What follows belongs to an exercise in optimizing a design on an open flow for small area and a short achievable clock period; a production flow would make more cautious choices. RTL that was checked went through simulation tests only; none was proved equivalent to the original. Not every run is shown, and edits may drop behaviour that the tests do not exercise. No functional check of the RTL was part of runs 3 to 12.

==> flow/run.sh <==
#!/bin/bash
# synth_recipe.tcl (not shown) runs the flow's synth.tcl, then flattens the netlist and writes it again
# the make line also repeats each setting of config.mk as NAME=value (left out here)
make -C /OpenROAD-flow-scripts/flow DESIGN_CONFIG=/design/flow/config.mk WORK_HOME=/design/flow/orfs CLKGATE_MAP_FILE= SYNTH_SCRIPT=/design/flow/synth_recipe.tcl finish
==> flow/config.mk <==
export PLATFORM = sky130hd
export DESIGN_NAME = thumb
export DESIGN_NICKNAME = thumb
export VERILOG_FILES = /design/flow/design.v
export SDC_FILE = /design/flow/constraint.sdc
export NUM_CORES = 4
export LEC_CHECK = 0
export CAP_MARGIN = 40
export CORE_MARGIN = 2
export CORE_UTILIZATION = 30
export GPL_ROUTABILITY_DRIVEN = 1
export PLACE_DENSITY = 0.45
export SLEW_MARGIN = 20
==> flow/constraint.sdc <==
create_clock -name core_clock -period 15.0 [get_ports {clk}]
set_input_delay 3.0000 -clock core_clock [delete_from_list [all_inputs] [get_ports {clk}]]
set_output_delay 3.0000 -clock core_clock [all_outputs]
set_load 0.01 [all_outputs]
==> flow/design.v <==
module thumb (read_instruction_n, instruction_address,
              instruction, read_data_n, write_data_n,
              data_address, data_in, data_out, reset_n, clk);
  output read_instruction_n;
  output [31:0] instruction_address;
  input [15:0] instruction;
  output read_data_n;
  output write_data_n;
  output [31:0] data_address;
  input [31:0] data_in;
  output [31:0] data_out;
  input reset_n;
  input clk;
  reg read_data_n, write_data_n;
  reg [31:0] PC, SP, LR;
  reg [31:0] R [0:7];
  reg [7:0] rvalid;           
  reg N_Flag, Z_Flag, C_Flag, V_Flag;
  reg n_mul, z_exr, z_mul;    
  reg [15:0] IF_IR;
  reg if_bub;                 
  reg branch_taken;
  reg [31:0] opA, opB, opS;
  reg e_a32, e_b32, e_cin1, e_cinc;
  reg e_radd, e_rlog, e_rshr, e_rshl, e_rmul;
  reg [3:0] e_tt;
  reg e_fill;
  reg e_fN, e_fZ, e_fC, e_fV;
  reg e_lsr0, e_zpre, e_rorc;
  reg e_wb, e_ld, e_st;
  reg [2:0] e_rd;
  reg [2:0] e_ldt;            
  reg e_spwe, e_lrwe, e_lror1, e_br, e_bc;
  reg [3:0] e_cond;
  reg [31:0] EXR, DR;
  reg w_we, w_ld, w_mul;
  reg [2:0] w_rd;
  reg [2:0] w_ldt;
  assign read_instruction_n = 1'b0;
  assign instruction_address = PC;
  assign data_address = EXR;
  assign data_out = DR;
  integer i;
  wire ldb = w_ldt[0], ldh = w_ldt[1], lds = w_ldt[2];
  wire [31:0] wb_data;
  wire [31:0] P = EXR + DR;
  wire [31:0] wr = w_mul ? P : EXR;
  assign wb_data[7:0] = w_ld ? data_in[7:0] : wr[7:0];
  assign wb_data[15:8] = w_ld ? (ldb ? {8{lds & data_in[7]}} : data_in[15:8])
                              : wr[15:8];
  assign wb_data[31:16] = w_ld ? (ldb ? {16{lds & data_in[7]}} :
                                  ldh ? {16{lds & data_in[15]}} :
                                  data_in[31:16]) : wr[31:16];
  wire exv = ~branch_taken;
  wire cin = e_cinc ? C_Flag : e_cin1;
  wire [32:0] S = {e_a32, opA} + {e_b32, opB} + {32'b0, cin};
  wire [31:0] L;
  genvar g;
  generate for (g = 0; g < 32; g = g + 1) begin : lg
    assign L[g] = e_tt[{opA[g], opB[g]}];
  end endgenerate
  wire [32:0] sh0 = {opA, 1'b0};
  wire [32:0] sh1 = opB[0] ? {e_fill, sh0[32:1]} : sh0;
  wire [32:0] sh2 = opB[1] ? {{2{e_fill}}, sh1[32:2]} : sh1;
  wire [32:0] sh3 = opB[2] ? {{4{e_fill}}, sh2[32:4]} : sh2;
  wire [32:0] sh4 = opB[3] ? {{8{e_fill}}, sh3[32:8]} : sh3;
  wire [32:0] sh5 = opB[4] ? {{16{e_fill}}, sh4[32:16]} : sh4;
  wire [32:0] sh6 = opB[5] ? {{32{e_fill}}, sh5[32]} : sh5;
  wire [31:0] SH = sh6[32:1];
  wire shc = sh6[0];
  wire [31:0] SHL;
  generate for (g = 0; g < 32; g = g + 1) begin : rv
    assign SHL[g] = SH[31-g];
  end endgenerate
  wire [31:0] ms, mc;
  thumb_mul mul (.a(opA), .b(opB), .s(ms), .c(mc));
  wire [31:0] res = ({32{e_radd}} & S[31:0]) | ({32{e_rlog}} & L) |
                    ({32{e_rshr}} & SH) | ({32{e_rshl}} & SHL) |
                    ({32{e_rmul}} & ms);
  wire Nn = e_lsr0 ? shc : res[31];
  wire N_eff = n_mul ? P[31] : N_Flag;
  wire Z_eff = z_exr ? (EXR == 32'b0) : (z_mul ? (P == 32'b0) : Z_Flag);
  wire Cn = e_radd ? S[32] : (e_rorc ? opA[31] : shc);
  wire Vn = S[32] ^ S[31];
  reg cpass;
  always @* begin
    case (e_cond)
      4'b0000: cpass = Z_eff;
      4'b0001: cpass = ~Z_eff;
      4'b0010: cpass = C_Flag;
      4'b0011: cpass = ~C_Flag;
      4'b0100: cpass = N_eff;
      4'b0101: cpass = ~N_eff;
      4'b0110: cpass = V_Flag;
      4'b0111: cpass = ~V_Flag;
      4'b1000: cpass = C_Flag & ~Z_eff;
      4'b1001: cpass = ~C_Flag & Z_eff;
      4'b1010: cpass = (N_eff == V_Flag);
      4'b1011: cpass = (N_eff != V_Flag);
      4'b1100: cpass = ~Z_eff & (N_eff == V_Flag);
      4'b1101: cpass = Z_eff & (N_eff != V_Flag);
      default: cpass = 1'b1;
    endcase
  end
  wire sp_we = exv & e_spwe;
  wire lr_we = exv & e_lrwe;
  wire [31:0] SP_next = sp_we ? S[31:0] : SP;
  wire [31:0] LR_next = lr_we ? {S[31:1], S[0] | e_lror1} : LR;
  wire [15:0] ir = IF_IR;
  wire idv = ~if_bub & ~branch_taken;
  reg [2:0] found;
  always @* begin
    found = 3'd0;
    for (i = 0; i < 8; i = i + 1)
      if (ir[i]) found = i;
  end
  wire f_dp = (ir[15:10] == 6'b010000);
  wire f_i8 = (ir[15:13] == 3'b001);
  wire [2:0] ix = f_i8 ? ir[10:8] : (f_dp ? ir[2:0] : ir[5:3]);
  wire [2:0] iy = f_dp ? ir[5:3] : ir[8:6];
  wire is_push = (ir[15:8] == 8'b10110100);
  wire is_pop = (ir[15:8] == 8'b10111100);
  wire [2:0] iz = is_push ? found : ((ir[15:12] == 4'b1001) ? ir[10:8] : ir[2:0]);
  function [31:0] rread;
    input [2:0] idx;
    input [255:0] rf;
    input [7:0] vld;
    integer k;
    reg [7:0] sel;
    begin
      sel = 8'b0;
      sel[idx] = 1'b1;
      sel = sel & vld;
      rread = {32{~|sel}};
      for (k = 0; k < 8; k = k + 1)
        rread = rread | ({32{sel[k]}} & rf[32*k +: 32]);
    end
  endfunction
  wire [255:0] rflat = {R[7], R[6], R[5], R[4], R[3], R[2], R[1], R[0]};
  wire [31:0] X = rread(ix, rflat, rvalid);
  wire [31:0] Y = rread(iy, rflat, rvalid);
  wire [31:0] Zr = rread(iz, rflat, rvalid);
  wire fwd = is_push & w_we & (w_rd == found);
  wire [31:0] Zv = fwd ? wb_data : Zr;
  wire [31:0] Xrev;
  generate for (g = 0; g < 32; g = g + 1) begin : xr
    assign Xrev[g] = X[31-g];
  end endgenerate
  wire [31:0] pc2 = PC + 32'd2;
  reg [2:0] asel;      
  reg [1:0] bsel;      
  reg [3:0] ksel;      
  reg binv;
  reg a32, b32, cin1, cinc;
  reg radd, rlog, rshr, rshl, rmul;
  reg [3:0] tt;
  reg fill_s;          
  reg fN, fZ, fC, fV;
  reg lsr0, rorc;
  reg wb, ld, st;
  reg [2:0] rd, ldt;
  reg spwe, lrwe, lror1, br, bc;
  reg [1:0] amode;     
  reg ror;
  wire [7:0] rs8 = Y[7:0];
  wire [4:0] imm5 = ir[10:6];
  reg [5:0] amt;
  always @* begin
    case (amode)
      2'd0: amt = {1'b0, imm5};
      2'd1: amt = (imm5 == 5'd0) ? 6'd32 : {1'b0, imm5};
      2'd2: amt = (rs8 > 8'd32) ? 6'd33 : rs8[5:0];
      default: amt = ror ? {1'b0, rs8[4:0]} :
                     ((rs8 >= 8'd32) ? 6'd32 : {1'b0, rs8[4:0]});
    endcase
  end
  always @* begin
    asel = 3'd0; bsel = 2'd0; ksel = 4'd0; binv = 1'b0;
    a32 = 1'b0; b32 = 1'b0; cin1 = 1'b0; cinc = 1'b0;
    radd = 1'b0; rlog = 1'b0; rshr = 1'b0; rshl = 1'b0; rmul = 1'b0;
    tt = 4'b0000; fill_s = 1'b0;
    fN = 1'b0; fZ = 1'b0; fC = 1'b0; fV = 1'b0;
    lsr0 = 1'b0; rorc = 1'b0;
    wb = 1'b0; ld = 1'b0; st = 1'b0; rd = ir[2:0]; ldt = 3'b000;
    spwe = 1'b0; lrwe = 1'b0; lror1 = 1'b0; br = 1'b0; bc = 1'b0;
    amode = 2'd0; ror = 1'b0;
    case (ir[15:13])
      3'b000: begin
        if (ir[12:11] == 2'b11) begin     
          radd = 1'b1; wb = 1'b1; fN = 1'b1; fZ = 1'b1;
          bsel = ir[10] ? 2'd2 : 2'd0;    
          ksel = 4'd0;
          binv = ir[9]; b32 = ir[9]; cin1 = ir[9];
          if (ir[10] == 1'b0 || ir[9] == 1'b1 || ir[8:6] != 3'b000) begin
            fC = 1'b1; fV = 1'b1;
          end
        end
        else begin                        
          wb = 1'b1; fN = 1'b1; fZ = 1'b1; fC = 1'b1;
          bsel = 2'd3;
          case (ir[12:11])
            2'b00: begin asel = 3'd1; rshl = 1'b1; amode = 2'd0; end
            2'b01: begin rshr = 1'b1; amode = 2'd1; lsr0 = (imm5 == 5'd0); end
            default: begin rshr = 1'b1; amode = 2'd1; fill_s = 1'b1; end
          endcase
        end
      end
      3'b001: begin                       
        rd = ir[10:8]; fN = 1'b1; fZ = 1'b1;
        bsel = 2'd2; ksel = 4'd1;
        case (ir[12:11])
          2'b00: begin rlog = 1'b1; tt = 4'b1010; wb = 1'b1; end        
          2'b01: begin radd = 1'b1; binv = 1'b1; b32 = 1'b1; cin1 = 1'b1;
                       fC = 1'b1; fV = 1'b1; end                          
          2'b10: begin radd = 1'b1; wb = 1'b1; fC = 1'b1; fV = 1'b1; end  
          default: begin radd = 1'b1; binv = 1'b1; b32 = 1'b1; cin1 = 1'b1;
                       wb = 1'b1; fC = 1'b1; fV = 1'b1; end               
        endcase
      end
      3'b010: begin
        if (ir[12:10] == 3'b000) begin    
          fN = 1'b1; fZ = 1'b1;
          case (ir[9:6])
            4'h0: begin rlog = 1'b1; tt = 4'b1000; wb = 1'b1; end   
            4'h1: begin rlog = 1'b1; tt = 4'b0110; wb = 1'b1; end   
            4'h2: begin asel = 3'd1; bsel = 2'd3; amode = 2'd2; rshl = 1'b1;
                        fC = 1'b1; wb = 1'b1; end                   
            4'h3: begin bsel = 2'd3; amode = 2'd2; rshr = 1'b1;
                        fC = 1'b1; wb = 1'b1; end                   
            4'h4: begin bsel = 2'd3; amode = 2'd3; rshr = 1'b1; fill_s = 1'b1;
                        fC = 1'b1; wb = 1'b1; end                   
            4'h5: begin radd = 1'b1; cinc = 1'b1; fC = 1'b1; fV = 1'b1;
                        wb = 1'b1; end                              
            4'h6: begin radd = 1'b1; bsel = 2'd1; cinc = 1'b1; b32 = |Y[31:1];
                        fC = 1'b1; fV = 1'b1; wb = 1'b1; end       
            4'h7: begin bsel = 2'd3; amode = 2'd3; ror = 1'b1; rshr = 1'b1;
                        fC = (rs8 != 8'd0); rorc = (rs8[4:0] == 5'd0);
                        wb = 1'b1; end                              
            4'h8: begin rlog = 1'b1; tt = 4'b1000; end              
            4'h9: begin radd = 1'b1; asel = 3'd7; binv = 1'b1; b32 = ~Y[31];
                        cin1 = 1'b1; fC = 1'b1; fV = 1'b1; wb = 1'b1; end  
            4'hA: begin radd = 1'b1; binv = 1'b1; b32 = 1'b1; cin1 = 1'b1;
                        fC = 1'b1; fV = 1'b1; end                   
            4'hB: begin radd = 1'b1; fC = 1'b1; fV = 1'b1; end      
            4'hC: begin rlog = 1'b1; tt = 4'b1110; end             
            4'hD: begin rmul = 1'b1; wb = 1'b1; end                 
            4'hE: begin rlog = 1'b1; tt = 4'b0100; wb = 1'b1; end   
            default: begin rlog = 1'b1; tt = 4'b0101; wb = 1'b1; end  
          endcase
        end
        else if (ir[12:11] == 2'b01) begin    
          asel = 3'd3; bsel = 2'd2; ksel = 4'd5; radd = 1'b1;
          ld = 1'b1; wb = 1'b1; rd = ir[10:8];
        end
        else if (ir[12] == 1'b1) begin        
          radd = 1'b1;
          case (ir[11:9])
            3'b000: st = 1'b1;
            3'b001: st = 1'b1;
            3'b010: st = 1'b1;
            3'b011: begin ld = 1'b1; ldt = 3'b101; end
            3'b100: begin ld = 1'b1; ldt = 3'b000; end
            3'b101: begin ld = 1'b1; ldt = 3'b010; end
            3'b110: begin ld = 1'b1; ldt = 3'b001; end
            default: begin ld = 1'b1; ldt = 3'b110; end
          endcase
          wb = ld;
        end
      end
      3'b011: begin                       
        radd = 1'b1; bsel = 2'd2;
        ksel = ir[12] ? 4'd3 : 4'd2;      
        ld = ir[11]; st = ~ir[11]; wb = ir[11];
        ldt = ir[12] ? 3'b001 : 3'b000;
      end
      3'b100: begin
        radd = 1'b1; bsel = 2'd2;
        ld = ir[11]; st = ~ir[11]; wb = ir[11];
        if (ir[12] == 1'b0) begin         
          ksel = 4'd4; ldt = 3'b010;
        end
        else begin                        
          asel = 3'd5; ksel = 4'd5; rd = ir[10:8];
        end
      end
      3'b101: begin
        if (ir[12] == 1'b0) begin         
          radd = 1'b1; bsel = 2'd2; ksel = 4'd5; wb = 1'b1; rd = ir[10:8];
          asel = ir[11] ? 3'd5 : 3'd3;
        end
        else if (ir[11:8] == 4'b0000) begin   
          radd = 1'b1; bsel = 2'd2; ksel = 4'd6; asel = 3'd5; spwe = 1'b1;
          binv = ir[7]; cin1 = ir[7];
        end
        else if (ir[11:8] == 4'b0100) begin   
          radd = 1'b1; bsel = 2'd2; ksel = 4'd8; asel = 3'd5; spwe = 1'b1;
          st = 1'b1;
        end
        else if (ir[11:8] == 4'b1100) begin   
          rlog = 1'b1; tt = 4'b1100; bsel = 2'd2; ksel = 4'd7; asel = 3'd5;
          spwe = 1'b1; ld = 1'b1; wb = 1'b1; rd = found;
        end
      end
      3'b110: begin
        if (ir[12] == 1'b1) begin
          if (ir[11:8] == 4'b1111) begin      
            radd = 1'b1; asel = 3'd2; bsel = 2'd2; ksel = 4'd13; br = 1'b1;
          end
          else if (ir[11:8] != 4'b1110) begin  
            radd = 1'b1; asel = 3'd4; bsel = 2'd2; ksel = 4'd9; bc = 1'b1;
          end
        end
      end
      default: begin
        case (ir[12:11])
          2'b00: begin radd = 1'b1; asel = 3'd4; bsel = 2'd2; ksel = 4'd10;
                       br = 1'b1; end           
          2'b10: begin radd = 1'b1; asel = 3'd2; bsel = 2'd2; ksel = 4'd11;
                       lrwe = 1'b1; end         
          2'b11: begin radd = 1'b1; asel = 3'd6; bsel = 2'd2; ksel = 4'd12;
                       lrwe = 1'b1; lror1 = 1'b1; br = 1'b1; end   
          default: ;
        endcase
      end
    endcase
  end
  reg [31:0] K;
  always @* begin
    case (ksel)
      4'd0: K = {29'b0, ir[8:6]};
      4'd1: K = {24'b0, ir[7:0]};
      4'd2: K = {25'b0, ir[10:6], 2'b0};
      4'd3: K = {27'b0, ir[10:6]};
      4'd4: K = {26'b0, ir[10:6], 1'b0};
      4'd5: K = {22'b0, ir[7:0], 2'b0};
      4'd6: K = {23'b0, ir[6:0], 2'b0};
      4'd7: K = 32'd4;
      4'd8: K = 32'hfffffffc;
      4'd9: K = {{23{ir[7]}}, ir[7:0], 1'b0};
      4'd10: K = {{20{ir[10]}}, ir[10:0], 1'b0};
      4'd11: K = {{9{ir[10]}}, ir[10:0], 12'b0};
      4'd12: K = {20'b0, ir[10:0], 1'b0};
      default: K = 32'hfffffffe;
    endcase
  end
  reg [31:0] A_d, B_d;
  wire [31:0] nY2 = ~Y + 32'd2;
  always @* begin
    case (asel)
      3'd0: A_d = X;
      3'd1: A_d = Xrev;
      3'd2: A_d = PC;
      3'd3: A_d = {PC[31:2], 2'b00};
      3'd4: A_d = pc2;
      3'd5: A_d = SP_next;
      3'd6: A_d = LR_next;
      default: A_d = 32'b0;
    endcase
    case (bsel)
      2'd0: B_d = Y ^ {32{binv}};
      2'd1: B_d = nY2;
      2'd2: B_d = K ^ {32{binv}};
      default: B_d = {26'b0, amt};
    endcase
  end
  always @(posedge clk) begin
    opA <= A_d;
    opB <= B_d;
    opS <= Zv;
    e_a32 <= a32; e_b32 <= b32; e_cin1 <= cin1; e_cinc <= cinc;
    e_radd <= radd; e_rlog <= rlog; e_rshr <= rshr; e_rshl <= rshl;
    e_rmul <= rmul;
    e_tt <= tt;
    e_fill <= fill_s & X[31];
    e_lsr0 <= lsr0; e_zpre <= (X == 32'b0); e_rorc <= rorc;
    e_rd <= rd; e_ldt <= ldt;
    e_cond <= ir[11:8];
    e_lror1 <= lror1;
    e_fN <= idv & fN; e_fZ <= idv & fZ; e_fC <= idv & fC; e_fV <= idv & fV;
    e_wb <= idv & wb; e_ld <= idv & ld; e_st <= idv & st;
    e_spwe <= idv & spwe; e_lrwe <= idv & lrwe;
    e_br <= idv & br; e_bc <= idv & bc;
  end
  always @(negedge reset_n or posedge clk) begin
    if (~reset_n) begin
      PC <= 32'b0;
      if_bub <= 1'b1;
    end
    else begin
      PC <= branch_taken ? EXR : pc2;
      if_bub <= branch_taken;
    end
  end
  always @(posedge clk) IF_IR <= instruction;
  always @(negedge reset_n or posedge clk) begin
    if (~reset_n) begin
      branch_taken <= 1'b0;
      read_data_n <= 1'b1;
      write_data_n <= 1'b1;
      w_we <= 1'b0;
      SP <= 32'b0;
      LR <= 32'b0;
      N_Flag <= 1'b0;
      Z_Flag <= 1'b0;
      n_mul <= 1'b0;
      z_exr <= 1'b0;
      z_mul <= 1'b0;
      C_Flag <= 1'b0;
      V_Flag <= 1'b0;
    end
    else begin
      branch_taken <= exv & (e_br | (e_bc & cpass));
      read_data_n <= ~(exv & e_ld);
      write_data_n <= ~(exv & e_st);
      w_we <= exv & e_wb;
      SP <= SP_next;
      LR <= LR_next;
      if (exv & e_fN) begin
        N_Flag <= Nn; n_mul <= e_rmul;
      end
      else begin
        N_Flag <= N_eff; n_mul <= 1'b0;
      end
      if (exv & e_fZ) begin
        Z_Flag <= e_zpre; z_exr <= ~e_lsr0 & ~e_rmul; z_mul <= e_rmul;
      end
      else begin
        Z_Flag <= Z_eff; z_exr <= 1'b0; z_mul <= 1'b0;
      end
      if (exv & e_fC) C_Flag <= Cn;
      if (exv & e_fV) V_Flag <= Vn;
    end
  end
  always @(posedge clk) begin
    EXR <= res;
    DR <= e_rmul ? mc : opS;
    w_mul <= e_rmul;
    w_rd <= e_rd;
    w_ld <= e_ld;
    w_ldt <= e_ldt;
  end
  always @(negedge reset_n or posedge clk) begin
    if (~reset_n)
      rvalid <= 8'b0;
    else if (w_we)
      rvalid[w_rd] <= 1'b1;
  end
  always @(posedge clk) begin
    if (w_we) R[w_rd] <= wb_data;
  end
endmodule
module thumb_mul (a, b, s, c);
  input [31:0] a, b;
  output [31:0] s, c;
  wire one0 = b[0] ^ 1'b0;
  wire two0 = (b[1] & ~b[0] & ~1'b0) | (~b[1] & b[0] & 1'b0);
  wire neg0 = b[1];
  wire pp0_0 = ((one0 & a[0]) | (two0 & 1'b0)) ^ neg0;
  wire pp0_1 = ((one0 & a[1]) | (two0 & a[0])) ^ neg0;
  wire pp0_2 = ((one0 & a[2]) | (two0 & a[1])) ^ neg0;
  wire pp0_3 = ((one0 & a[3]) | (two0 & a[2])) ^ neg0;
  wire pp0_4 = ((one0 & a[4]) | (two0 & a[3])) ^ neg0;
  wire pp0_5 = ((one0 & a[5]) | (two0 & a[4])) ^ neg0;
  wire pp0_6 = ((one0 & a[6]) | (two0 & a[5])) ^ neg0;
  wire pp0_7 = ((one0 & a[7]) | (two0 & a[6])) ^ neg0;
  wire pp0_8 = ((one0 & a[8]) | (two0 & a[7])) ^ neg0;
  wire pp0_9 = ((one0 & a[9]) | (two0 & a[8])) ^ neg0;
  wire pp0_10 = ((one0 & a[10]) | (two0 & a[9])) ^ neg0;
  wire pp0_11 = ((one0 & a[11]) | (two0 & a[10])) ^ neg0;
  wire pp0_12 = ((one0 & a[12]) | (two0 & a[11])) ^ neg0;
  wire pp0_13 = ((one0 & a[13]) | (two0 & a[12])) ^ neg0;
  wire pp0_14 = ((one0 & a[14]) | (two0 & a[13])) ^ neg0;
  wire pp0_15 = ((one0 & a[15]) | (two0 & a[14])) ^ neg0;
  wire pp0_16 = ((one0 & a[16]) | (two0 & a[15])) ^ neg0;
  wire pp0_17 = ((one0 & a[17]) | (two0 & a[16])) ^ neg0;
  wire pp0_18 = ((one0 & a[18]) | (two0 & a[17])) ^ neg0;
  wire pp0_19 = ((one0 & a[19]) | (two0 & a[18])) ^ neg0;
  wire pp0_20 = ((one0 & a[20]) | (two0 & a[19])) ^ neg0;
  wire pp0_21 = ((one0 & a[21]) | (two0 & a[20])) ^ neg0;
  wire pp0_22 = ((one0 & a[22]) | (two0 & a[21])) ^ neg0;
  wire pp0_23 = ((one0 & a[23]) | (two0 & a[22])) ^ neg0;
  wire pp0_24 = ((one0 & a[24]) | (two0 & a[23])) ^ neg0;
  wire pp0_25 = ((one0 & a[25]) | (two0 & a[24])) ^ neg0;
  wire pp0_26 = ((one0 & a[26]) | (two0 & a[25])) ^ neg0;
  wire pp0_27 = ((one0 & a[27]) | (two0 & a[26])) ^ neg0;
  wire pp0_28 = ((one0 & a[28]) | (two0 & a[27])) ^ neg0;
  wire pp0_29 = ((one0 & a[29]) | (two0 & a[28])) ^ neg0;
  wire pp0_30 = ((one0 & a[30]) | (two0 & a[29])) ^ neg0;
  wire pp0_31 = ((one0 & a[31]) | (two0 & a[30])) ^ neg0;
  wire one1 = b[2] ^ b[1];
  wire two1 = (b[3] & ~b[2] & ~b[1]) | (~b[3] & b[2] & b[1]);
  wire neg1 = b[3];
  wire pp1_2 = ((one1 & a[0]) | (two1 & 1'b0)) ^ neg1;
  wire pp1_3 = ((one1 & a[1]) | (two1 & a[0])) ^ neg1;
  wire pp1_4 = ((one1 & a[2]) | (two1 & a[1])) ^ neg1;
  wire pp1_5 = ((one1 & a[3]) | (two1 & a[2])) ^ neg1;
  wire pp1_6 = ((one1 & a[4]) | (two1 & a[3])) ^ neg1;
  wire pp1_7 = ((one1 & a[5]) | (two1 & a[4])) ^ neg1;
  wire pp1_8 = ((one1 & a[6]) | (two1 & a[5])) ^ neg1;
  wire pp1_9 = ((one1 & a[7]) | (two1 & a[6])) ^ neg1;
  wire pp1_10 = ((one1 & a[8]) | (two1 & a[7])) ^ neg1;
  wire pp1_11 = ((one1 & a[9]) | (two1 & a[8])) ^ neg1;
  wire pp1_12 = ((one1 & a[10]) | (two1 & a[9])) ^ neg1;
  wire pp1_13 = ((one1 & a[11]) | (two1 & a[10])) ^ neg1;
  wire pp1_14 = ((one1 & a[12]) | (two1 & a[11])) ^ neg1;
  wire pp1_15 = ((one1 & a[13]) | (two1 & a[12])) ^ neg1;
  wire pp1_16 = ((one1 & a[14]) | (two1 & a[13])) ^ neg1;
  wire pp1_17 = ((one1 & a[15]) | (two1 & a[14])) ^ neg1;
  wire pp1_18 = ((one1 & a[16]) | (two1 & a[15])) ^ neg1;
  wire pp1_19 = ((one1 & a[17]) | (two1 & a[16])) ^ neg1;
  wire pp1_20 = ((one1 & a[18]) | (two1 & a[17])) ^ neg1;
  wire pp1_21 = ((one1 & a[19]) | (two1 & a[18])) ^ neg1;
  wire pp1_22 = ((one1 & a[20]) | (two1 & a[19])) ^ neg1;
  wire pp1_23 = ((one1 & a[21]) | (two1 & a[20])) ^ neg1;
  wire pp1_24 = ((one1 & a[22]) | (two1 & a[21])) ^ neg1;
  wire pp1_25 = ((one1 & a[23]) | (two1 & a[22])) ^ neg1;
  wire pp1_26 = ((one1 & a[24]) | (two1 & a[23])) ^ neg1;
  wire pp1_27 = ((one1 & a[25]) | (two1 & a[24])) ^ neg1;
  wire pp1_28 = ((one1 & a[26]) | (two1 & a[25])) ^ neg1;
  wire pp1_29 = ((one1 & a[27]) | (two1 & a[26])) ^ neg1;
  wire pp1_30 = ((one1 & a[28]) | (two1 & a[27])) ^ neg1;
  wire pp1_31 = ((one1 & a[29]) | (two1 & a[28])) ^ neg1;
  wire one2 = b[4] ^ b[3];
  wire two2 = (b[5] & ~b[4] & ~b[3]) | (~b[5] & b[4] & b[3]);
  wire neg2 = b[5];
  wire pp2_4 = ((one2 & a[0]) | (two2 & 1'b0)) ^ neg2;
  wire pp2_5 = ((one2 & a[1]) | (two2 & a[0])) ^ neg2;
  wire pp2_6 = ((one2 & a[2]) | (two2 & a[1])) ^ neg2;
  wire pp2_7 = ((one2 & a[3]) | (two2 & a[2])) ^ neg2;
  wire pp2_8 = ((one2 & a[4]) | (two2 & a[3])) ^ neg2;
  wire pp2_9 = ((one2 & a[5]) | (two2 & a[4])) ^ neg2;
  wire pp2_10 = ((one2 & a[6]) | (two2 & a[5])) ^ neg2;
  wire pp2_11 = ((one2 & a[7]) | (two2 & a[6])) ^ neg2;
  wire pp2_12 = ((one2 & a[8]) | (two2 & a[7])) ^ neg2;
  wire pp2_13 = ((one2 & a[9]) | (two2 & a[8])) ^ neg2;
  wire pp2_14 = ((one2 & a[10]) | (two2 & a[9])) ^ neg2;
  wire pp2_15 = ((one2 & a[11]) | (two2 & a[10])) ^ neg2;
  wire pp2_16 = ((one2 & a[12]) | (two2 & a[11])) ^ neg2;
  wire pp2_17 = ((one2 & a[13]) | (two2 & a[12])) ^ neg2;
  wire pp2_18 = ((one2 & a[14]) | (two2 & a[13])) ^ neg2;
  wire pp2_19 = ((one2 & a[15]) | (two2 & a[14])) ^ neg2;
  wire pp2_20 = ((one2 & a[16]) | (two2 & a[15])) ^ neg2;
  wire pp2_21 = ((one2 & a[17]) | (two2 & a[16])) ^ neg2;
  wire pp2_22 = ((one2 & a[18]) | (two2 & a[17])) ^ neg2;
  wire pp2_23 = ((one2 & a[19]) | (two2 & a[18])) ^ neg2;
  wire pp2_24 = ((one2 & a[20]) | (two2 & a[19])) ^ neg2;
  wire pp2_25 = ((one2 & a[21]) | (two2 & a[20])) ^ neg2;
  wire pp2_26 = ((one2 & a[22]) | (two2 & a[21])) ^ neg2;
  wire pp2_27 = ((one2 & a[23]) | (two2 & a[22])) ^ neg2;
  wire pp2_28 = ((one2 & a[24]) | (two2 & a[23])) ^ neg2;
  wire pp2_29 = ((one2 & a[25]) | (two2 & a[24])) ^ neg2;
  wire pp2_30 = ((one2 & a[26]) | (two2 & a[25])) ^ neg2;
  wire pp2_31 = ((one2 & a[27]) | (two2 & a[26])) ^ neg2;
  wire one3 = b[6] ^ b[5];
  wire two3 = (b[7] & ~b[6] & ~b[5]) | (~b[7] & b[6] & b[5]);
  wire neg3 = b[7];
  wire pp3_6 = ((one3 & a[0]) | (two3 & 1'b0)) ^ neg3;
  wire pp3_7 = ((one3 & a[1]) | (two3 & a[0])) ^ neg3;
  wire pp3_8 = ((one3 & a[2]) | (two3 & a[1])) ^ neg3;
  wire pp3_9 = ((one3 & a[3]) | (two3 & a[2])) ^ neg3;
  wire pp3_10 = ((one3 & a[4]) | (two3 & a[3])) ^ neg3;
  wire pp3_11 = ((one3 & a[5]) | (two3 & a[4])) ^ neg3;
  wire pp3_12 = ((one3 & a[6]) | (two3 & a[5])) ^ neg3;
  wire pp3_13 = ((one3 & a[7]) | (two3 & a[6])) ^ neg3;
  wire pp3_14 = ((one3 & a[8]) | (two3 & a[7])) ^ neg3;
  wire pp3_15 = ((one3 & a[9]) | (two3 & a[8])) ^ neg3;
  wire pp3_16 = ((one3 & a[10]) | (two3 & a[9])) ^ neg3;
  wire pp3_17 = ((one3 & a[11]) | (two3 & a[10])) ^ neg3;
  wire pp3_18 = ((one3 & a[12]) | (two3 & a[11])) ^ neg3;
  wire pp3_19 = ((one3 & a[13]) | (two3 & a[12])) ^ neg3;
  wire pp3_20 = ((one3 & a[14]) | (two3 & a[13])) ^ neg3;
  wire pp3_21 = ((one3 & a[15]) | (two3 & a[14])) ^ neg3;
  wire pp3_22 = ((one3 & a[16]) | (two3 & a[15])) ^ neg3;
  wire pp3_23 = ((one3 & a[17]) | (two3 & a[16])) ^ neg3;
  wire pp3_24 = ((one3 & a[18]) | (two3 & a[17])) ^ neg3;
  wire pp3_25 = ((one3 & a[19]) | (two3 & a[18])) ^ neg3;
  wire pp3_26 = ((one3 & a[20]) | (two3 & a[19])) ^ neg3;
  wire pp3_27 = ((one3 & a[21]) | (two3 & a[20])) ^ neg3;
  wire pp3_28 = ((one3 & a[22]) | (two3 & a[21])) ^ neg3;
  wire pp3_29 = ((one3 & a[23]) | (two3 & a[22])) ^ neg3;
  wire pp3_30 = ((one3 & a[24]) | (two3 & a[23])) ^ neg3;
  wire pp3_31 = ((one3 & a[25]) | (two3 & a[24])) ^ neg3;
  wire one4 = b[8] ^ b[7];
  wire two4 = (b[9] & ~b[8] & ~b[7]) | (~b[9] & b[8] & b[7]);
  wire neg4 = b[9];
  wire pp4_8 = ((one4 & a[0]) | (two4 & 1'b0)) ^ neg4;
  wire pp4_9 = ((one4 & a[1]) | (two4 & a[0])) ^ neg4;
  wire pp4_10 = ((one4 & a[2]) | (two4 & a[1])) ^ neg4;
  wire pp4_11 = ((one4 & a[3]) | (two4 & a[2])) ^ neg4;
  wire pp4_12 = ((one4 & a[4]) | (two4 & a[3])) ^ neg4;
  wire pp4_13 = ((one4 & a[5]) | (two4 & a[4])) ^ neg4;
  wire pp4_14 = ((one4 & a[6]) | (two4 & a[5])) ^ neg4;
  wire pp4_15 = ((one4 & a[7]) | (two4 & a[6])) ^ neg4;
  wire pp4_16 = ((one4 & a[8]) | (two4 & a[7])) ^ neg4;
  wire pp4_17 = ((one4 & a[9]) | (two4 & a[8])) ^ neg4;
  wire pp4_18 = ((one4 & a[10]) | (two4 & a[9])) ^ neg4;
  wire pp4_19 = ((one4 & a[11]) | (two4 & a[10])) ^ neg4;
  wire pp4_20 = ((one4 & a[12]) | (two4 & a[11])) ^ neg4;
  wire pp4_21 = ((one4 & a[13]) | (two4 & a[12])) ^ neg4;
  wire pp4_22 = ((one4 & a[14]) | (two4 & a[13])) ^ neg4;
  wire pp4_23 = ((one4 & a[15]) | (two4 & a[14])) ^ neg4;
  wire pp4_24 = ((one4 & a[16]) | (two4 & a[15])) ^ neg4;
  wire pp4_25 = ((one4 & a[17]) | (two4 & a[16])) ^ neg4;
  wire pp4_26 = ((one4 & a[18]) | (two4 & a[17])) ^ neg4;
  wire pp4_27 = ((one4 & a[19]) | (two4 & a[18])) ^ neg4;
  wire pp4_28 = ((one4 & a[20]) | (two4 & a[19])) ^ neg4;
  wire pp4_29 = ((one4 & a[21]) | (two4 & a[20])) ^ neg4;
  wire pp4_30 = ((one4 & a[22]) | (two4 & a[21])) ^ neg4;
  wire pp4_31 = ((one4 & a[23]) | (two4 & a[22])) ^ neg4;
  wire one5 = b[10] ^ b[9];
  wire two5 = (b[11] & ~b[10] & ~b[9]) | (~b[11] & b[10] & b[9]);
  wire neg5 = b[11];
  wire pp5_10 = ((one5 & a[0]) | (two5 & 1'b0)) ^ neg5;
  wire pp5_11 = ((one5 & a[1]) | (two5 & a[0])) ^ neg5;
  wire pp5_12 = ((one5 & a[2]) | (two5 & a[1])) ^ neg5;
  wire pp5_13 = ((one5 & a[3]) | (two5 & a[2])) ^ neg5;
  wire pp5_14 = ((one5 & a[4]) | (two5 & a[3])) ^ neg5;
  wire pp5_15 = ((one5 & a[5]) | (two5 & a[4])) ^ neg5;
  wire pp5_16 = ((one5 & a[6]) | (two5 & a[5])) ^ neg5;
  wire pp5_17 = ((one5 & a[7]) | (two5 & a[6])) ^ neg5;
  wire pp5_18 = ((one5 & a[8]) | (two5 & a[7])) ^ neg5;
  wire pp5_19 = ((one5 & a[9]) | (two5 & a[8])) ^ neg5;
  wire pp5_20 = ((one5 & a[10]) | (two5 & a[9])) ^ neg5;
  wire pp5_21 = ((one5 & a[11]) | (two5 & a[10])) ^ neg5;
  wire pp5_22 = ((one5 & a[12]) | (two5 & a[11])) ^ neg5;
  wire pp5_23 = ((one5 & a[13]) | (two5 & a[12])) ^ neg5;
  wire pp5_24 = ((one5 & a[14]) | (two5 & a[13])) ^ neg5;
  wire pp5_25 = ((one5 & a[15]) | (two5 & a[14])) ^ neg5;
  wire pp5_26 = ((one5 & a[16]) | (two5 & a[15])) ^ neg5;
  wire pp5_27 = ((one5 & a[17]) | (two5 & a[16])) ^ neg5;
  wire pp5_28 = ((one5 & a[18]) | (two5 & a[17])) ^ neg5;
  wire pp5_29 = ((one5 & a[19]) | (two5 & a[18])) ^ neg5;
  wire pp5_30 = ((one5 & a[20]) | (two5 & a[19])) ^ neg5;
  wire pp5_31 = ((one5 & a[21]) | (two5 & a[20])) ^ neg5;
  wire one6 = b[12] ^ b[11];
  wire two6 = (b[13] & ~b[12] & ~b[11]) | (~b[13] & b[12] & b[11]);
  wire neg6 = b[13];
  wire pp6_12 = ((one6 & a[0]) | (two6 & 1'b0)) ^ neg6;
  wire pp6_13 = ((one6 & a[1]) | (two6 & a[0])) ^ neg6;
  wire pp6_14 = ((one6 & a[2]) | (two6 & a[1])) ^ neg6;
  wire pp6_15 = ((one6 & a[3]) | (two6 & a[2])) ^ neg6;
  wire pp6_16 = ((one6 & a[4]) | (two6 & a[3])) ^ neg6;
  wire pp6_17 = ((one6 & a[5]) | (two6 & a[4])) ^ neg6;
  wire pp6_18 = ((one6 & a[6]) | (two6 & a[5])) ^ neg6;
  wire pp6_19 = ((one6 & a[7]) | (two6 & a[6])) ^ neg6;
  wire pp6_20 = ((one6 & a[8]) | (two6 & a[7])) ^ neg6;
  wire pp6_21 = ((one6 & a[9]) | (two6 & a[8])) ^ neg6;
  wire pp6_22 = ((one6 & a[10]) | (two6 & a[9])) ^ neg6;
  wire pp6_23 = ((one6 & a[11]) | (two6 & a[10])) ^ neg6;
  wire pp6_24 = ((one6 & a[12]) | (two6 & a[11])) ^ neg6;
  wire pp6_25 = ((one6 & a[13]) | (two6 & a[12])) ^ neg6;
  wire pp6_26 = ((one6 & a[14]) | (two6 & a[13])) ^ neg6;
  wire pp6_27 = ((one6 & a[15]) | (two6 & a[14])) ^ neg6;
  wire pp6_28 = ((one6 & a[16]) | (two6 & a[15])) ^ neg6;
  wire pp6_29 = ((one6 & a[17]) | (two6 & a[16])) ^ neg6;
  wire pp6_30 = ((one6 & a[18]) | (two6 & a[17])) ^ neg6;
  wire pp6_31 = ((one6 & a[19]) | (two6 & a[18])) ^ neg6;
  wire one7 = b[14] ^ b[13];
  wire two7 = (b[15] & ~b[14] & ~b[13]) | (~b[15] & b[14] & b[13]);
  wire neg7 = b[15];
  wire pp7_14 = ((one7 & a[0]) | (two7 & 1'b0)) ^ neg7;
  wire pp7_15 = ((one7 & a[1]) | (two7 & a[0])) ^ neg7;
  wire pp7_16 = ((one7 & a[2]) | (two7 & a[1])) ^ neg7;
  wire pp7_17 = ((one7 & a[3]) | (two7 & a[2])) ^ neg7;
  wire pp7_18 = ((one7 & a[4]) | (two7 & a[3])) ^ neg7;
  wire pp7_19 = ((one7 & a[5]) | (two7 & a[4])) ^ neg7;
  wire pp7_20 = ((one7 & a[6]) | (two7 & a[5])) ^ neg7;
  wire pp7_21 = ((one7 & a[7]) | (two7 & a[6])) ^ neg7;
  wire pp7_22 = ((one7 & a[8]) | (two7 & a[7])) ^ neg7;
  wire pp7_23 = ((one7 & a[9]) | (two7 & a[8])) ^ neg7;
  wire pp7_24 = ((one7 & a[10]) | (two7 & a[9])) ^ neg7;
  wire pp7_25 = ((one7 & a[11]) | (two7 & a[10])) ^ neg7;
  wire pp7_26 = ((one7 & a[12]) | (two7 & a[11])) ^ neg7;
  wire pp7_27 = ((one7 & a[13]) | (two7 & a[12])) ^ neg7;
  wire pp7_28 = ((one7 & a[14]) | (two7 & a[13])) ^ neg7;
  wire pp7_29 = ((one7 & a[15]) | (two7 & a[14])) ^ neg7;
  wire pp7_30 = ((one7 & a[16]) | (two7 & a[15])) ^ neg7;
  wire pp7_31 = ((one7 & a[17]) | (two7 & a[16])) ^ neg7;
  wire one8 = b[16] ^ b[15];
  wire two8 = (b[17] & ~b[16] & ~b[15]) | (~b[17] & b[16] & b[15]);
  wire neg8 = b[17];
  wire pp8_16 = ((one8 & a[0]) | (two8 & 1'b0)) ^ neg8;
  wire pp8_17 = ((one8 & a[1]) | (two8 & a[0])) ^ neg8;
  wire pp8_18 = ((one8 & a[2]) | (two8 & a[1])) ^ neg8;
  wire pp8_19 = ((one8 & a[3]) | (two8 & a[2])) ^ neg8;
  wire pp8_20 = ((one8 & a[4]) | (two8 & a[3])) ^ neg8;
  wire pp8_21 = ((one8 & a[5]) | (two8 & a[4])) ^ neg8;
  wire pp8_22 = ((one8 & a[6]) | (two8 & a[5])) ^ neg8;
  wire pp8_23 = ((one8 & a[7]) | (two8 & a[6])) ^ neg8;
  wire pp8_24 = ((one8 & a[8]) | (two8 & a[7])) ^ neg8;
  wire pp8_25 = ((one8 & a[9]) | (two8 & a[8])) ^ neg8;
  wire pp8_26 = ((one8 & a[10]) | (two8 & a[9])) ^ neg8;
  wire pp8_27 = ((one8 & a[11]) | (two8 & a[10])) ^ neg8;
  wire pp8_28 = ((one8 & a[12]) | (two8 & a[11])) ^ neg8;
  wire pp8_29 = ((one8 & a[13]) | (two8 & a[12])) ^ neg8;
  wire pp8_30 = ((one8 & a[14]) | (two8 & a[13])) ^ neg8;
  wire pp8_31 = ((one8 & a[15]) | (two8 & a[14])) ^ neg8;
  wire one9 = b[18] ^ b[17];
  wire two9 = (b[19] & ~b[18] & ~b[17]) | (~b[19] & b[18] & b[17]);
  wire neg9 = b[19];
  wire pp9_18 = ((one9 & a[0]) | (two9 & 1'b0)) ^ neg9;
  wire pp9_19 = ((one9 & a[1]) | (two9 & a[0])) ^ neg9;
  wire pp9_20 = ((one9 & a[2]) | (two9 & a[1])) ^ neg9;
  wire pp9_21 = ((one9 & a[3]) | (two9 & a[2])) ^ neg9;
  wire pp9_22 = ((one9 & a[4]) | (two9 & a[3])) ^ neg9;
  wire pp9_23 = ((one9 & a[5]) | (two9 & a[4])) ^ neg9;
  wire pp9_24 = ((one9 & a[6]) | (two9 & a[5])) ^ neg9;
  wire pp9_25 = ((one9 & a[7]) | (two9 & a[6])) ^ neg9;
  wire pp9_26 = ((one9 & a[8]) | (two9 & a[7])) ^ neg9;
  wire pp9_27 = ((one9 & a[9]) | (two9 & a[8])) ^ neg9;
  wire pp9_28 = ((one9 & a[10]) | (two9 & a[9])) ^ neg9;
  wire pp9_29 = ((one9 & a[11]) | (two9 & a[10])) ^ neg9;
  wire pp9_30 = ((one9 & a[12]) | (two9 & a[11])) ^ neg9;
  wire pp9_31 = ((one9 & a[13]) | (two9 & a[12])) ^ neg9;
  wire one10 = b[20] ^ b[19];
  wire two10 = (b[21] & ~b[20] & ~b[19]) | (~b[21] & b[20] & b[19]);
  wire neg10 = b[21];
  wire pp10_20 = ((one10 & a[0]) | (two10 & 1'b0)) ^ neg10;
  wire pp10_21 = ((one10 & a[1]) | (two10 & a[0])) ^ neg10;
  wire pp10_22 = ((one10 & a[2]) | (two10 & a[1])) ^ neg10;
  wire pp10_23 = ((one10 & a[3]) | (two10 & a[2])) ^ neg10;
  wire pp10_24 = ((one10 & a[4]) | (two10 & a[3])) ^ neg10;
  wire pp10_25 = ((one10 & a[5]) | (two10 & a[4])) ^ neg10;
  wire pp10_26 = ((one10 & a[6]) | (two10 & a[5])) ^ neg10;
  wire pp10_27 = ((one10 & a[7]) | (two10 & a[6])) ^ neg10;
  wire pp10_28 = ((one10 & a[8]) | (two10 & a[7])) ^ neg10;
  wire pp10_29 = ((one10 & a[9]) | (two10 & a[8])) ^ neg10;
  wire pp10_30 = ((one10 & a[10]) | (two10 & a[9])) ^ neg10;
  wire pp10_31 = ((one10 & a[11]) | (two10 & a[10])) ^ neg10;
  wire one11 = b[22] ^ b[21];
  wire two11 = (b[23] & ~b[22] & ~b[21]) | (~b[23] & b[22] & b[21]);
  wire neg11 = b[23];
  wire pp11_22 = ((one11 & a[0]) | (two11 & 1'b0)) ^ neg11;
  wire pp11_23 = ((one11 & a[1]) | (two11 & a[0])) ^ neg11;
  wire pp11_24 = ((one11 & a[2]) | (two11 & a[1])) ^ neg11;
  wire pp11_25 = ((one11 & a[3]) | (two11 & a[2])) ^ neg11;
  wire pp11_26 = ((one11 & a[4]) | (two11 & a[3])) ^ neg11;
  wire pp11_27 = ((one11 & a[5]) | (two11 & a[4])) ^ neg11;
  wire pp11_28 = ((one11 & a[6]) | (two11 & a[5])) ^ neg11;
  wire pp11_29 = ((one11 & a[7]) | (two11 & a[6])) ^ neg11;
  wire pp11_30 = ((one11 & a[8]) | (two11 & a[7])) ^ neg11;
  wire pp11_31 = ((one11 & a[9]) | (two11 & a[8])) ^ neg11;
  wire one12 = b[24] ^ b[23];
  wire two12 = (b[25] & ~b[24] & ~b[23]) | (~b[25] & b[24] & b[23]);
  wire neg12 = b[25];
  wire pp12_24 = ((one12 & a[0]) | (two12 & 1'b0)) ^ neg12;
  wire pp12_25 = ((one12 & a[1]) | (two12 & a[0])) ^ neg12;
  wire pp12_26 = ((one12 & a[2]) | (two12 & a[1])) ^ neg12;
  wire pp12_27 = ((one12 & a[3]) | (two12 & a[2])) ^ neg12;
  wire pp12_28 = ((one12 & a[4]) | (two12 & a[3])) ^ neg12;
  wire pp12_29 = ((one12 & a[5]) | (two12 & a[4])) ^ neg12;
  wire pp12_30 = ((one12 & a[6]) | (two12 & a[5])) ^ neg12;
  wire pp12_31 = ((one12 & a[7]) | (two12 & a[6])) ^ neg12;
  wire one13 = b[26] ^ b[25];
  wire two13 = (b[27] & ~b[26] & ~b[25]) | (~b[27] & b[26] & b[25]);
  wire neg13 = b[27];
  wire pp13_26 = ((one13 & a[0]) | (two13 & 1'b0)) ^ neg13;
  wire pp13_27 = ((one13 & a[1]) | (two13 & a[0])) ^ neg13;
  wire pp13_28 = ((one13 & a[2]) | (two13 & a[1])) ^ neg13;
  wire pp13_29 = ((one13 & a[3]) | (two13 & a[2])) ^ neg13;
  wire pp13_30 = ((one13 & a[4]) | (two13 & a[3])) ^ neg13;
  wire pp13_31 = ((one13 & a[5]) | (two13 & a[4])) ^ neg13;
  wire one14 = b[28] ^ b[27];
  wire two14 = (b[29] & ~b[28] & ~b[27]) | (~b[29] & b[28] & b[27]);
  wire neg14 = b[29];
  wire pp14_28 = ((one14 & a[0]) | (two14 & 1'b0)) ^ neg14;
  wire pp14_29 = ((one14 & a[1]) | (two14 & a[0])) ^ neg14;
  wire pp14_30 = ((one14 & a[2]) | (two14 & a[1])) ^ neg14;
  wire pp14_31 = ((one14 & a[3]) | (two14 & a[2])) ^ neg14;
  wire one15 = b[30] ^ b[29];
  wire two15 = (b[31] & ~b[30] & ~b[29]) | (~b[31] & b[30] & b[29]);
  wire neg15 = b[31];
  wire pp15_30 = ((one15 & a[0]) | (two15 & 1'b0)) ^ neg15;
  wire pp15_31 = ((one15 & a[1]) | (two15 & a[0])) ^ neg15;
  wire hs1;
  wire hc2;
  assign hs1 = pp0_24 ^ pp1_24;
  assign hc2 = pp0_24 & pp1_24;
  wire hs3;
  wire hc4;
  assign hs3 = pp0_25 ^ pp1_25;
  assign hc4 = pp0_25 & pp1_25;
  wire fs5;
  wire fc6;
  assign fs5 = pp0_26 ^ pp1_26 ^ pp2_26;
  assign fc6 = (pp0_26 & pp1_26) | (pp2_26 & (pp0_26 ^ pp1_26));
  wire hs7;
  wire hc8;
  assign hs7 = pp3_26 ^ pp4_26;
  assign hc8 = pp3_26 & pp4_26;
  wire fs9;
  wire fc10;
  assign fs9 = pp0_27 ^ pp1_27 ^ pp2_27;
  assign fc10 = (pp0_27 & pp1_27) | (pp2_27 & (pp0_27 ^ pp1_27));
  wire hs11;
  wire hc12;
  assign hs11 = pp3_27 ^ pp4_27;
  assign hc12 = pp3_27 & pp4_27;
  wire fs13;
  wire fc14;
  assign fs13 = pp0_28 ^ pp1_28 ^ pp2_28;
  assign fc14 = (pp0_28 & pp1_28) | (pp2_28 & (pp0_28 ^ pp1_28));
  wire fs15;
  wire fc16;
  assign fs15 = pp3_28 ^ pp4_28 ^ pp5_28;
  assign fc16 = (pp3_28 & pp4_28) | (pp5_28 & (pp3_28 ^ pp4_28));
  wire hs17;
  wire hc18;
  assign hs17 = pp6_28 ^ pp7_28;
  assign hc18 = pp6_28 & pp7_28;
  wire fs19;
  wire fc20;
  assign fs19 = pp0_29 ^ pp1_29 ^ pp2_29;
  assign fc20 = (pp0_29 & pp1_29) | (pp2_29 & (pp0_29 ^ pp1_29));
  wire fs21;
  wire fc22;
  assign fs21 = pp3_29 ^ pp4_29 ^ pp5_29;
  assign fc22 = (pp3_29 & pp4_29) | (pp5_29 & (pp3_29 ^ pp4_29));
  wire hs23;
  wire hc24;
  assign hs23 = pp6_29 ^ pp7_29;
  assign hc24 = pp6_29 & pp7_29;
  wire fs25;
  wire fc26;
  assign fs25 = pp0_30 ^ pp1_30 ^ pp2_30;
  assign fc26 = (pp0_30 & pp1_30) | (pp2_30 & (pp0_30 ^ pp1_30));
  wire fs27;
  wire fc28;
  assign fs27 = pp3_30 ^ pp4_30 ^ pp5_30;
  assign fc28 = (pp3_30 & pp4_30) | (pp5_30 & (pp3_30 ^ pp4_30));
  wire fs29;
  wire fc30;
  assign fs29 = pp6_30 ^ pp7_30 ^ pp8_30;
  assign fc30 = (pp6_30 & pp7_30) | (pp8_30 & (pp6_30 ^ pp7_30));
  wire hs31;
  wire hc32;
  assign hs31 = pp9_30 ^ pp10_30;
  assign hc32 = pp9_30 & pp10_30;
  wire fs33;
  wire fc34;
  assign fs33 = pp0_31 ^ pp1_31 ^ pp2_31;
  assign fc34 = (pp0_31 & pp1_31) | (pp2_31 & (pp0_31 ^ pp1_31));
  wire fs35;
  wire fc36;
  assign fs35 = pp3_31 ^ pp4_31 ^ pp5_31;
  assign fc36 = (pp3_31 & pp4_31) | (pp5_31 & (pp3_31 ^ pp4_31));
  wire fs37;
  wire fc38;
  assign fs37 = pp6_31 ^ pp7_31 ^ pp8_31;
  assign fc38 = (pp6_31 & pp7_31) | (pp8_31 & (pp6_31 ^ pp7_31));
  wire hs39;
  wire hc40;
  assign hs39 = pp9_31 ^ pp10_31;
  assign hc40 = pp9_31 & pp10_31;
  wire hs41;
  wire hc42;
  assign hs41 = pp0_16 ^ pp1_16;
  assign hc42 = pp0_16 & pp1_16;
  wire hs43;
  wire hc44;
  assign hs43 = pp0_17 ^ pp1_17;
  assign hc44 = pp0_17 & pp1_17;
  wire fs45;
  wire fc46;
  assign fs45 = pp0_18 ^ pp1_18 ^ pp2_18;
  assign fc46 = (pp0_18 & pp1_18) | (pp2_18 & (pp0_18 ^ pp1_18));
  wire hs47;
  wire hc48;
  assign hs47 = pp3_18 ^ pp4_18;
  assign hc48 = pp3_18 & pp4_18;
  wire fs49;
  wire fc50;
  assign fs49 = pp0_19 ^ pp1_19 ^ pp2_19;
  assign fc50 = (pp0_19 & pp1_19) | (pp2_19 & (pp0_19 ^ pp1_19));
  wire hs51;
  wire hc52;
  assign hs51 = pp3_19 ^ pp4_19;
  assign hc52 = pp3_19 & pp4_19;
  wire fs53;
  wire fc54;
  assign fs53 = pp0_20 ^ pp1_20 ^ pp2_20;
  assign fc54 = (pp0_20 & pp1_20) | (pp2_20 & (pp0_20 ^ pp1_20));
  wire fs55;
  wire fc56;
  assign fs55 = pp3_20 ^ pp4_20 ^ pp5_20;
  assign fc56 = (pp3_20 & pp4_20) | (pp5_20 & (pp3_20 ^ pp4_20));
  wire hs57;
  wire hc58;
  assign hs57 = pp6_20 ^ pp7_20;
  assign hc58 = pp6_20 & pp7_20;
  wire fs59;
  wire fc60;
  assign fs59 = pp0_21 ^ pp1_21 ^ pp2_21;
  assign fc60 = (pp0_21 & pp1_21) | (pp2_21 & (pp0_21 ^ pp1_21));
  wire fs61;
  wire fc62;
  assign fs61 = pp3_21 ^ pp4_21 ^ pp5_21;
  assign fc62 = (pp3_21 & pp4_21) | (pp5_21 & (pp3_21 ^ pp4_21));
  wire hs63;
  wire hc64;
  assign hs63 = pp6_21 ^ pp7_21;
  assign hc64 = pp6_21 & pp7_21;
  wire fs65;
  wire fc66;
  assign fs65 = pp0_22 ^ pp1_22 ^ pp2_22;
  assign fc66 = (pp0_22 & pp1_22) | (pp2_22 & (pp0_22 ^ pp1_22));
  wire fs67;
  wire fc68;
  assign fs67 = pp3_22 ^ pp4_22 ^ pp5_22;
  assign fc68 = (pp3_22 & pp4_22) | (pp5_22 & (pp3_22 ^ pp4_22));
  wire fs69;
  wire fc70;
  assign fs69 = pp6_22 ^ pp7_22 ^ pp8_22;
  assign fc70 = (pp6_22 & pp7_22) | (pp8_22 & (pp6_22 ^ pp7_22));
  wire hs71;
  wire hc72;
  assign hs71 = pp9_22 ^ pp10_22;
  assign hc72 = pp9_22 & pp10_22;
  wire fs73;
  wire fc74;
  assign fs73 = pp0_23 ^ pp1_23 ^ pp2_23;
  assign fc74 = (pp0_23 & pp1_23) | (pp2_23 & (pp0_23 ^ pp1_23));
  wire fs75;
  wire fc76;
  assign fs75 = pp3_23 ^ pp4_23 ^ pp5_23;
  assign fc76 = (pp3_23 & pp4_23) | (pp5_23 & (pp3_23 ^ pp4_23));
  wire fs77;
  wire fc78;
  assign fs77 = pp6_23 ^ pp7_23 ^ pp8_23;
  assign fc78 = (pp6_23 & pp7_23) | (pp8_23 & (pp6_23 ^ pp7_23));
  wire hs79;
  wire hc80;
  assign hs79 = pp9_23 ^ pp10_23;
  assign hc80 = pp9_23 & pp10_23;
  wire fs81;
  wire fc82;
  assign fs81 = pp2_24 ^ pp3_24 ^ pp4_24;
  assign fc82 = (pp2_24 & pp3_24) | (pp4_24 & (pp2_24 ^ pp3_24));
  wire fs83;
  wire fc84;
  assign fs83 = pp5_24 ^ pp6_24 ^ pp7_24;
  assign fc84 = (pp5_24 & pp6_24) | (pp7_24 & (pp5_24 ^ pp6_24));
  wire fs85;
  wire fc86;
  assign fs85 = pp8_24 ^ pp9_24 ^ pp10_24;
  assign fc86 = (pp8_24 & pp9_24) | (pp10_24 & (pp8_24 ^ pp9_24));
  wire fs87;
  wire fc88;
  assign fs87 = pp11_24 ^ pp12_24 ^ neg12;
  assign fc88 = (pp11_24 & pp12_24) | (neg12 & (pp11_24 ^ pp12_24));
  wire fs89;
  wire fc90;
  assign fs89 = pp2_25 ^ pp3_25 ^ pp4_25;
  assign fc90 = (pp2_25 & pp3_25) | (pp4_25 & (pp2_25 ^ pp3_25));
  wire fs91;
  wire fc92;
  assign fs91 = pp5_25 ^ pp6_25 ^ pp7_25;
  assign fc92 = (pp5_25 & pp6_25) | (pp7_25 & (pp5_25 ^ pp6_25));
  wire fs93;
  wire fc94;
  assign fs93 = pp8_25 ^ pp9_25 ^ pp10_25;
  assign fc94 = (pp8_25 & pp9_25) | (pp10_25 & (pp8_25 ^ pp9_25));
  wire fs95;
  wire fc96;
  assign fs95 = pp11_25 ^ pp12_25 ^ hs3;
  assign fc96 = (pp11_25 & pp12_25) | (hs3 & (pp11_25 ^ pp12_25));
  wire fs97;
  wire fc98;
  assign fs97 = pp5_26 ^ pp6_26 ^ pp7_26;
  assign fc98 = (pp5_26 & pp6_26) | (pp7_26 & (pp5_26 ^ pp6_26));
  wire fs99;
  wire fc100;
  assign fs99 = pp8_26 ^ pp9_26 ^ pp10_26;
  assign fc100 = (pp8_26 & pp9_26) | (pp10_26 & (pp8_26 ^ pp9_26));
  wire fs101;
  wire fc102;
  assign fs101 = pp11_26 ^ pp12_26 ^ pp13_26;
  assign fc102 = (pp11_26 & pp12_26) | (pp13_26 & (pp11_26 ^ pp12_26));
  wire fs103;
  wire fc104;
  assign fs103 = neg13 ^ fs5 ^ hs7;
  assign fc104 = (neg13 & fs5) | (hs7 & (neg13 ^ fs5));
  wire fs105;
  wire fc106;
  assign fs105 = pp5_27 ^ pp6_27 ^ pp7_27;
  assign fc106 = (pp5_27 & pp6_27) | (pp7_27 & (pp5_27 ^ pp6_27));
  wire fs107;
  wire fc108;
  assign fs107 = pp8_27 ^ pp9_27 ^ pp10_27;
  assign fc108 = (pp8_27 & pp9_27) | (pp10_27 & (pp8_27 ^ pp9_27));
  wire fs109;
  wire fc110;
  assign fs109 = pp11_27 ^ pp12_27 ^ pp13_27;
  assign fc110 = (pp11_27 & pp12_27) | (pp13_27 & (pp11_27 ^ pp12_27));
  wire fs111;
  wire fc112;
  assign fs111 = fs9 ^ hs11 ^ fc6;
  assign fc112 = (fs9 & hs11) | (fc6 & (fs9 ^ hs11));
  wire fs113;
  wire fc114;
  assign fs113 = pp8_28 ^ pp9_28 ^ pp10_28;
  assign fc114 = (pp8_28 & pp9_28) | (pp10_28 & (pp8_28 ^ pp9_28));
  wire fs115;
  wire fc116;
  assign fs115 = pp11_28 ^ pp12_28 ^ pp13_28;
  assign fc116 = (pp11_28 & pp12_28) | (pp13_28 & (pp11_28 ^ pp12_28));
  wire fs117;
  wire fc118;
  assign fs117 = pp14_28 ^ neg14 ^ fs13;
  assign fc118 = (pp14_28 & neg14) | (fs13 & (pp14_28 ^ neg14));
  wire fs119;
  wire fc120;
  assign fs119 = fs15 ^ hs17 ^ fc10;
  assign fc120 = (fs15 & hs17) | (fc10 & (fs15 ^ hs17));
  wire fs121;
  wire fc122;
  assign fs121 = pp8_29 ^ pp9_29 ^ pp10_29;
  assign fc122 = (pp8_29 & pp9_29) | (pp10_29 & (pp8_29 ^ pp9_29));
  wire fs123;
  wire fc124;
  assign fs123 = pp11_29 ^ pp12_29 ^ pp13_29;
  assign fc124 = (pp11_29 & pp12_29) | (pp13_29 & (pp11_29 ^ pp12_29));
  wire fs125;
  wire fc126;
  assign fs125 = pp14_29 ^ fs19 ^ fs21;
  assign fc126 = (pp14_29 & fs19) | (fs21 & (pp14_29 ^ fs19));
  wire fs127;
  wire fc128;
  assign fs127 = hs23 ^ fc14 ^ fc16;
  assign fc128 = (hs23 & fc14) | (fc16 & (hs23 ^ fc14));
  wire fs129;
  wire fc130;
  assign fs129 = pp11_30 ^ pp12_30 ^ pp13_30;
  assign fc130 = (pp11_30 & pp12_30) | (pp13_30 & (pp11_30 ^ pp12_30));
  wire fs131;
  wire fc132;
  assign fs131 = pp14_30 ^ pp15_30 ^ neg15;
  assign fc132 = (pp14_30 & pp15_30) | (neg15 & (pp14_30 ^ pp15_30));
  wire fs133;
  wire fc134;
  assign fs133 = fs25 ^ fs27 ^ fs29;
  assign fc134 = (fs25 & fs27) | (fs29 & (fs25 ^ fs27));
  wire fs135;
  wire fc136;
  assign fs135 = hs31 ^ fc20 ^ fc22;
  assign fc136 = (hs31 & fc20) | (fc22 & (hs31 ^ fc20));
  wire fs137;
  wire fc138;
  assign fs137 = pp11_31 ^ pp12_31 ^ pp13_31;
  assign fc138 = (pp11_31 & pp12_31) | (pp13_31 & (pp11_31 ^ pp12_31));
  wire fs139;
  wire fc140;
  assign fs139 = pp14_31 ^ pp15_31 ^ fs33;
  assign fc140 = (pp14_31 & pp15_31) | (fs33 & (pp14_31 ^ pp15_31));
  wire fs141;
  wire fc142;
  assign fs141 = fs35 ^ fs37 ^ hs39;
  assign fc142 = (fs35 & fs37) | (hs39 & (fs35 ^ fs37));
  wire fs143;
  wire fc144;
  assign fs143 = fc26 ^ fc28 ^ fc30;
  assign fc144 = (fc26 & fc28) | (fc30 & (fc26 ^ fc28));
  wire hs145;
  wire hc146;
  assign hs145 = pp0_10 ^ pp1_10;
  assign hc146 = pp0_10 & pp1_10;
  wire hs147;
  wire hc148;
  assign hs147 = pp0_11 ^ pp1_11;
  assign hc148 = pp0_11 & pp1_11;
  wire fs149;
  wire fc150;
  assign fs149 = pp0_12 ^ pp1_12 ^ pp2_12;
  assign fc150 = (pp0_12 & pp1_12) | (pp2_12 & (pp0_12 ^ pp1_12));
  wire hs151;
  wire hc152;
  assign hs151 = pp3_12 ^ pp4_12;
  assign hc152 = pp3_12 & pp4_12;
  wire fs153;
  wire fc154;
  assign fs153 = pp0_13 ^ pp1_13 ^ pp2_13;
  assign fc154 = (pp0_13 & pp1_13) | (pp2_13 & (pp0_13 ^ pp1_13));
  wire hs155;
  wire hc156;
  assign hs155 = pp3_13 ^ pp4_13;
  assign hc156 = pp3_13 & pp4_13;
  wire fs157;
  wire fc158;
  assign fs157 = pp0_14 ^ pp1_14 ^ pp2_14;
  assign fc158 = (pp0_14 & pp1_14) | (pp2_14 & (pp0_14 ^ pp1_14));
  wire fs159;
  wire fc160;
  assign fs159 = pp3_14 ^ pp4_14 ^ pp5_14;
  assign fc160 = (pp3_14 & pp4_14) | (pp5_14 & (pp3_14 ^ pp4_14));
  wire hs161;
  wire hc162;
  assign hs161 = pp6_14 ^ pp7_14;
  assign hc162 = pp6_14 & pp7_14;
  wire fs163;
  wire fc164;
  assign fs163 = pp0_15 ^ pp1_15 ^ pp2_15;
  assign fc164 = (pp0_15 & pp1_15) | (pp2_15 & (pp0_15 ^ pp1_15));
  wire fs165;
  wire fc166;
  assign fs165 = pp3_15 ^ pp4_15 ^ pp5_15;
  assign fc166 = (pp3_15 & pp4_15) | (pp5_15 & (pp3_15 ^ pp4_15));
  wire hs167;
  wire hc168;
  assign hs167 = pp6_15 ^ pp7_15;
  assign hc168 = pp6_15 & pp7_15;
  wire fs169;
  wire fc170;
  assign fs169 = pp2_16 ^ pp3_16 ^ pp4_16;
  assign fc170 = (pp2_16 & pp3_16) | (pp4_16 & (pp2_16 ^ pp3_16));
  wire fs171;
  wire fc172;
  assign fs171 = pp5_16 ^ pp6_16 ^ pp7_16;
  assign fc172 = (pp5_16 & pp6_16) | (pp7_16 & (pp5_16 ^ pp6_16));
  wire fs173;
  wire fc174;
  assign fs173 = pp8_16 ^ neg8 ^ hs41;
  assign fc174 = (pp8_16 & neg8) | (hs41 & (pp8_16 ^ neg8));
  wire fs175;
  wire fc176;
  assign fs175 = pp2_17 ^ pp3_17 ^ pp4_17;
  assign fc176 = (pp2_17 & pp3_17) | (pp4_17 & (pp2_17 ^ pp3_17));
  wire fs177;
  wire fc178;
  assign fs177 = pp5_17 ^ pp6_17 ^ pp7_17;
  assign fc178 = (pp5_17 & pp6_17) | (pp7_17 & (pp5_17 ^ pp6_17));
  wire fs179;
  wire fc180;
  assign fs179 = pp8_17 ^ hs43 ^ hc42;
  assign fc180 = (pp8_17 & hs43) | (hc42 & (pp8_17 ^ hs43));
  wire fs181;
  wire fc182;
  assign fs181 = pp5_18 ^ pp6_18 ^ pp7_18;
  assign fc182 = (pp5_18 & pp6_18) | (pp7_18 & (pp5_18 ^ pp6_18));
  wire fs183;
  wire fc184;
  assign fs183 = pp8_18 ^ pp9_18 ^ neg9;
  assign fc184 = (pp8_18 & pp9_18) | (neg9 & (pp8_18 ^ pp9_18));
  wire fs185;
  wire fc186;
  assign fs185 = fs45 ^ hs47 ^ hc44;
  assign fc186 = (fs45 & hs47) | (hc44 & (fs45 ^ hs47));
  wire fs187;
  wire fc188;
  assign fs187 = pp5_19 ^ pp6_19 ^ pp7_19;
  assign fc188 = (pp5_19 & pp6_19) | (pp7_19 & (pp5_19 ^ pp6_19));
  wire fs189;
  wire fc190;
  assign fs189 = pp8_19 ^ pp9_19 ^ fs49;
  assign fc190 = (pp8_19 & pp9_19) | (fs49 & (pp8_19 ^ pp9_19));
  wire fs191;
  wire fc192;
  assign fs191 = hs51 ^ fc46 ^ hc48;
  assign fc192 = (hs51 & fc46) | (hc48 & (hs51 ^ fc46));
  wire fs193;
  wire fc194;
  assign fs193 = pp8_20 ^ pp9_20 ^ pp10_20;
  assign fc194 = (pp8_20 & pp9_20) | (pp10_20 & (pp8_20 ^ pp9_20));
  wire fs195;
  wire fc196;
  assign fs195 = neg10 ^ fs53 ^ fs55;
  assign fc196 = (neg10 & fs53) | (fs55 & (neg10 ^ fs53));
  wire fs197;
  wire fc198;
  assign fs197 = hs57 ^ fc50 ^ hc52;
  assign fc198 = (hs57 & fc50) | (hc52 & (hs57 ^ fc50));
  wire fs199;
  wire fc200;
  assign fs199 = pp8_21 ^ pp9_21 ^ pp10_21;
  assign fc200 = (pp8_21 & pp9_21) | (pp10_21 & (pp8_21 ^ pp9_21));
  wire fs201;
  wire fc202;
  assign fs201 = fs59 ^ fs61 ^ hs63;
  assign fc202 = (fs59 & fs61) | (hs63 & (fs59 ^ fs61));
  wire fs203;
  wire fc204;
  assign fs203 = fc54 ^ fc56 ^ hc58;
  assign fc204 = (fc54 & fc56) | (hc58 & (fc54 ^ fc56));
  wire fs205;
  wire fc206;
  assign fs205 = pp11_22 ^ neg11 ^ fs65;
  assign fc206 = (pp11_22 & neg11) | (fs65 & (pp11_22 ^ neg11));
  wire fs207;
  wire fc208;
  assign fs207 = fs67 ^ fs69 ^ hs71;
  assign fc208 = (fs67 & fs69) | (hs71 & (fs67 ^ fs69));
  wire fs209;
  wire fc210;
  assign fs209 = fc60 ^ fc62 ^ hc64;
  assign fc210 = (fc60 & fc62) | (hc64 & (fc60 ^ fc62));
  wire fs211;
  wire fc212;
  assign fs211 = pp11_23 ^ fs73 ^ fs75;
  assign fc212 = (pp11_23 & fs73) | (fs75 & (pp11_23 ^ fs73));
  wire fs213;
  wire fc214;
  assign fs213 = fs77 ^ hs79 ^ fc66;
  assign fc214 = (fs77 & hs79) | (fc66 & (fs77 ^ hs79));
  wire fs215;
  wire fc216;
  assign fs215 = fc68 ^ fc70 ^ hc72;
  assign fc216 = (fc68 & fc70) | (hc72 & (fc68 ^ fc70));
  wire fs217;
  wire fc218;
  assign fs217 = hs1 ^ fs81 ^ fs83;
  assign fc218 = (hs1 & fs81) | (fs83 & (hs1 ^ fs81));
  wire fs219;
  wire fc220;
  assign fs219 = fs85 ^ fs87 ^ fc74;
  assign fc220 = (fs85 & fs87) | (fc74 & (fs85 ^ fs87));
  wire fs221;
  wire fc222;
  assign fs221 = fc76 ^ fc78 ^ hc80;
  assign fc222 = (fc76 & fc78) | (hc80 & (fc76 ^ fc78));
  wire fs223;
  wire fc224;
  assign fs223 = hc2 ^ fs89 ^ fs91;
  assign fc224 = (hc2 & fs89) | (fs91 & (hc2 ^ fs89));
  wire fs225;
  wire fc226;
  assign fs225 = fs93 ^ fs95 ^ fc82;
  assign fc226 = (fs93 & fs95) | (fc82 & (fs93 ^ fs95));
  wire fs227;
  wire fc228;
  assign fs227 = fc84 ^ fc86 ^ fc88;
  assign fc228 = (fc84 & fc86) | (fc88 & (fc84 ^ fc86));
  wire fs229;
  wire fc230;
  assign fs229 = hc4 ^ fs97 ^ fs99;
  assign fc230 = (hc4 & fs97) | (fs99 & (hc4 ^ fs97));
  wire fs231;
  wire fc232;
  assign fs231 = fs101 ^ fs103 ^ fc90;
  assign fc232 = (fs101 & fs103) | (fc90 & (fs101 ^ fs103));
  wire fs233;
  wire fc234;
  assign fs233 = fc92 ^ fc94 ^ fc96;
  assign fc234 = (fc92 & fc94) | (fc96 & (fc92 ^ fc94));
  wire fs235;
  wire fc236;
  assign fs235 = hc8 ^ fs105 ^ fs107;
  assign fc236 = (hc8 & fs105) | (fs107 & (hc8 ^ fs105));
  wire fs237;
  wire fc238;
  assign fs237 = fs109 ^ fs111 ^ fc98;
  assign fc238 = (fs109 & fs111) | (fc98 & (fs109 ^ fs111));
  wire fs239;
  wire fc240;
  assign fs239 = fc100 ^ fc102 ^ fc104;
  assign fc240 = (fc100 & fc102) | (fc104 & (fc100 ^ fc102));
  wire fs241;
  wire fc242;
  assign fs241 = hc12 ^ fs113 ^ fs115;
  assign fc242 = (hc12 & fs113) | (fs115 & (hc12 ^ fs113));
  wire fs243;
  wire fc244;
  assign fs243 = fs117 ^ fs119 ^ fc106;
  assign fc244 = (fs117 & fs119) | (fc106 & (fs117 ^ fs119));
  wire fs245;
  wire fc246;
  assign fs245 = fc108 ^ fc110 ^ fc112;
  assign fc246 = (fc108 & fc110) | (fc112 & (fc108 ^ fc110));
  wire fs247;
  wire fc248;
  assign fs247 = hc18 ^ fs121 ^ fs123;
  assign fc248 = (hc18 & fs121) | (fs123 & (hc18 ^ fs121));
  wire fs249;
  wire fc250;
  assign fs249 = fs125 ^ fs127 ^ fc114;
  assign fc250 = (fs125 & fs127) | (fc114 & (fs125 ^ fs127));
  wire fs251;
  wire fc252;
  assign fs251 = fc116 ^ fc118 ^ fc120;
  assign fc252 = (fc116 & fc118) | (fc120 & (fc116 ^ fc118));
  wire fs253;
  wire fc254;
  assign fs253 = hc24 ^ fs129 ^ fs131;
  assign fc254 = (hc24 & fs129) | (fs131 & (hc24 ^ fs129));
  wire fs255;
  wire fc256;
  assign fs255 = fs133 ^ fs135 ^ fc122;
  assign fc256 = (fs133 & fs135) | (fc122 & (fs133 ^ fs135));
  wire fs257;
  wire fc258;
  assign fs257 = fc124 ^ fc126 ^ fc128;
  assign fc258 = (fc124 & fc126) | (fc128 & (fc124 ^ fc126));
  wire fs259;
  wire fc260;
  assign fs259 = hc32 ^ fs137 ^ fs139;
  assign fc260 = (hc32 & fs137) | (fs139 & (hc32 ^ fs137));
  wire fs261;
  wire fc262;
  assign fs261 = fs141 ^ fs143 ^ fc130;
  assign fc262 = (fs141 & fs143) | (fc130 & (fs141 ^ fs143));
  wire fs263;
  wire fc264;
  assign fs263 = fc132 ^ fc134 ^ fc136;
  assign fc264 = (fc132 & fc134) | (fc136 & (fc132 ^ fc134));
  wire hs265;
  wire hc266;
  assign hs265 = pp0_6 ^ pp1_6;
  assign hc266 = pp0_6 & pp1_6;
  wire hs267;
  wire hc268;
  assign hs267 = pp0_7 ^ pp1_7;
  assign hc268 = pp0_7 & pp1_7;
  wire fs269;
  wire fc270;
  assign fs269 = pp0_8 ^ pp1_8 ^ pp2_8;
  assign fc270 = (pp0_8 & pp1_8) | (pp2_8 & (pp0_8 ^ pp1_8));
  wire hs271;
  wire hc272;
  assign hs271 = pp3_8 ^ pp4_8;
  assign hc272 = pp3_8 & pp4_8;
  wire fs273;
  wire fc274;
  assign fs273 = pp0_9 ^ pp1_9 ^ pp2_9;
  assign fc274 = (pp0_9 & pp1_9) | (pp2_9 & (pp0_9 ^ pp1_9));
  wire hs275;
  wire hc276;
  assign hs275 = pp3_9 ^ pp4_9;
  assign hc276 = pp3_9 & pp4_9;
  wire fs277;
  wire fc278;
  assign fs277 = pp2_10 ^ pp3_10 ^ pp4_10;
  assign fc278 = (pp2_10 & pp3_10) | (pp4_10 & (pp2_10 ^ pp3_10));
  wire fs279;
  wire fc280;
  assign fs279 = pp5_10 ^ neg5 ^ hs145;
  assign fc280 = (pp5_10 & neg5) | (hs145 & (pp5_10 ^ neg5));
  wire fs281;
  wire fc282;
  assign fs281 = pp2_11 ^ pp3_11 ^ pp4_11;
  assign fc282 = (pp2_11 & pp3_11) | (pp4_11 & (pp2_11 ^ pp3_11));
  wire fs283;
  wire fc284;
  assign fs283 = pp5_11 ^ hs147 ^ hc146;
  assign fc284 = (pp5_11 & hs147) | (hc146 & (pp5_11 ^ hs147));
  wire fs285;
  wire fc286;
  assign fs285 = pp5_12 ^ pp6_12 ^ neg6;
  assign fc286 = (pp5_12 & pp6_12) | (neg6 & (pp5_12 ^ pp6_12));
  wire fs287;
  wire fc288;
  assign fs287 = fs149 ^ hs151 ^ hc148;
  assign fc288 = (fs149 & hs151) | (hc148 & (fs149 ^ hs151));
  wire fs289;
  wire fc290;
  assign fs289 = pp5_13 ^ pp6_13 ^ fs153;
  assign fc290 = (pp5_13 & pp6_13) | (fs153 & (pp5_13 ^ pp6_13));
  wire fs291;
  wire fc292;
  assign fs291 = hs155 ^ fc150 ^ hc152;
  assign fc292 = (hs155 & fc150) | (hc152 & (hs155 ^ fc150));
  wire fs293;
  wire fc294;
  assign fs293 = neg7 ^ fs157 ^ fs159;
  assign fc294 = (neg7 & fs157) | (fs159 & (neg7 ^ fs157));
  wire fs295;
  wire fc296;
  assign fs295 = hs161 ^ fc154 ^ hc156;
  assign fc296 = (hs161 & fc154) | (hc156 & (hs161 ^ fc154));
  wire fs297;
  wire fc298;
  assign fs297 = fs163 ^ fs165 ^ hs167;
  assign fc298 = (fs163 & fs165) | (hs167 & (fs163 ^ fs165));
  wire fs299;
  wire fc300;
  assign fs299 = fc158 ^ fc160 ^ hc162;
  assign fc300 = (fc158 & fc160) | (hc162 & (fc158 ^ fc160));
  wire fs301;
  wire fc302;
  assign fs301 = fs169 ^ fs171 ^ fs173;
  assign fc302 = (fs169 & fs171) | (fs173 & (fs169 ^ fs171));
  wire fs303;
  wire fc304;
  assign fs303 = fc164 ^ fc166 ^ hc168;
  assign fc304 = (fc164 & fc166) | (hc168 & (fc164 ^ fc166));
  wire fs305;
  wire fc306;
  assign fs305 = fs175 ^ fs177 ^ fs179;
  assign fc306 = (fs175 & fs177) | (fs179 & (fs175 ^ fs177));
  wire fs307;
  wire fc308;
  assign fs307 = fc170 ^ fc172 ^ fc174;
  assign fc308 = (fc170 & fc172) | (fc174 & (fc170 ^ fc172));
  wire fs309;
  wire fc310;
  assign fs309 = fs181 ^ fs183 ^ fs185;
  assign fc310 = (fs181 & fs183) | (fs185 & (fs181 ^ fs183));
  wire fs311;
  wire fc312;
  assign fs311 = fc176 ^ fc178 ^ fc180;
  assign fc312 = (fc176 & fc178) | (fc180 & (fc176 ^ fc178));
  wire fs313;
  wire fc314;
  assign fs313 = fs187 ^ fs189 ^ fs191;
  assign fc314 = (fs187 & fs189) | (fs191 & (fs187 ^ fs189));
  wire fs315;
  wire fc316;
  assign fs315 = fc182 ^ fc184 ^ fc186;
  assign fc316 = (fc182 & fc184) | (fc186 & (fc182 ^ fc184));
  wire fs317;
  wire fc318;
  assign fs317 = fs193 ^ fs195 ^ fs197;
  assign fc318 = (fs193 & fs195) | (fs197 & (fs193 ^ fs195));
  wire fs319;
  wire fc320;
  assign fs319 = fc188 ^ fc190 ^ fc192;
  assign fc320 = (fc188 & fc190) | (fc192 & (fc188 ^ fc190));
  wire fs321;
  wire fc322;
  assign fs321 = fs199 ^ fs201 ^ fs203;
  assign fc322 = (fs199 & fs201) | (fs203 & (fs199 ^ fs201));
  wire fs323;
  wire fc324;
  assign fs323 = fc194 ^ fc196 ^ fc198;
  assign fc324 = (fc194 & fc196) | (fc198 & (fc194 ^ fc196));
  wire fs325;
  wire fc326;
  assign fs325 = fs205 ^ fs207 ^ fs209;
  assign fc326 = (fs205 & fs207) | (fs209 & (fs205 ^ fs207));
  wire fs327;
  wire fc328;
  assign fs327 = fc200 ^ fc202 ^ fc204;
  assign fc328 = (fc200 & fc202) | (fc204 & (fc200 ^ fc202));
  wire fs329;
  wire fc330;
  assign fs329 = fs211 ^ fs213 ^ fs215;
  assign fc330 = (fs211 & fs213) | (fs215 & (fs211 ^ fs213));
  wire fs331;
  wire fc332;
  assign fs331 = fc206 ^ fc208 ^ fc210;
  assign fc332 = (fc206 & fc208) | (fc210 & (fc206 ^ fc208));
  wire fs333;
  wire fc334;
  assign fs333 = fs217 ^ fs219 ^ fs221;
  assign fc334 = (fs217 & fs219) | (fs221 & (fs217 ^ fs219));
  wire fs335;
  wire fc336;
  assign fs335 = fc212 ^ fc214 ^ fc216;
  assign fc336 = (fc212 & fc214) | (fc216 & (fc212 ^ fc214));
  wire fs337;
  wire fc338;
  assign fs337 = fs223 ^ fs225 ^ fs227;
  assign fc338 = (fs223 & fs225) | (fs227 & (fs223 ^ fs225));
  wire fs339;
  wire fc340;
  assign fs339 = fc218 ^ fc220 ^ fc222;
  assign fc340 = (fc218 & fc220) | (fc222 & (fc218 ^ fc220));
  wire fs341;
  wire fc342;
  assign fs341 = fs229 ^ fs231 ^ fs233;
  assign fc342 = (fs229 & fs231) | (fs233 & (fs229 ^ fs231));
  wire fs343;
  wire fc344;
  assign fs343 = fc224 ^ fc226 ^ fc228;
  assign fc344 = (fc224 & fc226) | (fc228 & (fc224 ^ fc226));
  wire fs345;
  wire fc346;
  assign fs345 = fs235 ^ fs237 ^ fs239;
  assign fc346 = (fs235 & fs237) | (fs239 & (fs235 ^ fs237));
  wire fs347;
  wire fc348;
  assign fs347 = fc230 ^ fc232 ^ fc234;
  assign fc348 = (fc230 & fc232) | (fc234 & (fc230 ^ fc232));
  wire fs349;
  wire fc350;
  assign fs349 = fs241 ^ fs243 ^ fs245;
  assign fc350 = (fs241 & fs243) | (fs245 & (fs241 ^ fs243));
  wire fs351;
  wire fc352;
  assign fs351 = fc236 ^ fc238 ^ fc240;
  assign fc352 = (fc236 & fc238) | (fc240 & (fc236 ^ fc238));
  wire fs353;
  wire fc354;
  assign fs353 = fs247 ^ fs249 ^ fs251;
  assign fc354 = (fs247 & fs249) | (fs251 & (fs247 ^ fs249));
  wire fs355;
  wire fc356;
  assign fs355 = fc242 ^ fc244 ^ fc246;
  assign fc356 = (fc242 & fc244) | (fc246 & (fc242 ^ fc244));
  wire fs357;
  wire fc358;
  assign fs357 = fs253 ^ fs255 ^ fs257;
  assign fc358 = (fs253 & fs255) | (fs257 & (fs253 ^ fs255));
  wire fs359;
  wire fc360;
  assign fs359 = fc248 ^ fc250 ^ fc252;
  assign fc360 = (fc248 & fc250) | (fc252 & (fc248 ^ fc250));
  wire fs361;
  wire fc362;
  assign fs361 = fs259 ^ fs261 ^ fs263;
  assign fc362 = (fs259 & fs261) | (fs263 & (fs259 ^ fs261));
  wire fs363;
  wire fc364;
  assign fs363 = fc254 ^ fc256 ^ fc258;
  assign fc364 = (fc254 & fc256) | (fc258 & (fc254 ^ fc256));
  wire hs365;
  wire hc366;
  assign hs365 = pp0_4 ^ pp1_4;
  assign hc366 = pp0_4 & pp1_4;
  wire hs367;
  wire hc368;
  assign hs367 = pp0_5 ^ pp1_5;
  assign hc368 = pp0_5 & pp1_5;
  wire fs369;
  wire fc370;
  assign fs369 = pp2_6 ^ pp3_6 ^ neg3;
  assign fc370 = (pp2_6 & pp3_6) | (neg3 & (pp2_6 ^ pp3_6));
  wire fs371;
  wire fc372;
  assign fs371 = pp2_7 ^ pp3_7 ^ hs267;
  assign fc372 = (pp2_7 & pp3_7) | (hs267 & (pp2_7 ^ pp3_7));
  wire fs373;
  wire fc374;
  assign fs373 = neg4 ^ fs269 ^ hs271;
  assign fc374 = (neg4 & fs269) | (hs271 & (neg4 ^ fs269));
  wire fs375;
  wire fc376;
  assign fs375 = fs273 ^ hs275 ^ fc270;
  assign fc376 = (fs273 & hs275) | (fc270 & (fs273 ^ hs275));
  wire fs377;
  wire fc378;
  assign fs377 = fs277 ^ fs279 ^ fc274;
  assign fc378 = (fs277 & fs279) | (fc274 & (fs277 ^ fs279));
  wire fs379;
  wire fc380;
  assign fs379 = fs281 ^ fs283 ^ fc278;
  assign fc380 = (fs281 & fs283) | (fc278 & (fs281 ^ fs283));
  wire fs381;
  wire fc382;
  assign fs381 = fs285 ^ fs287 ^ fc282;
  assign fc382 = (fs285 & fs287) | (fc282 & (fs285 ^ fs287));
  wire fs383;
  wire fc384;
  assign fs383 = fs289 ^ fs291 ^ fc286;
  assign fc384 = (fs289 & fs291) | (fc286 & (fs289 ^ fs291));
  wire fs385;
  wire fc386;
  assign fs385 = fs293 ^ fs295 ^ fc290;
  assign fc386 = (fs293 & fs295) | (fc290 & (fs293 ^ fs295));
  wire fs387;
  wire fc388;
  assign fs387 = fs297 ^ fs299 ^ fc294;
  assign fc388 = (fs297 & fs299) | (fc294 & (fs297 ^ fs299));
  wire fs389;
  wire fc390;
  assign fs389 = fs301 ^ fs303 ^ fc298;
  assign fc390 = (fs301 & fs303) | (fc298 & (fs301 ^ fs303));
  wire fs391;
  wire fc392;
  assign fs391 = fs305 ^ fs307 ^ fc302;
  assign fc392 = (fs305 & fs307) | (fc302 & (fs305 ^ fs307));
  wire fs393;
  wire fc394;
  assign fs393 = fs309 ^ fs311 ^ fc306;
  assign fc394 = (fs309 & fs311) | (fc306 & (fs309 ^ fs311));
  wire fs395;
  wire fc396;
  assign fs395 = fs313 ^ fs315 ^ fc310;
  assign fc396 = (fs313 & fs315) | (fc310 & (fs313 ^ fs315));
  wire fs397;
  wire fc398;
  assign fs397 = fs317 ^ fs319 ^ fc314;
  assign fc398 = (fs317 & fs319) | (fc314 & (fs317 ^ fs319));
  wire fs399;
  wire fc400;
  assign fs399 = fs321 ^ fs323 ^ fc318;
  assign fc400 = (fs321 & fs323) | (fc318 & (fs321 ^ fs323));
  wire fs401;
  wire fc402;
  assign fs401 = fs325 ^ fs327 ^ fc322;
  assign fc402 = (fs325 & fs327) | (fc322 & (fs325 ^ fs327));
  wire fs403;
  wire fc404;
  assign fs403 = fs329 ^ fs331 ^ fc326;
  assign fc404 = (fs329 & fs331) | (fc326 & (fs329 ^ fs331));
  wire fs405;
  wire fc406;
  assign fs405 = fs333 ^ fs335 ^ fc330;
  assign fc406 = (fs333 & fs335) | (fc330 & (fs333 ^ fs335));
  wire fs407;
  wire fc408;
  assign fs407 = fs337 ^ fs339 ^ fc334;
  assign fc408 = (fs337 & fs339) | (fc334 & (fs337 ^ fs339));
  wire fs409;
  wire fc410;
  assign fs409 = fs341 ^ fs343 ^ fc338;
  assign fc410 = (fs341 & fs343) | (fc338 & (fs341 ^ fs343));
  wire fs411;
  wire fc412;
  assign fs411 = fs345 ^ fs347 ^ fc342;
  assign fc412 = (fs345 & fs347) | (fc342 & (fs345 ^ fs347));
  wire fs413;
  wire fc414;
  assign fs413 = fs349 ^ fs351 ^ fc346;
  assign fc414 = (fs349 & fs351) | (fc346 & (fs349 ^ fs351));
  wire fs415;
  wire fc416;
  assign fs415 = fs353 ^ fs355 ^ fc350;
  assign fc416 = (fs353 & fs355) | (fc350 & (fs353 ^ fs355));
  wire fs417;
  wire fc418;
  assign fs417 = fs357 ^ fs359 ^ fc354;
  assign fc418 = (fs357 & fs359) | (fc354 & (fs357 ^ fs359));
  wire fs419;
  wire fc420;
  assign fs419 = fs361 ^ fs363 ^ fc358;
  assign fc420 = (fs361 & fs363) | (fc358 & (fs361 ^ fs363));
  wire hs421;
  wire hc422;
  assign hs421 = pp0_2 ^ pp1_2;
  assign hc422 = pp0_2 & pp1_2;
  wire hs423;
  wire hc424;
  assign hs423 = pp0_3 ^ pp1_3;
  assign hc424 = pp0_3 & pp1_3;
  wire fs425;
  wire fc426;
  assign fs425 = pp2_4 ^ neg2 ^ hs365;
  assign fc426 = (pp2_4 & neg2) | (hs365 & (pp2_4 ^ neg2));
  wire fs427;
  wire fc428;
  assign fs427 = pp2_5 ^ hs367 ^ hc366;
  assign fc428 = (pp2_5 & hs367) | (hc366 & (pp2_5 ^ hs367));
  wire fs429;
  wire fc430;
  assign fs429 = hs265 ^ fs369 ^ hc368;
  assign fc430 = (hs265 & fs369) | (hc368 & (hs265 ^ fs369));
  wire fs431;
  wire fc432;
  assign fs431 = hc266 ^ fs371 ^ fc370;
  assign fc432 = (hc266 & fs371) | (fc370 & (hc266 ^ fs371));
  wire fs433;
  wire fc434;
  assign fs433 = hc268 ^ fs373 ^ fc372;
  assign fc434 = (hc268 & fs373) | (fc372 & (hc268 ^ fs373));
  wire fs435;
  wire fc436;
  assign fs435 = hc272 ^ fs375 ^ fc374;
  assign fc436 = (hc272 & fs375) | (fc374 & (hc272 ^ fs375));
  wire fs437;
  wire fc438;
  assign fs437 = hc276 ^ fs377 ^ fc376;
  assign fc438 = (hc276 & fs377) | (fc376 & (hc276 ^ fs377));
  wire fs439;
  wire fc440;
  assign fs439 = fc280 ^ fs379 ^ fc378;
  assign fc440 = (fc280 & fs379) | (fc378 & (fc280 ^ fs379));
  wire fs441;
  wire fc442;
  assign fs441 = fc284 ^ fs381 ^ fc380;
  assign fc442 = (fc284 & fs381) | (fc380 & (fc284 ^ fs381));
  wire fs443;
  wire fc444;
  assign fs443 = fc288 ^ fs383 ^ fc382;
  assign fc444 = (fc288 & fs383) | (fc382 & (fc288 ^ fs383));
  wire fs445;
  wire fc446;
  assign fs445 = fc292 ^ fs385 ^ fc384;
  assign fc446 = (fc292 & fs385) | (fc384 & (fc292 ^ fs385));
  wire fs447;
  wire fc448;
  assign fs447 = fc296 ^ fs387 ^ fc386;
  assign fc448 = (fc296 & fs387) | (fc386 & (fc296 ^ fs387));
  wire fs449;
  wire fc450;
  assign fs449 = fc300 ^ fs389 ^ fc388;
  assign fc450 = (fc300 & fs389) | (fc388 & (fc300 ^ fs389));
  wire fs451;
  wire fc452;
  assign fs451 = fc304 ^ fs391 ^ fc390;
  assign fc452 = (fc304 & fs391) | (fc390 & (fc304 ^ fs391));
  wire fs453;
  wire fc454;
  assign fs453 = fc308 ^ fs393 ^ fc392;
  assign fc454 = (fc308 & fs393) | (fc392 & (fc308 ^ fs393));
  wire fs455;
  wire fc456;
  assign fs455 = fc312 ^ fs395 ^ fc394;
  assign fc456 = (fc312 & fs395) | (fc394 & (fc312 ^ fs395));
  wire fs457;
  wire fc458;
  assign fs457 = fc316 ^ fs397 ^ fc396;
  assign fc458 = (fc316 & fs397) | (fc396 & (fc316 ^ fs397));
  wire fs459;
  wire fc460;
  assign fs459 = fc320 ^ fs399 ^ fc398;
  assign fc460 = (fc320 & fs399) | (fc398 & (fc320 ^ fs399));
  wire fs461;
  wire fc462;
  assign fs461 = fc324 ^ fs401 ^ fc400;
  assign fc462 = (fc324 & fs401) | (fc400 & (fc324 ^ fs401));
  wire fs463;
  wire fc464;
  assign fs463 = fc328 ^ fs403 ^ fc402;
  assign fc464 = (fc328 & fs403) | (fc402 & (fc328 ^ fs403));
  wire fs465;
  wire fc466;
  assign fs465 = fc332 ^ fs405 ^ fc404;
  assign fc466 = (fc332 & fs405) | (fc404 & (fc332 ^ fs405));
  wire fs467;
  wire fc468;
  assign fs467 = fc336 ^ fs407 ^ fc406;
  assign fc468 = (fc336 & fs407) | (fc406 & (fc336 ^ fs407));
  wire fs469;
  wire fc470;
  assign fs469 = fc340 ^ fs409 ^ fc408;
  assign fc470 = (fc340 & fs409) | (fc408 & (fc340 ^ fs409));
  wire fs471;
  wire fc472;
  assign fs471 = fc344 ^ fs411 ^ fc410;
  assign fc472 = (fc344 & fs411) | (fc410 & (fc344 ^ fs411));
  wire fs473;
  wire fc474;
  assign fs473 = fc348 ^ fs413 ^ fc412;
  assign fc474 = (fc348 & fs413) | (fc412 & (fc348 ^ fs413));
  wire fs475;
  wire fc476;
  assign fs475 = fc352 ^ fs415 ^ fc414;
  assign fc476 = (fc352 & fs415) | (fc414 & (fc352 ^ fs415));
  wire fs477;
  wire fc478;
  assign fs477 = fc356 ^ fs417 ^ fc416;
  assign fc478 = (fc356 & fs417) | (fc416 & (fc356 ^ fs417));
  wire fs479;
  wire fc480;
  assign fs479 = fc360 ^ fs419 ^ fc418;
  assign fc480 = (fc360 & fs419) | (fc418 & (fc360 ^ fs419));
  assign s[0] = pp0_0;
  assign c[0] = neg0;
  assign s[1] = pp0_1;
  assign c[1] = 1'b0;
  assign s[2] = neg1;
  assign c[2] = hs421;
  assign s[3] = hs423;
  assign c[3] = hc422;
  assign s[4] = fs425;
  assign c[4] = hc424;
  assign s[5] = fs427;
  assign c[5] = fc426;
  assign s[6] = fs429;
  assign c[6] = fc428;
  assign s[7] = fs431;
  assign c[7] = fc430;
  assign s[8] = fs433;
  assign c[8] = fc432;
  assign s[9] = fs435;
  assign c[9] = fc434;
  assign s[10] = fs437;
  assign c[10] = fc436;
  assign s[11] = fs439;
  assign c[11] = fc438;
  assign s[12] = fs441;
  assign c[12] = fc440;
  assign s[13] = fs443;
  assign c[13] = fc442;
  assign s[14] = fs445;
  assign c[14] = fc444;
  assign s[15] = fs447;
  assign c[15] = fc446;
  assign s[16] = fs449;
  assign c[16] = fc448;
  assign s[17] = fs451;
  assign c[17] = fc450;
  assign s[18] = fs453;
  assign c[18] = fc452;
  assign s[19] = fs455;
  assign c[19] = fc454;
  assign s[20] = fs457;
  assign c[20] = fc456;
  assign s[21] = fs459;
  assign c[21] = fc458;
  assign s[22] = fs461;
  assign c[22] = fc460;
  assign s[23] = fs463;
  assign c[23] = fc462;
  assign s[24] = fs465;
  assign c[24] = fc464;
  assign s[25] = fs467;
  assign c[25] = fc466;
  assign s[26] = fs469;
  assign c[26] = fc468;
  assign s[27] = fs471;
  assign c[27] = fc470;
  assign s[28] = fs473;
  assign c[28] = fc472;
  assign s[29] = fs475;
  assign c[29] = fc474;
  assign s[30] = fs477;
  assign c[30] = fc476;
  assign s[31] = fs479;
  assign c[31] = fc478;
endmodule
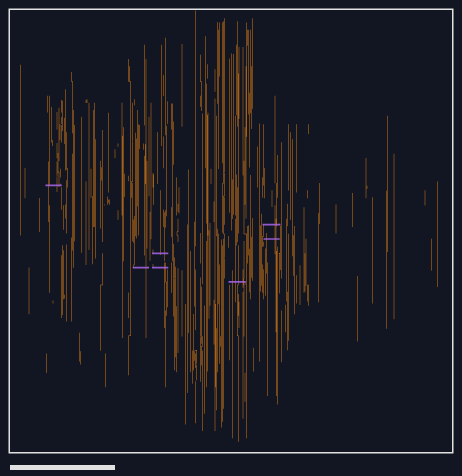
*Signal wires by layer, run 1*
The bar under the picture is 100 microns long. Only two layers are drawn.
- met4: orange (wire length 19,000 microns)
- met5: purple (wire length 99.4 microns)
detail-routed net length per standard cell: 30.5 microns
Total Routing Usage GR: 28.4%

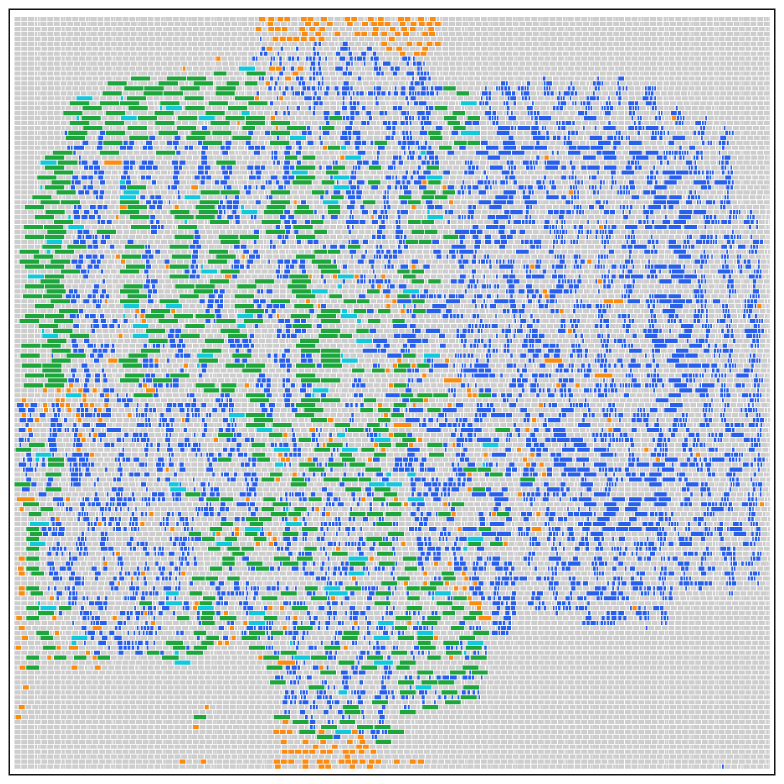
*Placed cells, one color a class, run 1*
Fill, decap, tap and diode cells in gray.
- all other logic: blue (cells 5,029)
- flip-flops: green (cells 592)
- clock drivers and dummy loads: cyan (cells 123)
- other buffers and delay cells: orange (cells 393)
Core Region: 0.172 sq mm
Final Core Density: 34.0%

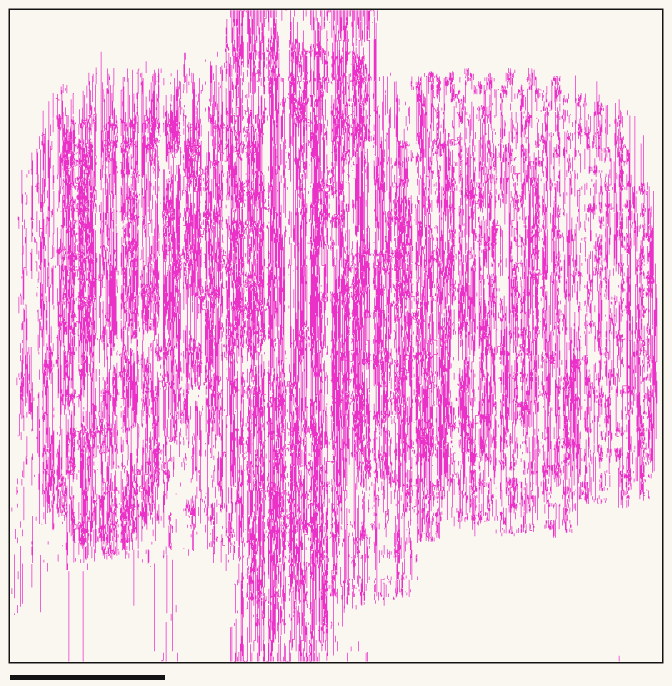
*The metal 2 layer, run 1*
The bar under the picture is 100 microns long.
- main direction: vertical
- wire length on this layer: 117 mm
- longest straight run: 123 microns
- share of all routed wire: 45%
wirelength, routed: 258,000 microns
vias: 52,132
grt met2 use: 45.6%

==> results.py, run 1 <==
metrics = {
    "outcome": {
        "status": "no timing/DRC/antenna violations",
    },
    "floorplan": {
        "design.die.area_sq_mm": 0.176,
        "die_width_microns": 420,
        "ios": 149,
    },
    "layout": {
        "fin_area_sq_mm": 0.0583,
        "nNetsFinal": 6437,
        "final_common_cell": "nand2_1",
    },
    "placement": {
        "dpl_cell_area_sq_mm": 0.0558,
    },
    "worst_setup_path": {
        "r2r-end": "N_Flag",
        "endpoint": "N_Flag",
        "worstPathMaxFanout": 59,
        "crit_buf_inv": 2,
        "crit_path_start_kind": "flip-flop",
        "r2r_slack_ns": 7.98,
        "worst_path_max_delay_cell": "dfxtp_4",
    },
    "global_route": {
        "grtUsageMet1_pct": 35.9,
    },
    "hold_path": {
        "min_path_type": "reg -> reg",
    },
    "synth": {
        "yosysUniqueCellTypes": 99,
        "ys_ff_latch": 592,
        "synth_edf_count": 256,
    },
    "timing": {
        "max_clock_freq_mhz": 142,
        "finalSetupTns_ns": 0,
    },
    "routing": {
        "met2WireLength_microns": 117000,
        "drtPass1Iterations": 13,
    },
    "cts": {
        "cts_sinks": 592,
    },
}
==> run 2: changes to the inputs <==
--- a/flow/config.mk
+++ b/flow/config.mk
@@ -5,6 +5,7 @@
 export SDC_FILE = /design/flow/constraint.sdc
 export NUM_CORES = 4
 export LEC_CHECK = 0
+export ABC_AREA = 1
 export CAP_MARGIN = 40
 export CORE_MARGIN = 2
 export CORE_UTILIZATION = 30
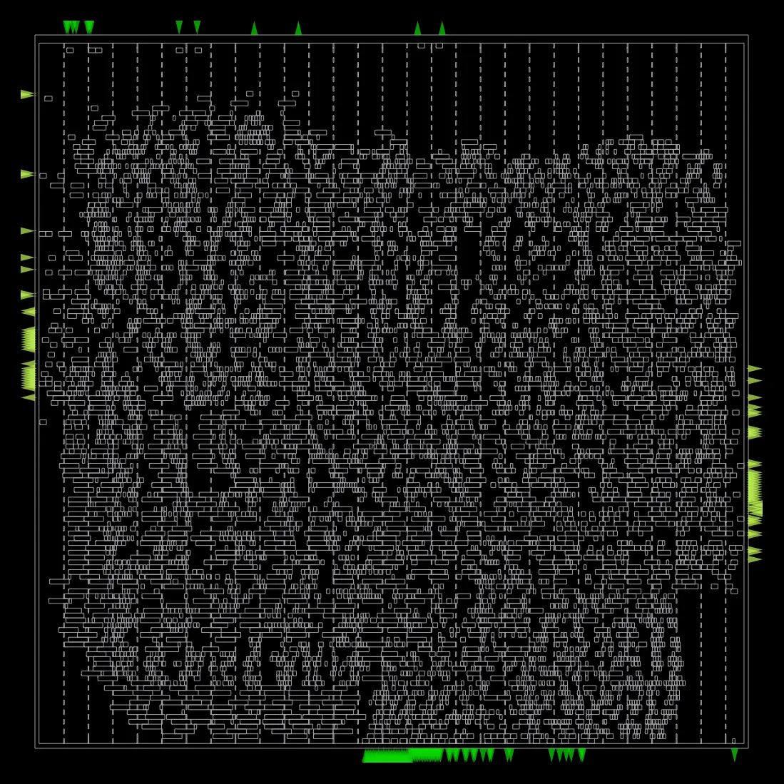
*Cell placement, run 2*
row cnt: 145
fraction of area in registers: 27.7%

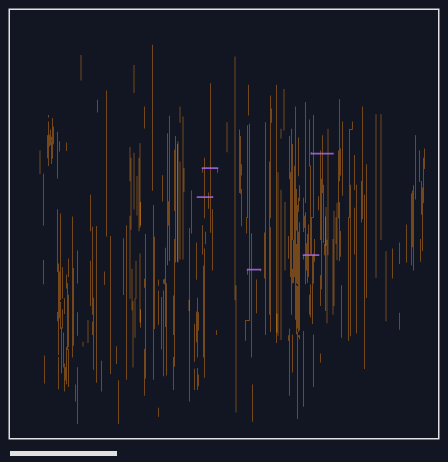
*Signal wires by layer, run 2*
The bar under the picture is 100 microns long. Only two layers are drawn.
- met4: orange (wire length 14,000 microns)
- met5: purple (wire length 73.6 microns)
wirelength, routed: 264,000 microns
vias: 49,738
Total Routing Usage GR: 31.8%
detail-routed net length per standard cell: 30.6 microns

==> results.py, run 2 <==
metrics = {
    "outcome": {
        "status": "no timing/DRC/antenna violations",
    },
    "placement": {
        "port_buffers": 147,
        "dpl_cell_area_sq_mm": 0.0515,
    },
    "worst_setup_path": {
        "crit_path_start_kind": "flip-flop",
        "reg2reg_from": "opB[3]",
        "r2r_slack_ns": 8.41,
        "crit_top_cell": "fa_1",
        "critical_path_class": "reg -> reg",
        "worst_path_max_delay_cell": "dfxtp_2",
        "endpoint": "EXR[30]",
        "worstPathMaxFanout": 27,
        "crit_buf_inv": 5,
        "worst_setup_path_end_kind": "flip-flop",
        "r2r-end": "EXR[30]",
        "cp.required_ns": 15.52,
    },
    "layout": {
        "regMostFlops": "R",
        "final_common_cell": "nand2_1",
        "nMultiInputCombCells": 4722,
        "nClkBuffers": 103,
        "nNetsFinal": 6868,
        "final_cell_count_no_fill": 8637,
        "buf_share_pct": 5.07,
    },
    "synth": {
        "synth_edf_count": 256,
        "synth_top_cells_by_area": "edfxtp_1, nand2_1, dfxtp_1, fa_1, inv_1",
        "syn_inst": 6457,
        "syn_area_sq_mm": 0.0475,
        "ys_ff_latch": 592,
        "yosys_most_used_dff": "edfxtp_1",
        "ys_seq_area_share_pct": 31.6,
        "yosysUniqueCellTypes": 74,
    },
    "hold_path": {
        "min_path_type": "reg -> reg",
    },
    "global_route": {
        "met2_usage_pct": 47.6,
        "grtUsageMet1_pct": 43.2,
        "grt_pass1_wl_microns": 367000,
    },
    "timing": {
        "max_clock_freq_mhz": 152,
        "maxSlewHeadroom_pct": 35.2,
        "finalHoldViolations": 0,
        "report.final.slew_viol_count": 0,
        "finalSetupTns_ns": 0,
        "rsz0062_at_grt": "no",
        "worst_slew_pin_slew_ns": 0.967,
        "hold-worst-slack_ns": 0.324,
    },
    "floorplan": {
        "die_width_microns": 402,
        "initial_core_util_pct": 30.3,
        "design.die.area_sq_mm": 0.161,
    },
    "routing": {
        "wl_met3_microns": 27500,
        "met2WireLength_microns": 113000,
        "drtPass1Iterations": 8,
        "met1_length_microns": 110000,
    },
    "flow_run": {
        "maxCapViolations": 0,
    },
    "cts": {
        "clk_pin_slew_ns": 0.06,
        "cts_sinks": 592,
        "cts_setup_buffers": 0,
    },
}
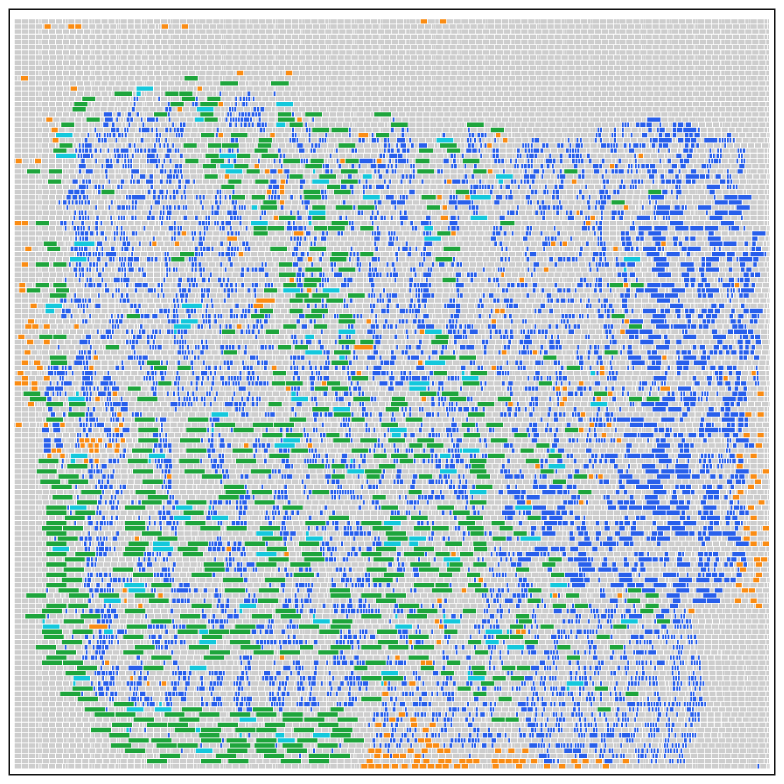
*Placed cells, one color a class, run 2*
Fill, decap, tap and diode cells in gray.
- other buffers and delay cells: orange (cells 306)
- all other logic: blue (cells 5,541)
- clock drivers and dummy loads: cyan (cells 137)
- flip-flops: green (cells 592)
Core Region: 0.157 sq mm
post-route cell area: 0.0542 sq mm
Final Core Density: 34.6%

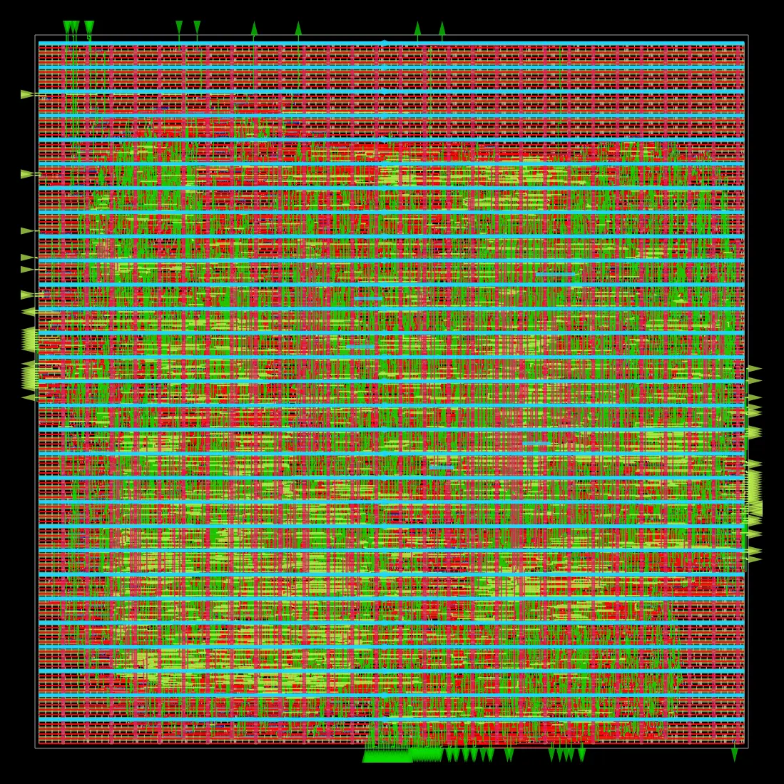
*Full-chip view from the flow's report step, run 2*
die span in y: 402 microns
I/O pins: 149

==> run 3: changes to the inputs <==
--- a/flow/design.v
+++ b/flow/design.v
@@ -16,7 +16,6 @@
   reg [31:0] R [0:7];
   reg [7:0] rvalid;           
   reg N_Flag, Z_Flag, C_Flag, V_Flag;
-  reg n_mul, z_exr, z_mul;    
   reg [15:0] IF_IR;
   reg if_bub;                 
   reg branch_taken;
@@ -33,7 +32,7 @@
   reg e_spwe, e_lrwe, e_lror1, e_br, e_bc;
   reg [3:0] e_cond;
   reg [31:0] EXR, DR;
-  reg w_we, w_ld, w_mul;
+  reg w_we, w_ld;
   reg [2:0] w_rd;
   reg [2:0] w_ldt;
   assign read_instruction_n = 1'b0;
@@ -43,14 +42,12 @@
   integer i;
   wire ldb = w_ldt[0], ldh = w_ldt[1], lds = w_ldt[2];
   wire [31:0] wb_data;
-  wire [31:0] P = EXR + DR;
-  wire [31:0] wr = w_mul ? P : EXR;
-  assign wb_data[7:0] = w_ld ? data_in[7:0] : wr[7:0];
+  assign wb_data[7:0] = w_ld ? data_in[7:0] : EXR[7:0];
   assign wb_data[15:8] = w_ld ? (ldb ? {8{lds & data_in[7]}} : data_in[15:8])
-                              : wr[15:8];
+                              : EXR[15:8];
   assign wb_data[31:16] = w_ld ? (ldb ? {16{lds & data_in[7]}} :
                                   ldh ? {16{lds & data_in[15]}} :
-                                  data_in[31:16]) : wr[31:16];
+                                  data_in[31:16]) : EXR[31:16];
   wire exv = ~branch_taken;
   wire cin = e_cinc ? C_Flag : e_cin1;
   wire [32:0] S = {e_a32, opA} + {e_b32, opB} + {32'b0, cin};
@@ -74,31 +71,31 @@
   end endgenerate
   wire [31:0] ms, mc;
   thumb_mul mul (.a(opA), .b(opB), .s(ms), .c(mc));
+  wire [31:0] P = ms + mc;
   wire [31:0] res = ({32{e_radd}} & S[31:0]) | ({32{e_rlog}} & L) |
                     ({32{e_rshr}} & SH) | ({32{e_rshl}} & SHL) |
-                    ({32{e_rmul}} & ms);
+                    ({32{e_rmul}} & P);
   wire Nn = e_lsr0 ? shc : res[31];
-  wire N_eff = n_mul ? P[31] : N_Flag;
-  wire Z_eff = z_exr ? (EXR == 32'b0) : (z_mul ? (P == 32'b0) : Z_Flag);
+  wire Zn = e_lsr0 ? e_zpre : (res == 32'b0);
   wire Cn = e_radd ? S[32] : (e_rorc ? opA[31] : shc);
   wire Vn = S[32] ^ S[31];
   reg cpass;
   always @* begin
     case (e_cond)
-      4'b0000: cpass = Z_eff;
-      4'b0001: cpass = ~Z_eff;
+      4'b0000: cpass = Z_Flag;
+      4'b0001: cpass = ~Z_Flag;
       4'b0010: cpass = C_Flag;
       4'b0011: cpass = ~C_Flag;
-      4'b0100: cpass = N_eff;
-      4'b0101: cpass = ~N_eff;
+      4'b0100: cpass = N_Flag;
+      4'b0101: cpass = ~N_Flag;
       4'b0110: cpass = V_Flag;
       4'b0111: cpass = ~V_Flag;
-      4'b1000: cpass = C_Flag & ~Z_eff;
-      4'b1001: cpass = ~C_Flag & Z_eff;
-      4'b1010: cpass = (N_eff == V_Flag);
-      4'b1011: cpass = (N_eff != V_Flag);
-      4'b1100: cpass = ~Z_eff & (N_eff == V_Flag);
-      4'b1101: cpass = Z_eff & (N_eff != V_Flag);
+      4'b1000: cpass = C_Flag & ~Z_Flag;
+      4'b1001: cpass = ~C_Flag & Z_Flag;
+      4'b1010: cpass = (N_Flag == V_Flag);
+      4'b1011: cpass = (N_Flag != V_Flag);
+      4'b1100: cpass = ~Z_Flag & (N_Flag == V_Flag);
+      4'b1101: cpass = Z_Flag & (N_Flag != V_Flag);
       default: cpass = 1'b1;
     endcase
   end
@@ -121,25 +118,9 @@
   wire is_push = (ir[15:8] == 8'b10110100);
   wire is_pop = (ir[15:8] == 8'b10111100);
   wire [2:0] iz = is_push ? found : ((ir[15:12] == 4'b1001) ? ir[10:8] : ir[2:0]);
-  function [31:0] rread;
-    input [2:0] idx;
-    input [255:0] rf;
-    input [7:0] vld;
-    integer k;
-    reg [7:0] sel;
-    begin
-      sel = 8'b0;
-      sel[idx] = 1'b1;
-      sel = sel & vld;
-      rread = {32{~|sel}};
-      for (k = 0; k < 8; k = k + 1)
-        rread = rread | ({32{sel[k]}} & rf[32*k +: 32]);
-    end
-  endfunction
-  wire [255:0] rflat = {R[7], R[6], R[5], R[4], R[3], R[2], R[1], R[0]};
-  wire [31:0] X = rread(ix, rflat, rvalid);
-  wire [31:0] Y = rread(iy, rflat, rvalid);
-  wire [31:0] Zr = rread(iz, rflat, rvalid);
+  wire [31:0] X = R[ix] | {32{~rvalid[ix]}};
+  wire [31:0] Y = R[iy] | {32{~rvalid[iy]}};
+  wire [31:0] Zr = R[iz] | {32{~rvalid[iz]}};
   wire fwd = is_push & w_we & (w_rd == found);
   wire [31:0] Zv = fwd ? wb_data : Zr;
   wire [31:0] Xrev;
@@ -402,9 +383,6 @@
       LR <= 32'b0;
       N_Flag <= 1'b0;
       Z_Flag <= 1'b0;
-      n_mul <= 1'b0;
-      z_exr <= 1'b0;
-      z_mul <= 1'b0;
       C_Flag <= 1'b0;
       V_Flag <= 1'b0;
     end
@@ -415,26 +393,15 @@
       w_we <= exv & e_wb;
       SP <= SP_next;
       LR <= LR_next;
-      if (exv & e_fN) begin
-        N_Flag <= Nn; n_mul <= e_rmul;
-      end
-      else begin
-        N_Flag <= N_eff; n_mul <= 1'b0;
-      end
-      if (exv & e_fZ) begin
-        Z_Flag <= e_zpre; z_exr <= ~e_lsr0 & ~e_rmul; z_mul <= e_rmul;
-      end
-      else begin
-        Z_Flag <= Z_eff; z_exr <= 1'b0; z_mul <= 1'b0;
-      end
+      if (exv & e_fN) N_Flag <= Nn;
+      if (exv & e_fZ) Z_Flag <= Zn;
       if (exv & e_fC) C_Flag <= Cn;
       if (exv & e_fV) V_Flag <= Vn;
     end
   end
   always @(posedge clk) begin
     EXR <= res;
-    DR <= e_rmul ? mc : opS;
-    w_mul <= e_rmul;
+    DR <= opS;
     w_rd <= e_rd;
     w_ld <= e_ld;
     w_ldt <= e_ldt;
--- a/flow/config.mk
+++ b/flow/config.mk
@@ -5,7 +5,6 @@
 export SDC_FILE = /design/flow/constraint.sdc
 export NUM_CORES = 4
 export LEC_CHECK = 0
-export ABC_AREA = 1
 export CAP_MARGIN = 40
 export CORE_MARGIN = 2
 export CORE_UTILIZATION = 30
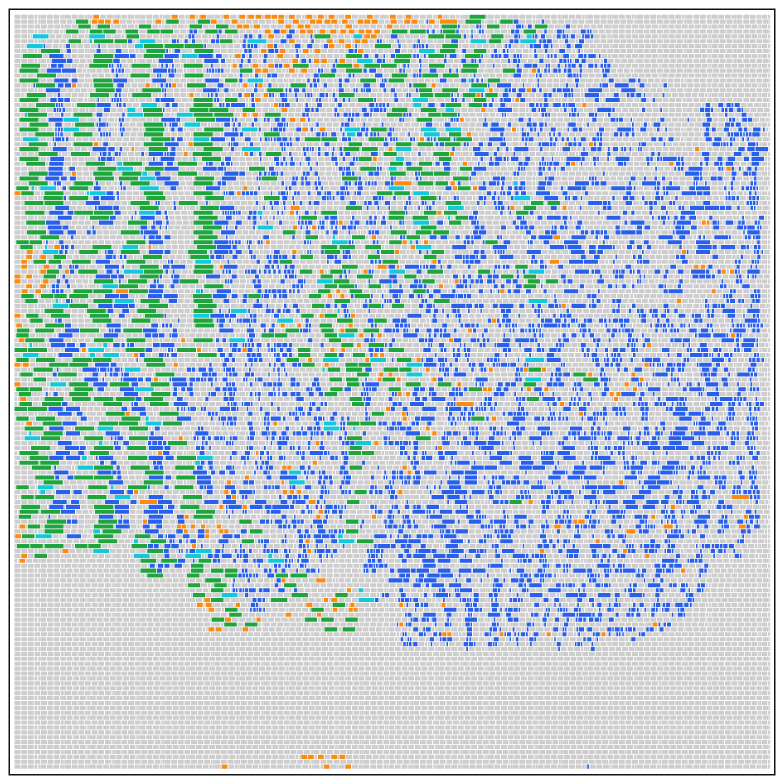
*Placed cells, one color a class, run 3*
Fill, decap, tap and diode cells in gray.
- all other logic: blue (cells 4,817)
- flip-flops: green (cells 589)
- clock drivers and dummy loads: cyan (cells 136)
- other buffers and delay cells: orange (cells 379)
post-route cell area: 0.0597 sq mm
Final Core Density: 34.0%
Core Region: 0.176 sq mm
row cnt: 154

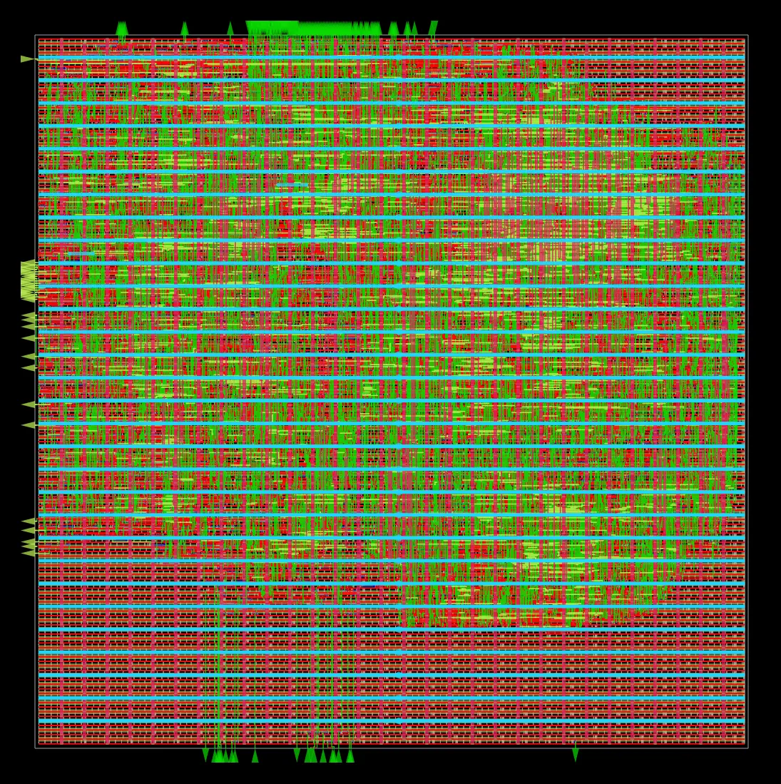
*Full-chip view from the flow's report step, run 3*
die area: 0.180 sq mm
die width: 424 microns
die span in y: 424 microns

==> results.py, run 3 <==
metrics = {
    "outcome": {
        "status": "no timing/DRC/antenna violations",
    },
    "layout": {
        "nMultiInputCombCells": 4523,
        "nClkBuffers": 103,
        "nNetsFinal": 6203,
        "final_common_cell": "nand2_1",
    },
    "cts": {
        "cts_setup_buffers": 0,
    },
    "timing": {
        "rsz0062_at_grt": "no",
        "finalSetupTns_ns": 0,
        "maxSlewHeadroom_pct": 33.9,
        "finalHoldViolations": 0,
        "max_clock_freq_mhz": 118,
        "worst_slew_pin_slew_ns": 0.982,
    },
    "global_route": {
        "grt_pass1_wl_microns": 366000,
        "track_usage_pct": 27.8,
        "grtUsageMet1_pct": 35.1,
    },
    "synth": {
        "syn_area_sq_mm": 0.0529,
        "ys_seq_area_share_pct": 28.2,
        "yosysUniqueCellTypes": 111,
        "synth_edf_count": 256,
    },
    "routing": {
        "met1_length_microns": 102000,
        "met2WireLength_microns": 120000,
        "wl_per_cell_microns": 31.1,
        "wl_met3_microns": 20200,
    },
    "flow_run": {
        "maxCapViolations": 0,
    },
    "worst_setup_path": {
        "critical_path_class": "reg -> reg",
        "worstPathMaxFanout": 78,
        "crit_top_cell": "fa_1",
        "crit_path_start_kind": "flip-flop",
        "r2r-end": "Z_Flag",
        "r2r_slack_ns": 6.50,
    },
    "placement": {
        "port_buffers": 147,
    },
    "floorplan": {
        "ios": 149,
        "initial_core_util_pct": 30.1,
    },
}
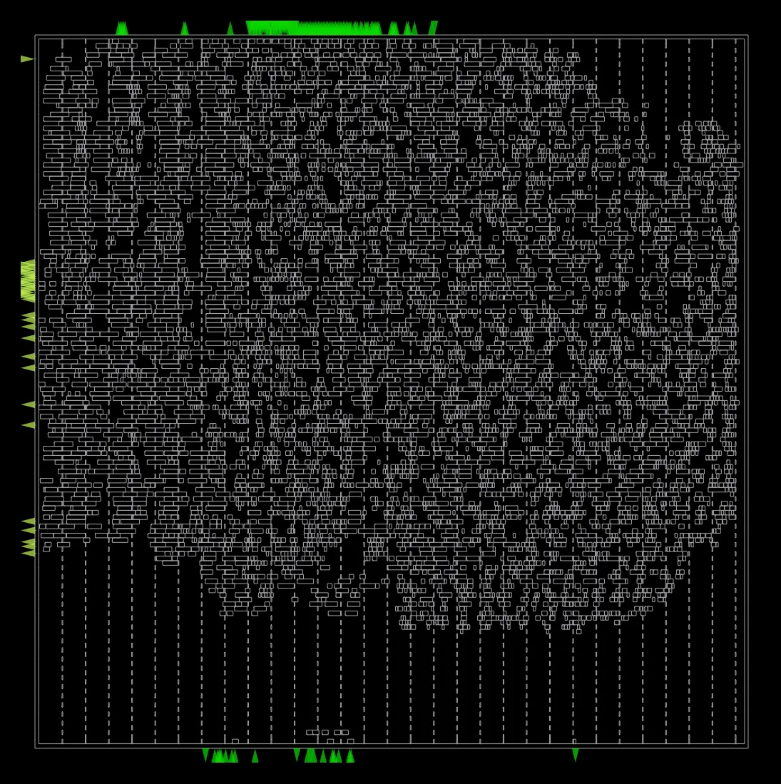
*Cell placement, run 3*
fin cells: 8,267
fraction of area in registers: 25.1%
Seq cells: 589
Tapcell Cnt: 2,340
fill cell count: 18,208

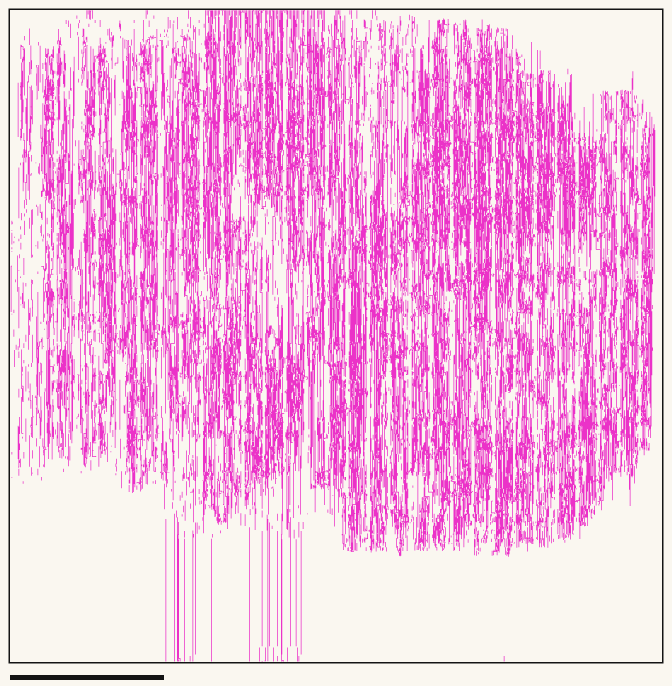
*The metal 2 layer, run 3*
The bar under the picture is 100 microns long.
- wire length on this layer: 120 mm
- main direction: vertical
- share of all routed wire: 47%
- nets with wire on the layer: 4,921
grt met2 use: 45.7%
wirelength, routed: 257,000 microns
vias: 50,316

==> run 4: changes to the inputs <==
--- a/flow/design.v
+++ b/flow/design.v
@@ -16,10 +16,12 @@
   reg [31:0] R [0:7];
   reg [7:0] rvalid;           
   reg N_Flag, Z_Flag, C_Flag, V_Flag;
+  reg n_mul, z_exr, z_mul;    
   reg [15:0] IF_IR;
   reg if_bub;                 
   reg branch_taken;
   reg [31:0] opA, opB, opS;
+  reg [15:0] e_one, e_two, e_neg;   
   reg e_a32, e_b32, e_cin1, e_cinc;
   reg e_radd, e_rlog, e_rshr, e_rshl, e_rmul;
   reg [3:0] e_tt;
@@ -32,7 +34,7 @@
   reg e_spwe, e_lrwe, e_lror1, e_br, e_bc;
   reg [3:0] e_cond;
   reg [31:0] EXR, DR;
-  reg w_we, w_ld;
+  reg w_we, w_ld, w_mul;
   reg [2:0] w_rd;
   reg [2:0] w_ldt;
   assign read_instruction_n = 1'b0;
@@ -42,12 +44,14 @@
   integer i;
   wire ldb = w_ldt[0], ldh = w_ldt[1], lds = w_ldt[2];
   wire [31:0] wb_data;
-  assign wb_data[7:0] = w_ld ? data_in[7:0] : EXR[7:0];
+  wire [31:0] P = EXR + DR;
+  wire [31:0] wr = w_mul ? P : EXR;
+  assign wb_data[7:0] = w_ld ? data_in[7:0] : wr[7:0];
   assign wb_data[15:8] = w_ld ? (ldb ? {8{lds & data_in[7]}} : data_in[15:8])
-                              : EXR[15:8];
+                              : wr[15:8];
   assign wb_data[31:16] = w_ld ? (ldb ? {16{lds & data_in[7]}} :
                                   ldh ? {16{lds & data_in[15]}} :
-                                  data_in[31:16]) : EXR[31:16];
+                                  data_in[31:16]) : wr[31:16];
   wire exv = ~branch_taken;
   wire cin = e_cinc ? C_Flag : e_cin1;
   wire [32:0] S = {e_a32, opA} + {e_b32, opB} + {32'b0, cin};
@@ -70,32 +74,32 @@
     assign SHL[g] = SH[31-g];
   end endgenerate
   wire [31:0] ms, mc;
-  thumb_mul mul (.a(opA), .b(opB), .s(ms), .c(mc));
-  wire [31:0] P = ms + mc;
+  thumb_mul mul (.a(opA), .one(e_one), .two(e_two), .neg(e_neg), .s(ms), .c(mc));
   wire [31:0] res = ({32{e_radd}} & S[31:0]) | ({32{e_rlog}} & L) |
                     ({32{e_rshr}} & SH) | ({32{e_rshl}} & SHL) |
-                    ({32{e_rmul}} & P);
+                    ({32{e_rmul}} & ms);
   wire Nn = e_lsr0 ? shc : res[31];
-  wire Zn = e_lsr0 ? e_zpre : (res == 32'b0);
+  wire N_eff = n_mul ? P[31] : N_Flag;
+  wire Z_eff = z_exr ? (EXR == 32'b0) : (z_mul ? (P == 32'b0) : Z_Flag);
   wire Cn = e_radd ? S[32] : (e_rorc ? opA[31] : shc);
   wire Vn = S[32] ^ S[31];
   reg cpass;
   always @* begin
     case (e_cond)
-      4'b0000: cpass = Z_Flag;
-      4'b0001: cpass = ~Z_Flag;
+      4'b0000: cpass = Z_eff;
+      4'b0001: cpass = ~Z_eff;
       4'b0010: cpass = C_Flag;
       4'b0011: cpass = ~C_Flag;
-      4'b0100: cpass = N_Flag;
-      4'b0101: cpass = ~N_Flag;
+      4'b0100: cpass = N_eff;
+      4'b0101: cpass = ~N_eff;
       4'b0110: cpass = V_Flag;
       4'b0111: cpass = ~V_Flag;
-      4'b1000: cpass = C_Flag & ~Z_Flag;
-      4'b1001: cpass = ~C_Flag & Z_Flag;
-      4'b1010: cpass = (N_Flag == V_Flag);
-      4'b1011: cpass = (N_Flag != V_Flag);
-      4'b1100: cpass = ~Z_Flag & (N_Flag == V_Flag);
-      4'b1101: cpass = Z_Flag & (N_Flag != V_Flag);
+      4'b1000: cpass = C_Flag & ~Z_eff;
+      4'b1001: cpass = ~C_Flag & Z_eff;
+      4'b1010: cpass = (N_eff == V_Flag);
+      4'b1011: cpass = (N_eff != V_Flag);
+      4'b1100: cpass = ~Z_eff & (N_eff == V_Flag);
+      4'b1101: cpass = Z_eff & (N_eff != V_Flag);
       default: cpass = 1'b1;
     endcase
   end
@@ -105,23 +109,49 @@
   wire [31:0] LR_next = lr_we ? {S[31:1], S[0] | e_lror1} : LR;
   wire [15:0] ir = IF_IR;
   wire idv = ~if_bub & ~branch_taken;
-  reg [2:0] found;
-  always @* begin
-    found = 3'd0;
-    for (i = 0; i < 8; i = i + 1)
-      if (ir[i]) found = i;
-  end
-  wire f_dp = (ir[15:10] == 6'b010000);
-  wire f_i8 = (ir[15:13] == 3'b001);
-  wire [2:0] ix = f_i8 ? ir[10:8] : (f_dp ? ir[2:0] : ir[5:3]);
-  wire [2:0] iy = f_dp ? ir[5:3] : ir[8:6];
+  function [2:0] hibit;
+    input [7:0] l;
+    integer k;
+    begin
+      hibit = 3'd0;
+      for (k = 0; k < 8; k = k + 1)
+        if (l[k]) hibit = k;
+    end
+  endfunction
+  wire [15:0] in = instruction;
+  wire n_dp = (in[15:10] == 6'b010000);
+  wire n_i8 = (in[15:13] == 3'b001);
+  wire n_push = (in[15:8] == 8'b10110100);
+  wire [2:0] ix_n = n_i8 ? in[10:8] : (n_dp ? in[2:0] : in[5:3]);
+  wire [2:0] iy_n = n_dp ? in[5:3] : in[8:6];
+  wire [2:0] iz_n = n_push ? hibit(in[7:0]) :
+                    ((in[15:12] == 4'b1001) ? in[10:8] : in[2:0]);
+  reg [2:0] ix, iy, iz;
+  always @(posedge clk) begin
+    ix <= ix_n; iy <= iy_n; iz <= iz_n;
+  end
+  wire [2:0] found = hibit(ir[7:0]);
   wire is_push = (ir[15:8] == 8'b10110100);
-  wire is_pop = (ir[15:8] == 8'b10111100);
-  wire [2:0] iz = is_push ? found : ((ir[15:12] == 4'b1001) ? ir[10:8] : ir[2:0]);
-  wire [31:0] X = R[ix] | {32{~rvalid[ix]}};
-  wire [31:0] Y = R[iy] | {32{~rvalid[iy]}};
-  wire [31:0] Zr = R[iz] | {32{~rvalid[iz]}};
-  wire fwd = is_push & w_we & (w_rd == found);
+  function [31:0] rread;
+    input [2:0] idx;
+    input [255:0] rf;
+    input [7:0] vld;
+    integer k;
+    reg [7:0] sel;
+    begin
+      sel = 8'b0;
+      sel[idx] = 1'b1;
+      sel = sel & vld;
+      rread = {32{~|sel}};
+      for (k = 0; k < 8; k = k + 1)
+        rread = rread | ({32{sel[k]}} & rf[32*k +: 32]);
+    end
+  endfunction
+  wire [255:0] rflat = {R[7], R[6], R[5], R[4], R[3], R[2], R[1], R[0]};
+  wire [31:0] X = rread(ix, rflat, rvalid);
+  wire [31:0] Y = rread(iy, rflat, rvalid);
+  wire [31:0] Zr = rread(iz, rflat, rvalid);
+  wire fwd = is_push & w_we & (w_rd == iz);
   wire [31:0] Zv = fwd ? wb_data : Zr;
   wire [31:0] Xrev;
   generate for (g = 0; g < 32; g = g + 1) begin : xr
@@ -348,6 +378,12 @@
     opA <= A_d;
     opB <= B_d;
     opS <= Zv;
+    for (i = 0; i < 16; i = i + 1) begin
+      e_one[i] <= Y[2*i] ^ ((i == 0) ? 1'b0 : Y[2*i-1]);
+      e_two[i] <= (Y[2*i+1] & ~Y[2*i] & ~((i == 0) ? 1'b0 : Y[2*i-1])) |
+                  (~Y[2*i+1] & Y[2*i] & ((i == 0) ? 1'b0 : Y[2*i-1]));
+      e_neg[i] <= Y[2*i+1];
+    end
     e_a32 <= a32; e_b32 <= b32; e_cin1 <= cin1; e_cinc <= cinc;
     e_radd <= radd; e_rlog <= rlog; e_rshr <= rshr; e_rshl <= rshl;
     e_rmul <= rmul;
@@ -383,6 +419,9 @@
       LR <= 32'b0;
       N_Flag <= 1'b0;
       Z_Flag <= 1'b0;
+      n_mul <= 1'b0;
+      z_exr <= 1'b0;
+      z_mul <= 1'b0;
       C_Flag <= 1'b0;
       V_Flag <= 1'b0;
     end
@@ -393,15 +432,26 @@
       w_we <= exv & e_wb;
       SP <= SP_next;
       LR <= LR_next;
-      if (exv & e_fN) N_Flag <= Nn;
-      if (exv & e_fZ) Z_Flag <= Zn;
+      if (exv & e_fN) begin
+        N_Flag <= Nn; n_mul <= e_rmul;
+      end
+      else begin
+        N_Flag <= N_eff; n_mul <= 1'b0;
+      end
+      if (exv & e_fZ) begin
+        Z_Flag <= e_zpre; z_exr <= ~e_lsr0 & ~e_rmul; z_mul <= e_rmul;
+      end
+      else begin
+        Z_Flag <= Z_eff; z_exr <= 1'b0; z_mul <= 1'b0;
+      end
       if (exv & e_fC) C_Flag <= Cn;
       if (exv & e_fV) V_Flag <= Vn;
     end
   end
   always @(posedge clk) begin
     EXR <= res;
-    DR <= opS;
+    DR <= e_rmul ? mc : opS;
+    w_mul <= e_rmul;
     w_rd <= e_rd;
     w_ld <= e_ld;
     w_ldt <= e_ldt;
@@ -416,12 +466,13 @@
     if (w_we) R[w_rd] <= wb_data;
   end
 endmodule
-module thumb_mul (a, b, s, c);
-  input [31:0] a, b;
+module thumb_mul (a, one, two, neg, s, c);
+  input [31:0] a;
+  input [15:0] one, two, neg;
   output [31:0] s, c;
-  wire one0 = b[0] ^ 1'b0;
-  wire two0 = (b[1] & ~b[0] & ~1'b0) | (~b[1] & b[0] & 1'b0);
-  wire neg0 = b[1];
+  wire one0 = one[0];
+  wire two0 = two[0];
+  wire neg0 = neg[0];
   wire pp0_0 = ((one0 & a[0]) | (two0 & 1'b0)) ^ neg0;
   wire pp0_1 = ((one0 & a[1]) | (two0 & a[0])) ^ neg0;
   wire pp0_2 = ((one0 & a[2]) | (two0 & a[1])) ^ neg0;
@@ -454,9 +505,9 @@
   wire pp0_29 = ((one0 & a[29]) | (two0 & a[28])) ^ neg0;
   wire pp0_30 = ((one0 & a[30]) | (two0 & a[29])) ^ neg0;
   wire pp0_31 = ((one0 & a[31]) | (two0 & a[30])) ^ neg0;
-  wire one1 = b[2] ^ b[1];
-  wire two1 = (b[3] & ~b[2] & ~b[1]) | (~b[3] & b[2] & b[1]);
-  wire neg1 = b[3];
+  wire one1 = one[1];
+  wire two1 = two[1];
+  wire neg1 = neg[1];
   wire pp1_2 = ((one1 & a[0]) | (two1 & 1'b0)) ^ neg1;
   wire pp1_3 = ((one1 & a[1]) | (two1 & a[0])) ^ neg1;
   wire pp1_4 = ((one1 & a[2]) | (two1 & a[1])) ^ neg1;
@@ -487,9 +538,9 @@
   wire pp1_29 = ((one1 & a[27]) | (two1 & a[26])) ^ neg1;
   wire pp1_30 = ((one1 & a[28]) | (two1 & a[27])) ^ neg1;
   wire pp1_31 = ((one1 & a[29]) | (two1 & a[28])) ^ neg1;
-  wire one2 = b[4] ^ b[3];
-  wire two2 = (b[5] & ~b[4] & ~b[3]) | (~b[5] & b[4] & b[3]);
-  wire neg2 = b[5];
+  wire one2 = one[2];
+  wire two2 = two[2];
+  wire neg2 = neg[2];
   wire pp2_4 = ((one2 & a[0]) | (two2 & 1'b0)) ^ neg2;
   wire pp2_5 = ((one2 & a[1]) | (two2 & a[0])) ^ neg2;
   wire pp2_6 = ((one2 & a[2]) | (two2 & a[1])) ^ neg2;
@@ -518,9 +569,9 @@
   wire pp2_29 = ((one2 & a[25]) | (two2 & a[24])) ^ neg2;
   wire pp2_30 = ((one2 & a[26]) | (two2 & a[25])) ^ neg2;
   wire pp2_31 = ((one2 & a[27]) | (two2 & a[26])) ^ neg2;
-  wire one3 = b[6] ^ b[5];
-  wire two3 = (b[7] & ~b[6] & ~b[5]) | (~b[7] & b[6] & b[5]);
-  wire neg3 = b[7];
+  wire one3 = one[3];
+  wire two3 = two[3];
+  wire neg3 = neg[3];
   wire pp3_6 = ((one3 & a[0]) | (two3 & 1'b0)) ^ neg3;
   wire pp3_7 = ((one3 & a[1]) | (two3 & a[0])) ^ neg3;
   wire pp3_8 = ((one3 & a[2]) | (two3 & a[1])) ^ neg3;
@@ -547,9 +598,9 @@
   wire pp3_29 = ((one3 & a[23]) | (two3 & a[22])) ^ neg3;
   wire pp3_30 = ((one3 & a[24]) | (two3 & a[23])) ^ neg3;
   wire pp3_31 = ((one3 & a[25]) | (two3 & a[24])) ^ neg3;
-  wire one4 = b[8] ^ b[7];
-  wire two4 = (b[9] & ~b[8] & ~b[7]) | (~b[9] & b[8] & b[7]);
-  wire neg4 = b[9];
+  wire one4 = one[4];
+  wire two4 = two[4];
+  wire neg4 = neg[4];
   wire pp4_8 = ((one4 & a[0]) | (two4 & 1'b0)) ^ neg4;
   wire pp4_9 = ((one4 & a[1]) | (two4 & a[0])) ^ neg4;
   wire pp4_10 = ((one4 & a[2]) | (two4 & a[1])) ^ neg4;
@@ -574,9 +625,9 @@
   wire pp4_29 = ((one4 & a[21]) | (two4 & a[20])) ^ neg4;
   wire pp4_30 = ((one4 & a[22]) | (two4 & a[21])) ^ neg4;
   wire pp4_31 = ((one4 & a[23]) | (two4 & a[22])) ^ neg4;
-  wire one5 = b[10] ^ b[9];
-  wire two5 = (b[11] & ~b[10] & ~b[9]) | (~b[11] & b[10] & b[9]);
-  wire neg5 = b[11];
+  wire one5 = one[5];
+  wire two5 = two[5];
+  wire neg5 = neg[5];
   wire pp5_10 = ((one5 & a[0]) | (two5 & 1'b0)) ^ neg5;
   wire pp5_11 = ((one5 & a[1]) | (two5 & a[0])) ^ neg5;
   wire pp5_12 = ((one5 & a[2]) | (two5 & a[1])) ^ neg5;
@@ -599,9 +650,9 @@
   wire pp5_29 = ((one5 & a[19]) | (two5 & a[18])) ^ neg5;
   wire pp5_30 = ((one5 & a[20]) | (two5 & a[19])) ^ neg5;
   wire pp5_31 = ((one5 & a[21]) | (two5 & a[20])) ^ neg5;
-  wire one6 = b[12] ^ b[11];
-  wire two6 = (b[13] & ~b[12] & ~b[11]) | (~b[13] & b[12] & b[11]);
-  wire neg6 = b[13];
+  wire one6 = one[6];
+  wire two6 = two[6];
+  wire neg6 = neg[6];
   wire pp6_12 = ((one6 & a[0]) | (two6 & 1'b0)) ^ neg6;
   wire pp6_13 = ((one6 & a[1]) | (two6 & a[0])) ^ neg6;
   wire pp6_14 = ((one6 & a[2]) | (two6 & a[1])) ^ neg6;
@@ -622,9 +673,9 @@
   wire pp6_29 = ((one6 & a[17]) | (two6 & a[16])) ^ neg6;
   wire pp6_30 = ((one6 & a[18]) | (two6 & a[17])) ^ neg6;
   wire pp6_31 = ((one6 & a[19]) | (two6 & a[18])) ^ neg6;
-  wire one7 = b[14] ^ b[13];
-  wire two7 = (b[15] & ~b[14] & ~b[13]) | (~b[15] & b[14] & b[13]);
-  wire neg7 = b[15];
+  wire one7 = one[7];
+  wire two7 = two[7];
+  wire neg7 = neg[7];
   wire pp7_14 = ((one7 & a[0]) | (two7 & 1'b0)) ^ neg7;
   wire pp7_15 = ((one7 & a[1]) | (two7 & a[0])) ^ neg7;
   wire pp7_16 = ((one7 & a[2]) | (two7 & a[1])) ^ neg7;
@@ -643,9 +694,9 @@
   wire pp7_29 = ((one7 & a[15]) | (two7 & a[14])) ^ neg7;
   wire pp7_30 = ((one7 & a[16]) | (two7 & a[15])) ^ neg7;
   wire pp7_31 = ((one7 & a[17]) | (two7 & a[16])) ^ neg7;
-  wire one8 = b[16] ^ b[15];
-  wire two8 = (b[17] & ~b[16] & ~b[15]) | (~b[17] & b[16] & b[15]);
-  wire neg8 = b[17];
+  wire one8 = one[8];
+  wire two8 = two[8];
+  wire neg8 = neg[8];
   wire pp8_16 = ((one8 & a[0]) | (two8 & 1'b0)) ^ neg8;
   wire pp8_17 = ((one8 & a[1]) | (two8 & a[0])) ^ neg8;
   wire pp8_18 = ((one8 & a[2]) | (two8 & a[1])) ^ neg8;
@@ -662,9 +713,9 @@
   wire pp8_29 = ((one8 & a[13]) | (two8 & a[12])) ^ neg8;
   wire pp8_30 = ((one8 & a[14]) | (two8 & a[13])) ^ neg8;
   wire pp8_31 = ((one8 & a[15]) | (two8 & a[14])) ^ neg8;
-  wire one9 = b[18] ^ b[17];
-  wire two9 = (b[19] & ~b[18] & ~b[17]) | (~b[19] & b[18] & b[17]);
-  wire neg9 = b[19];
+  wire one9 = one[9];
+  wire two9 = two[9];
+  wire neg9 = neg[9];
   wire pp9_18 = ((one9 & a[0]) | (two9 & 1'b0)) ^ neg9;
   wire pp9_19 = ((one9 & a[1]) | (two9 & a[0])) ^ neg9;
   wire pp9_20 = ((one9 & a[2]) | (two9 & a[1])) ^ neg9;
@@ -679,9 +730,9 @@
   wire pp9_29 = ((one9 & a[11]) | (two9 & a[10])) ^ neg9;
   wire pp9_30 = ((one9 & a[12]) | (two9 & a[11])) ^ neg9;
   wire pp9_31 = ((one9 & a[13]) | (two9 & a[12])) ^ neg9;
-  wire one10 = b[20] ^ b[19];
-  wire two10 = (b[21] & ~b[20] & ~b[19]) | (~b[21] & b[20] & b[19]);
-  wire neg10 = b[21];
+  wire one10 = one[10];
+  wire two10 = two[10];
+  wire neg10 = neg[10];
   wire pp10_20 = ((one10 & a[0]) | (two10 & 1'b0)) ^ neg10;
   wire pp10_21 = ((one10 & a[1]) | (two10 & a[0])) ^ neg10;
   wire pp10_22 = ((one10 & a[2]) | (two10 & a[1])) ^ neg10;
@@ -694,9 +745,9 @@
   wire pp10_29 = ((one10 & a[9]) | (two10 & a[8])) ^ neg10;
   wire pp10_30 = ((one10 & a[10]) | (two10 & a[9])) ^ neg10;
   wire pp10_31 = ((one10 & a[11]) | (two10 & a[10])) ^ neg10;
-  wire one11 = b[22] ^ b[21];
-  wire two11 = (b[23] & ~b[22] & ~b[21]) | (~b[23] & b[22] & b[21]);
-  wire neg11 = b[23];
+  wire one11 = one[11];
+  wire two11 = two[11];
+  wire neg11 = neg[11];
   wire pp11_22 = ((one11 & a[0]) | (two11 & 1'b0)) ^ neg11;
   wire pp11_23 = ((one11 & a[1]) | (two11 & a[0])) ^ neg11;
   wire pp11_24 = ((one11 & a[2]) | (two11 & a[1])) ^ neg11;
@@ -707,9 +758,9 @@
   wire pp11_29 = ((one11 & a[7]) | (two11 & a[6])) ^ neg11;
   wire pp11_30 = ((one11 & a[8]) | (two11 & a[7])) ^ neg11;
   wire pp11_31 = ((one11 & a[9]) | (two11 & a[8])) ^ neg11;
-  wire one12 = b[24] ^ b[23];
-  wire two12 = (b[25] & ~b[24] & ~b[23]) | (~b[25] & b[24] & b[23]);
-  wire neg12 = b[25];
+  wire one12 = one[12];
+  wire two12 = two[12];
+  wire neg12 = neg[12];
   wire pp12_24 = ((one12 & a[0]) | (two12 & 1'b0)) ^ neg12;
   wire pp12_25 = ((one12 & a[1]) | (two12 & a[0])) ^ neg12;
   wire pp12_26 = ((one12 & a[2]) | (two12 & a[1])) ^ neg12;
@@ -718,25 +769,25 @@
   wire pp12_29 = ((one12 & a[5]) | (two12 & a[4])) ^ neg12;
   wire pp12_30 = ((one12 & a[6]) | (two12 & a[5])) ^ neg12;
   wire pp12_31 = ((one12 & a[7]) | (two12 & a[6])) ^ neg12;
-  wire one13 = b[26] ^ b[25];
-  wire two13 = (b[27] & ~b[26] & ~b[25]) | (~b[27] & b[26] & b[25]);
-  wire neg13 = b[27];
+  wire one13 = one[13];
+  wire two13 = two[13];
+  wire neg13 = neg[13];
   wire pp13_26 = ((one13 & a[0]) | (two13 & 1'b0)) ^ neg13;
   wire pp13_27 = ((one13 & a[1]) | (two13 & a[0])) ^ neg13;
   wire pp13_28 = ((one13 & a[2]) | (two13 & a[1])) ^ neg13;
   wire pp13_29 = ((one13 & a[3]) | (two13 & a[2])) ^ neg13;
   wire pp13_30 = ((one13 & a[4]) | (two13 & a[3])) ^ neg13;
   wire pp13_31 = ((one13 & a[5]) | (two13 & a[4])) ^ neg13;
-  wire one14 = b[28] ^ b[27];
-  wire two14 = (b[29] & ~b[28] & ~b[27]) | (~b[29] & b[28] & b[27]);
-  wire neg14 = b[29];
+  wire one14 = one[14];
+  wire two14 = two[14];
+  wire neg14 = neg[14];
   wire pp14_28 = ((one14 & a[0]) | (two14 & 1'b0)) ^ neg14;
   wire pp14_29 = ((one14 & a[1]) | (two14 & a[0])) ^ neg14;
   wire pp14_30 = ((one14 & a[2]) | (two14 & a[1])) ^ neg14;
   wire pp14_31 = ((one14 & a[3]) | (two14 & a[2])) ^ neg14;
-  wire one15 = b[30] ^ b[29];
-  wire two15 = (b[31] & ~b[30] & ~b[29]) | (~b[31] & b[30] & b[29]);
-  wire neg15 = b[31];
+  wire one15 = one[15];
+  wire two15 = two[15];
+  wire neg15 = neg[15];
   wire pp15_30 = ((one15 & a[0]) | (two15 & 1'b0)) ^ neg15;
   wire pp15_31 = ((one15 & a[1]) | (two15 & a[0])) ^ neg15;
   wire hs1;
--- a/flow/config.mk
+++ b/flow/config.mk
@@ -5,6 +5,7 @@
 export SDC_FILE = /design/flow/constraint.sdc
 export NUM_CORES = 4
 export LEC_CHECK = 0
+export ABC_AREA = 1
 export CAP_MARGIN = 40
 export CORE_MARGIN = 2
 export CORE_UTILIZATION = 30
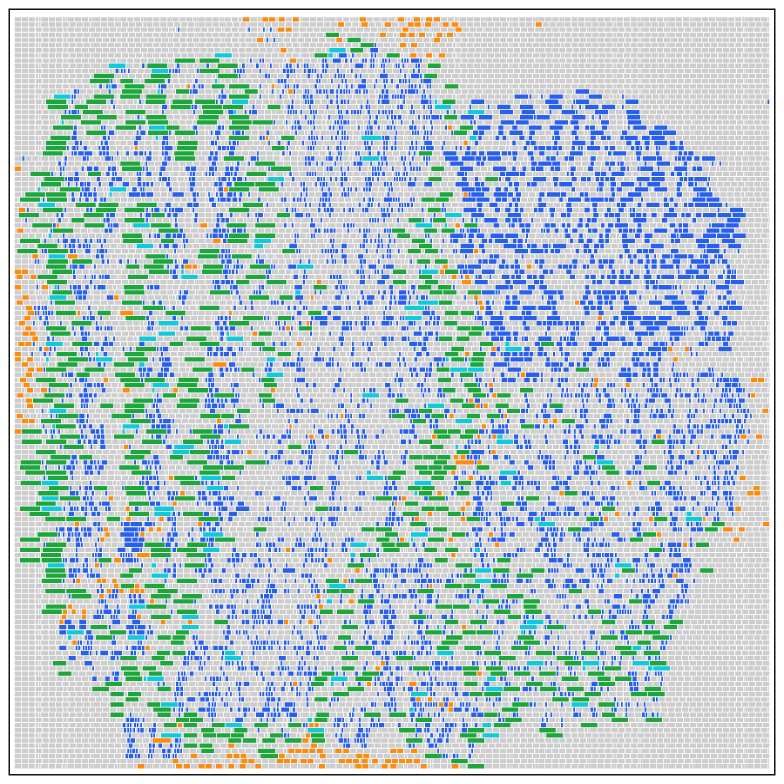
*Placed cells, one color a class, run 4*
Fill, decap, tap and diode cells in gray.
- other buffers and delay cells: orange (cells 323)
- all other logic: blue (cells 5,120)
- flip-flops: green (cells 649)
- clock drivers and dummy loads: cyan (cells 150)
fraction of area in registers: 29.4%
post-route cell area: 0.0549 sq mm

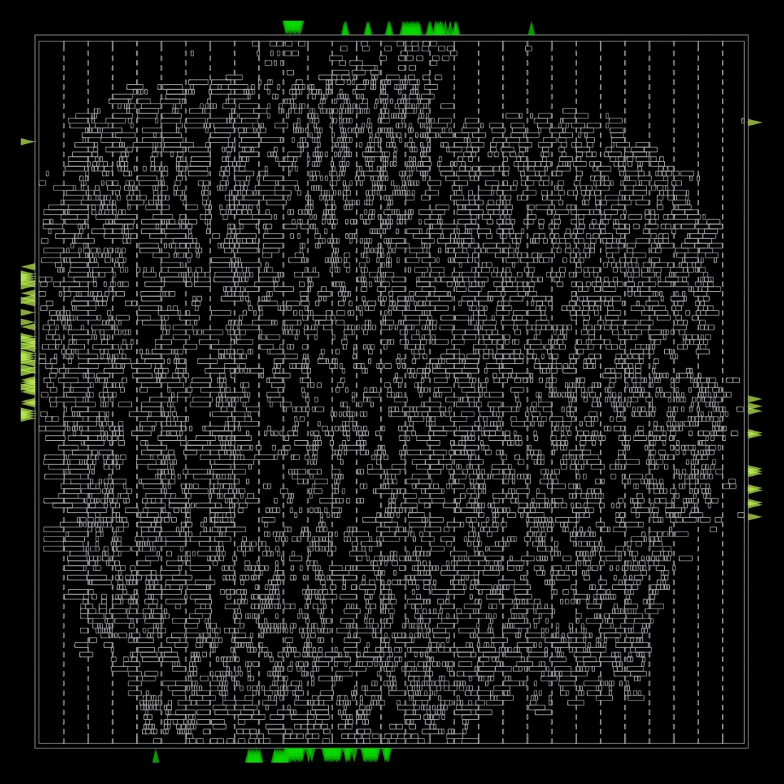
*Cell placement, run 4*
fill cell count: 16,652
fin cells: 8,316
Seq cells: 649

==> results.py, run 4 <==
metrics = {
    "hold_path": {
        "min_path_type": "reg -> reg",
    },
    "global_route": {
        "met2_usage_pct": 48.8,
        "grtUsageMet1_pct": 42.2,
        "track_usage_pct": 31.8,
        "grt_pass1_wl_microns": 366000,
    },
    "routing": {
        "drtPass1Iterations": 10,
        "met2WireLength_microns": 115000,
        "wl_per_cell_microns": 31.9,
    },
    "placement": {
        "dpl_cell_area_sq_mm": 0.0520,
        "port_buffers": 147,
    },
    "floorplan": {
        "ios": 149,
        "tap_cells": 2072,
        "rows": 146,
        "initial_core_util_pct": 30.2,
        "design.die.area_sq_mm": 0.163,
    },
    "timing": {
        "finalSetupTns_ns": 0,
        "hold-worst-slack_ns": 0.328,
        "report.final.slew_viol_count": 0,
        "worst_slew_pin_slew_ns": 1.05,
    },
    "synth": {
        "ys_ff_latch": 649,
        "syn_inst": 6093,
        "ys_seq_area_share_pct": 33.7,
        "yosysUniqueCellTypes": 79,
        "syn_area_sq_mm": 0.0479,
        "synth_top_cells_by_area": "edfxtp_1, dfxtp_1, nand2_1, fa_1, xor2_1",
    },
    "layout": {
        "nClkBuffers": 102,
        "buf_share_pct": 5.24,
        "utilization_pct": 34.6,
        "nMultiInputCombCells": 4290,
    },
    "flow_run": {
        "maxCapViolations": 0,
    },
    "worst_setup_path": {
        "r2r_slack_ns": 9.12,
        "cp.required_ns": 15.60,
        "worst_setup_path_end_kind": "flip-flop",
        "critical_path_class": "reg -> reg",
        "worstPathMaxFanout": 29,
        "r2r-end": "e_b32",
        "endpoint": "e_b32",
    },
    "outcome": {
        "status": "no timing/DRC/antenna violations",
    },
    "cts": {
        "cts_sinks": 649,
        "cts_setup_buffers": 0,
    },
}
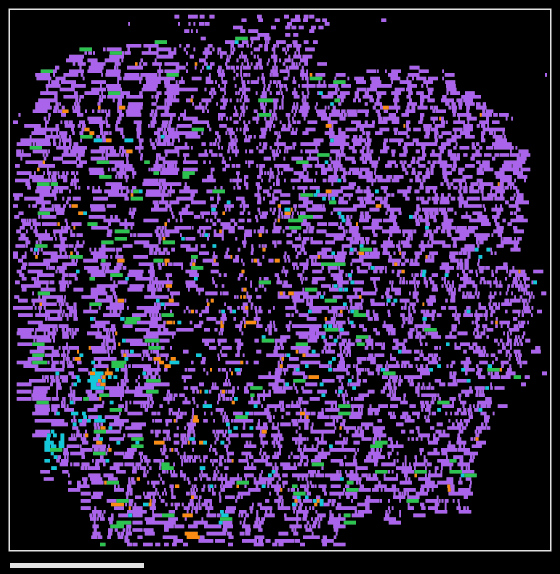
*Cell sizes after repair, run 4*
The bar under the picture is 100 microns long.
- drive 2: orange (cells 146; most used inv_2)
- drive 1 or less: purple (cells 5,792; most used nand2_1)
- drive 3 to 4: cyan (cells 185; most used buf_4)
- drive 6 and up: green (cells 119; most used clkbuf_16)
Non-CTS buffers: 323
Area Growth Syn to Fin: 14.6%
setup ws final: 9.12 ns

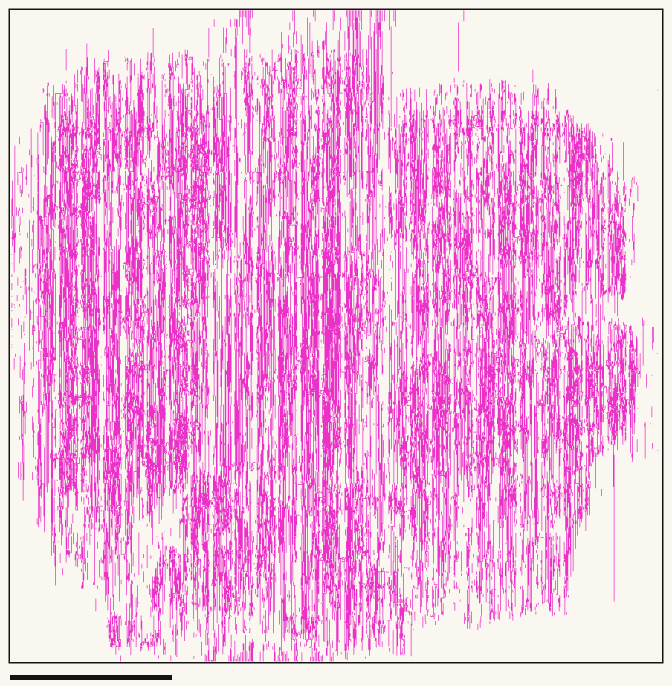
*The metal 2 layer, run 4*
The bar under the picture is 100 microns long.
- nets with wire on the layer: 5,245
- wire length on this layer: 115 mm
- longest straight run: 144 microns
- share of all routed wire: 44%
- main direction: vertical
wirelength, routed: 265,000 microns
vias: 48,127

==> run 5: changes to the inputs <==
--- a/flow/design.v
+++ b/flow/design.v
@@ -27,13 +27,13 @@
   reg [3:0] e_tt;
   reg e_fill;
   reg e_fN, e_fZ, e_fC, e_fV;
-  reg e_lsr0, e_zpre, e_rorc;
+  reg e_lsr0, e_zpre, e_rorc, e_sbc;
   reg e_wb, e_ld, e_st;
   reg [2:0] e_rd;
   reg [2:0] e_ldt;            
   reg e_spwe, e_lrwe, e_lror1, e_br, e_bc;
   reg [3:0] e_cond;
-  reg [31:0] EXR, DR;
+  reg [31:0] EXR, DR, MR;     
   reg w_we, w_ld, w_mul;
   reg [2:0] w_rd;
   reg [2:0] w_ldt;
@@ -44,7 +44,10 @@
   integer i;
   wire ldb = w_ldt[0], ldh = w_ldt[1], lds = w_ldt[2];
   wire [31:0] wb_data;
-  wire [31:0] P = EXR + DR;
+  wire [31:0] q3 = EXR ^ DR ^ MR;
+  wire [31:0] q4 = {(EXR[30:0] & DR[30:0]) | (MR[30:0] & (EXR[30:0] ^ DR[30:0])), 1'b0};
+  wire [31:0] P = q3 + q4;
+  wire Pz = ~|((q3 ^ q4) ^ {q3[30:0] | q4[30:0], 1'b0});
   wire [31:0] wr = w_mul ? P : EXR;
   assign wb_data[7:0] = w_ld ? data_in[7:0] : wr[7:0];
   assign wb_data[15:8] = w_ld ? (ldb ? {8{lds & data_in[7]}} : data_in[15:8])
@@ -54,7 +57,10 @@
                                   data_in[31:16]) : wr[31:16];
   wire exv = ~branch_taken;
   wire cin = e_cinc ? C_Flag : e_cin1;
-  wire [32:0] S = {e_a32, opA} + {e_b32, opB} + {32'b0, cin};
+  wire [33:0] S0 = {e_a32, opA, 1'b1} + {e_b32, opB, cin};
+  wire [32:0] S = S0[33:1];
+  wire [32:0] ag = {e_a32, opA} & {e_b32, opB};
+  wire [32:0] ap = {e_a32, opA} ^ {e_b32, opB};
   wire [31:0] L;
   genvar g;
   generate for (g = 0; g < 32; g = g + 1) begin : lg
@@ -73,16 +79,19 @@
   generate for (g = 0; g < 32; g = g + 1) begin : rv
     assign SHL[g] = SH[31-g];
   end endgenerate
-  wire [31:0] ms, mc;
-  thumb_mul mul (.a(opA), .one(e_one), .two(e_two), .neg(e_neg), .s(ms), .c(mc));
+  wire [31:0] ms, mc, mt;
+  thumb_mul mul (.a(opA), .one(e_one), .two(e_two), .neg(e_neg), .s(ms), .c(mc), .t(mt));
   wire [31:0] res = ({32{e_radd}} & S[31:0]) | ({32{e_rlog}} & L) |
-                    ({32{e_rshr}} & SH) | ({32{e_rshl}} & SHL) |
-                    ({32{e_rmul}} & ms);
+                    ({32{e_rshr}} & SH) | ({32{e_rshl}} & SHL);
   wire Nn = e_lsr0 ? shc : res[31];
   wire N_eff = n_mul ? P[31] : N_Flag;
-  wire Z_eff = z_exr ? (EXR == 32'b0) : (z_mul ? (P == 32'b0) : Z_Flag);
-  wire Cn = e_radd ? S[32] : (e_rorc ? opA[31] : shc);
-  wire Vn = S[32] ^ S[31];
+  wire Z_eff = z_exr ? (EXR == 32'b0) : (z_mul ? Pz : Z_Flag);
+  wire s1ones = ((ag[0] | (ap[0] & cin)) ^ ap[1]) & (&(ag[29:1] ^ ap[30:2]));
+  wire T31 = S[31] ^ (e_sbc & s1ones);
+  wire T32 = S[32] ^ (e_sbc & s1ones & S[31]);
+  wire Cn = e_radd ? T32 : (e_rorc ? opA[31] : shc);
+  wire Vn = T32 ^ T31;
+  wire e_wp = e_rmul | e_sbc;    
   reg cpass;
   always @* begin
     case (e_cond)
@@ -168,6 +177,7 @@
   reg fill_s;          
   reg fN, fZ, fC, fV;
   reg lsr0, rorc;
+  reg sbc;             
   reg wb, ld, st;
   reg [2:0] rd, ldt;
   reg spwe, lrwe, lror1, br, bc;
@@ -191,7 +201,7 @@
     radd = 1'b0; rlog = 1'b0; rshr = 1'b0; rshl = 1'b0; rmul = 1'b0;
     tt = 4'b0000; fill_s = 1'b0;
     fN = 1'b0; fZ = 1'b0; fC = 1'b0; fV = 1'b0;
-    lsr0 = 1'b0; rorc = 1'b0;
+    lsr0 = 1'b0; rorc = 1'b0; sbc = 1'b0;
     wb = 1'b0; ld = 1'b0; st = 1'b0; rd = ir[2:0]; ldt = 3'b000;
     spwe = 1'b0; lrwe = 1'b0; lror1 = 1'b0; br = 1'b0; bc = 1'b0;
     amode = 2'd0; ror = 1'b0;
@@ -242,8 +252,8 @@
                         fC = 1'b1; wb = 1'b1; end                   
             4'h5: begin radd = 1'b1; cinc = 1'b1; fC = 1'b1; fV = 1'b1;
                         wb = 1'b1; end                              
-            4'h6: begin radd = 1'b1; bsel = 2'd1; cinc = 1'b1; b32 = |Y[31:1];
-                        fC = 1'b1; fV = 1'b1; wb = 1'b1; end       
+            4'h6: begin radd = 1'b1; binv = 1'b1; b32 = 1'b1; cinc = 1'b1;
+                        sbc = 1'b1; fC = 1'b1; fV = 1'b1; wb = 1'b1; end  
             4'h7: begin bsel = 2'd3; amode = 2'd3; ror = 1'b1; rshr = 1'b1;
                         fC = (rs8 != 8'd0); rorc = (rs8[4:0] == 5'd0);
                         wb = 1'b1; end                              
@@ -355,7 +365,6 @@
     endcase
   end
   reg [31:0] A_d, B_d;
-  wire [31:0] nY2 = ~Y + 32'd2;
   always @* begin
     case (asel)
       3'd0: A_d = X;
@@ -369,7 +378,6 @@
     endcase
     case (bsel)
       2'd0: B_d = Y ^ {32{binv}};
-      2'd1: B_d = nY2;
       2'd2: B_d = K ^ {32{binv}};
       default: B_d = {26'b0, amt};
     endcase
@@ -389,7 +397,7 @@
     e_rmul <= rmul;
     e_tt <= tt;
     e_fill <= fill_s & X[31];
-    e_lsr0 <= lsr0; e_zpre <= (X == 32'b0); e_rorc <= rorc;
+    e_lsr0 <= lsr0; e_zpre <= (X == 32'b0); e_rorc <= rorc; e_sbc <= sbc;
     e_rd <= rd; e_ldt <= ldt;
     e_cond <= ir[11:8];
     e_lror1 <= lror1;
@@ -433,13 +441,13 @@
       SP <= SP_next;
       LR <= LR_next;
       if (exv & e_fN) begin
-        N_Flag <= Nn; n_mul <= e_rmul;
+        N_Flag <= Nn; n_mul <= e_wp;
       end
       else begin
         N_Flag <= N_eff; n_mul <= 1'b0;
       end
       if (exv & e_fZ) begin
-        Z_Flag <= e_zpre; z_exr <= ~e_lsr0 & ~e_rmul; z_mul <= e_rmul;
+        Z_Flag <= e_zpre; z_exr <= ~e_lsr0 & ~e_wp; z_mul <= e_wp;
       end
       else begin
         Z_Flag <= Z_eff; z_exr <= 1'b0; z_mul <= 1'b0;
@@ -449,9 +457,10 @@
     end
   end
   always @(posedge clk) begin
-    EXR <= res;
-    DR <= e_rmul ? mc : opS;
-    w_mul <= e_rmul;
+    EXR <= e_rmul ? ms : res;
+    MR <= {32{e_rmul}} & mt;
+    DR <= e_rmul ? mc : (e_sbc ? 32'd2 : opS);
+    w_mul <= e_wp;
     w_rd <= e_rd;
     w_ld <= e_ld;
     w_ldt <= e_ldt;
@@ -466,10 +475,10 @@
     if (w_we) R[w_rd] <= wb_data;
   end
 endmodule
-module thumb_mul (a, one, two, neg, s, c);
+module thumb_mul (a, one, two, neg, s, c, t);
   input [31:0] a;
   input [15:0] one, two, neg;
-  output [31:0] s, c;
+  output [31:0] s, c, t;
   wire one0 = one[0];
   wire two0 = two[0];
   wire neg0 = neg[0];
@@ -1630,188 +1639,100 @@
   wire fc420;
   assign fs419 = fs361 ^ fs363 ^ fc358;
   assign fc420 = (fs361 & fs363) | (fc358 & (fs361 ^ fs363));
-  wire hs421;
-  wire hc422;
-  assign hs421 = pp0_2 ^ pp1_2;
-  assign hc422 = pp0_2 & pp1_2;
-  wire hs423;
-  wire hc424;
-  assign hs423 = pp0_3 ^ pp1_3;
-  assign hc424 = pp0_3 & pp1_3;
-  wire fs425;
-  wire fc426;
-  assign fs425 = pp2_4 ^ neg2 ^ hs365;
-  assign fc426 = (pp2_4 & neg2) | (hs365 & (pp2_4 ^ neg2));
-  wire fs427;
-  wire fc428;
-  assign fs427 = pp2_5 ^ hs367 ^ hc366;
-  assign fc428 = (pp2_5 & hs367) | (hc366 & (pp2_5 ^ hs367));
-  wire fs429;
-  wire fc430;
-  assign fs429 = hs265 ^ fs369 ^ hc368;
-  assign fc430 = (hs265 & fs369) | (hc368 & (hs265 ^ fs369));
-  wire fs431;
-  wire fc432;
-  assign fs431 = hc266 ^ fs371 ^ fc370;
-  assign fc432 = (hc266 & fs371) | (fc370 & (hc266 ^ fs371));
-  wire fs433;
-  wire fc434;
-  assign fs433 = hc268 ^ fs373 ^ fc372;
-  assign fc434 = (hc268 & fs373) | (fc372 & (hc268 ^ fs373));
-  wire fs435;
-  wire fc436;
-  assign fs435 = hc272 ^ fs375 ^ fc374;
-  assign fc436 = (hc272 & fs375) | (fc374 & (hc272 ^ fs375));
-  wire fs437;
-  wire fc438;
-  assign fs437 = hc276 ^ fs377 ^ fc376;
-  assign fc438 = (hc276 & fs377) | (fc376 & (hc276 ^ fs377));
-  wire fs439;
-  wire fc440;
-  assign fs439 = fc280 ^ fs379 ^ fc378;
-  assign fc440 = (fc280 & fs379) | (fc378 & (fc280 ^ fs379));
-  wire fs441;
-  wire fc442;
-  assign fs441 = fc284 ^ fs381 ^ fc380;
-  assign fc442 = (fc284 & fs381) | (fc380 & (fc284 ^ fs381));
-  wire fs443;
-  wire fc444;
-  assign fs443 = fc288 ^ fs383 ^ fc382;
-  assign fc444 = (fc288 & fs383) | (fc382 & (fc288 ^ fs383));
-  wire fs445;
-  wire fc446;
-  assign fs445 = fc292 ^ fs385 ^ fc384;
-  assign fc446 = (fc292 & fs385) | (fc384 & (fc292 ^ fs385));
-  wire fs447;
-  wire fc448;
-  assign fs447 = fc296 ^ fs387 ^ fc386;
-  assign fc448 = (fc296 & fs387) | (fc386 & (fc296 ^ fs387));
-  wire fs449;
-  wire fc450;
-  assign fs449 = fc300 ^ fs389 ^ fc388;
-  assign fc450 = (fc300 & fs389) | (fc388 & (fc300 ^ fs389));
-  wire fs451;
-  wire fc452;
-  assign fs451 = fc304 ^ fs391 ^ fc390;
-  assign fc452 = (fc304 & fs391) | (fc390 & (fc304 ^ fs391));
-  wire fs453;
-  wire fc454;
-  assign fs453 = fc308 ^ fs393 ^ fc392;
-  assign fc454 = (fc308 & fs393) | (fc392 & (fc308 ^ fs393));
-  wire fs455;
-  wire fc456;
-  assign fs455 = fc312 ^ fs395 ^ fc394;
-  assign fc456 = (fc312 & fs395) | (fc394 & (fc312 ^ fs395));
-  wire fs457;
-  wire fc458;
-  assign fs457 = fc316 ^ fs397 ^ fc396;
-  assign fc458 = (fc316 & fs397) | (fc396 & (fc316 ^ fs397));
-  wire fs459;
-  wire fc460;
-  assign fs459 = fc320 ^ fs399 ^ fc398;
-  assign fc460 = (fc320 & fs399) | (fc398 & (fc320 ^ fs399));
-  wire fs461;
-  wire fc462;
-  assign fs461 = fc324 ^ fs401 ^ fc400;
-  assign fc462 = (fc324 & fs401) | (fc400 & (fc324 ^ fs401));
-  wire fs463;
-  wire fc464;
-  assign fs463 = fc328 ^ fs403 ^ fc402;
-  assign fc464 = (fc328 & fs403) | (fc402 & (fc328 ^ fs403));
-  wire fs465;
-  wire fc466;
-  assign fs465 = fc332 ^ fs405 ^ fc404;
-  assign fc466 = (fc332 & fs405) | (fc404 & (fc332 ^ fs405));
-  wire fs467;
-  wire fc468;
-  assign fs467 = fc336 ^ fs407 ^ fc406;
-  assign fc468 = (fc336 & fs407) | (fc406 & (fc336 ^ fs407));
-  wire fs469;
-  wire fc470;
-  assign fs469 = fc340 ^ fs409 ^ fc408;
-  assign fc470 = (fc340 & fs409) | (fc408 & (fc340 ^ fs409));
-  wire fs471;
-  wire fc472;
-  assign fs471 = fc344 ^ fs411 ^ fc410;
-  assign fc472 = (fc344 & fs411) | (fc410 & (fc344 ^ fs411));
-  wire fs473;
-  wire fc474;
-  assign fs473 = fc348 ^ fs413 ^ fc412;
-  assign fc474 = (fc348 & fs413) | (fc412 & (fc348 ^ fs413));
-  wire fs475;
-  wire fc476;
-  assign fs475 = fc352 ^ fs415 ^ fc414;
-  assign fc476 = (fc352 & fs415) | (fc414 & (fc352 ^ fs415));
-  wire fs477;
-  wire fc478;
-  assign fs477 = fc356 ^ fs417 ^ fc416;
-  assign fc478 = (fc356 & fs417) | (fc416 & (fc356 ^ fs417));
-  wire fs479;
-  wire fc480;
-  assign fs479 = fc360 ^ fs419 ^ fc418;
-  assign fc480 = (fc360 & fs419) | (fc418 & (fc360 ^ fs419));
   assign s[0] = pp0_0;
   assign c[0] = neg0;
+  assign t[0] = 1'b0;
   assign s[1] = pp0_1;
   assign c[1] = 1'b0;
-  assign s[2] = neg1;
-  assign c[2] = hs421;
-  assign s[3] = hs423;
-  assign c[3] = hc422;
-  assign s[4] = fs425;
-  assign c[4] = hc424;
-  assign s[5] = fs427;
-  assign c[5] = fc426;
-  assign s[6] = fs429;
-  assign c[6] = fc428;
-  assign s[7] = fs431;
-  assign c[7] = fc430;
-  assign s[8] = fs433;
-  assign c[8] = fc432;
-  assign s[9] = fs435;
-  assign c[9] = fc434;
-  assign s[10] = fs437;
-  assign c[10] = fc436;
-  assign s[11] = fs439;
-  assign c[11] = fc438;
-  assign s[12] = fs441;
-  assign c[12] = fc440;
-  assign s[13] = fs443;
-  assign c[13] = fc442;
-  assign s[14] = fs445;
-  assign c[14] = fc444;
-  assign s[15] = fs447;
-  assign c[15] = fc446;
-  assign s[16] = fs449;
-  assign c[16] = fc448;
-  assign s[17] = fs451;
-  assign c[17] = fc450;
-  assign s[18] = fs453;
-  assign c[18] = fc452;
-  assign s[19] = fs455;
-  assign c[19] = fc454;
-  assign s[20] = fs457;
-  assign c[20] = fc456;
-  assign s[21] = fs459;
-  assign c[21] = fc458;
-  assign s[22] = fs461;
-  assign c[22] = fc460;
-  assign s[23] = fs463;
-  assign c[23] = fc462;
-  assign s[24] = fs465;
-  assign c[24] = fc464;
-  assign s[25] = fs467;
-  assign c[25] = fc466;
-  assign s[26] = fs469;
-  assign c[26] = fc468;
-  assign s[27] = fs471;
-  assign c[27] = fc470;
-  assign s[28] = fs473;
-  assign c[28] = fc472;
-  assign s[29] = fs475;
-  assign c[29] = fc474;
-  assign s[30] = fs477;
-  assign c[30] = fc476;
-  assign s[31] = fs479;
-  assign c[31] = fc478;
+  assign t[1] = 1'b0;
+  assign s[2] = pp0_2;
+  assign c[2] = pp1_2;
+  assign t[2] = neg1;
+  assign s[3] = pp0_3;
+  assign c[3] = pp1_3;
+  assign t[3] = 1'b0;
+  assign s[4] = pp2_4;
+  assign c[4] = neg2;
+  assign t[4] = hs365;
+  assign s[5] = pp2_5;
+  assign c[5] = hs367;
+  assign t[5] = hc366;
+  assign s[6] = hs265;
+  assign c[6] = fs369;
+  assign t[6] = hc368;
+  assign s[7] = hc266;
+  assign c[7] = fs371;
+  assign t[7] = fc370;
+  assign s[8] = hc268;
+  assign c[8] = fs373;
+  assign t[8] = fc372;
+  assign s[9] = hc272;
+  assign c[9] = fs375;
+  assign t[9] = fc374;
+  assign s[10] = hc276;
+  assign c[10] = fs377;
+  assign t[10] = fc376;
+  assign s[11] = fc280;
+  assign c[11] = fs379;
+  assign t[11] = fc378;
+  assign s[12] = fc284;
+  assign c[12] = fs381;
+  assign t[12] = fc380;
+  assign s[13] = fc288;
+  assign c[13] = fs383;
+  assign t[13] = fc382;
+  assign s[14] = fc292;
+  assign c[14] = fs385;
+  assign t[14] = fc384;
+  assign s[15] = fc296;
+  assign c[15] = fs387;
+  assign t[15] = fc386;
+  assign s[16] = fc300;
+  assign c[16] = fs389;
+  assign t[16] = fc388;
+  assign s[17] = fc304;
+  assign c[17] = fs391;
+  assign t[17] = fc390;
+  assign s[18] = fc308;
+  assign c[18] = fs393;
+  assign t[18] = fc392;
+  assign s[19] = fc312;
+  assign c[19] = fs395;
+  assign t[19] = fc394;
+  assign s[20] = fc316;
+  assign c[20] = fs397;
+  assign t[20] = fc396;
+  assign s[21] = fc320;
+  assign c[21] = fs399;
+  assign t[21] = fc398;
+  assign s[22] = fc324;
+  assign c[22] = fs401;
+  assign t[22] = fc400;
+  assign s[23] = fc328;
+  assign c[23] = fs403;
+  assign t[23] = fc402;
+  assign s[24] = fc332;
+  assign c[24] = fs405;
+  assign t[24] = fc404;
+  assign s[25] = fc336;
+  assign c[25] = fs407;
+  assign t[25] = fc406;
+  assign s[26] = fc340;
+  assign c[26] = fs409;
+  assign t[26] = fc408;
+  assign s[27] = fc344;
+  assign c[27] = fs411;
+  assign t[27] = fc410;
+  assign s[28] = fc348;
+  assign c[28] = fs413;
+  assign t[28] = fc412;
+  assign s[29] = fc352;
+  assign c[29] = fs415;
+  assign t[29] = fc414;
+  assign s[30] = fc356;
+  assign c[30] = fs417;
+  assign t[30] = fc416;
+  assign s[31] = fc360;
+  assign c[31] = fs419;
+  assign t[31] = fc418;
 endmodule
==> flow/flow/run.sh (new file) <==
#!/bin/bash
export BUFFER_PORTS_ARGS="-buffer_cell sky130_fd_sc_hd__buf_4"
bash standard.sh > standard.log 2>&1
==> flow/standard.sh (new file) <==
#!/bin/bash
# synth_recipe.tcl (not shown) runs the flow's synth.tcl, then flattens the netlist and writes it again
# the make line also repeats each setting of config.mk as NAME=value (left out here)
make -C /OpenROAD-flow-scripts/flow DESIGN_CONFIG=/design/flow/config.mk WORK_HOME=/design/flow/orfs CLKGATE_MAP_FILE= SYNTH_SCRIPT=/design/flow/synth_recipe.tcl "${@:-finish}"
--- a/flow/config.mk
+++ b/flow/config.mk
@@ -6,9 +6,11 @@
 export NUM_CORES = 4
 export LEC_CHECK = 0
 export ABC_AREA = 1
-export CAP_MARGIN = 40
+export CAP_MARGIN = 20
 export CORE_MARGIN = 2
-export CORE_UTILIZATION = 30
+export CORE_UTILIZATION = 45
+export CTS_CLUSTER_DIAMETER = 100
+export CTS_CLUSTER_SIZE = 20
 export GPL_ROUTABILITY_DRIVEN = 1
-export PLACE_DENSITY = 0.45
+export PLACE_DENSITY = 0.6
 export SLEW_MARGIN = 20
removed: flow/run.sh
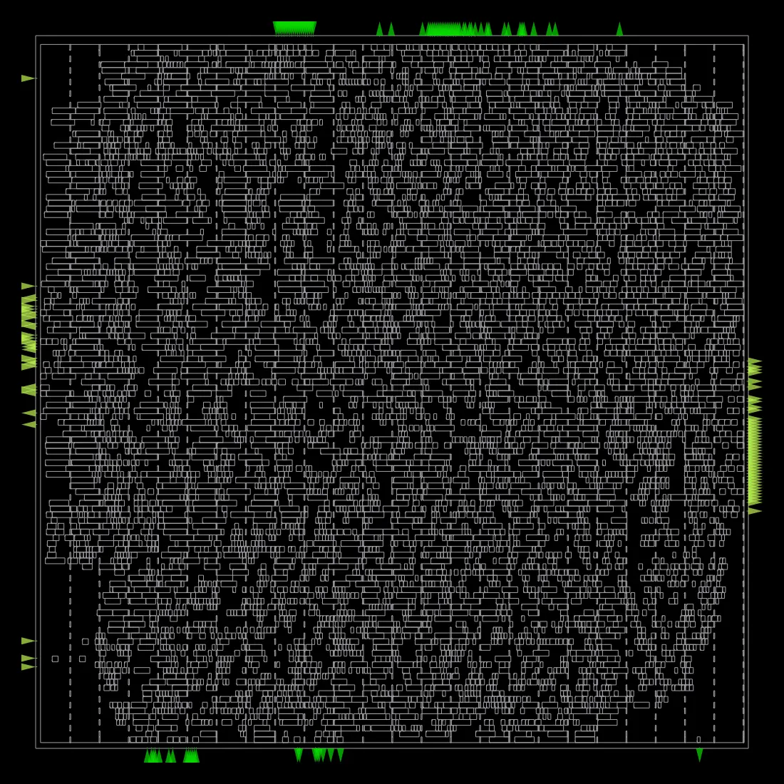
*Cell placement, run 5*
fin cells: 7,831
fill cell count: 10,686
fraction of area in registers: 31.1%
Seq cells: 679

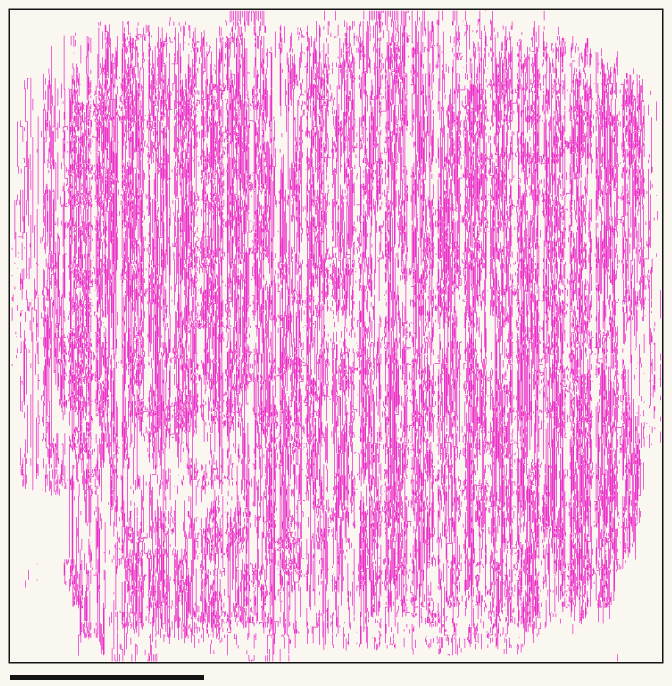
*The metal 2 layer, run 5*
The bar under the picture is 100 microns long.
- wire length on this layer: 99.2 mm
- nets with wire on the layer: 5,348
- longest straight run: 124 microns
- main direction: vertical
- share of all routed wire: 41%
vias: 49,127
wirelength, routed: 241,000 microns
grt met2 use: 60.4%

==> results.py, run 5 <==
metrics = {
    "worst_setup_path": {
        "crit_path_start_kind": "flip-flop",
        "crit_top_cell": "nand2_1",
        "endpoint": "R[6][29]",
        "crit_buf_inv": 1,
        "r2r_slack_ns": 10.04,
        "worst_setup_path_end_kind": "flip-flop",
        "critical_path_class": "reg -> reg",
        "worst_path_max_delay_cell": "dfxtp_1",
    },
    "layout": {
        "nNetsFinal": 6731,
        "final_common_cell": "nand2_1",
        "nNonClkBuffers": 285,
        "utilization_pct": 49.3,
        "buf_share_pct": 3.98,
        "nMultiInputCombCells": 4373,
    },
    "flow_run": {
        "maxCapViolations": 0,
    },
    "routing": {
        "met2WireLength_microns": 99200,
    },
    "floorplan": {
        "tap_cells": 1476,
        "ios": 149,
        "initial_core_util_pct": 45.4,
        "die_y_microns": 336,
        "design.die.area_sq_mm": 0.113,
    },
    "synth": {
        "ys_ff_latch": 679,
        "syn_inst": 6315,
        "syn_area_sq_mm": 0.0496,
    },
    "timing": {
        "worst_slack_ns": 10.04,
        "rsz0062_at_grt": "no",
        "hold-worst-slack_ns": 0.335,
        "finalSetupTns_ns": 0,
    },
    "hold_path": {
        "min_path_type": "reg -> reg",
    },
    "outcome": {
        "status": "no timing/DRC/antenna violations",
    },
}
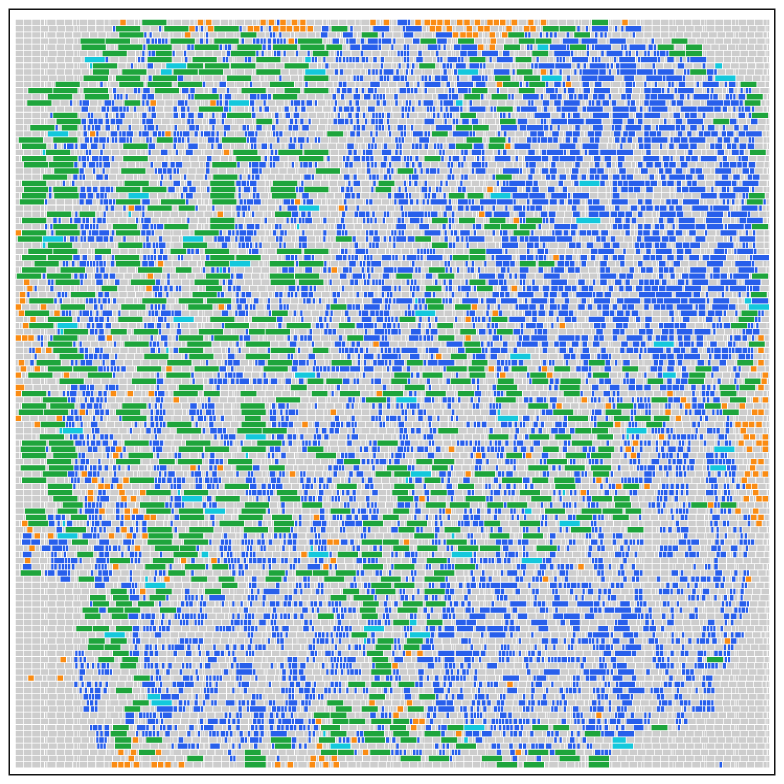
*Placed cells, one color a class, run 5*
Fill, decap, tap and diode cells in gray.
- other buffers and delay cells: orange (cells 285)
- clock drivers and dummy loads: cyan (cells 82)
- flip-flops: green (cells 679)
- all other logic: blue (cells 5,308)
row cnt: 121
post-route cell area: 0.0538 sq mm

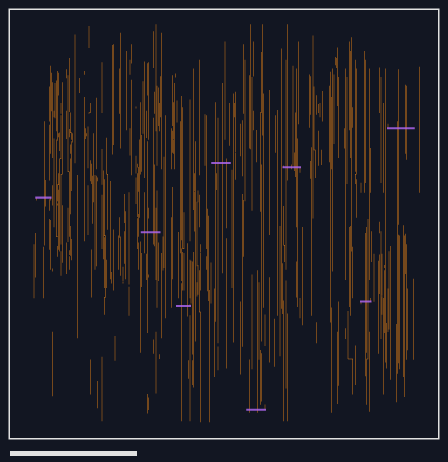
*Signal wires by layer, run 5*
The bar under the picture is 100 microns long. Only two layers are drawn.
- met5: purple (wire length 103 microns)
- met4: orange (wire length 19,200 microns)
detail-routed net length per standard cell: 30.8 microns
Total Routing Usage GR: 41.7%

==> run 6: changes to the inputs <==
==> flow/flow/run.sh (replaced) <==
#!/bin/bash
export BUFFER_PORTS_ARGS="-buffer_cell sky130_fd_sc_hd__buf_4"
bash standard.sh SETUP_SLACK_MARGIN=10.4 finish > standard.log 2>&1
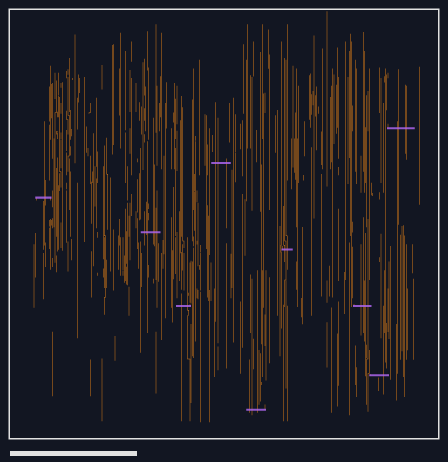
*Signal wires by layer, run 6*
The bar under the picture is 100 microns long. Only two layers are drawn.
- met4: orange (wire length 20.1 mm)
- met5: purple (wire length 117 microns)
vias: 49,383
Total Routing Usage GR: 41.7%

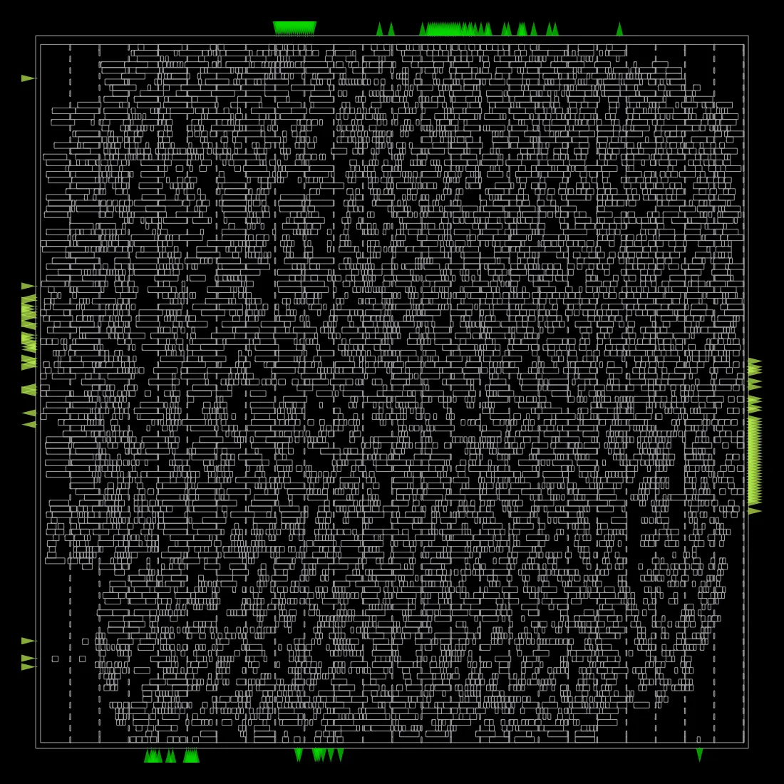
*Cell placement, run 6*
Final Core Density: 49.4%
fraction of area in registers: 31.1%
Tapcell Cnt: 1,476

==> results.py, run 6 <==
metrics = {
    "outcome": {
        "status": "no timing/DRC/antenna violations",
    },
    "hold_path": {
        "min_path_type": "reg -> reg",
    },
    "floorplan": {
        "initial_core_util_pct": 45.4,
        "design.die.area_sq_mm": 0.113,
        "rows": 121,
        "die_y_microns": 336,
        "ios": 149,
    },
    "synth": {
        "syn_area_sq_mm": 0.0496,
        "syn_inst": 6315,
    },
    "layout": {
        "regMostFlops": "R",
        "filler_cell_count": 10688,
    },
    "routing": {
        "wl_per_cell_microns": 30.8,
        "drtPass1Iterations": 9,
    },
    "worst_setup_path": {
        "crit_path_start_kind": "flip-flop",
        "r2r_slack_ns": 10.35,
        "crit_buf_inv": 1,
        "worst_path_max_delay_cell": "dfxtp_1",
    },
    "timing": {
        "finalSetupTns_ns": 0,
        "worst_slew_pin_slew_ns": 1.23,
        "hold-worst-slack_ns": 0.332,
        "rsz0062_at_grt": "yes",
        "report.final.slew_viol_count": 0,
    },
    "cts": {
        "cts_sinks": 679,
    },
    "placement": {
        "dpl_cell_area_sq_mm": 0.0524,
    },
}
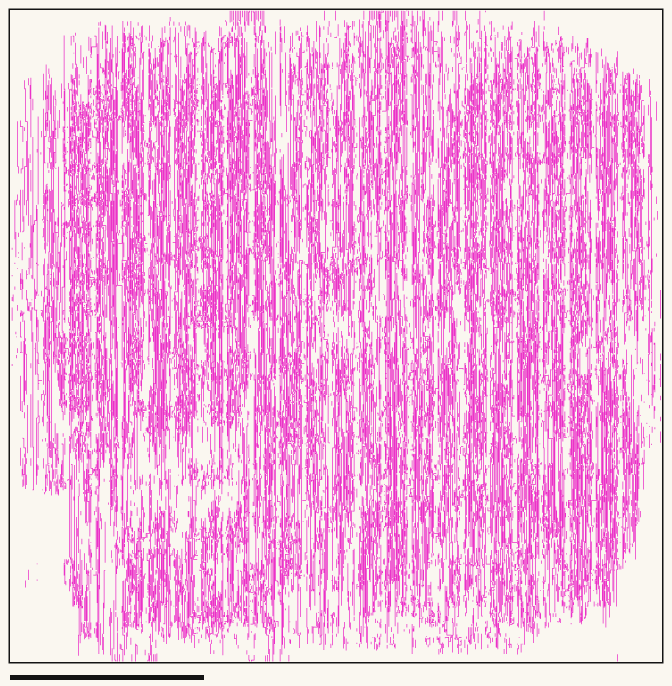
*The metal 2 layer, run 6*
The bar under the picture is 100 microns long.
- share of all routed wire: 41%
- wire length on this layer: 98.5 mm
- longest straight run: 147 microns
wirelength, routed: 241,000 microns
grt met2 use: 60.1%

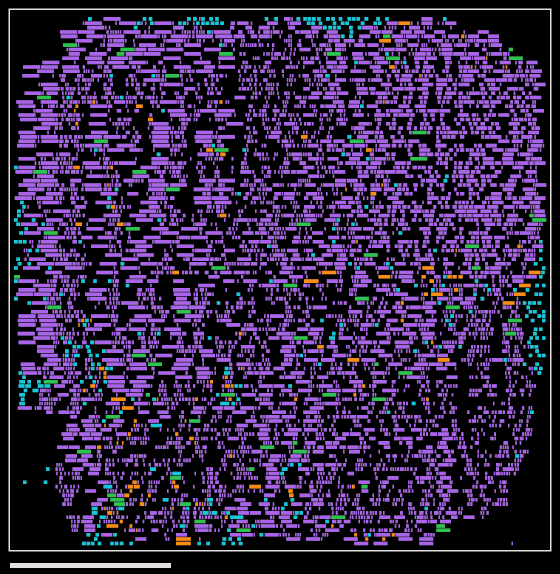
*Cell sizes after repair, run 6*
The bar under the picture is 100 microns long.
- drive 3 to 4: cyan (cells 319; most used buf_4)
- drive 2: orange (cells 122; most used inv_2)
- drive 1 or less: purple (cells 5,852; most used nand2_1)
- drive 6 and up: green (cells 64; most used clkbuf_16)
Non-CTS buffers: 287
Area Growth Syn to Fin: 8.67%
setup ws final: 10.35 ns
post-route cell area: 0.0539 sq mm

==> run 7: changes to the inputs <==
--- a/flow/design.v
+++ b/flow/design.v
@@ -33,7 +33,7 @@
   reg [2:0] e_ldt;            
   reg e_spwe, e_lrwe, e_lror1, e_br, e_bc;
   reg [3:0] e_cond;
-  reg [31:0] EXR, DR, MR;     
+  reg [31:0] EXR, DR, MR, MU;   
   reg w_we, w_ld, w_mul;
   reg [2:0] w_rd;
   reg [2:0] w_ldt;
@@ -44,10 +44,11 @@
   integer i;
   wire ldb = w_ldt[0], ldh = w_ldt[1], lds = w_ldt[2];
   wire [31:0] wb_data;
-  wire [31:0] q3 = EXR ^ DR ^ MR;
-  wire [31:0] q4 = {(EXR[30:0] & DR[30:0]) | (MR[30:0] & (EXR[30:0] ^ DR[30:0])), 1'b0};
+  wire [31:0] q1 = EXR ^ DR ^ MR;
+  wire [31:0] q2 = {(EXR[30:0] & DR[30:0]) | (MR[30:0] & (EXR[30:0] ^ DR[30:0])), 1'b0};
+  wire [31:0] q3 = q1 ^ q2 ^ MU;
+  wire [31:0] q4 = {(q1[30:0] & q2[30:0]) | (MU[30:0] & (q1[30:0] ^ q2[30:0])), 1'b0};
   wire [31:0] P = q3 + q4;
-  wire Pz = ~|((q3 ^ q4) ^ {q3[30:0] | q4[30:0], 1'b0});
   wire [31:0] wr = w_mul ? P : EXR;
   assign wb_data[7:0] = w_ld ? data_in[7:0] : wr[7:0];
   assign wb_data[15:8] = w_ld ? (ldb ? {8{lds & data_in[7]}} : data_in[15:8])
@@ -79,13 +80,13 @@
   generate for (g = 0; g < 32; g = g + 1) begin : rv
     assign SHL[g] = SH[31-g];
   end endgenerate
-  wire [31:0] ms, mc, mt;
-  thumb_mul mul (.a(opA), .one(e_one), .two(e_two), .neg(e_neg), .s(ms), .c(mc), .t(mt));
+  wire [31:0] ms, mc, mt, mu;
+  thumb_mul mul (.a(opA), .one(e_one), .two(e_two), .neg(e_neg), .s(ms), .c(mc), .t(mt), .u(mu));
   wire [31:0] res = ({32{e_radd}} & S[31:0]) | ({32{e_rlog}} & L) |
                     ({32{e_rshr}} & SH) | ({32{e_rshl}} & SHL);
   wire Nn = e_lsr0 ? shc : res[31];
   wire N_eff = n_mul ? P[31] : N_Flag;
-  wire Z_eff = z_exr ? (EXR == 32'b0) : (z_mul ? Pz : Z_Flag);
+  wire Z_eff = z_exr ? (EXR == 32'b0) : (z_mul ? (P == 32'b0) : Z_Flag);
   wire s1ones = ((ag[0] | (ap[0] & cin)) ^ ap[1]) & (&(ag[29:1] ^ ap[30:2]));
   wire T31 = S[31] ^ (e_sbc & s1ones);
   wire T32 = S[32] ^ (e_sbc & s1ones & S[31]);
@@ -459,6 +460,7 @@
   always @(posedge clk) begin
     EXR <= e_rmul ? ms : res;
     MR <= {32{e_rmul}} & mt;
+    MU <= {32{e_rmul}} & mu;
     DR <= e_rmul ? mc : (e_sbc ? 32'd2 : opS);
     w_mul <= e_wp;
     w_rd <= e_rd;
@@ -475,10 +477,10 @@
     if (w_we) R[w_rd] <= wb_data;
   end
 endmodule
-module thumb_mul (a, one, two, neg, s, c, t);
+module thumb_mul (a, one, two, neg, s, c, t, u);
   input [31:0] a;
   input [15:0] one, two, neg;
-  output [31:0] s, c, t;
+  output [31:0] s, c, t, u;
   wire one0 = one[0];
   wire two0 = two[0];
   wire neg0 = neg[0];
@@ -1527,212 +1529,132 @@
   wire fc364;
   assign fs363 = fc254 ^ fc256 ^ fc258;
   assign fc364 = (fc254 & fc256) | (fc258 & (fc254 ^ fc256));
-  wire hs365;
-  wire hc366;
-  assign hs365 = pp0_4 ^ pp1_4;
-  assign hc366 = pp0_4 & pp1_4;
-  wire hs367;
-  wire hc368;
-  assign hs367 = pp0_5 ^ pp1_5;
-  assign hc368 = pp0_5 & pp1_5;
-  wire fs369;
-  wire fc370;
-  assign fs369 = pp2_6 ^ pp3_6 ^ neg3;
-  assign fc370 = (pp2_6 & pp3_6) | (neg3 & (pp2_6 ^ pp3_6));
-  wire fs371;
-  wire fc372;
-  assign fs371 = pp2_7 ^ pp3_7 ^ hs267;
-  assign fc372 = (pp2_7 & pp3_7) | (hs267 & (pp2_7 ^ pp3_7));
-  wire fs373;
-  wire fc374;
-  assign fs373 = neg4 ^ fs269 ^ hs271;
-  assign fc374 = (neg4 & fs269) | (hs271 & (neg4 ^ fs269));
-  wire fs375;
-  wire fc376;
-  assign fs375 = fs273 ^ hs275 ^ fc270;
-  assign fc376 = (fs273 & hs275) | (fc270 & (fs273 ^ hs275));
-  wire fs377;
-  wire fc378;
-  assign fs377 = fs277 ^ fs279 ^ fc274;
-  assign fc378 = (fs277 & fs279) | (fc274 & (fs277 ^ fs279));
-  wire fs379;
-  wire fc380;
-  assign fs379 = fs281 ^ fs283 ^ fc278;
-  assign fc380 = (fs281 & fs283) | (fc278 & (fs281 ^ fs283));
-  wire fs381;
-  wire fc382;
-  assign fs381 = fs285 ^ fs287 ^ fc282;
-  assign fc382 = (fs285 & fs287) | (fc282 & (fs285 ^ fs287));
-  wire fs383;
-  wire fc384;
-  assign fs383 = fs289 ^ fs291 ^ fc286;
-  assign fc384 = (fs289 & fs291) | (fc286 & (fs289 ^ fs291));
-  wire fs385;
-  wire fc386;
-  assign fs385 = fs293 ^ fs295 ^ fc290;
-  assign fc386 = (fs293 & fs295) | (fc290 & (fs293 ^ fs295));
-  wire fs387;
-  wire fc388;
-  assign fs387 = fs297 ^ fs299 ^ fc294;
-  assign fc388 = (fs297 & fs299) | (fc294 & (fs297 ^ fs299));
-  wire fs389;
-  wire fc390;
-  assign fs389 = fs301 ^ fs303 ^ fc298;
-  assign fc390 = (fs301 & fs303) | (fc298 & (fs301 ^ fs303));
-  wire fs391;
-  wire fc392;
-  assign fs391 = fs305 ^ fs307 ^ fc302;
-  assign fc392 = (fs305 & fs307) | (fc302 & (fs305 ^ fs307));
-  wire fs393;
-  wire fc394;
-  assign fs393 = fs309 ^ fs311 ^ fc306;
-  assign fc394 = (fs309 & fs311) | (fc306 & (fs309 ^ fs311));
-  wire fs395;
-  wire fc396;
-  assign fs395 = fs313 ^ fs315 ^ fc310;
-  assign fc396 = (fs313 & fs315) | (fc310 & (fs313 ^ fs315));
-  wire fs397;
-  wire fc398;
-  assign fs397 = fs317 ^ fs319 ^ fc314;
-  assign fc398 = (fs317 & fs319) | (fc314 & (fs317 ^ fs319));
-  wire fs399;
-  wire fc400;
-  assign fs399 = fs321 ^ fs323 ^ fc318;
-  assign fc400 = (fs321 & fs323) | (fc318 & (fs321 ^ fs323));
-  wire fs401;
-  wire fc402;
-  assign fs401 = fs325 ^ fs327 ^ fc322;
-  assign fc402 = (fs325 & fs327) | (fc322 & (fs325 ^ fs327));
-  wire fs403;
-  wire fc404;
-  assign fs403 = fs329 ^ fs331 ^ fc326;
-  assign fc404 = (fs329 & fs331) | (fc326 & (fs329 ^ fs331));
-  wire fs405;
-  wire fc406;
-  assign fs405 = fs333 ^ fs335 ^ fc330;
-  assign fc406 = (fs333 & fs335) | (fc330 & (fs333 ^ fs335));
-  wire fs407;
-  wire fc408;
-  assign fs407 = fs337 ^ fs339 ^ fc334;
-  assign fc408 = (fs337 & fs339) | (fc334 & (fs337 ^ fs339));
-  wire fs409;
-  wire fc410;
-  assign fs409 = fs341 ^ fs343 ^ fc338;
-  assign fc410 = (fs341 & fs343) | (fc338 & (fs341 ^ fs343));
-  wire fs411;
-  wire fc412;
-  assign fs411 = fs345 ^ fs347 ^ fc342;
-  assign fc412 = (fs345 & fs347) | (fc342 & (fs345 ^ fs347));
-  wire fs413;
-  wire fc414;
-  assign fs413 = fs349 ^ fs351 ^ fc346;
-  assign fc414 = (fs349 & fs351) | (fc346 & (fs349 ^ fs351));
-  wire fs415;
-  wire fc416;
-  assign fs415 = fs353 ^ fs355 ^ fc350;
-  assign fc416 = (fs353 & fs355) | (fc350 & (fs353 ^ fs355));
-  wire fs417;
-  wire fc418;
-  assign fs417 = fs357 ^ fs359 ^ fc354;
-  assign fc418 = (fs357 & fs359) | (fc354 & (fs357 ^ fs359));
-  wire fs419;
-  wire fc420;
-  assign fs419 = fs361 ^ fs363 ^ fc358;
-  assign fc420 = (fs361 & fs363) | (fc358 & (fs361 ^ fs363));
   assign s[0] = pp0_0;
   assign c[0] = neg0;
   assign t[0] = 1'b0;
+  assign u[0] = 1'b0;
   assign s[1] = pp0_1;
   assign c[1] = 1'b0;
   assign t[1] = 1'b0;
+  assign u[1] = 1'b0;
   assign s[2] = pp0_2;
   assign c[2] = pp1_2;
   assign t[2] = neg1;
+  assign u[2] = 1'b0;
   assign s[3] = pp0_3;
   assign c[3] = pp1_3;
   assign t[3] = 1'b0;
-  assign s[4] = pp2_4;
-  assign c[4] = neg2;
-  assign t[4] = hs365;
-  assign s[5] = pp2_5;
-  assign c[5] = hs367;
-  assign t[5] = hc366;
-  assign s[6] = hs265;
-  assign c[6] = fs369;
-  assign t[6] = hc368;
-  assign s[7] = hc266;
-  assign c[7] = fs371;
-  assign t[7] = fc370;
-  assign s[8] = hc268;
-  assign c[8] = fs373;
-  assign t[8] = fc372;
-  assign s[9] = hc272;
-  assign c[9] = fs375;
-  assign t[9] = fc374;
-  assign s[10] = hc276;
-  assign c[10] = fs377;
-  assign t[10] = fc376;
-  assign s[11] = fc280;
-  assign c[11] = fs379;
-  assign t[11] = fc378;
-  assign s[12] = fc284;
-  assign c[12] = fs381;
-  assign t[12] = fc380;
-  assign s[13] = fc288;
-  assign c[13] = fs383;
-  assign t[13] = fc382;
-  assign s[14] = fc292;
-  assign c[14] = fs385;
-  assign t[14] = fc384;
-  assign s[15] = fc296;
-  assign c[15] = fs387;
-  assign t[15] = fc386;
-  assign s[16] = fc300;
-  assign c[16] = fs389;
-  assign t[16] = fc388;
-  assign s[17] = fc304;
-  assign c[17] = fs391;
-  assign t[17] = fc390;
-  assign s[18] = fc308;
-  assign c[18] = fs393;
-  assign t[18] = fc392;
-  assign s[19] = fc312;
-  assign c[19] = fs395;
-  assign t[19] = fc394;
-  assign s[20] = fc316;
-  assign c[20] = fs397;
-  assign t[20] = fc396;
-  assign s[21] = fc320;
-  assign c[21] = fs399;
-  assign t[21] = fc398;
-  assign s[22] = fc324;
-  assign c[22] = fs401;
-  assign t[22] = fc400;
-  assign s[23] = fc328;
-  assign c[23] = fs403;
-  assign t[23] = fc402;
-  assign s[24] = fc332;
-  assign c[24] = fs405;
-  assign t[24] = fc404;
-  assign s[25] = fc336;
-  assign c[25] = fs407;
-  assign t[25] = fc406;
-  assign s[26] = fc340;
-  assign c[26] = fs409;
-  assign t[26] = fc408;
-  assign s[27] = fc344;
-  assign c[27] = fs411;
-  assign t[27] = fc410;
-  assign s[28] = fc348;
-  assign c[28] = fs413;
-  assign t[28] = fc412;
-  assign s[29] = fc352;
-  assign c[29] = fs415;
-  assign t[29] = fc414;
-  assign s[30] = fc356;
-  assign c[30] = fs417;
-  assign t[30] = fc416;
-  assign s[31] = fc360;
-  assign c[31] = fs419;
-  assign t[31] = fc418;
+  assign u[3] = 1'b0;
+  assign s[4] = pp0_4;
+  assign c[4] = pp1_4;
+  assign t[4] = pp2_4;
+  assign u[4] = neg2;
+  assign s[5] = pp0_5;
+  assign c[5] = pp1_5;
+  assign t[5] = pp2_5;
+  assign u[5] = 1'b0;
+  assign s[6] = pp2_6;
+  assign c[6] = pp3_6;
+  assign t[6] = neg3;
+  assign u[6] = hs265;
+  assign s[7] = pp2_7;
+  assign c[7] = pp3_7;
+  assign t[7] = hs267;
+  assign u[7] = hc266;
+  assign s[8] = neg4;
+  assign c[8] = fs269;
+  assign t[8] = hs271;
+  assign u[8] = hc268;
+  assign s[9] = fs273;
+  assign c[9] = hs275;
+  assign t[9] = fc270;
+  assign u[9] = hc272;
+  assign s[10] = fs277;
+  assign c[10] = fs279;
+  assign t[10] = fc274;
+  assign u[10] = hc276;
+  assign s[11] = fs281;
+  assign c[11] = fs283;
+  assign t[11] = fc278;
+  assign u[11] = fc280;
+  assign s[12] = fs285;
+  assign c[12] = fs287;
+  assign t[12] = fc282;
+  assign u[12] = fc284;
+  assign s[13] = fs289;
+  assign c[13] = fs291;
+  assign t[13] = fc286;
+  assign u[13] = fc288;
+  assign s[14] = fs293;
+  assign c[14] = fs295;
+  assign t[14] = fc290;
+  assign u[14] = fc292;
+  assign s[15] = fs297;
+  assign c[15] = fs299;
+  assign t[15] = fc294;
+  assign u[15] = fc296;
+  assign s[16] = fs301;
+  assign c[16] = fs303;
+  assign t[16] = fc298;
+  assign u[16] = fc300;
+  assign s[17] = fs305;
+  assign c[17] = fs307;
+  assign t[17] = fc302;
+  assign u[17] = fc304;
+  assign s[18] = fs309;
+  assign c[18] = fs311;
+  assign t[18] = fc306;
+  assign u[18] = fc308;
+  assign s[19] = fs313;
+  assign c[19] = fs315;
+  assign t[19] = fc310;
+  assign u[19] = fc312;
+  assign s[20] = fs317;
+  assign c[20] = fs319;
+  assign t[20] = fc314;
+  assign u[20] = fc316;
+  assign s[21] = fs321;
+  assign c[21] = fs323;
+  assign t[21] = fc318;
+  assign u[21] = fc320;
+  assign s[22] = fs325;
+  assign c[22] = fs327;
+  assign t[22] = fc322;
+  assign u[22] = fc324;
+  assign s[23] = fs329;
+  assign c[23] = fs331;
+  assign t[23] = fc326;
+  assign u[23] = fc328;
+  assign s[24] = fs333;
+  assign c[24] = fs335;
+  assign t[24] = fc330;
+  assign u[24] = fc332;
+  assign s[25] = fs337;
+  assign c[25] = fs339;
+  assign t[25] = fc334;
+  assign u[25] = fc336;
+  assign s[26] = fs341;
+  assign c[26] = fs343;
+  assign t[26] = fc338;
+  assign u[26] = fc340;
+  assign s[27] = fs345;
+  assign c[27] = fs347;
+  assign t[27] = fc342;
+  assign u[27] = fc344;
+  assign s[28] = fs349;
+  assign c[28] = fs351;
+  assign t[28] = fc346;
+  assign u[28] = fc348;
+  assign s[29] = fs353;
+  assign c[29] = fs355;
+  assign t[29] = fc350;
+  assign u[29] = fc352;
+  assign s[30] = fs357;
+  assign c[30] = fs359;
+  assign t[30] = fc354;
+  assign u[30] = fc356;
+  assign s[31] = fs361;
+  assign c[31] = fs363;
+  assign t[31] = fc358;
+  assign u[31] = fc360;
 endmodule
==> flow/flow/run.sh (replaced) <==
#!/bin/bash
export BUFFER_PORTS_ARGS="-buffer_cell sky130_fd_sc_hd__buf_4"
bash standard.sh > standard.log 2>&1
==> flow/config.mk (replaced) <==
export PLATFORM = sky130hd
export DESIGN_NAME = thumb
export DESIGN_NICKNAME = thumb
export VERILOG_FILES = /design/flow/design.v
export SDC_FILE = /design/flow/constraint.sdc
export NUM_CORES = 4
export LEC_CHECK = 0
export ABC_AREA = 1
export CAP_MARGIN = 40
export CORE_MARGIN = 2
export CORE_UTILIZATION = 30
export GPL_ROUTABILITY_DRIVEN = 1
export PLACE_DENSITY = 0.45
export SLEW_MARGIN = 20
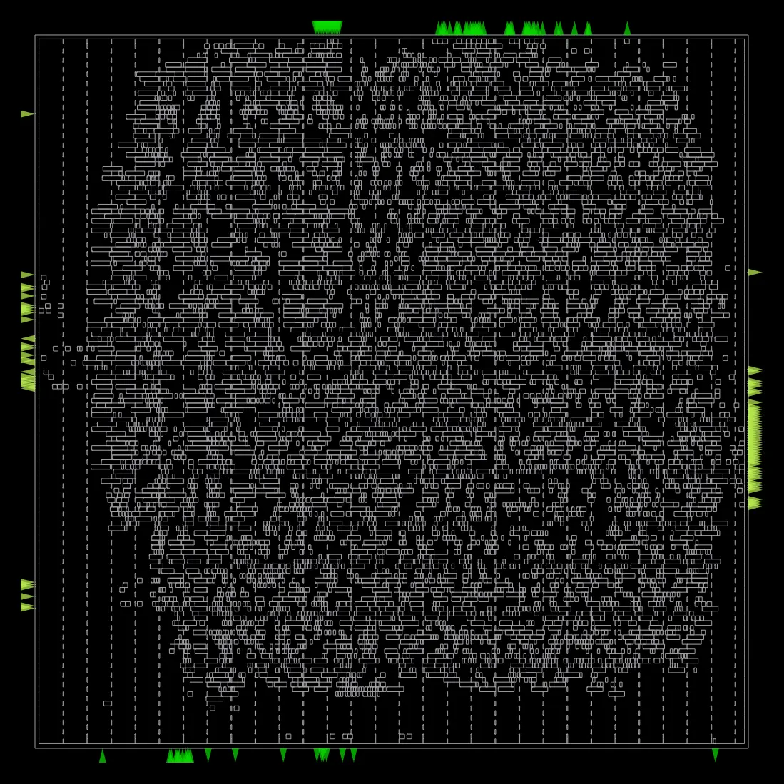
*Cell placement, run 7*
Seq cells: 706
Tapcell Cnt: 2,189

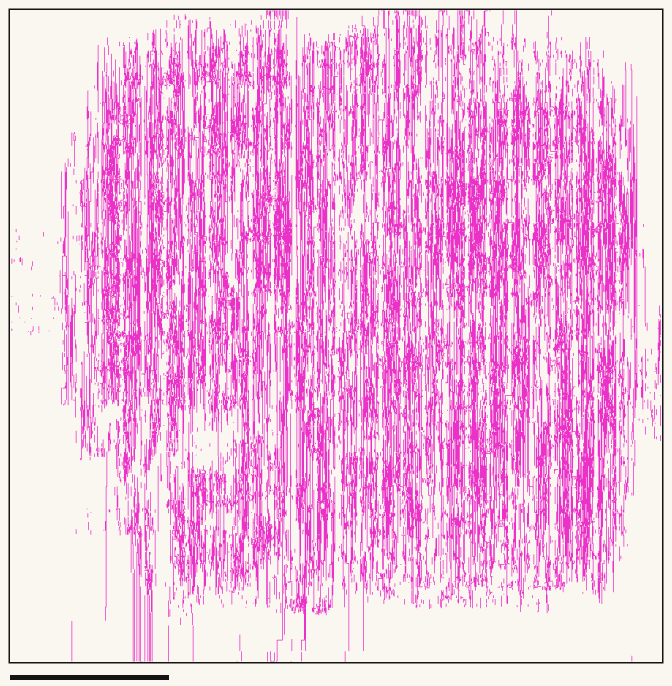
*The metal 2 layer, run 7*
The bar under the picture is 100 microns long.
- share of all routed wire: 42%
- nets with wire on the layer: 5,405
- longest straight run: 188 microns
- main direction: vertical
- wire length on this layer: 112 mm
grt met2 use: 45.6%
vias: 48,864
wirelength, routed: 265,000 microns

==> results.py, run 7 <==
metrics = {
    "worst_setup_path": {
        "worstPathMaxFanout": 4,
        "worst_setup_path_end_kind": "flip-flop",
        "reg2reg_from": "EXR[28]",
        "r2r-end": "branch_taken",
        "crit_path_start_kind": "flip-flop",
        "crit_top_cell": "nand2_1",
        "cp.required_ns": 15.62,
        "crit_buf_inv": 4,
        "endpoint": "branch_taken",
        "r2r_slack_ns": 9.98,
    },
    "global_route": {
        "grt_pass1_wl_microns": 365000,
        "grtUsageMet1_pct": 41.0,
    },
    "layout": {
        "nMultiInputCombCells": 4192,
        "filler_cell_count": 17288,
        "buf_share_pct": 4.60,
        "final_common_cell": "nand2_1",
        "area_growth_pct": 14.9,
        "final_cell_count_no_fill": 8576,
        "nNonClkBuffers": 327,
    },
    "placement": {
        "port_buffers": 147,
    },
    "synth": {
        "ys_seq_area_share_pct": 34.9,
        "synth_top_cells_by_area": "edfxtp_1, dfxtp_1, fa_1, nand2_1, inv_1",
        "yosys_most_used_dff": "dfxtp_1",
    },
    "cts": {
        "cts_setup_buffers": 0,
        "clk_pin_slew_ns": 0.06,
        "cts_sinks": 706,
    },
    "timing": {
        "finalHoldViolations": 0,
        "hold-worst-slack_ns": 0.324,
        "maxSlewHeadroom_pct": 33.2,
        "report.final.slew_viol_count": 0,
    },
    "routing": {
        "wl_met3_microns": 27300,
        "met1_length_microns": 110000,
        "drtPass1Iterations": 6,
    },
    "floorplan": {
        "ios": 149,
        "design.die.area_sq_mm": 0.168,
    },
    "hold_path": {
        "min_path_type": "reg -> reg",
    },
    "outcome": {
        "status": "no timing/DRC/antenna violations",
    },
    "flow_run": {
        "maxCapViolations": 0,
    },
}
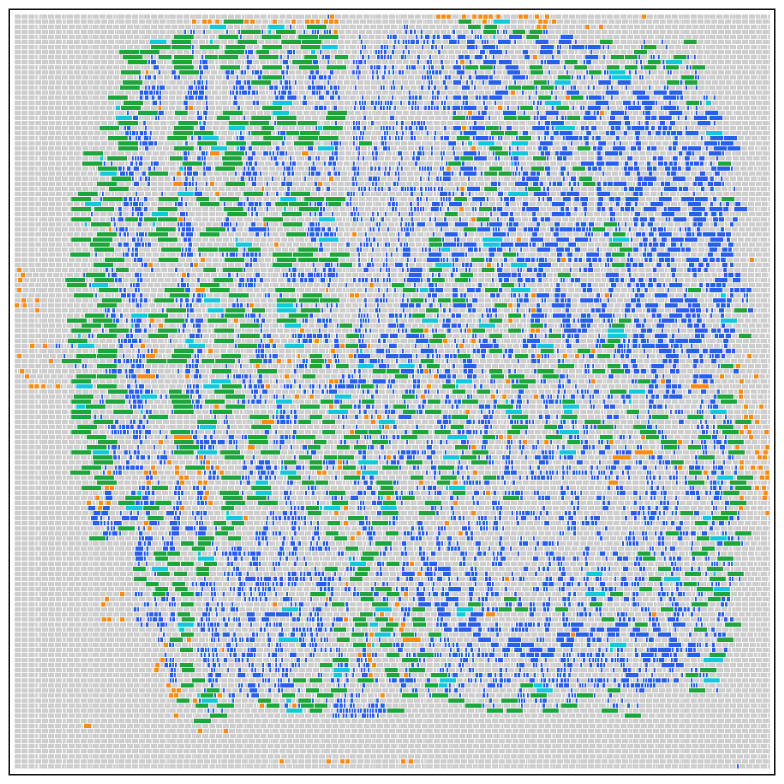
*Placed cells, one color a class, run 7*
Fill, decap, tap and diode cells in gray.
- other buffers and delay cells: orange (cells 327)
- flip-flops: green (cells 706)
- all other logic: blue (cells 5,188)
- clock drivers and dummy loads: cyan (cells 164)
row cnt: 149
Core Region: 0.164 sq mm
post-route cell area: 0.0569 sq mm

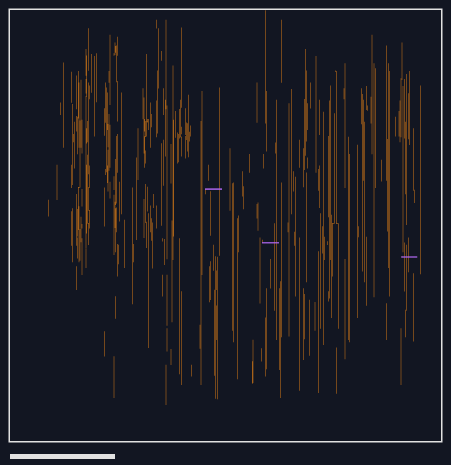
*Signal wires by layer, run 7*
The bar under the picture is 100 microns long. Only two layers are drawn.
- met4: orange (wire length 15,600 microns)
- met5: purple (wire length 43.2 microns)
detail-routed net length per standard cell: 30.9 microns
Total Routing Usage GR: 30.6%

==> run 8: changes to the inputs <==
--- a/flow/design.v
+++ b/flow/design.v
@@ -49,6 +49,7 @@
   wire [31:0] q3 = q1 ^ q2 ^ MU;
   wire [31:0] q4 = {(q1[30:0] & q2[30:0]) | (MU[30:0] & (q1[30:0] ^ q2[30:0])), 1'b0};
   wire [31:0] P = q3 + q4;
+  wire Pz = ~|((q3 ^ q4) ^ {q3[30:0] | q4[30:0], 1'b0});
   wire [31:0] wr = w_mul ? P : EXR;
   assign wb_data[7:0] = w_ld ? data_in[7:0] : wr[7:0];
   assign wb_data[15:8] = w_ld ? (ldb ? {8{lds & data_in[7]}} : data_in[15:8])
@@ -86,7 +87,7 @@
                     ({32{e_rshr}} & SH) | ({32{e_rshl}} & SHL);
   wire Nn = e_lsr0 ? shc : res[31];
   wire N_eff = n_mul ? P[31] : N_Flag;
-  wire Z_eff = z_exr ? (EXR == 32'b0) : (z_mul ? (P == 32'b0) : Z_Flag);
+  wire Z_eff = z_exr ? (EXR == 32'b0) : (z_mul ? Pz : Z_Flag);
   wire s1ones = ((ag[0] | (ap[0] & cin)) ^ ap[1]) & (&(ag[29:1] ^ ap[30:2]));
   wire T31 = S[31] ^ (e_sbc & s1ones);
   wire T32 = S[32] ^ (e_sbc & s1ones & S[31]);
--- a/flow/config.mk
+++ b/flow/config.mk
@@ -6,9 +6,11 @@
 export NUM_CORES = 4
 export LEC_CHECK = 0
 export ABC_AREA = 1
-export CAP_MARGIN = 40
+export CAP_MARGIN = 20
 export CORE_MARGIN = 2
-export CORE_UTILIZATION = 30
+export CORE_UTILIZATION = 45
+export CTS_CLUSTER_DIAMETER = 100
+export CTS_CLUSTER_SIZE = 20
 export GPL_ROUTABILITY_DRIVEN = 1
-export PLACE_DENSITY = 0.45
+export PLACE_DENSITY = 0.6
 export SLEW_MARGIN = 20
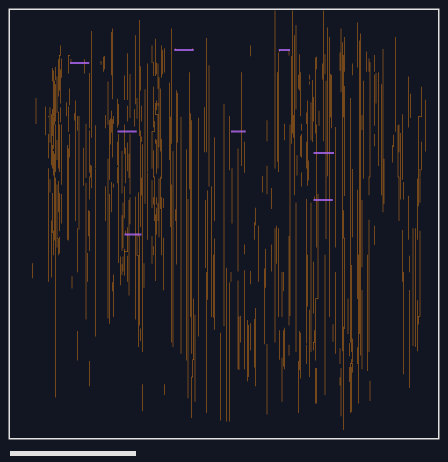
*Signal wires by layer, run 8*
The bar under the picture is 100 microns long. Only two layers are drawn.
- met5: purple (wire length 99.4 microns)
- met4: orange (wire length 17,600 microns)
vias: 50,193
wirelength, routed: 246,000 microns

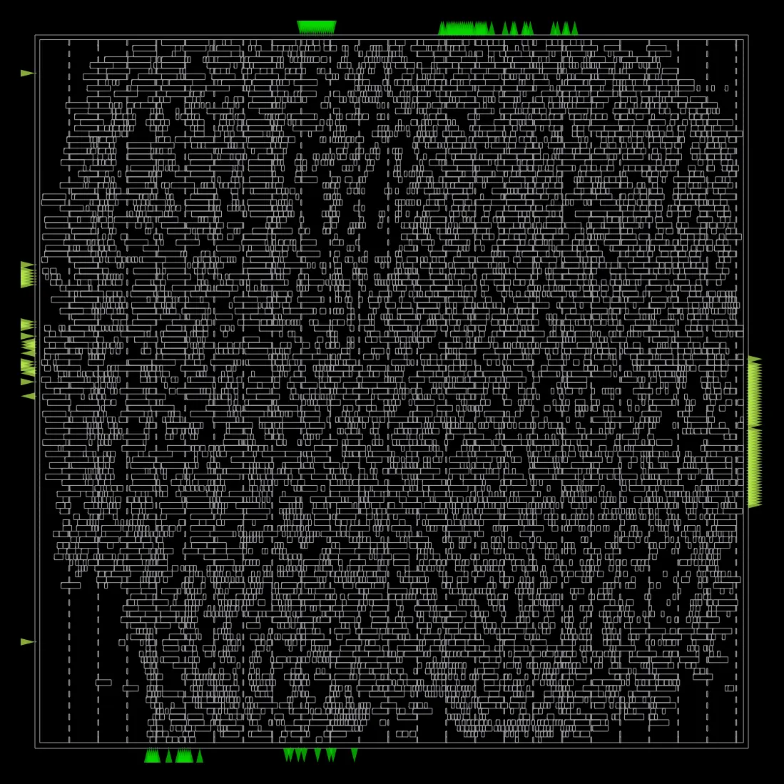
*Cell placement, run 8*
fraction of area in registers: 31.5%
row cnt: 123

==> results.py, run 8 <==
metrics = {
    "hold_path": {
        "min_path_type": "reg -> reg",
    },
    "worst_setup_path": {
        "cp.required_ns": 15.50,
        "r2r_slack_ns": 10.08,
        "worst_path_max_delay_cell": "o21ai_0",
        "worst_setup_path_end_kind": "flip-flop",
        "worstPathMaxFanout": 8,
        "r2r-end": "R[0][30]",
        "critical_path_class": "reg -> reg",
        "reg2reg_from": "EXR[4]",
        "crit_path_start_kind": "flip-flop",
    },
    "global_route": {
        "met2_usage_pct": 59.9,
        "grt_pass1_wl_microns": 347000,
        "grtUsageMet1_pct": 54.2,
    },
    "layout": {
        "final_cell_count_no_fill": 7979,
        "buf_share_pct": 3.72,
        "seq_cell_count": 706,
        "regMostFlops": "R",
        "nMultiInputCombCells": 4432,
        "nNetsFinal": 6854,
        "nClkBuffers": 69,
    },
    "timing": {
        "report.final.slew_viol_count": 0,
        "finalHoldViolations": 0,
        "finalSetupTns_ns": 0,
        "maxSlewHeadroom_pct": 18.7,
        "rsz0062_at_grt": "no",
        "hold-worst-slack_ns": 0.324,
    },
    "synth": {
        "yosys_most_used_dff": "dfxtp_1",
        "syn_area_sq_mm": 0.0507,
        "syn_inst": 6451,
        "ys_seq_area_share_pct": 34.1,
        "yosysUniqueCellTypes": 79,
        "ys_ff_latch": 706,
        "synth_top_cells_by_area": "edfxtp_1, dfxtp_1, nand2_1, fa_1, inv_1",
        "synth_edf_count": 256,
    },
    "cts": {
        "clk_pin_slew_ns": 0.09,
        "cts_sinks": 706,
        "cts_setup_buffers": 0,
    },
    "routing": {
        "wl_met3_microns": 33600,
        "wl_per_cell_microns": 30.8,
        "drtPass1Iterations": 6,
        "met1_length_microns": 93000,
    },
    "floorplan": {
        "initial_core_util_pct": 45.2,
        "core_area_sq_mm": 0.112,
        "ios": 149,
        "tap_cells": 1500,
    },
    "flow_run": {
        "maxCapViolations": 0,
    },
    "placement": {
        "dpl_cell_area_sq_mm": 0.0534,
    },
    "outcome": {
        "status": "no timing/DRC/antenna violations",
    },
}
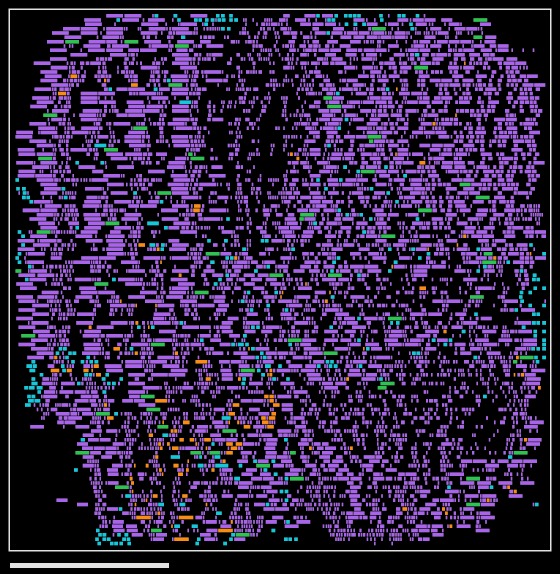
*Cell sizes after repair, run 8*
The bar under the picture is 100 microns long.
- drive 6 and up: green (cells 64; most used clkbuf_16)
- drive 3 to 4: cyan (cells 305; most used buf_4)
- drive 1 or less: purple (cells 5,975; most used nand2_1)
- drive 2: orange (cells 132; most used inv_2)
setup ws final: 10.08 ns
post-route cell area: 0.0549 sq mm
Non-CTS buffers: 272
Area Growth Syn to Fin: 8.38%

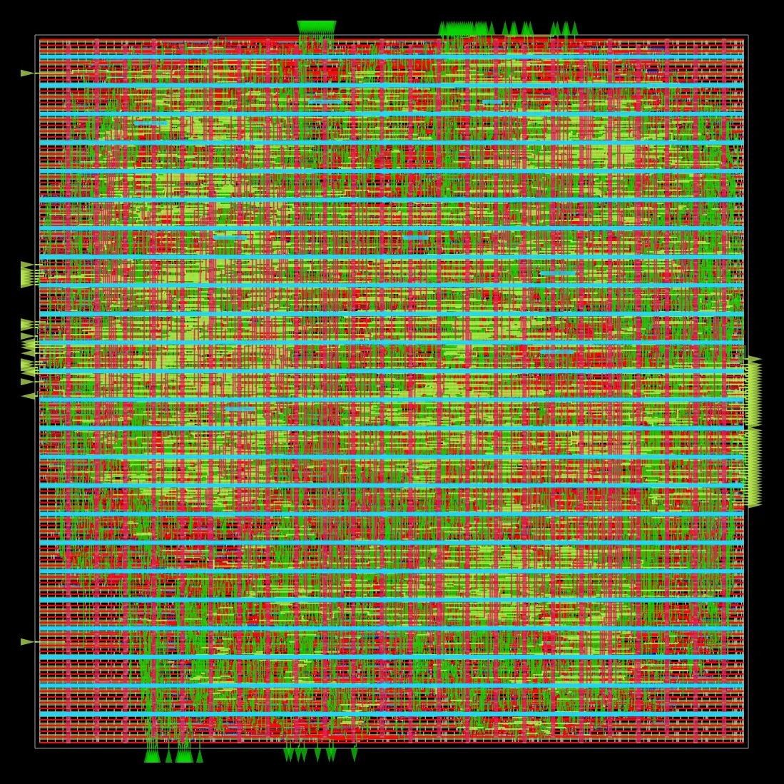
*Full-chip view from the flow's report step, run 8*
die span in y: 340 microns
die width: 340 microns
die area: 0.115 sq mm
Final Core Density: 49.0%

==> run 9: changes to the inputs <==
==> flow/flow/run.sh (replaced) <==
#!/bin/bash
export BUFFER_PORTS_ARGS="-buffer_cell sky130_fd_sc_hd__buf_4"
bash standard.sh SETUP_SLACK_MARGIN=10.4 finish > standard.log 2>&1
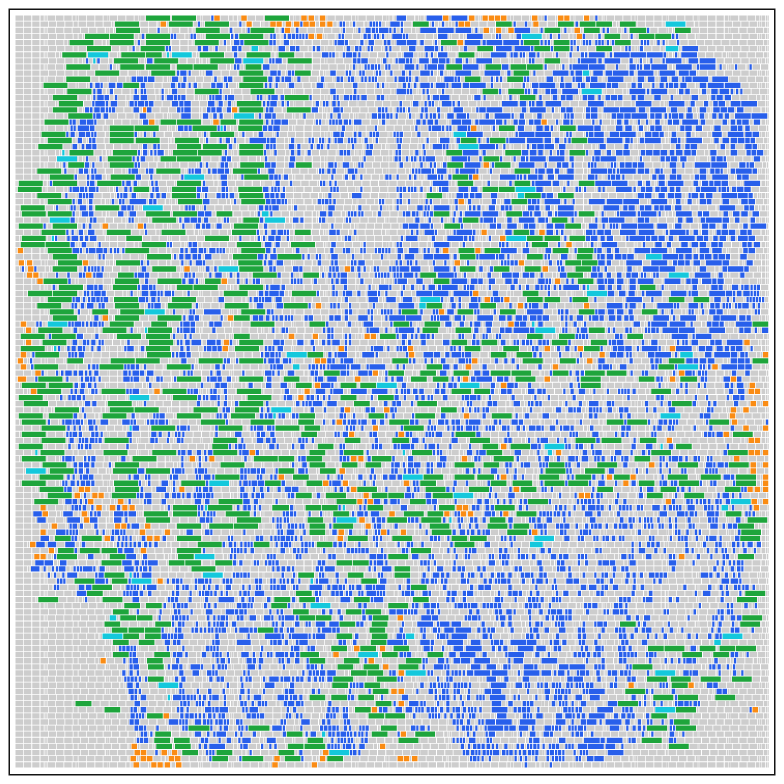
*Placed cells, one color a class, run 9*
Fill, decap, tap and diode cells in gray.
- all other logic: blue (cells 5,412)
- other buffers and delay cells: orange (cells 274)
- clock drivers and dummy loads: cyan (cells 86)
- flip-flops: green (cells 706)
Core Region: 0.112 sq mm
fraction of area in registers: 31.5%
post-route cell area: 0.0550 sq mm

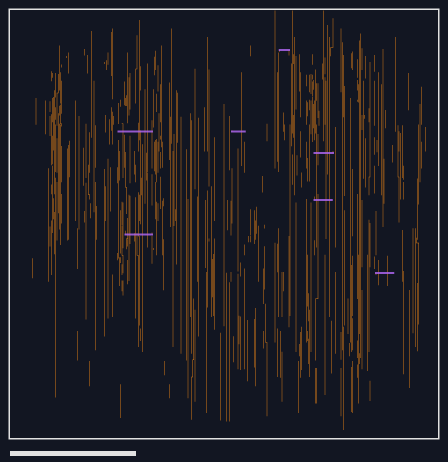
*Signal wires by layer, run 9*
The bar under the picture is 100 microns long. Only two layers are drawn.
- met4: orange (wire length 17,900 microns)
- met5: purple (wire length 108 microns)
wirelength, routed: 246,000 microns
vias: 50,439
detail-routed net length per standard cell: 30.8 microns
Total Routing Usage GR: 41.5%

==> results.py, run 9 <==
metrics = {
    "outcome": {
        "status": "no timing/DRC/antenna violations",
    },
    "floorplan": {
        "design.die.area_sq_mm": 0.115,
        "die_y_microns": 340,
        "die_width_microns": 340,
        "rows": 123,
        "ios": 149,
        "tap_cells": 1500,
    },
    "worst_setup_path": {
        "crit_buf_inv": 3,
        "r2r_slack_ns": 10.26,
        "worstPathMaxFanout": 27,
        "cp.required_ns": 15.52,
        "worst_path_max_delay_cell": "a221oi_1",
        "critical_path_class": "reg -> reg",
        "crit_path_start_kind": "flip-flop",
        "worst_setup_path_end_kind": "flip-flop",
        "reg2reg_from": "ix[0]",
        "r2r-end": "opA[24]",
    },
    "cts": {
        "cts_setup_buffers": 0,
        "cts_sinks": 706,
    },
    "placement": {
        "dpl_cell_area_sq_mm": 0.0534,
        "port_buffers": 147,
    },
    "timing": {
        "finalHoldViolations": 0,
        "report.final.slew_viol_count": 0,
        "max_clock_freq_mhz": 211,
        "maxSlewHeadroom_pct": 20.5,
        "hold-worst-slack_ns": 0.323,
    },
    "routing": {
        "met2WireLength_microns": 101000,
        "wl_met3_microns": 34500,
        "drtPass1Iterations": 8,
        "met1_length_microns": 92100,
    },
    "flow_run": {
        "maxCapViolations": 0,
    },
    "synth": {
        "syn_inst": 6451,
        "yosysUniqueCellTypes": 79,
        "synth_edf_count": 256,
        "synth_top_cells_by_area": "edfxtp_1, dfxtp_1, nand2_1, fa_1, inv_1",
        "ys_seq_area_share_pct": 34.1,
    },
    "layout": {
        "buf_share_pct": 3.74,
        "seq_cell_count": 706,
        "nNetsFinal": 6856,
        "nClkBuffers": 69,
        "final_common_cell": "nand2_1",
        "regMostFlops": "R",
        "filler_cell_count": 11113,
    },
    "hold_path": {
        "min_path_type": "reg -> reg",
    },
    "global_route": {
        "grt_pass1_wl_microns": 347000,
        "met2_usage_pct": 60.0,
        "grtUsageMet1_pct": 54.2,
    },
}
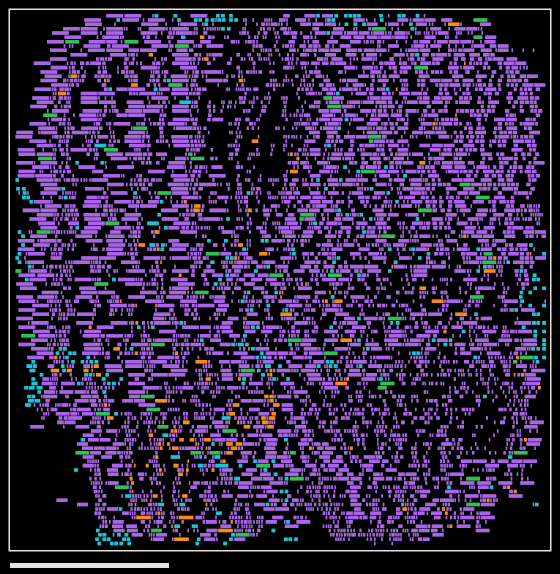
*Cell sizes after repair, run 9*
The bar under the picture is 100 microns long.
- drive 2: orange (cells 151; most used inv_2)
- drive 1 or less: purple (cells 5,955; most used nand2_1)
- drive 6 and up: green (cells 64; most used clkbuf_16)
- drive 3 to 4: cyan (cells 308; most used buf_4)
setup ws final: 10.26 ns
Non-CTS buffers: 274
Area Growth Syn to Fin: 8.53%

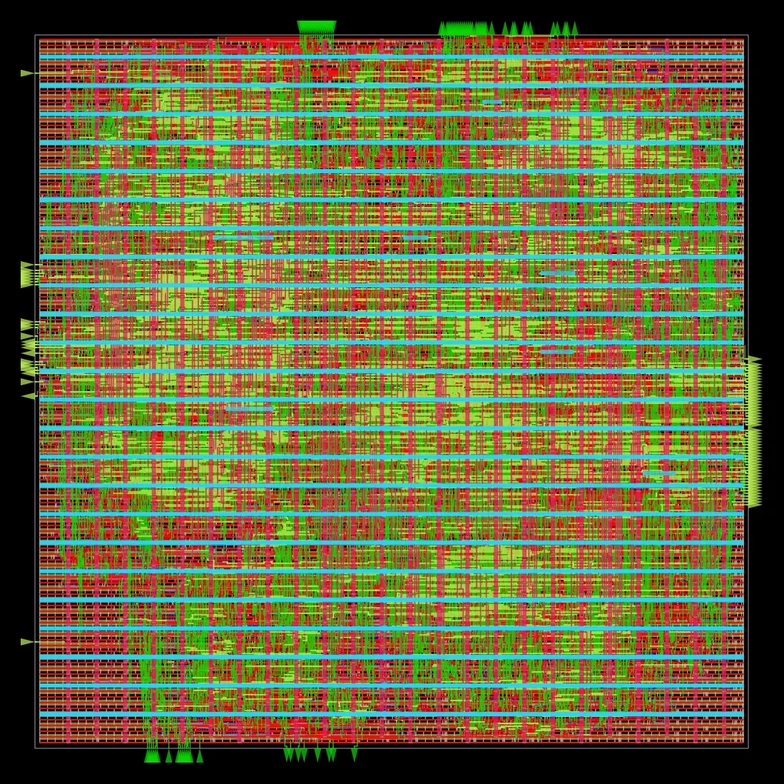
*Full-chip view from the flow's report step, run 9*
fin cells: 7,982
Final Core Density: 49.1%

## Run 10: large edit since run 9, in outline
flow/design.v: 1661 -> 1733 lines; modules unchanged: 0
  thumb: edited, 480 -> 470 lines
  thumb_mul: edited, 1181 -> 1263 lines
==> flow/run.sh (new file) <==
#!/bin/bash
# synth_recipe.tcl (not shown) runs the flow's synth.tcl, then flattens the netlist and writes it again
# the make line also repeats each setting of config.mk as NAME=value (left out here)
make -C /OpenROAD-flow-scripts/flow DESIGN_CONFIG=/design/flow/config.mk WORK_HOME=/design/flow/orfs CLKGATE_MAP_FILE= SYNTH_SCRIPT=/design/flow/synth_recipe.tcl finish
==> flow/config.mk (replaced) <==
export PLATFORM = sky130hd
export DESIGN_NAME = thumb
export DESIGN_NICKNAME = thumb
export VERILOG_FILES = /design/flow/design.v
export SDC_FILE = /design/flow/constraint.sdc
export NUM_CORES = 4
export LEC_CHECK = 0
export ABC_AREA = 1
export CAP_MARGIN = 40
export CORE_MARGIN = 2
export CORE_UTILIZATION = 30
export GPL_ROUTABILITY_DRIVEN = 1
export PLACE_DENSITY = 0.45
export SLEW_MARGIN = 20
removed: flow/flow/run.sh
removed: flow/standard.sh
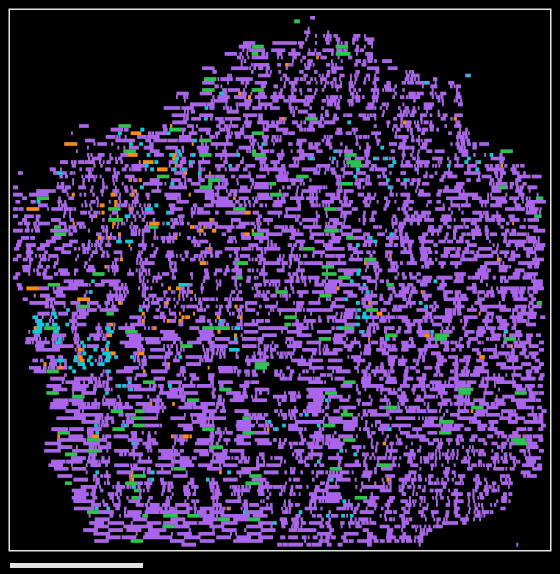
*Cell sizes after repair, run 10*
The bar under the picture is 100 microns long.
- drive 2: orange (cells 124; most used inv_2)
- drive 6 and up: green (cells 127; most used clkbuf_16)
- drive 3 to 4: cyan (cells 173; most used buf_4)
- drive 1 or less: purple (cells 5,983; most used nand2_1)
Non-CTS buffers: 310
Area Growth Syn to Fin: 14.9%
setup ws final: 9.12 ns
post-route cell area: 0.0560 sq mm

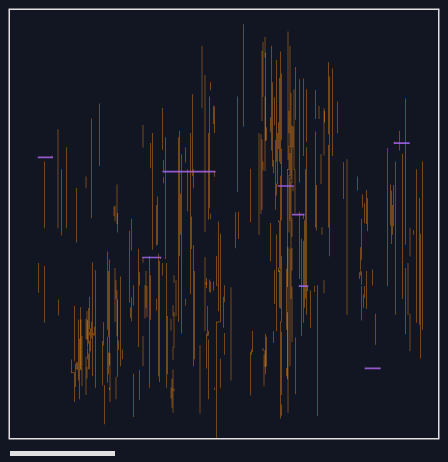
*Signal wires by layer, run 10*
The bar under the picture is 100 microns long. Only two layers are drawn.
- met4: orange (wire length 13,900 microns)
- met5: purple (wire length 137 microns)
Total Routing Usage GR: 31.1%
wirelength, routed: 264,000 microns

==> results.py, run 10 <==
metrics = {
    "outcome": {
        "status": "no timing/DRC/antenna violations",
    },
    "routing": {
        "wl_met3_microns": 28300,
        "met1_length_microns": 112000,
        "via_count": 49280,
    },
    "synth": {
        "syn_inst": 6255,
        "synth_edf_count": 256,
        "yosys_most_used_dff": "dfxtp_1",
        "synth_top_cells_by_area": "edfxtp_1, dfxtp_1, nand2_1, fa_1, inv_1",
        "syn_area_sq_mm": 0.0487,
    },
    "worst_setup_path": {
        "crit_top_cell": "nand2_1",
        "endpoint": "e_b32",
        "critical_path_class": "reg -> reg",
    },
    "layout": {
        "seq_cell_count": 677,
        "buf_share_pct": 4.99,
        "nMultiInputCombCells": 4333,
    },
    "placement": {
        "dpl_cell_area_sq_mm": 0.0530,
        "port_buffers": 147,
    },
    "hold_path": {
        "min_path_type": "reg -> reg",
    },
    "timing": {
        "hold-worst-slack_ns": 0.322,
        "maxSlewHeadroom_pct": 26.8,
        "finalSetupTns_ns": 0,
    },
    "floorplan": {
        "core_area_sq_mm": 0.161,
        "rows": 147,
    },
    "flow_run": {
        "maxCapViolations": 0,
    },
    "global_route": {
        "grt_pass1_wl_microns": 363000,
    },
}
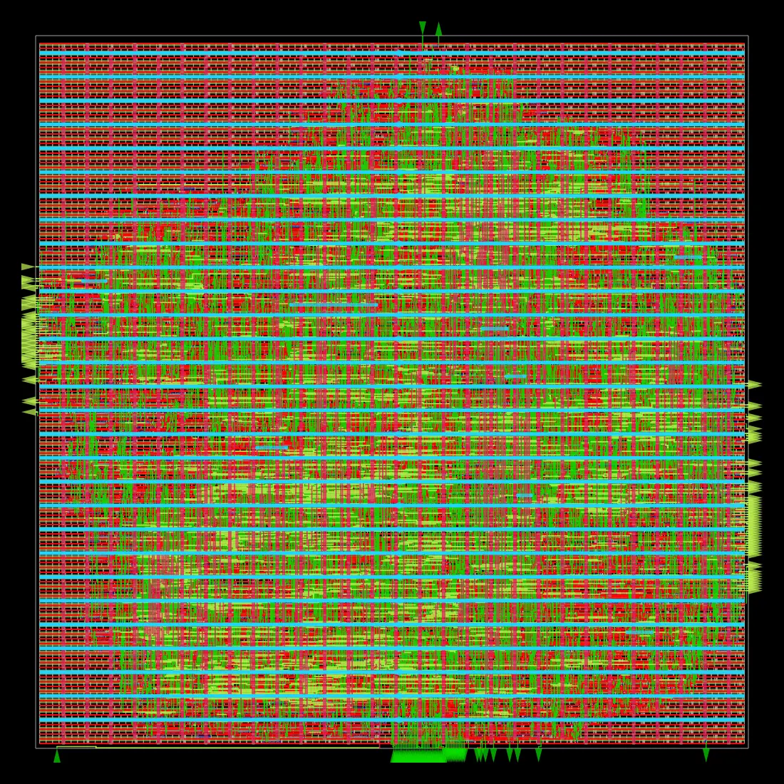
*Full-chip view from the flow's report step, run 10*
fin cells: 8,574
die width: 407 microns
die span in y: 407 microns
die area: 0.166 sq mm
Final Core Density: 34.8%

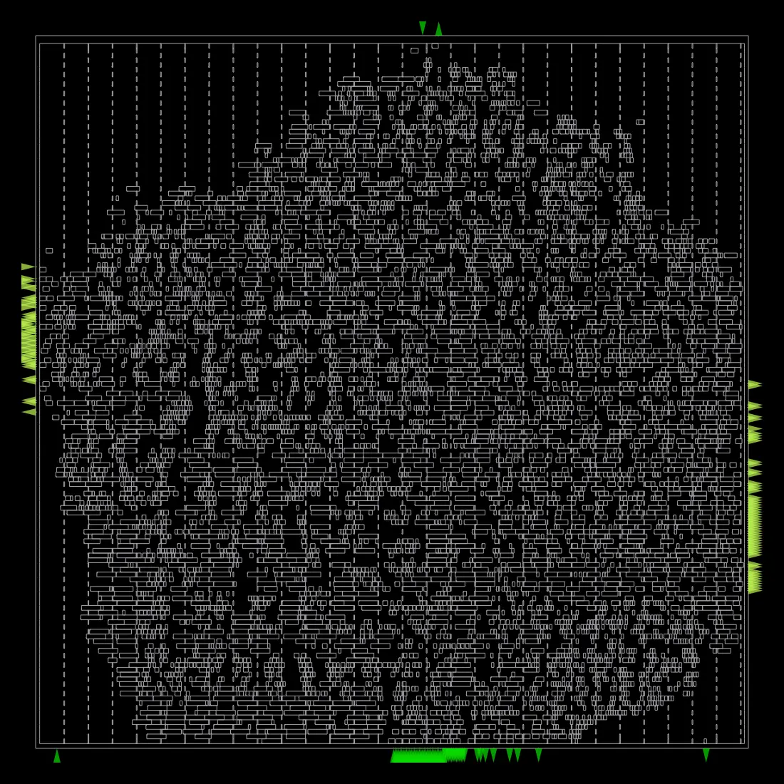
*Cell placement, run 10*
fraction of area in registers: 29.8%
fill cell count: 17,082

==> run 11: changes to the inputs <==
--- a/flow/config.mk
+++ b/flow/config.mk
@@ -6,9 +6,11 @@
 export NUM_CORES = 4
 export LEC_CHECK = 0
 export ABC_AREA = 1
-export CAP_MARGIN = 40
+export CAP_MARGIN = 20
 export CORE_MARGIN = 2
-export CORE_UTILIZATION = 30
+export CORE_UTILIZATION = 50
+export CTS_CLUSTER_DIAMETER = 60
+export CTS_CLUSTER_SIZE = 30
 export GPL_ROUTABILITY_DRIVEN = 1
-export PLACE_DENSITY = 0.45
+export PLACE_DENSITY = 0.65
 export SLEW_MARGIN = 20
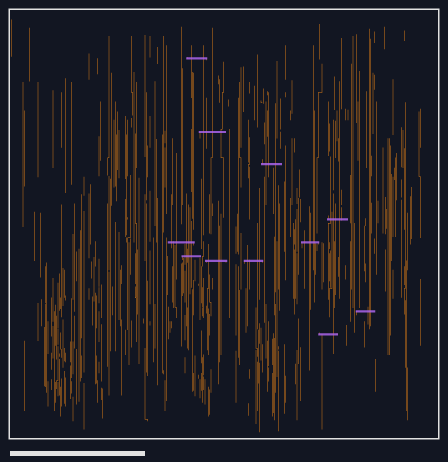
*Signal wires by layer, run 11*
The bar under the picture is 100 microns long. Only two layers are drawn.
- met4: orange (wire length 19,000 microns)
- met5: purple (wire length 156 microns)
detail-routed net length per standard cell: 31.6 microns
Total Routing Usage GR: 46.9%
wirelength, routed: 240,000 microns
vias: 49,870

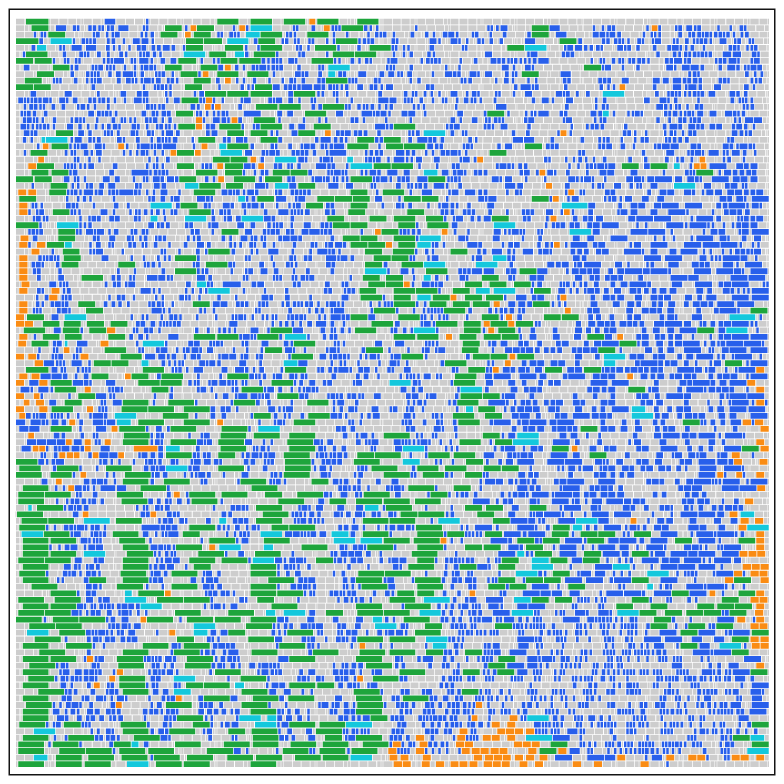
*Placed cells, one color a class, run 11*
Fill, decap, tap and diode cells in gray.
- clock drivers and dummy loads: cyan (cells 131)
- flip-flops: green (cells 677)
- other buffers and delay cells: orange (cells 253)
- all other logic: blue (cells 5,264)
row cnt: 114
Core Region: 0.0967 sq mm
post-route cell area: 0.0541 sq mm
Final Core Density: 56.0%

==> results.py, run 11 <==
metrics = {
    "timing": {
        "finalHoldViolations": 0,
        "hold-worst-slack_ns": 0.332,
        "max_clock_freq_mhz": 165,
        "worst_slew_pin_slew_ns": 1.27,
        "report.final.slew_viol_count": 0,
        "maxSlewHeadroom_pct": 14.5,
        "finalSetupTns_ns": 0,
    },
    "floorplan": {
        "die_width_microns": 316,
        "tap_cells": 1276,
        "ios": 149,
        "die_y_microns": 316,
        "design.die.area_sq_mm": 0.100,
        "initial_core_util_pct": 50.4,
    },
    "cts": {
        "cts_root_buffer": "clkbuf_16",
        "cts_sinks": 677,
        "clk_pin_slew_ns": 0.09,
        "cts_setup_buffers": 0,
    },
    "placement": {
        "dpl_cell_area_sq_mm": 0.0514,
        "port_buffers": 147,
    },
    "synth": {
        "synth_edf_count": 256,
        "synth_top_cells_by_area": "edfxtp_1, dfxtp_1, nand2_1, fa_1, inv_1",
        "syn_inst": 6255,
        "ys_ff_latch": 677,
        "syn_area_sq_mm": 0.0487,
        "ys_seq_area_share_pct": 34.3,
        "yosys_most_used_dff": "dfxtp_1",
    },
    "layout": {
        "filler_cell_count": 9178,
        "final_cell_count_no_fill": 7607,
        "seq_cell_count": 677,
        "nMultiInputCombCells": 4333,
        "buf_share_pct": 4.22,
        "seq_share_pct": 30.9,
        "nClkBuffers": 73,
        "regMostFlops": "R",
    },
    "flow_run": {
        "maxCapViolations": 0,
    },
    "worst_setup_path": {
        "reg2reg_from": "iy[0]",
        "worstPathMaxFanout": 21,
        "r2r-end": "e_b32",
        "critical_path_class": "reg -> reg",
        "worst_r2r_path_depth": 33,
        "worst_setup_path_end_kind": "flip-flop",
        "crit_path_start_kind": "flip-flop",
        "crit_top_cell": "nand2_1",
        "cp.required_ns": 15.56,
        "crit_buf_inv": 9,
        "r2r_slack_ns": 8.95,
    },
    "routing": {
        "met1_length_microns": 87800,
        "drtPass1Iterations": 9,
        "met2WireLength_microns": 95600,
    },
    "hold_path": {
        "min_path_type": "reg -> reg",
    },
    "outcome": {
        "status": "no timing/DRC/antenna violations",
    },
    "global_route": {
        "grt_pass1_wl_microns": 334000,
    },
}
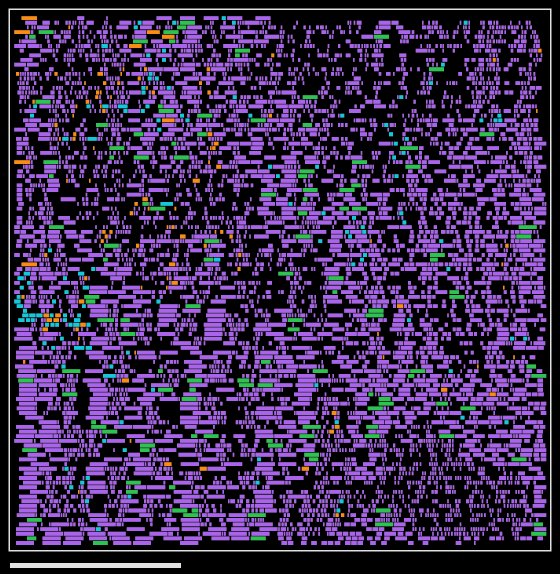
*Cell sizes after repair, run 11*
The bar under the picture is 100 microns long.
- drive 6 and up: green (cells 125; most used clkbuf_16)
- drive 2: orange (cells 113; most used inv_2)
- drive 1 or less: purple (cells 5,954; most used nand2_1)
- drive 3 to 4: cyan (cells 133; most used buf_4)
Non-CTS buffers: 253
Area Growth Syn to Fin: 11.0%
setup ws final: 8.95 ns

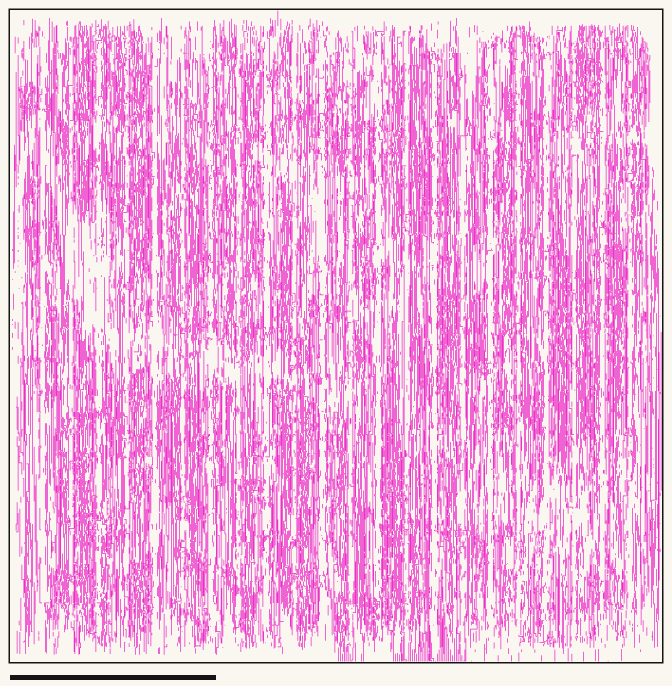
*The metal 2 layer, run 11*
The bar under the picture is 100 microns long.
- wire length on this layer: 95.6 mm
- main direction: vertical
- longest straight run: 111 microns
- nets with wire on the layer: 5,418
- share of all routed wire: 40%
grt met2 use: 65.9%

==> run 12: changes to the inputs <==
--- a/flow/design.v
+++ b/flow/design.v
@@ -27,7 +27,7 @@
   reg [3:0] e_tt;
   reg e_fill;
   reg e_fN, e_fZ, e_fC, e_fV;
-  reg e_lsr0, e_zpre, e_rorc;
+  reg e_lsr0, e_zpre, e_rorc, e_sbc;
   reg e_wb, e_ld, e_st;
   reg [2:0] e_rd;
   reg [2:0] e_ldt;            
@@ -82,8 +82,12 @@
   wire Nn = e_lsr0 ? shc : res[31];
   wire N_eff = n_mul ? P[31] : N_Flag;
   wire Z_eff = z_exr ? (EXR == 32'b0) : (z_mul ? (P == 32'b0) : Z_Flag);
-  wire Cn = e_radd ? S[32] : (e_rorc ? opA[31] : shc);
-  wire Vn = S[32] ^ S[31];
+  wire s1ones = &S[30:1];
+  wire T31 = S[31] ^ (e_sbc & s1ones);
+  wire T32 = S[32] ^ (e_sbc & s1ones & S[31]);
+  wire Cn = e_radd ? T32 : (e_rorc ? opA[31] : shc);
+  wire Vn = T32 ^ T31;
+  wire e_wp = e_rmul | e_sbc;    
   reg cpass;
   always @* begin
     case (e_cond)
@@ -169,6 +173,7 @@
   reg fill_s;          
   reg fN, fZ, fC, fV;
   reg lsr0, rorc;
+  reg sbc;             
   reg wb, ld, st;
   reg [2:0] rd, ldt;
   reg spwe, lrwe, lror1, br, bc;
@@ -192,7 +197,7 @@
     radd = 1'b0; rlog = 1'b0; rshr = 1'b0; rshl = 1'b0; rmul = 1'b0;
     tt = 4'b0000; fill_s = 1'b0;
     fN = 1'b0; fZ = 1'b0; fC = 1'b0; fV = 1'b0;
-    lsr0 = 1'b0; rorc = 1'b0;
+    lsr0 = 1'b0; rorc = 1'b0; sbc = 1'b0;
     wb = 1'b0; ld = 1'b0; st = 1'b0; rd = ir[2:0]; ldt = 3'b000;
     spwe = 1'b0; lrwe = 1'b0; lror1 = 1'b0; br = 1'b0; bc = 1'b0;
     amode = 2'd0; ror = 1'b0;
@@ -243,8 +248,8 @@
                         fC = 1'b1; wb = 1'b1; end                   
             4'h5: begin radd = 1'b1; cinc = 1'b1; fC = 1'b1; fV = 1'b1;
                         wb = 1'b1; end                              
-            4'h6: begin radd = 1'b1; bsel = 2'd1; cinc = 1'b1; b32 = |Y[31:1];
-                        fC = 1'b1; fV = 1'b1; wb = 1'b1; end       
+            4'h6: begin radd = 1'b1; binv = 1'b1; b32 = 1'b1; cinc = 1'b1;
+                        sbc = 1'b1; fC = 1'b1; fV = 1'b1; wb = 1'b1; end  
             4'h7: begin bsel = 2'd3; amode = 2'd3; ror = 1'b1; rshr = 1'b1;
                         fC = (rs8 != 8'd0); rorc = (rs8[4:0] == 5'd0);
                         wb = 1'b1; end                              
@@ -356,7 +361,6 @@
     endcase
   end
   reg [31:0] A_d, B_d;
-  wire [31:0] nY2 = ~Y + 32'd2;
   always @* begin
     case (asel)
       3'd0: A_d = X;
@@ -370,7 +374,6 @@
     endcase
     case (bsel)
       2'd0: B_d = Y ^ {32{binv}};
-      2'd1: B_d = nY2;
       2'd2: B_d = K ^ {32{binv}};
       default: B_d = {26'b0, amt};
     endcase
@@ -390,7 +393,7 @@
     e_rmul <= rmul;
     e_tt <= tt;
     e_fill <= fill_s & X[31];
-    e_lsr0 <= lsr0; e_zpre <= (X == 32'b0); e_rorc <= rorc;
+    e_lsr0 <= lsr0; e_zpre <= (X == 32'b0); e_rorc <= rorc; e_sbc <= sbc;
     e_rd <= rd; e_ldt <= ldt;
     e_cond <= ir[11:8];
     e_lror1 <= lror1;
@@ -434,13 +437,13 @@
       SP <= SP_next;
       LR <= LR_next;
       if (exv & e_fN) begin
-        N_Flag <= Nn; n_mul <= e_rmul;
+        N_Flag <= Nn; n_mul <= e_wp;
       end
       else begin
         N_Flag <= N_eff; n_mul <= 1'b0;
       end
       if (exv & e_fZ) begin
-        Z_Flag <= e_zpre; z_exr <= ~e_lsr0 & ~e_rmul; z_mul <= e_rmul;
+        Z_Flag <= e_zpre; z_exr <= ~e_lsr0 & ~e_wp; z_mul <= e_wp;
       end
       else begin
         Z_Flag <= Z_eff; z_exr <= 1'b0; z_mul <= 1'b0;
@@ -451,9 +454,9 @@
   end
   always @(posedge clk) begin
     EXR <= e_rmul ? ms : res;
-    MR <= mt;
-    DR <= e_rmul ? mc : opS;
-    w_mul <= e_rmul;
+    MR <= {32{e_rmul}} & mt;
+    DR <= e_rmul ? mc : (e_sbc ? 32'd2 : opS);
+    w_mul <= e_wp;
     w_rd <= e_rd;
     w_ld <= e_ld;
     w_ldt <= e_ldt;
==> flow/config.mk (replaced) <==
export PLATFORM = sky130hd
export DESIGN_NAME = thumb
export DESIGN_NICKNAME = thumb
export VERILOG_FILES = /design/flow/design.v
export SDC_FILE = /design/flow/constraint.sdc
export NUM_CORES = 4
export LEC_CHECK = 0
export ABC_AREA = 1
export CAP_MARGIN = 40
export CORE_MARGIN = 2
export CORE_UTILIZATION = 30
export GPL_ROUTABILITY_DRIVEN = 1
export PLACE_DENSITY = 0.45
export SLEW_MARGIN = 20
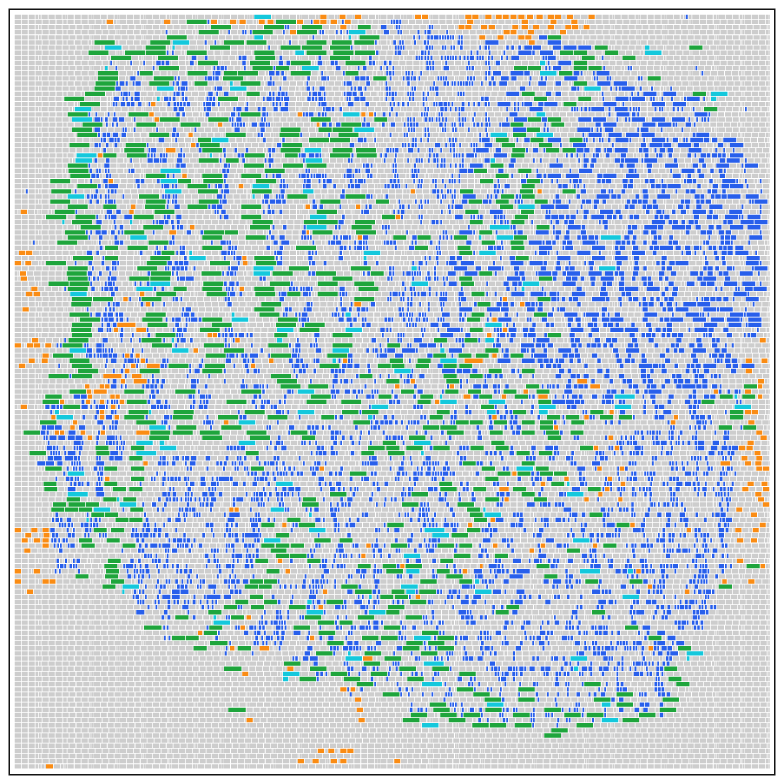
*Placed cells, one color a class, run 12*
Fill, decap, tap and diode cells in gray.
- clock drivers and dummy loads: cyan (cells 160)
- all other logic: blue (cells 5,151)
- other buffers and delay cells: orange (cells 307)
- flip-flops: green (cells 678)
post-route cell area: 0.0556 sq mm
row cnt: 147
Core Region: 0.160 sq mm
Final Core Density: 34.8%

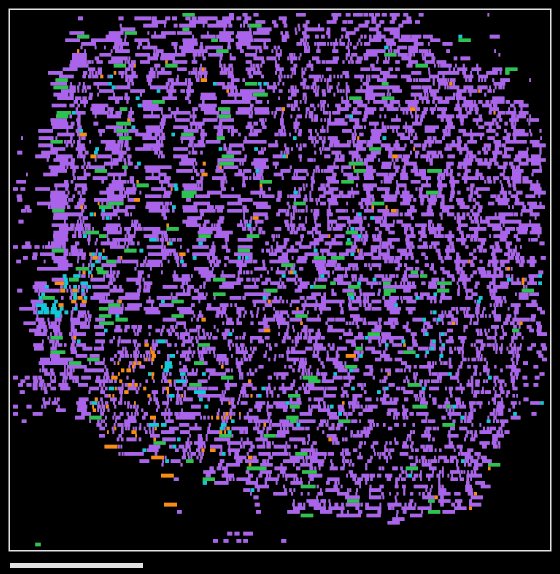
*Cell sizes after repair, run 12*
The bar under the picture is 100 microns long.
- drive 2: orange (cells 143; most used inv_2)
- drive 6 and up: green (cells 136; most used clkbuf_16)
- drive 1 or less: purple (cells 5,843; most used nand2_1)
- drive 3 to 4: cyan (cells 174; most used buf_4)
Non-CTS buffers: 307
Area Growth Syn to Fin: 15.4%
setup ws final: 9.40 ns

==> results.py, run 12 <==
metrics = {
    "outcome": {
        "status": "no timing/DRC/antenna violations",
    },
    "floorplan": {
        "die_width_microns": 405,
        "initial_core_util_pct": 30.1,
    },
    "synth": {
        "yosysUniqueCellTypes": 73,
        "syn_inst": 6152,
        "ys_seq_area_share_pct": 34.7,
        "syn_area_sq_mm": 0.0482,
        "ys_ff_latch": 678,
        "yosys_most_used_dff": "dfxtp_1",
    },
    "routing": {
        "met2WireLength_microns": 111000,
        "met1_length_microns": 107000,
    },
    "timing": {
        "max_clock_freq_mhz": 178,
        "report.final.slew_viol_count": 0,
        "worst_slew_pin_slew_ns": 1.00,
        "finalSetupTns_ns": 0,
        "hold-worst-slack_ns": 0.329,
    },
    "worst_setup_path": {
        "worst_setup_path_end_kind": "flip-flop",
        "critical_path_class": "reg -> reg",
        "cp.required_ns": 15.62,
        "crit_path_start_kind": "flip-flop",
        "crit_buf_inv": 3,
        "reg2reg_from": "C_Flag",
        "endpoint": "C_Flag",
    },
    "layout": {
        "seq_share_pct": 30.1,
        "seq_cell_count": 678,
    },
    "hold_path": {
        "min_path_type": "reg -> reg",
    },
    "cts": {
        "cts_root_buffer": "clkbuf_16",
        "cts_sinks": 678,
    },
    "global_route": {
        "grtUsageMet1_pct": 42.0,
        "met2_usage_pct": 46.3,
        "grt_pass1_wl_microns": 364000,
    },
    "placement": {
        "dpl_cell_area_sq_mm": 0.0524,
    },
    "flow_run": {
        "maxCapViolations": 0,
    },
}
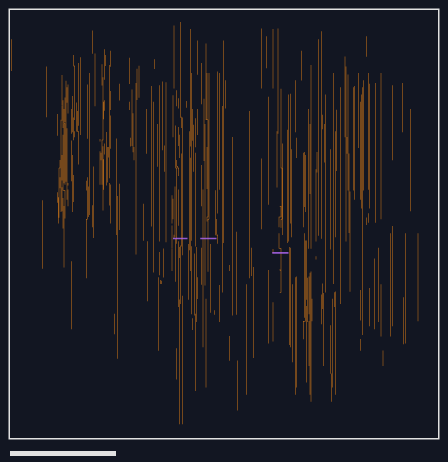
*Signal wires by layer, run 12*
The bar under the picture is 100 microns long. Only two layers are drawn.
- met4: orange (wire length 16,800 microns)
- met5: purple (wire length 39.6 microns)
wirelength, routed: 263,000 microns
vias: 48,229
detail-routed net length per standard cell: 31.4 microns

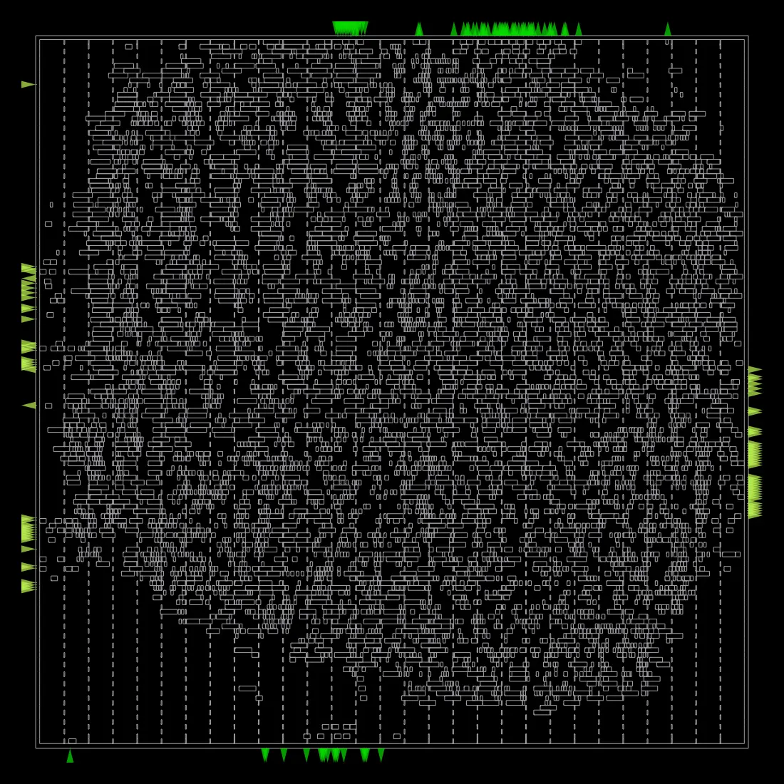
*Cell placement, run 12*
Tapcell Cnt: 2,086
fin cells: 8,390
fill cell count: 16,901

==> run 13: changes to the inputs <==
--- a/flow/design.v
+++ b/flow/design.v
@@ -44,9 +44,10 @@
   integer i;
   wire ldb = w_ldt[0], ldh = w_ldt[1], lds = w_ldt[2];
   wire [31:0] wb_data;
-  wire [31:0] q1 = EXR ^ DR ^ MR;
-  wire [31:0] q2 = (EXR & DR) | (MR & (EXR ^ DR));
-  wire [31:0] P = q1 + {q2[30:0], 1'b0};
+  wire [31:0] q3 = EXR ^ DR ^ MR;
+  wire [31:0] q4 = {(EXR[30:0] & DR[30:0]) | (MR[30:0] & (EXR[30:0] ^ DR[30:0])), 1'b0};
+  wire [31:0] P = q3 + q4;
+  wire Pz = ~|((q3 ^ q4) ^ {q3[30:0] | q4[30:0], 1'b0});
   wire [31:0] wr = w_mul ? P : EXR;
   assign wb_data[7:0] = w_ld ? data_in[7:0] : wr[7:0];
   assign wb_data[15:8] = w_ld ? (ldb ? {8{lds & data_in[7]}} : data_in[15:8])
@@ -56,7 +57,10 @@
                                   data_in[31:16]) : wr[31:16];
   wire exv = ~branch_taken;
   wire cin = e_cinc ? C_Flag : e_cin1;
-  wire [32:0] S = {e_a32, opA} + {e_b32, opB} + {32'b0, cin};
+  wire [33:0] S0 = {e_a32, opA, 1'b1} + {e_b32, opB, cin};
+  wire [32:0] S = S0[33:1];
+  wire [32:0] ag = {e_a32, opA} & {e_b32, opB};
+  wire [32:0] ap = {e_a32, opA} ^ {e_b32, opB};
   wire [31:0] L;
   genvar g;
   generate for (g = 0; g < 32; g = g + 1) begin : lg
@@ -81,8 +85,8 @@
                     ({32{e_rshr}} & SH) | ({32{e_rshl}} & SHL);
   wire Nn = e_lsr0 ? shc : res[31];
   wire N_eff = n_mul ? P[31] : N_Flag;
-  wire Z_eff = z_exr ? (EXR == 32'b0) : (z_mul ? (P == 32'b0) : Z_Flag);
-  wire s1ones = &S[30:1];
+  wire Z_eff = z_exr ? (EXR == 32'b0) : (z_mul ? Pz : Z_Flag);
+  wire s1ones = ((ag[0] | (ap[0] & cin)) ^ ap[1]) & (&(ag[29:1] ^ ap[30:2]));
   wire T31 = S[31] ^ (e_sbc & s1ones);
   wire T32 = S[32] ^ (e_sbc & s1ones & S[31]);
   wire Cn = e_radd ? T32 : (e_rorc ? opA[31] : shc);
@@ -1632,11 +1636,7 @@
   wire px418;
   assign px418 = px416 ^ px417;
   wire px419;
-  assign px419 = fc336 ^ fc338;
-  wire px420;
-  assign px420 = px418 ^ px419;
-  wire px421;
-  assign px421 = fc392 ^ px420;
+  assign px419 = fc336 ^ px418;
   assign s[0] = pp0_0;
   assign c[0] = neg0;
   assign t[0] = 1'b0;
@@ -1730,7 +1730,7 @@
   assign s[30] = fc334;
   assign c[30] = fs391;
   assign t[30] = fc390;
-  assign s[31] = px421;
-  assign c[31] = 1'b0;
-  assign t[31] = 1'b0;
+  assign s[31] = px419;
+  assign c[31] = fc338;
+  assign t[31] = fc392;
 endmodule
==> flow/flow/run.sh (new file) <==
#!/bin/bash
export BUFFER_PORTS_ARGS="-buffer_cell sky130_fd_sc_hd__buf_4"
bash standard.sh SETUP_SLACK_MARGIN=10.8 finish > standard.log 2>&1
==> flow/standard.sh (new file) <==
#!/bin/bash
# synth_recipe.tcl (not shown) runs the flow's synth.tcl, then flattens the netlist and writes it again
# the make line also repeats each setting of config.mk as NAME=value (left out here)
make -C /OpenROAD-flow-scripts/flow DESIGN_CONFIG=/design/flow/config.mk WORK_HOME=/design/flow/orfs CLKGATE_MAP_FILE= SYNTH_SCRIPT=/design/flow/synth_recipe.tcl "${@:-finish}"
--- a/flow/config.mk
+++ b/flow/config.mk
@@ -6,9 +6,11 @@
 export NUM_CORES = 4
 export LEC_CHECK = 0
 export ABC_AREA = 1
-export CAP_MARGIN = 40
+export CAP_MARGIN = 20
 export CORE_MARGIN = 2
-export CORE_UTILIZATION = 30
+export CORE_UTILIZATION = 45
+export CTS_CLUSTER_DIAMETER = 100
+export CTS_CLUSTER_SIZE = 20
 export GPL_ROUTABILITY_DRIVEN = 1
-export PLACE_DENSITY = 0.45
+export PLACE_DENSITY = 0.6
 export SLEW_MARGIN = 20
removed: flow/run.sh
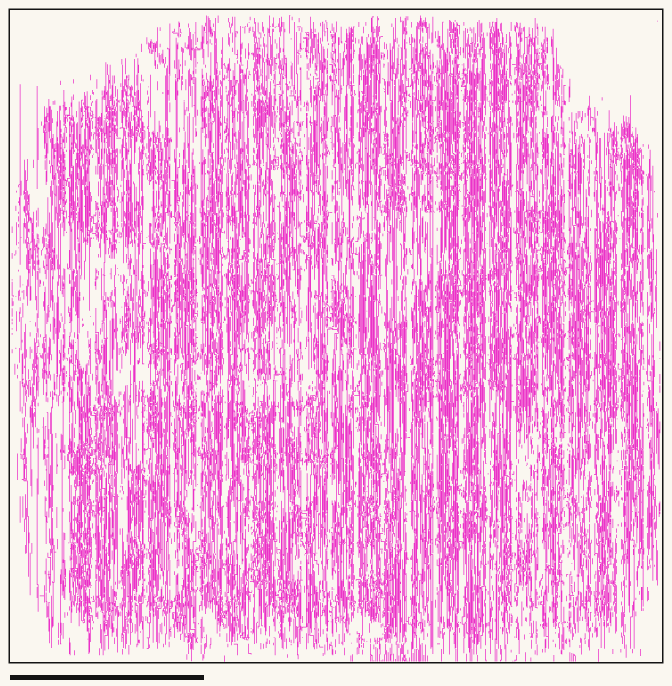
*The metal 2 layer, run 13*
The bar under the picture is 100 microns long.
- share of all routed wire: 40%
- nets with wire on the layer: 5,658
grt met2 use: 62.1%
vias: 51,121
wirelength, routed: 255,000 microns

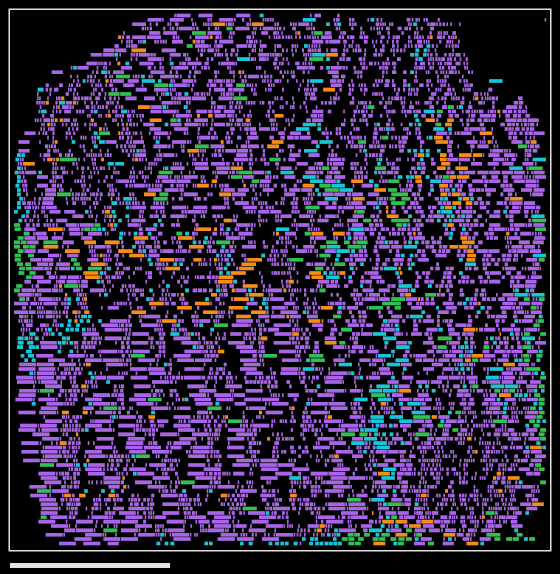
*Cell sizes after repair, run 13*
The bar under the picture is 100 microns long.
- drive 3 to 4: cyan (cells 463; most used buf_4)
- drive 2: orange (cells 230; most used dfxtp_2)
- drive 1 or less: purple (cells 5,755; most used nand2_1)
- drive 6 and up: green (cells 192; most used buf_6)
setup ws final: 10.59 ns
Area Growth Syn to Fin: 14.6%
post-route cell area: 0.0570 sq mm
Non-CTS buffers: 455

==> results.py, run 13 <==
metrics = {
    "outcome": {
        "status": "no timing/DRC/antenna violations",
    },
    "flow_run": {
        "maxCapViolations": 0,
    },
    "routing": {
        "wl_per_cell_microns": 31.4,
        "drtPass1Iterations": 9,
        "met2WireLength_microns": 102000,
    },
    "cts": {
        "clk_pin_slew_ns": 0.09,
        "cts_root_buffer": "clkbuf_16",
    },
    "worst_setup_path": {
        "worst_path_max_delay_cell": "dfrtp_2",
        "crit_path_start_kind": "flip-flop",
        "worst_r2r_path_depth": 13,
        "r2r-end": "opA[27]",
        "worstPathMaxFanout": 2,
        "worst_setup_path_end_kind": "primary output",
        "reg2reg_from": "IF_IR[11]",
    },
    "floorplan": {
        "die_width_microns": 337,
        "initial_core_util_pct": 45.2,
    },
    "layout": {
        "buf_share_pct": 7.13,
        "regMostFlops": "R",
        "nMultiInputCombCells": 4388,
        "nNetsFinal": 7016,
        "nClkBuffers": 68,
        "final_common_cell": "nand2_1",
    },
    "timing": {
        "finalHoldViolations": 0,
        "report.final.slew_viol_count": 0,
        "maxSlewHeadroom_pct": 16.9,
        "finalSetupTns_ns": 0,
        "rsz0062_at_grt": "yes",
    },
    "synth": {
        "synth_top_cells_by_area": "edfxtp_1, dfxtp_1, nand2_1, fa_1, inv_1",
        "ys_ff_latch": 679,
        "yosys_most_used_dff": "dfxtp_1",
        "synth_edf_count": 256,
    },
    "placement": {
        "port_buffers": 147,
        "dpl_cell_area_sq_mm": 0.0526,
    },
    "hold_path": {
        "min_path_type": "reg -> reg",
    },
    "global_route": {
        "track_usage_pct": 43.9,
        "grtUsageMet1_pct": 57.8,
        "grt_pass1_wl_microns": 351000,
    },
}
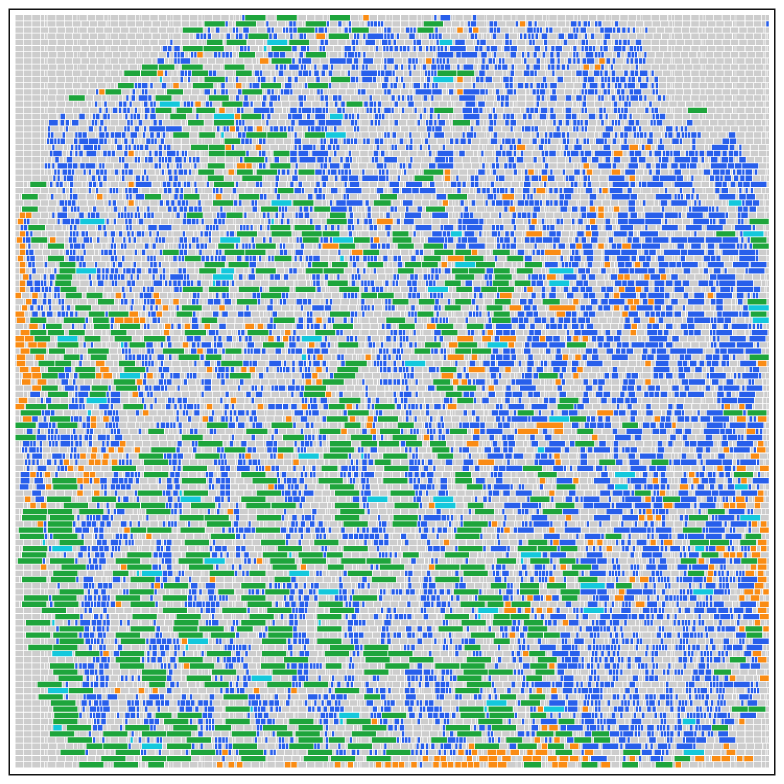
*Placed cells, one color a class, run 13*
Fill, decap, tap and diode cells in gray.
- flip-flops: green (cells 679)
- other buffers and delay cells: orange (cells 455)
- all other logic: blue (cells 5,421)
- clock drivers and dummy loads: cyan (cells 85)
row cnt: 122
Final Core Density: 51.7%
Core Region: 0.110 sq mm
fraction of area in registers: 29.9%

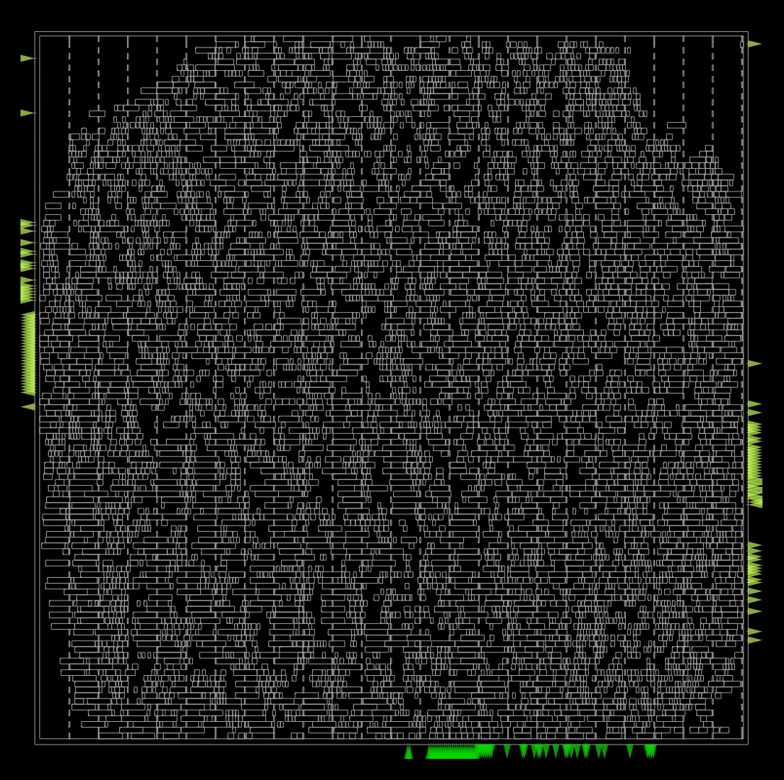
*Cell placement, run 13*
fin cells: 8,135
fill cell count: 10,756
Seq cells: 679
Tapcell Cnt: 1,488

## what the ideal ports hide
How much do the figures lean on ideal ports? The routed layouts below were timed once more, with nothing changed but the port constraints. Step 1 (the two cells are an assumption about what drives the block):
set clk [get_ports {clk}]
set_driving_cell -lib_cell sky130_fd_sc_hd__clkbuf_16 $clk
set_driving_cell -lib_cell sky130_fd_sc_hd__buf_2 [delete_from_list [all_inputs] $clk]
Step 2 times the ports against the registers' clock, not the clock port: input delays grow and output delays shrink by t, the midpoint of the rising clock arrivals with the driver on. a / b / c = ideal ports / drivers / drivers and shift; a / b = the first two.
| run | t (ns) | slack for setup (ns) | worst setup path at the end | worst slew at a driven data input, ns | cell pins on the clock port's net |
|---|---|---|---|---|---|
| run 1 | 0.722 | 7.980 / 7.980 / 7.980 | register to register | 0.05 | 1 |
| run 2 | 0.764 | 8.412 / 8.412 / 8.412 | register to register | 0.07 | 1 |
| run 3 | 0.718 | 6.500 / 6.500 / 6.500 | register to register | 0.09 | 1 |
| run 4 | 0.783 | 9.119 / 9.119 / 9.119 | register to register | 0.08 | 1 |
| run 5 | 0.764 | 10.043 / 10.043 / 10.037 | input to register | 0.10 | 1 |
| run 6 | 0.767 | 10.352 / 10.274 / 9.962 | input to register | 0.10 | 1 |
| run 7 | 0.797 | 9.978 / 9.978 / 9.900 | input to register | 0.09 | 1 |
| run 8 | 0.767 | 10.083 / 10.083 / 9.792 | input to register | 0.09 | 1 |
| run 9 | 0.762 | 10.262 / 10.262 / 9.826 | input to register | 0.09 | 1 |
| run 10 | 0.778 | 9.120 / 9.120 / 9.120 | register to register | 0.05 | 1 |
| run 11 | 0.751 | 8.947 / 8.947 / 8.947 | register to register | 0.04 | 1 |
| run 12 | 0.810 | 9.396 / 9.396 / 8.992 | input to register | 0.11 | 1 |
| run 13 | 0.766 | 10.593 / 10.518 / 10.291 | input to register | 0.14 | 1 |
After both steps setup and hold are still met in every run listed. For run 9, which loses most, drivers alone change the setup slack by 0.000 ns; drivers and shift together by -0.436 ns.
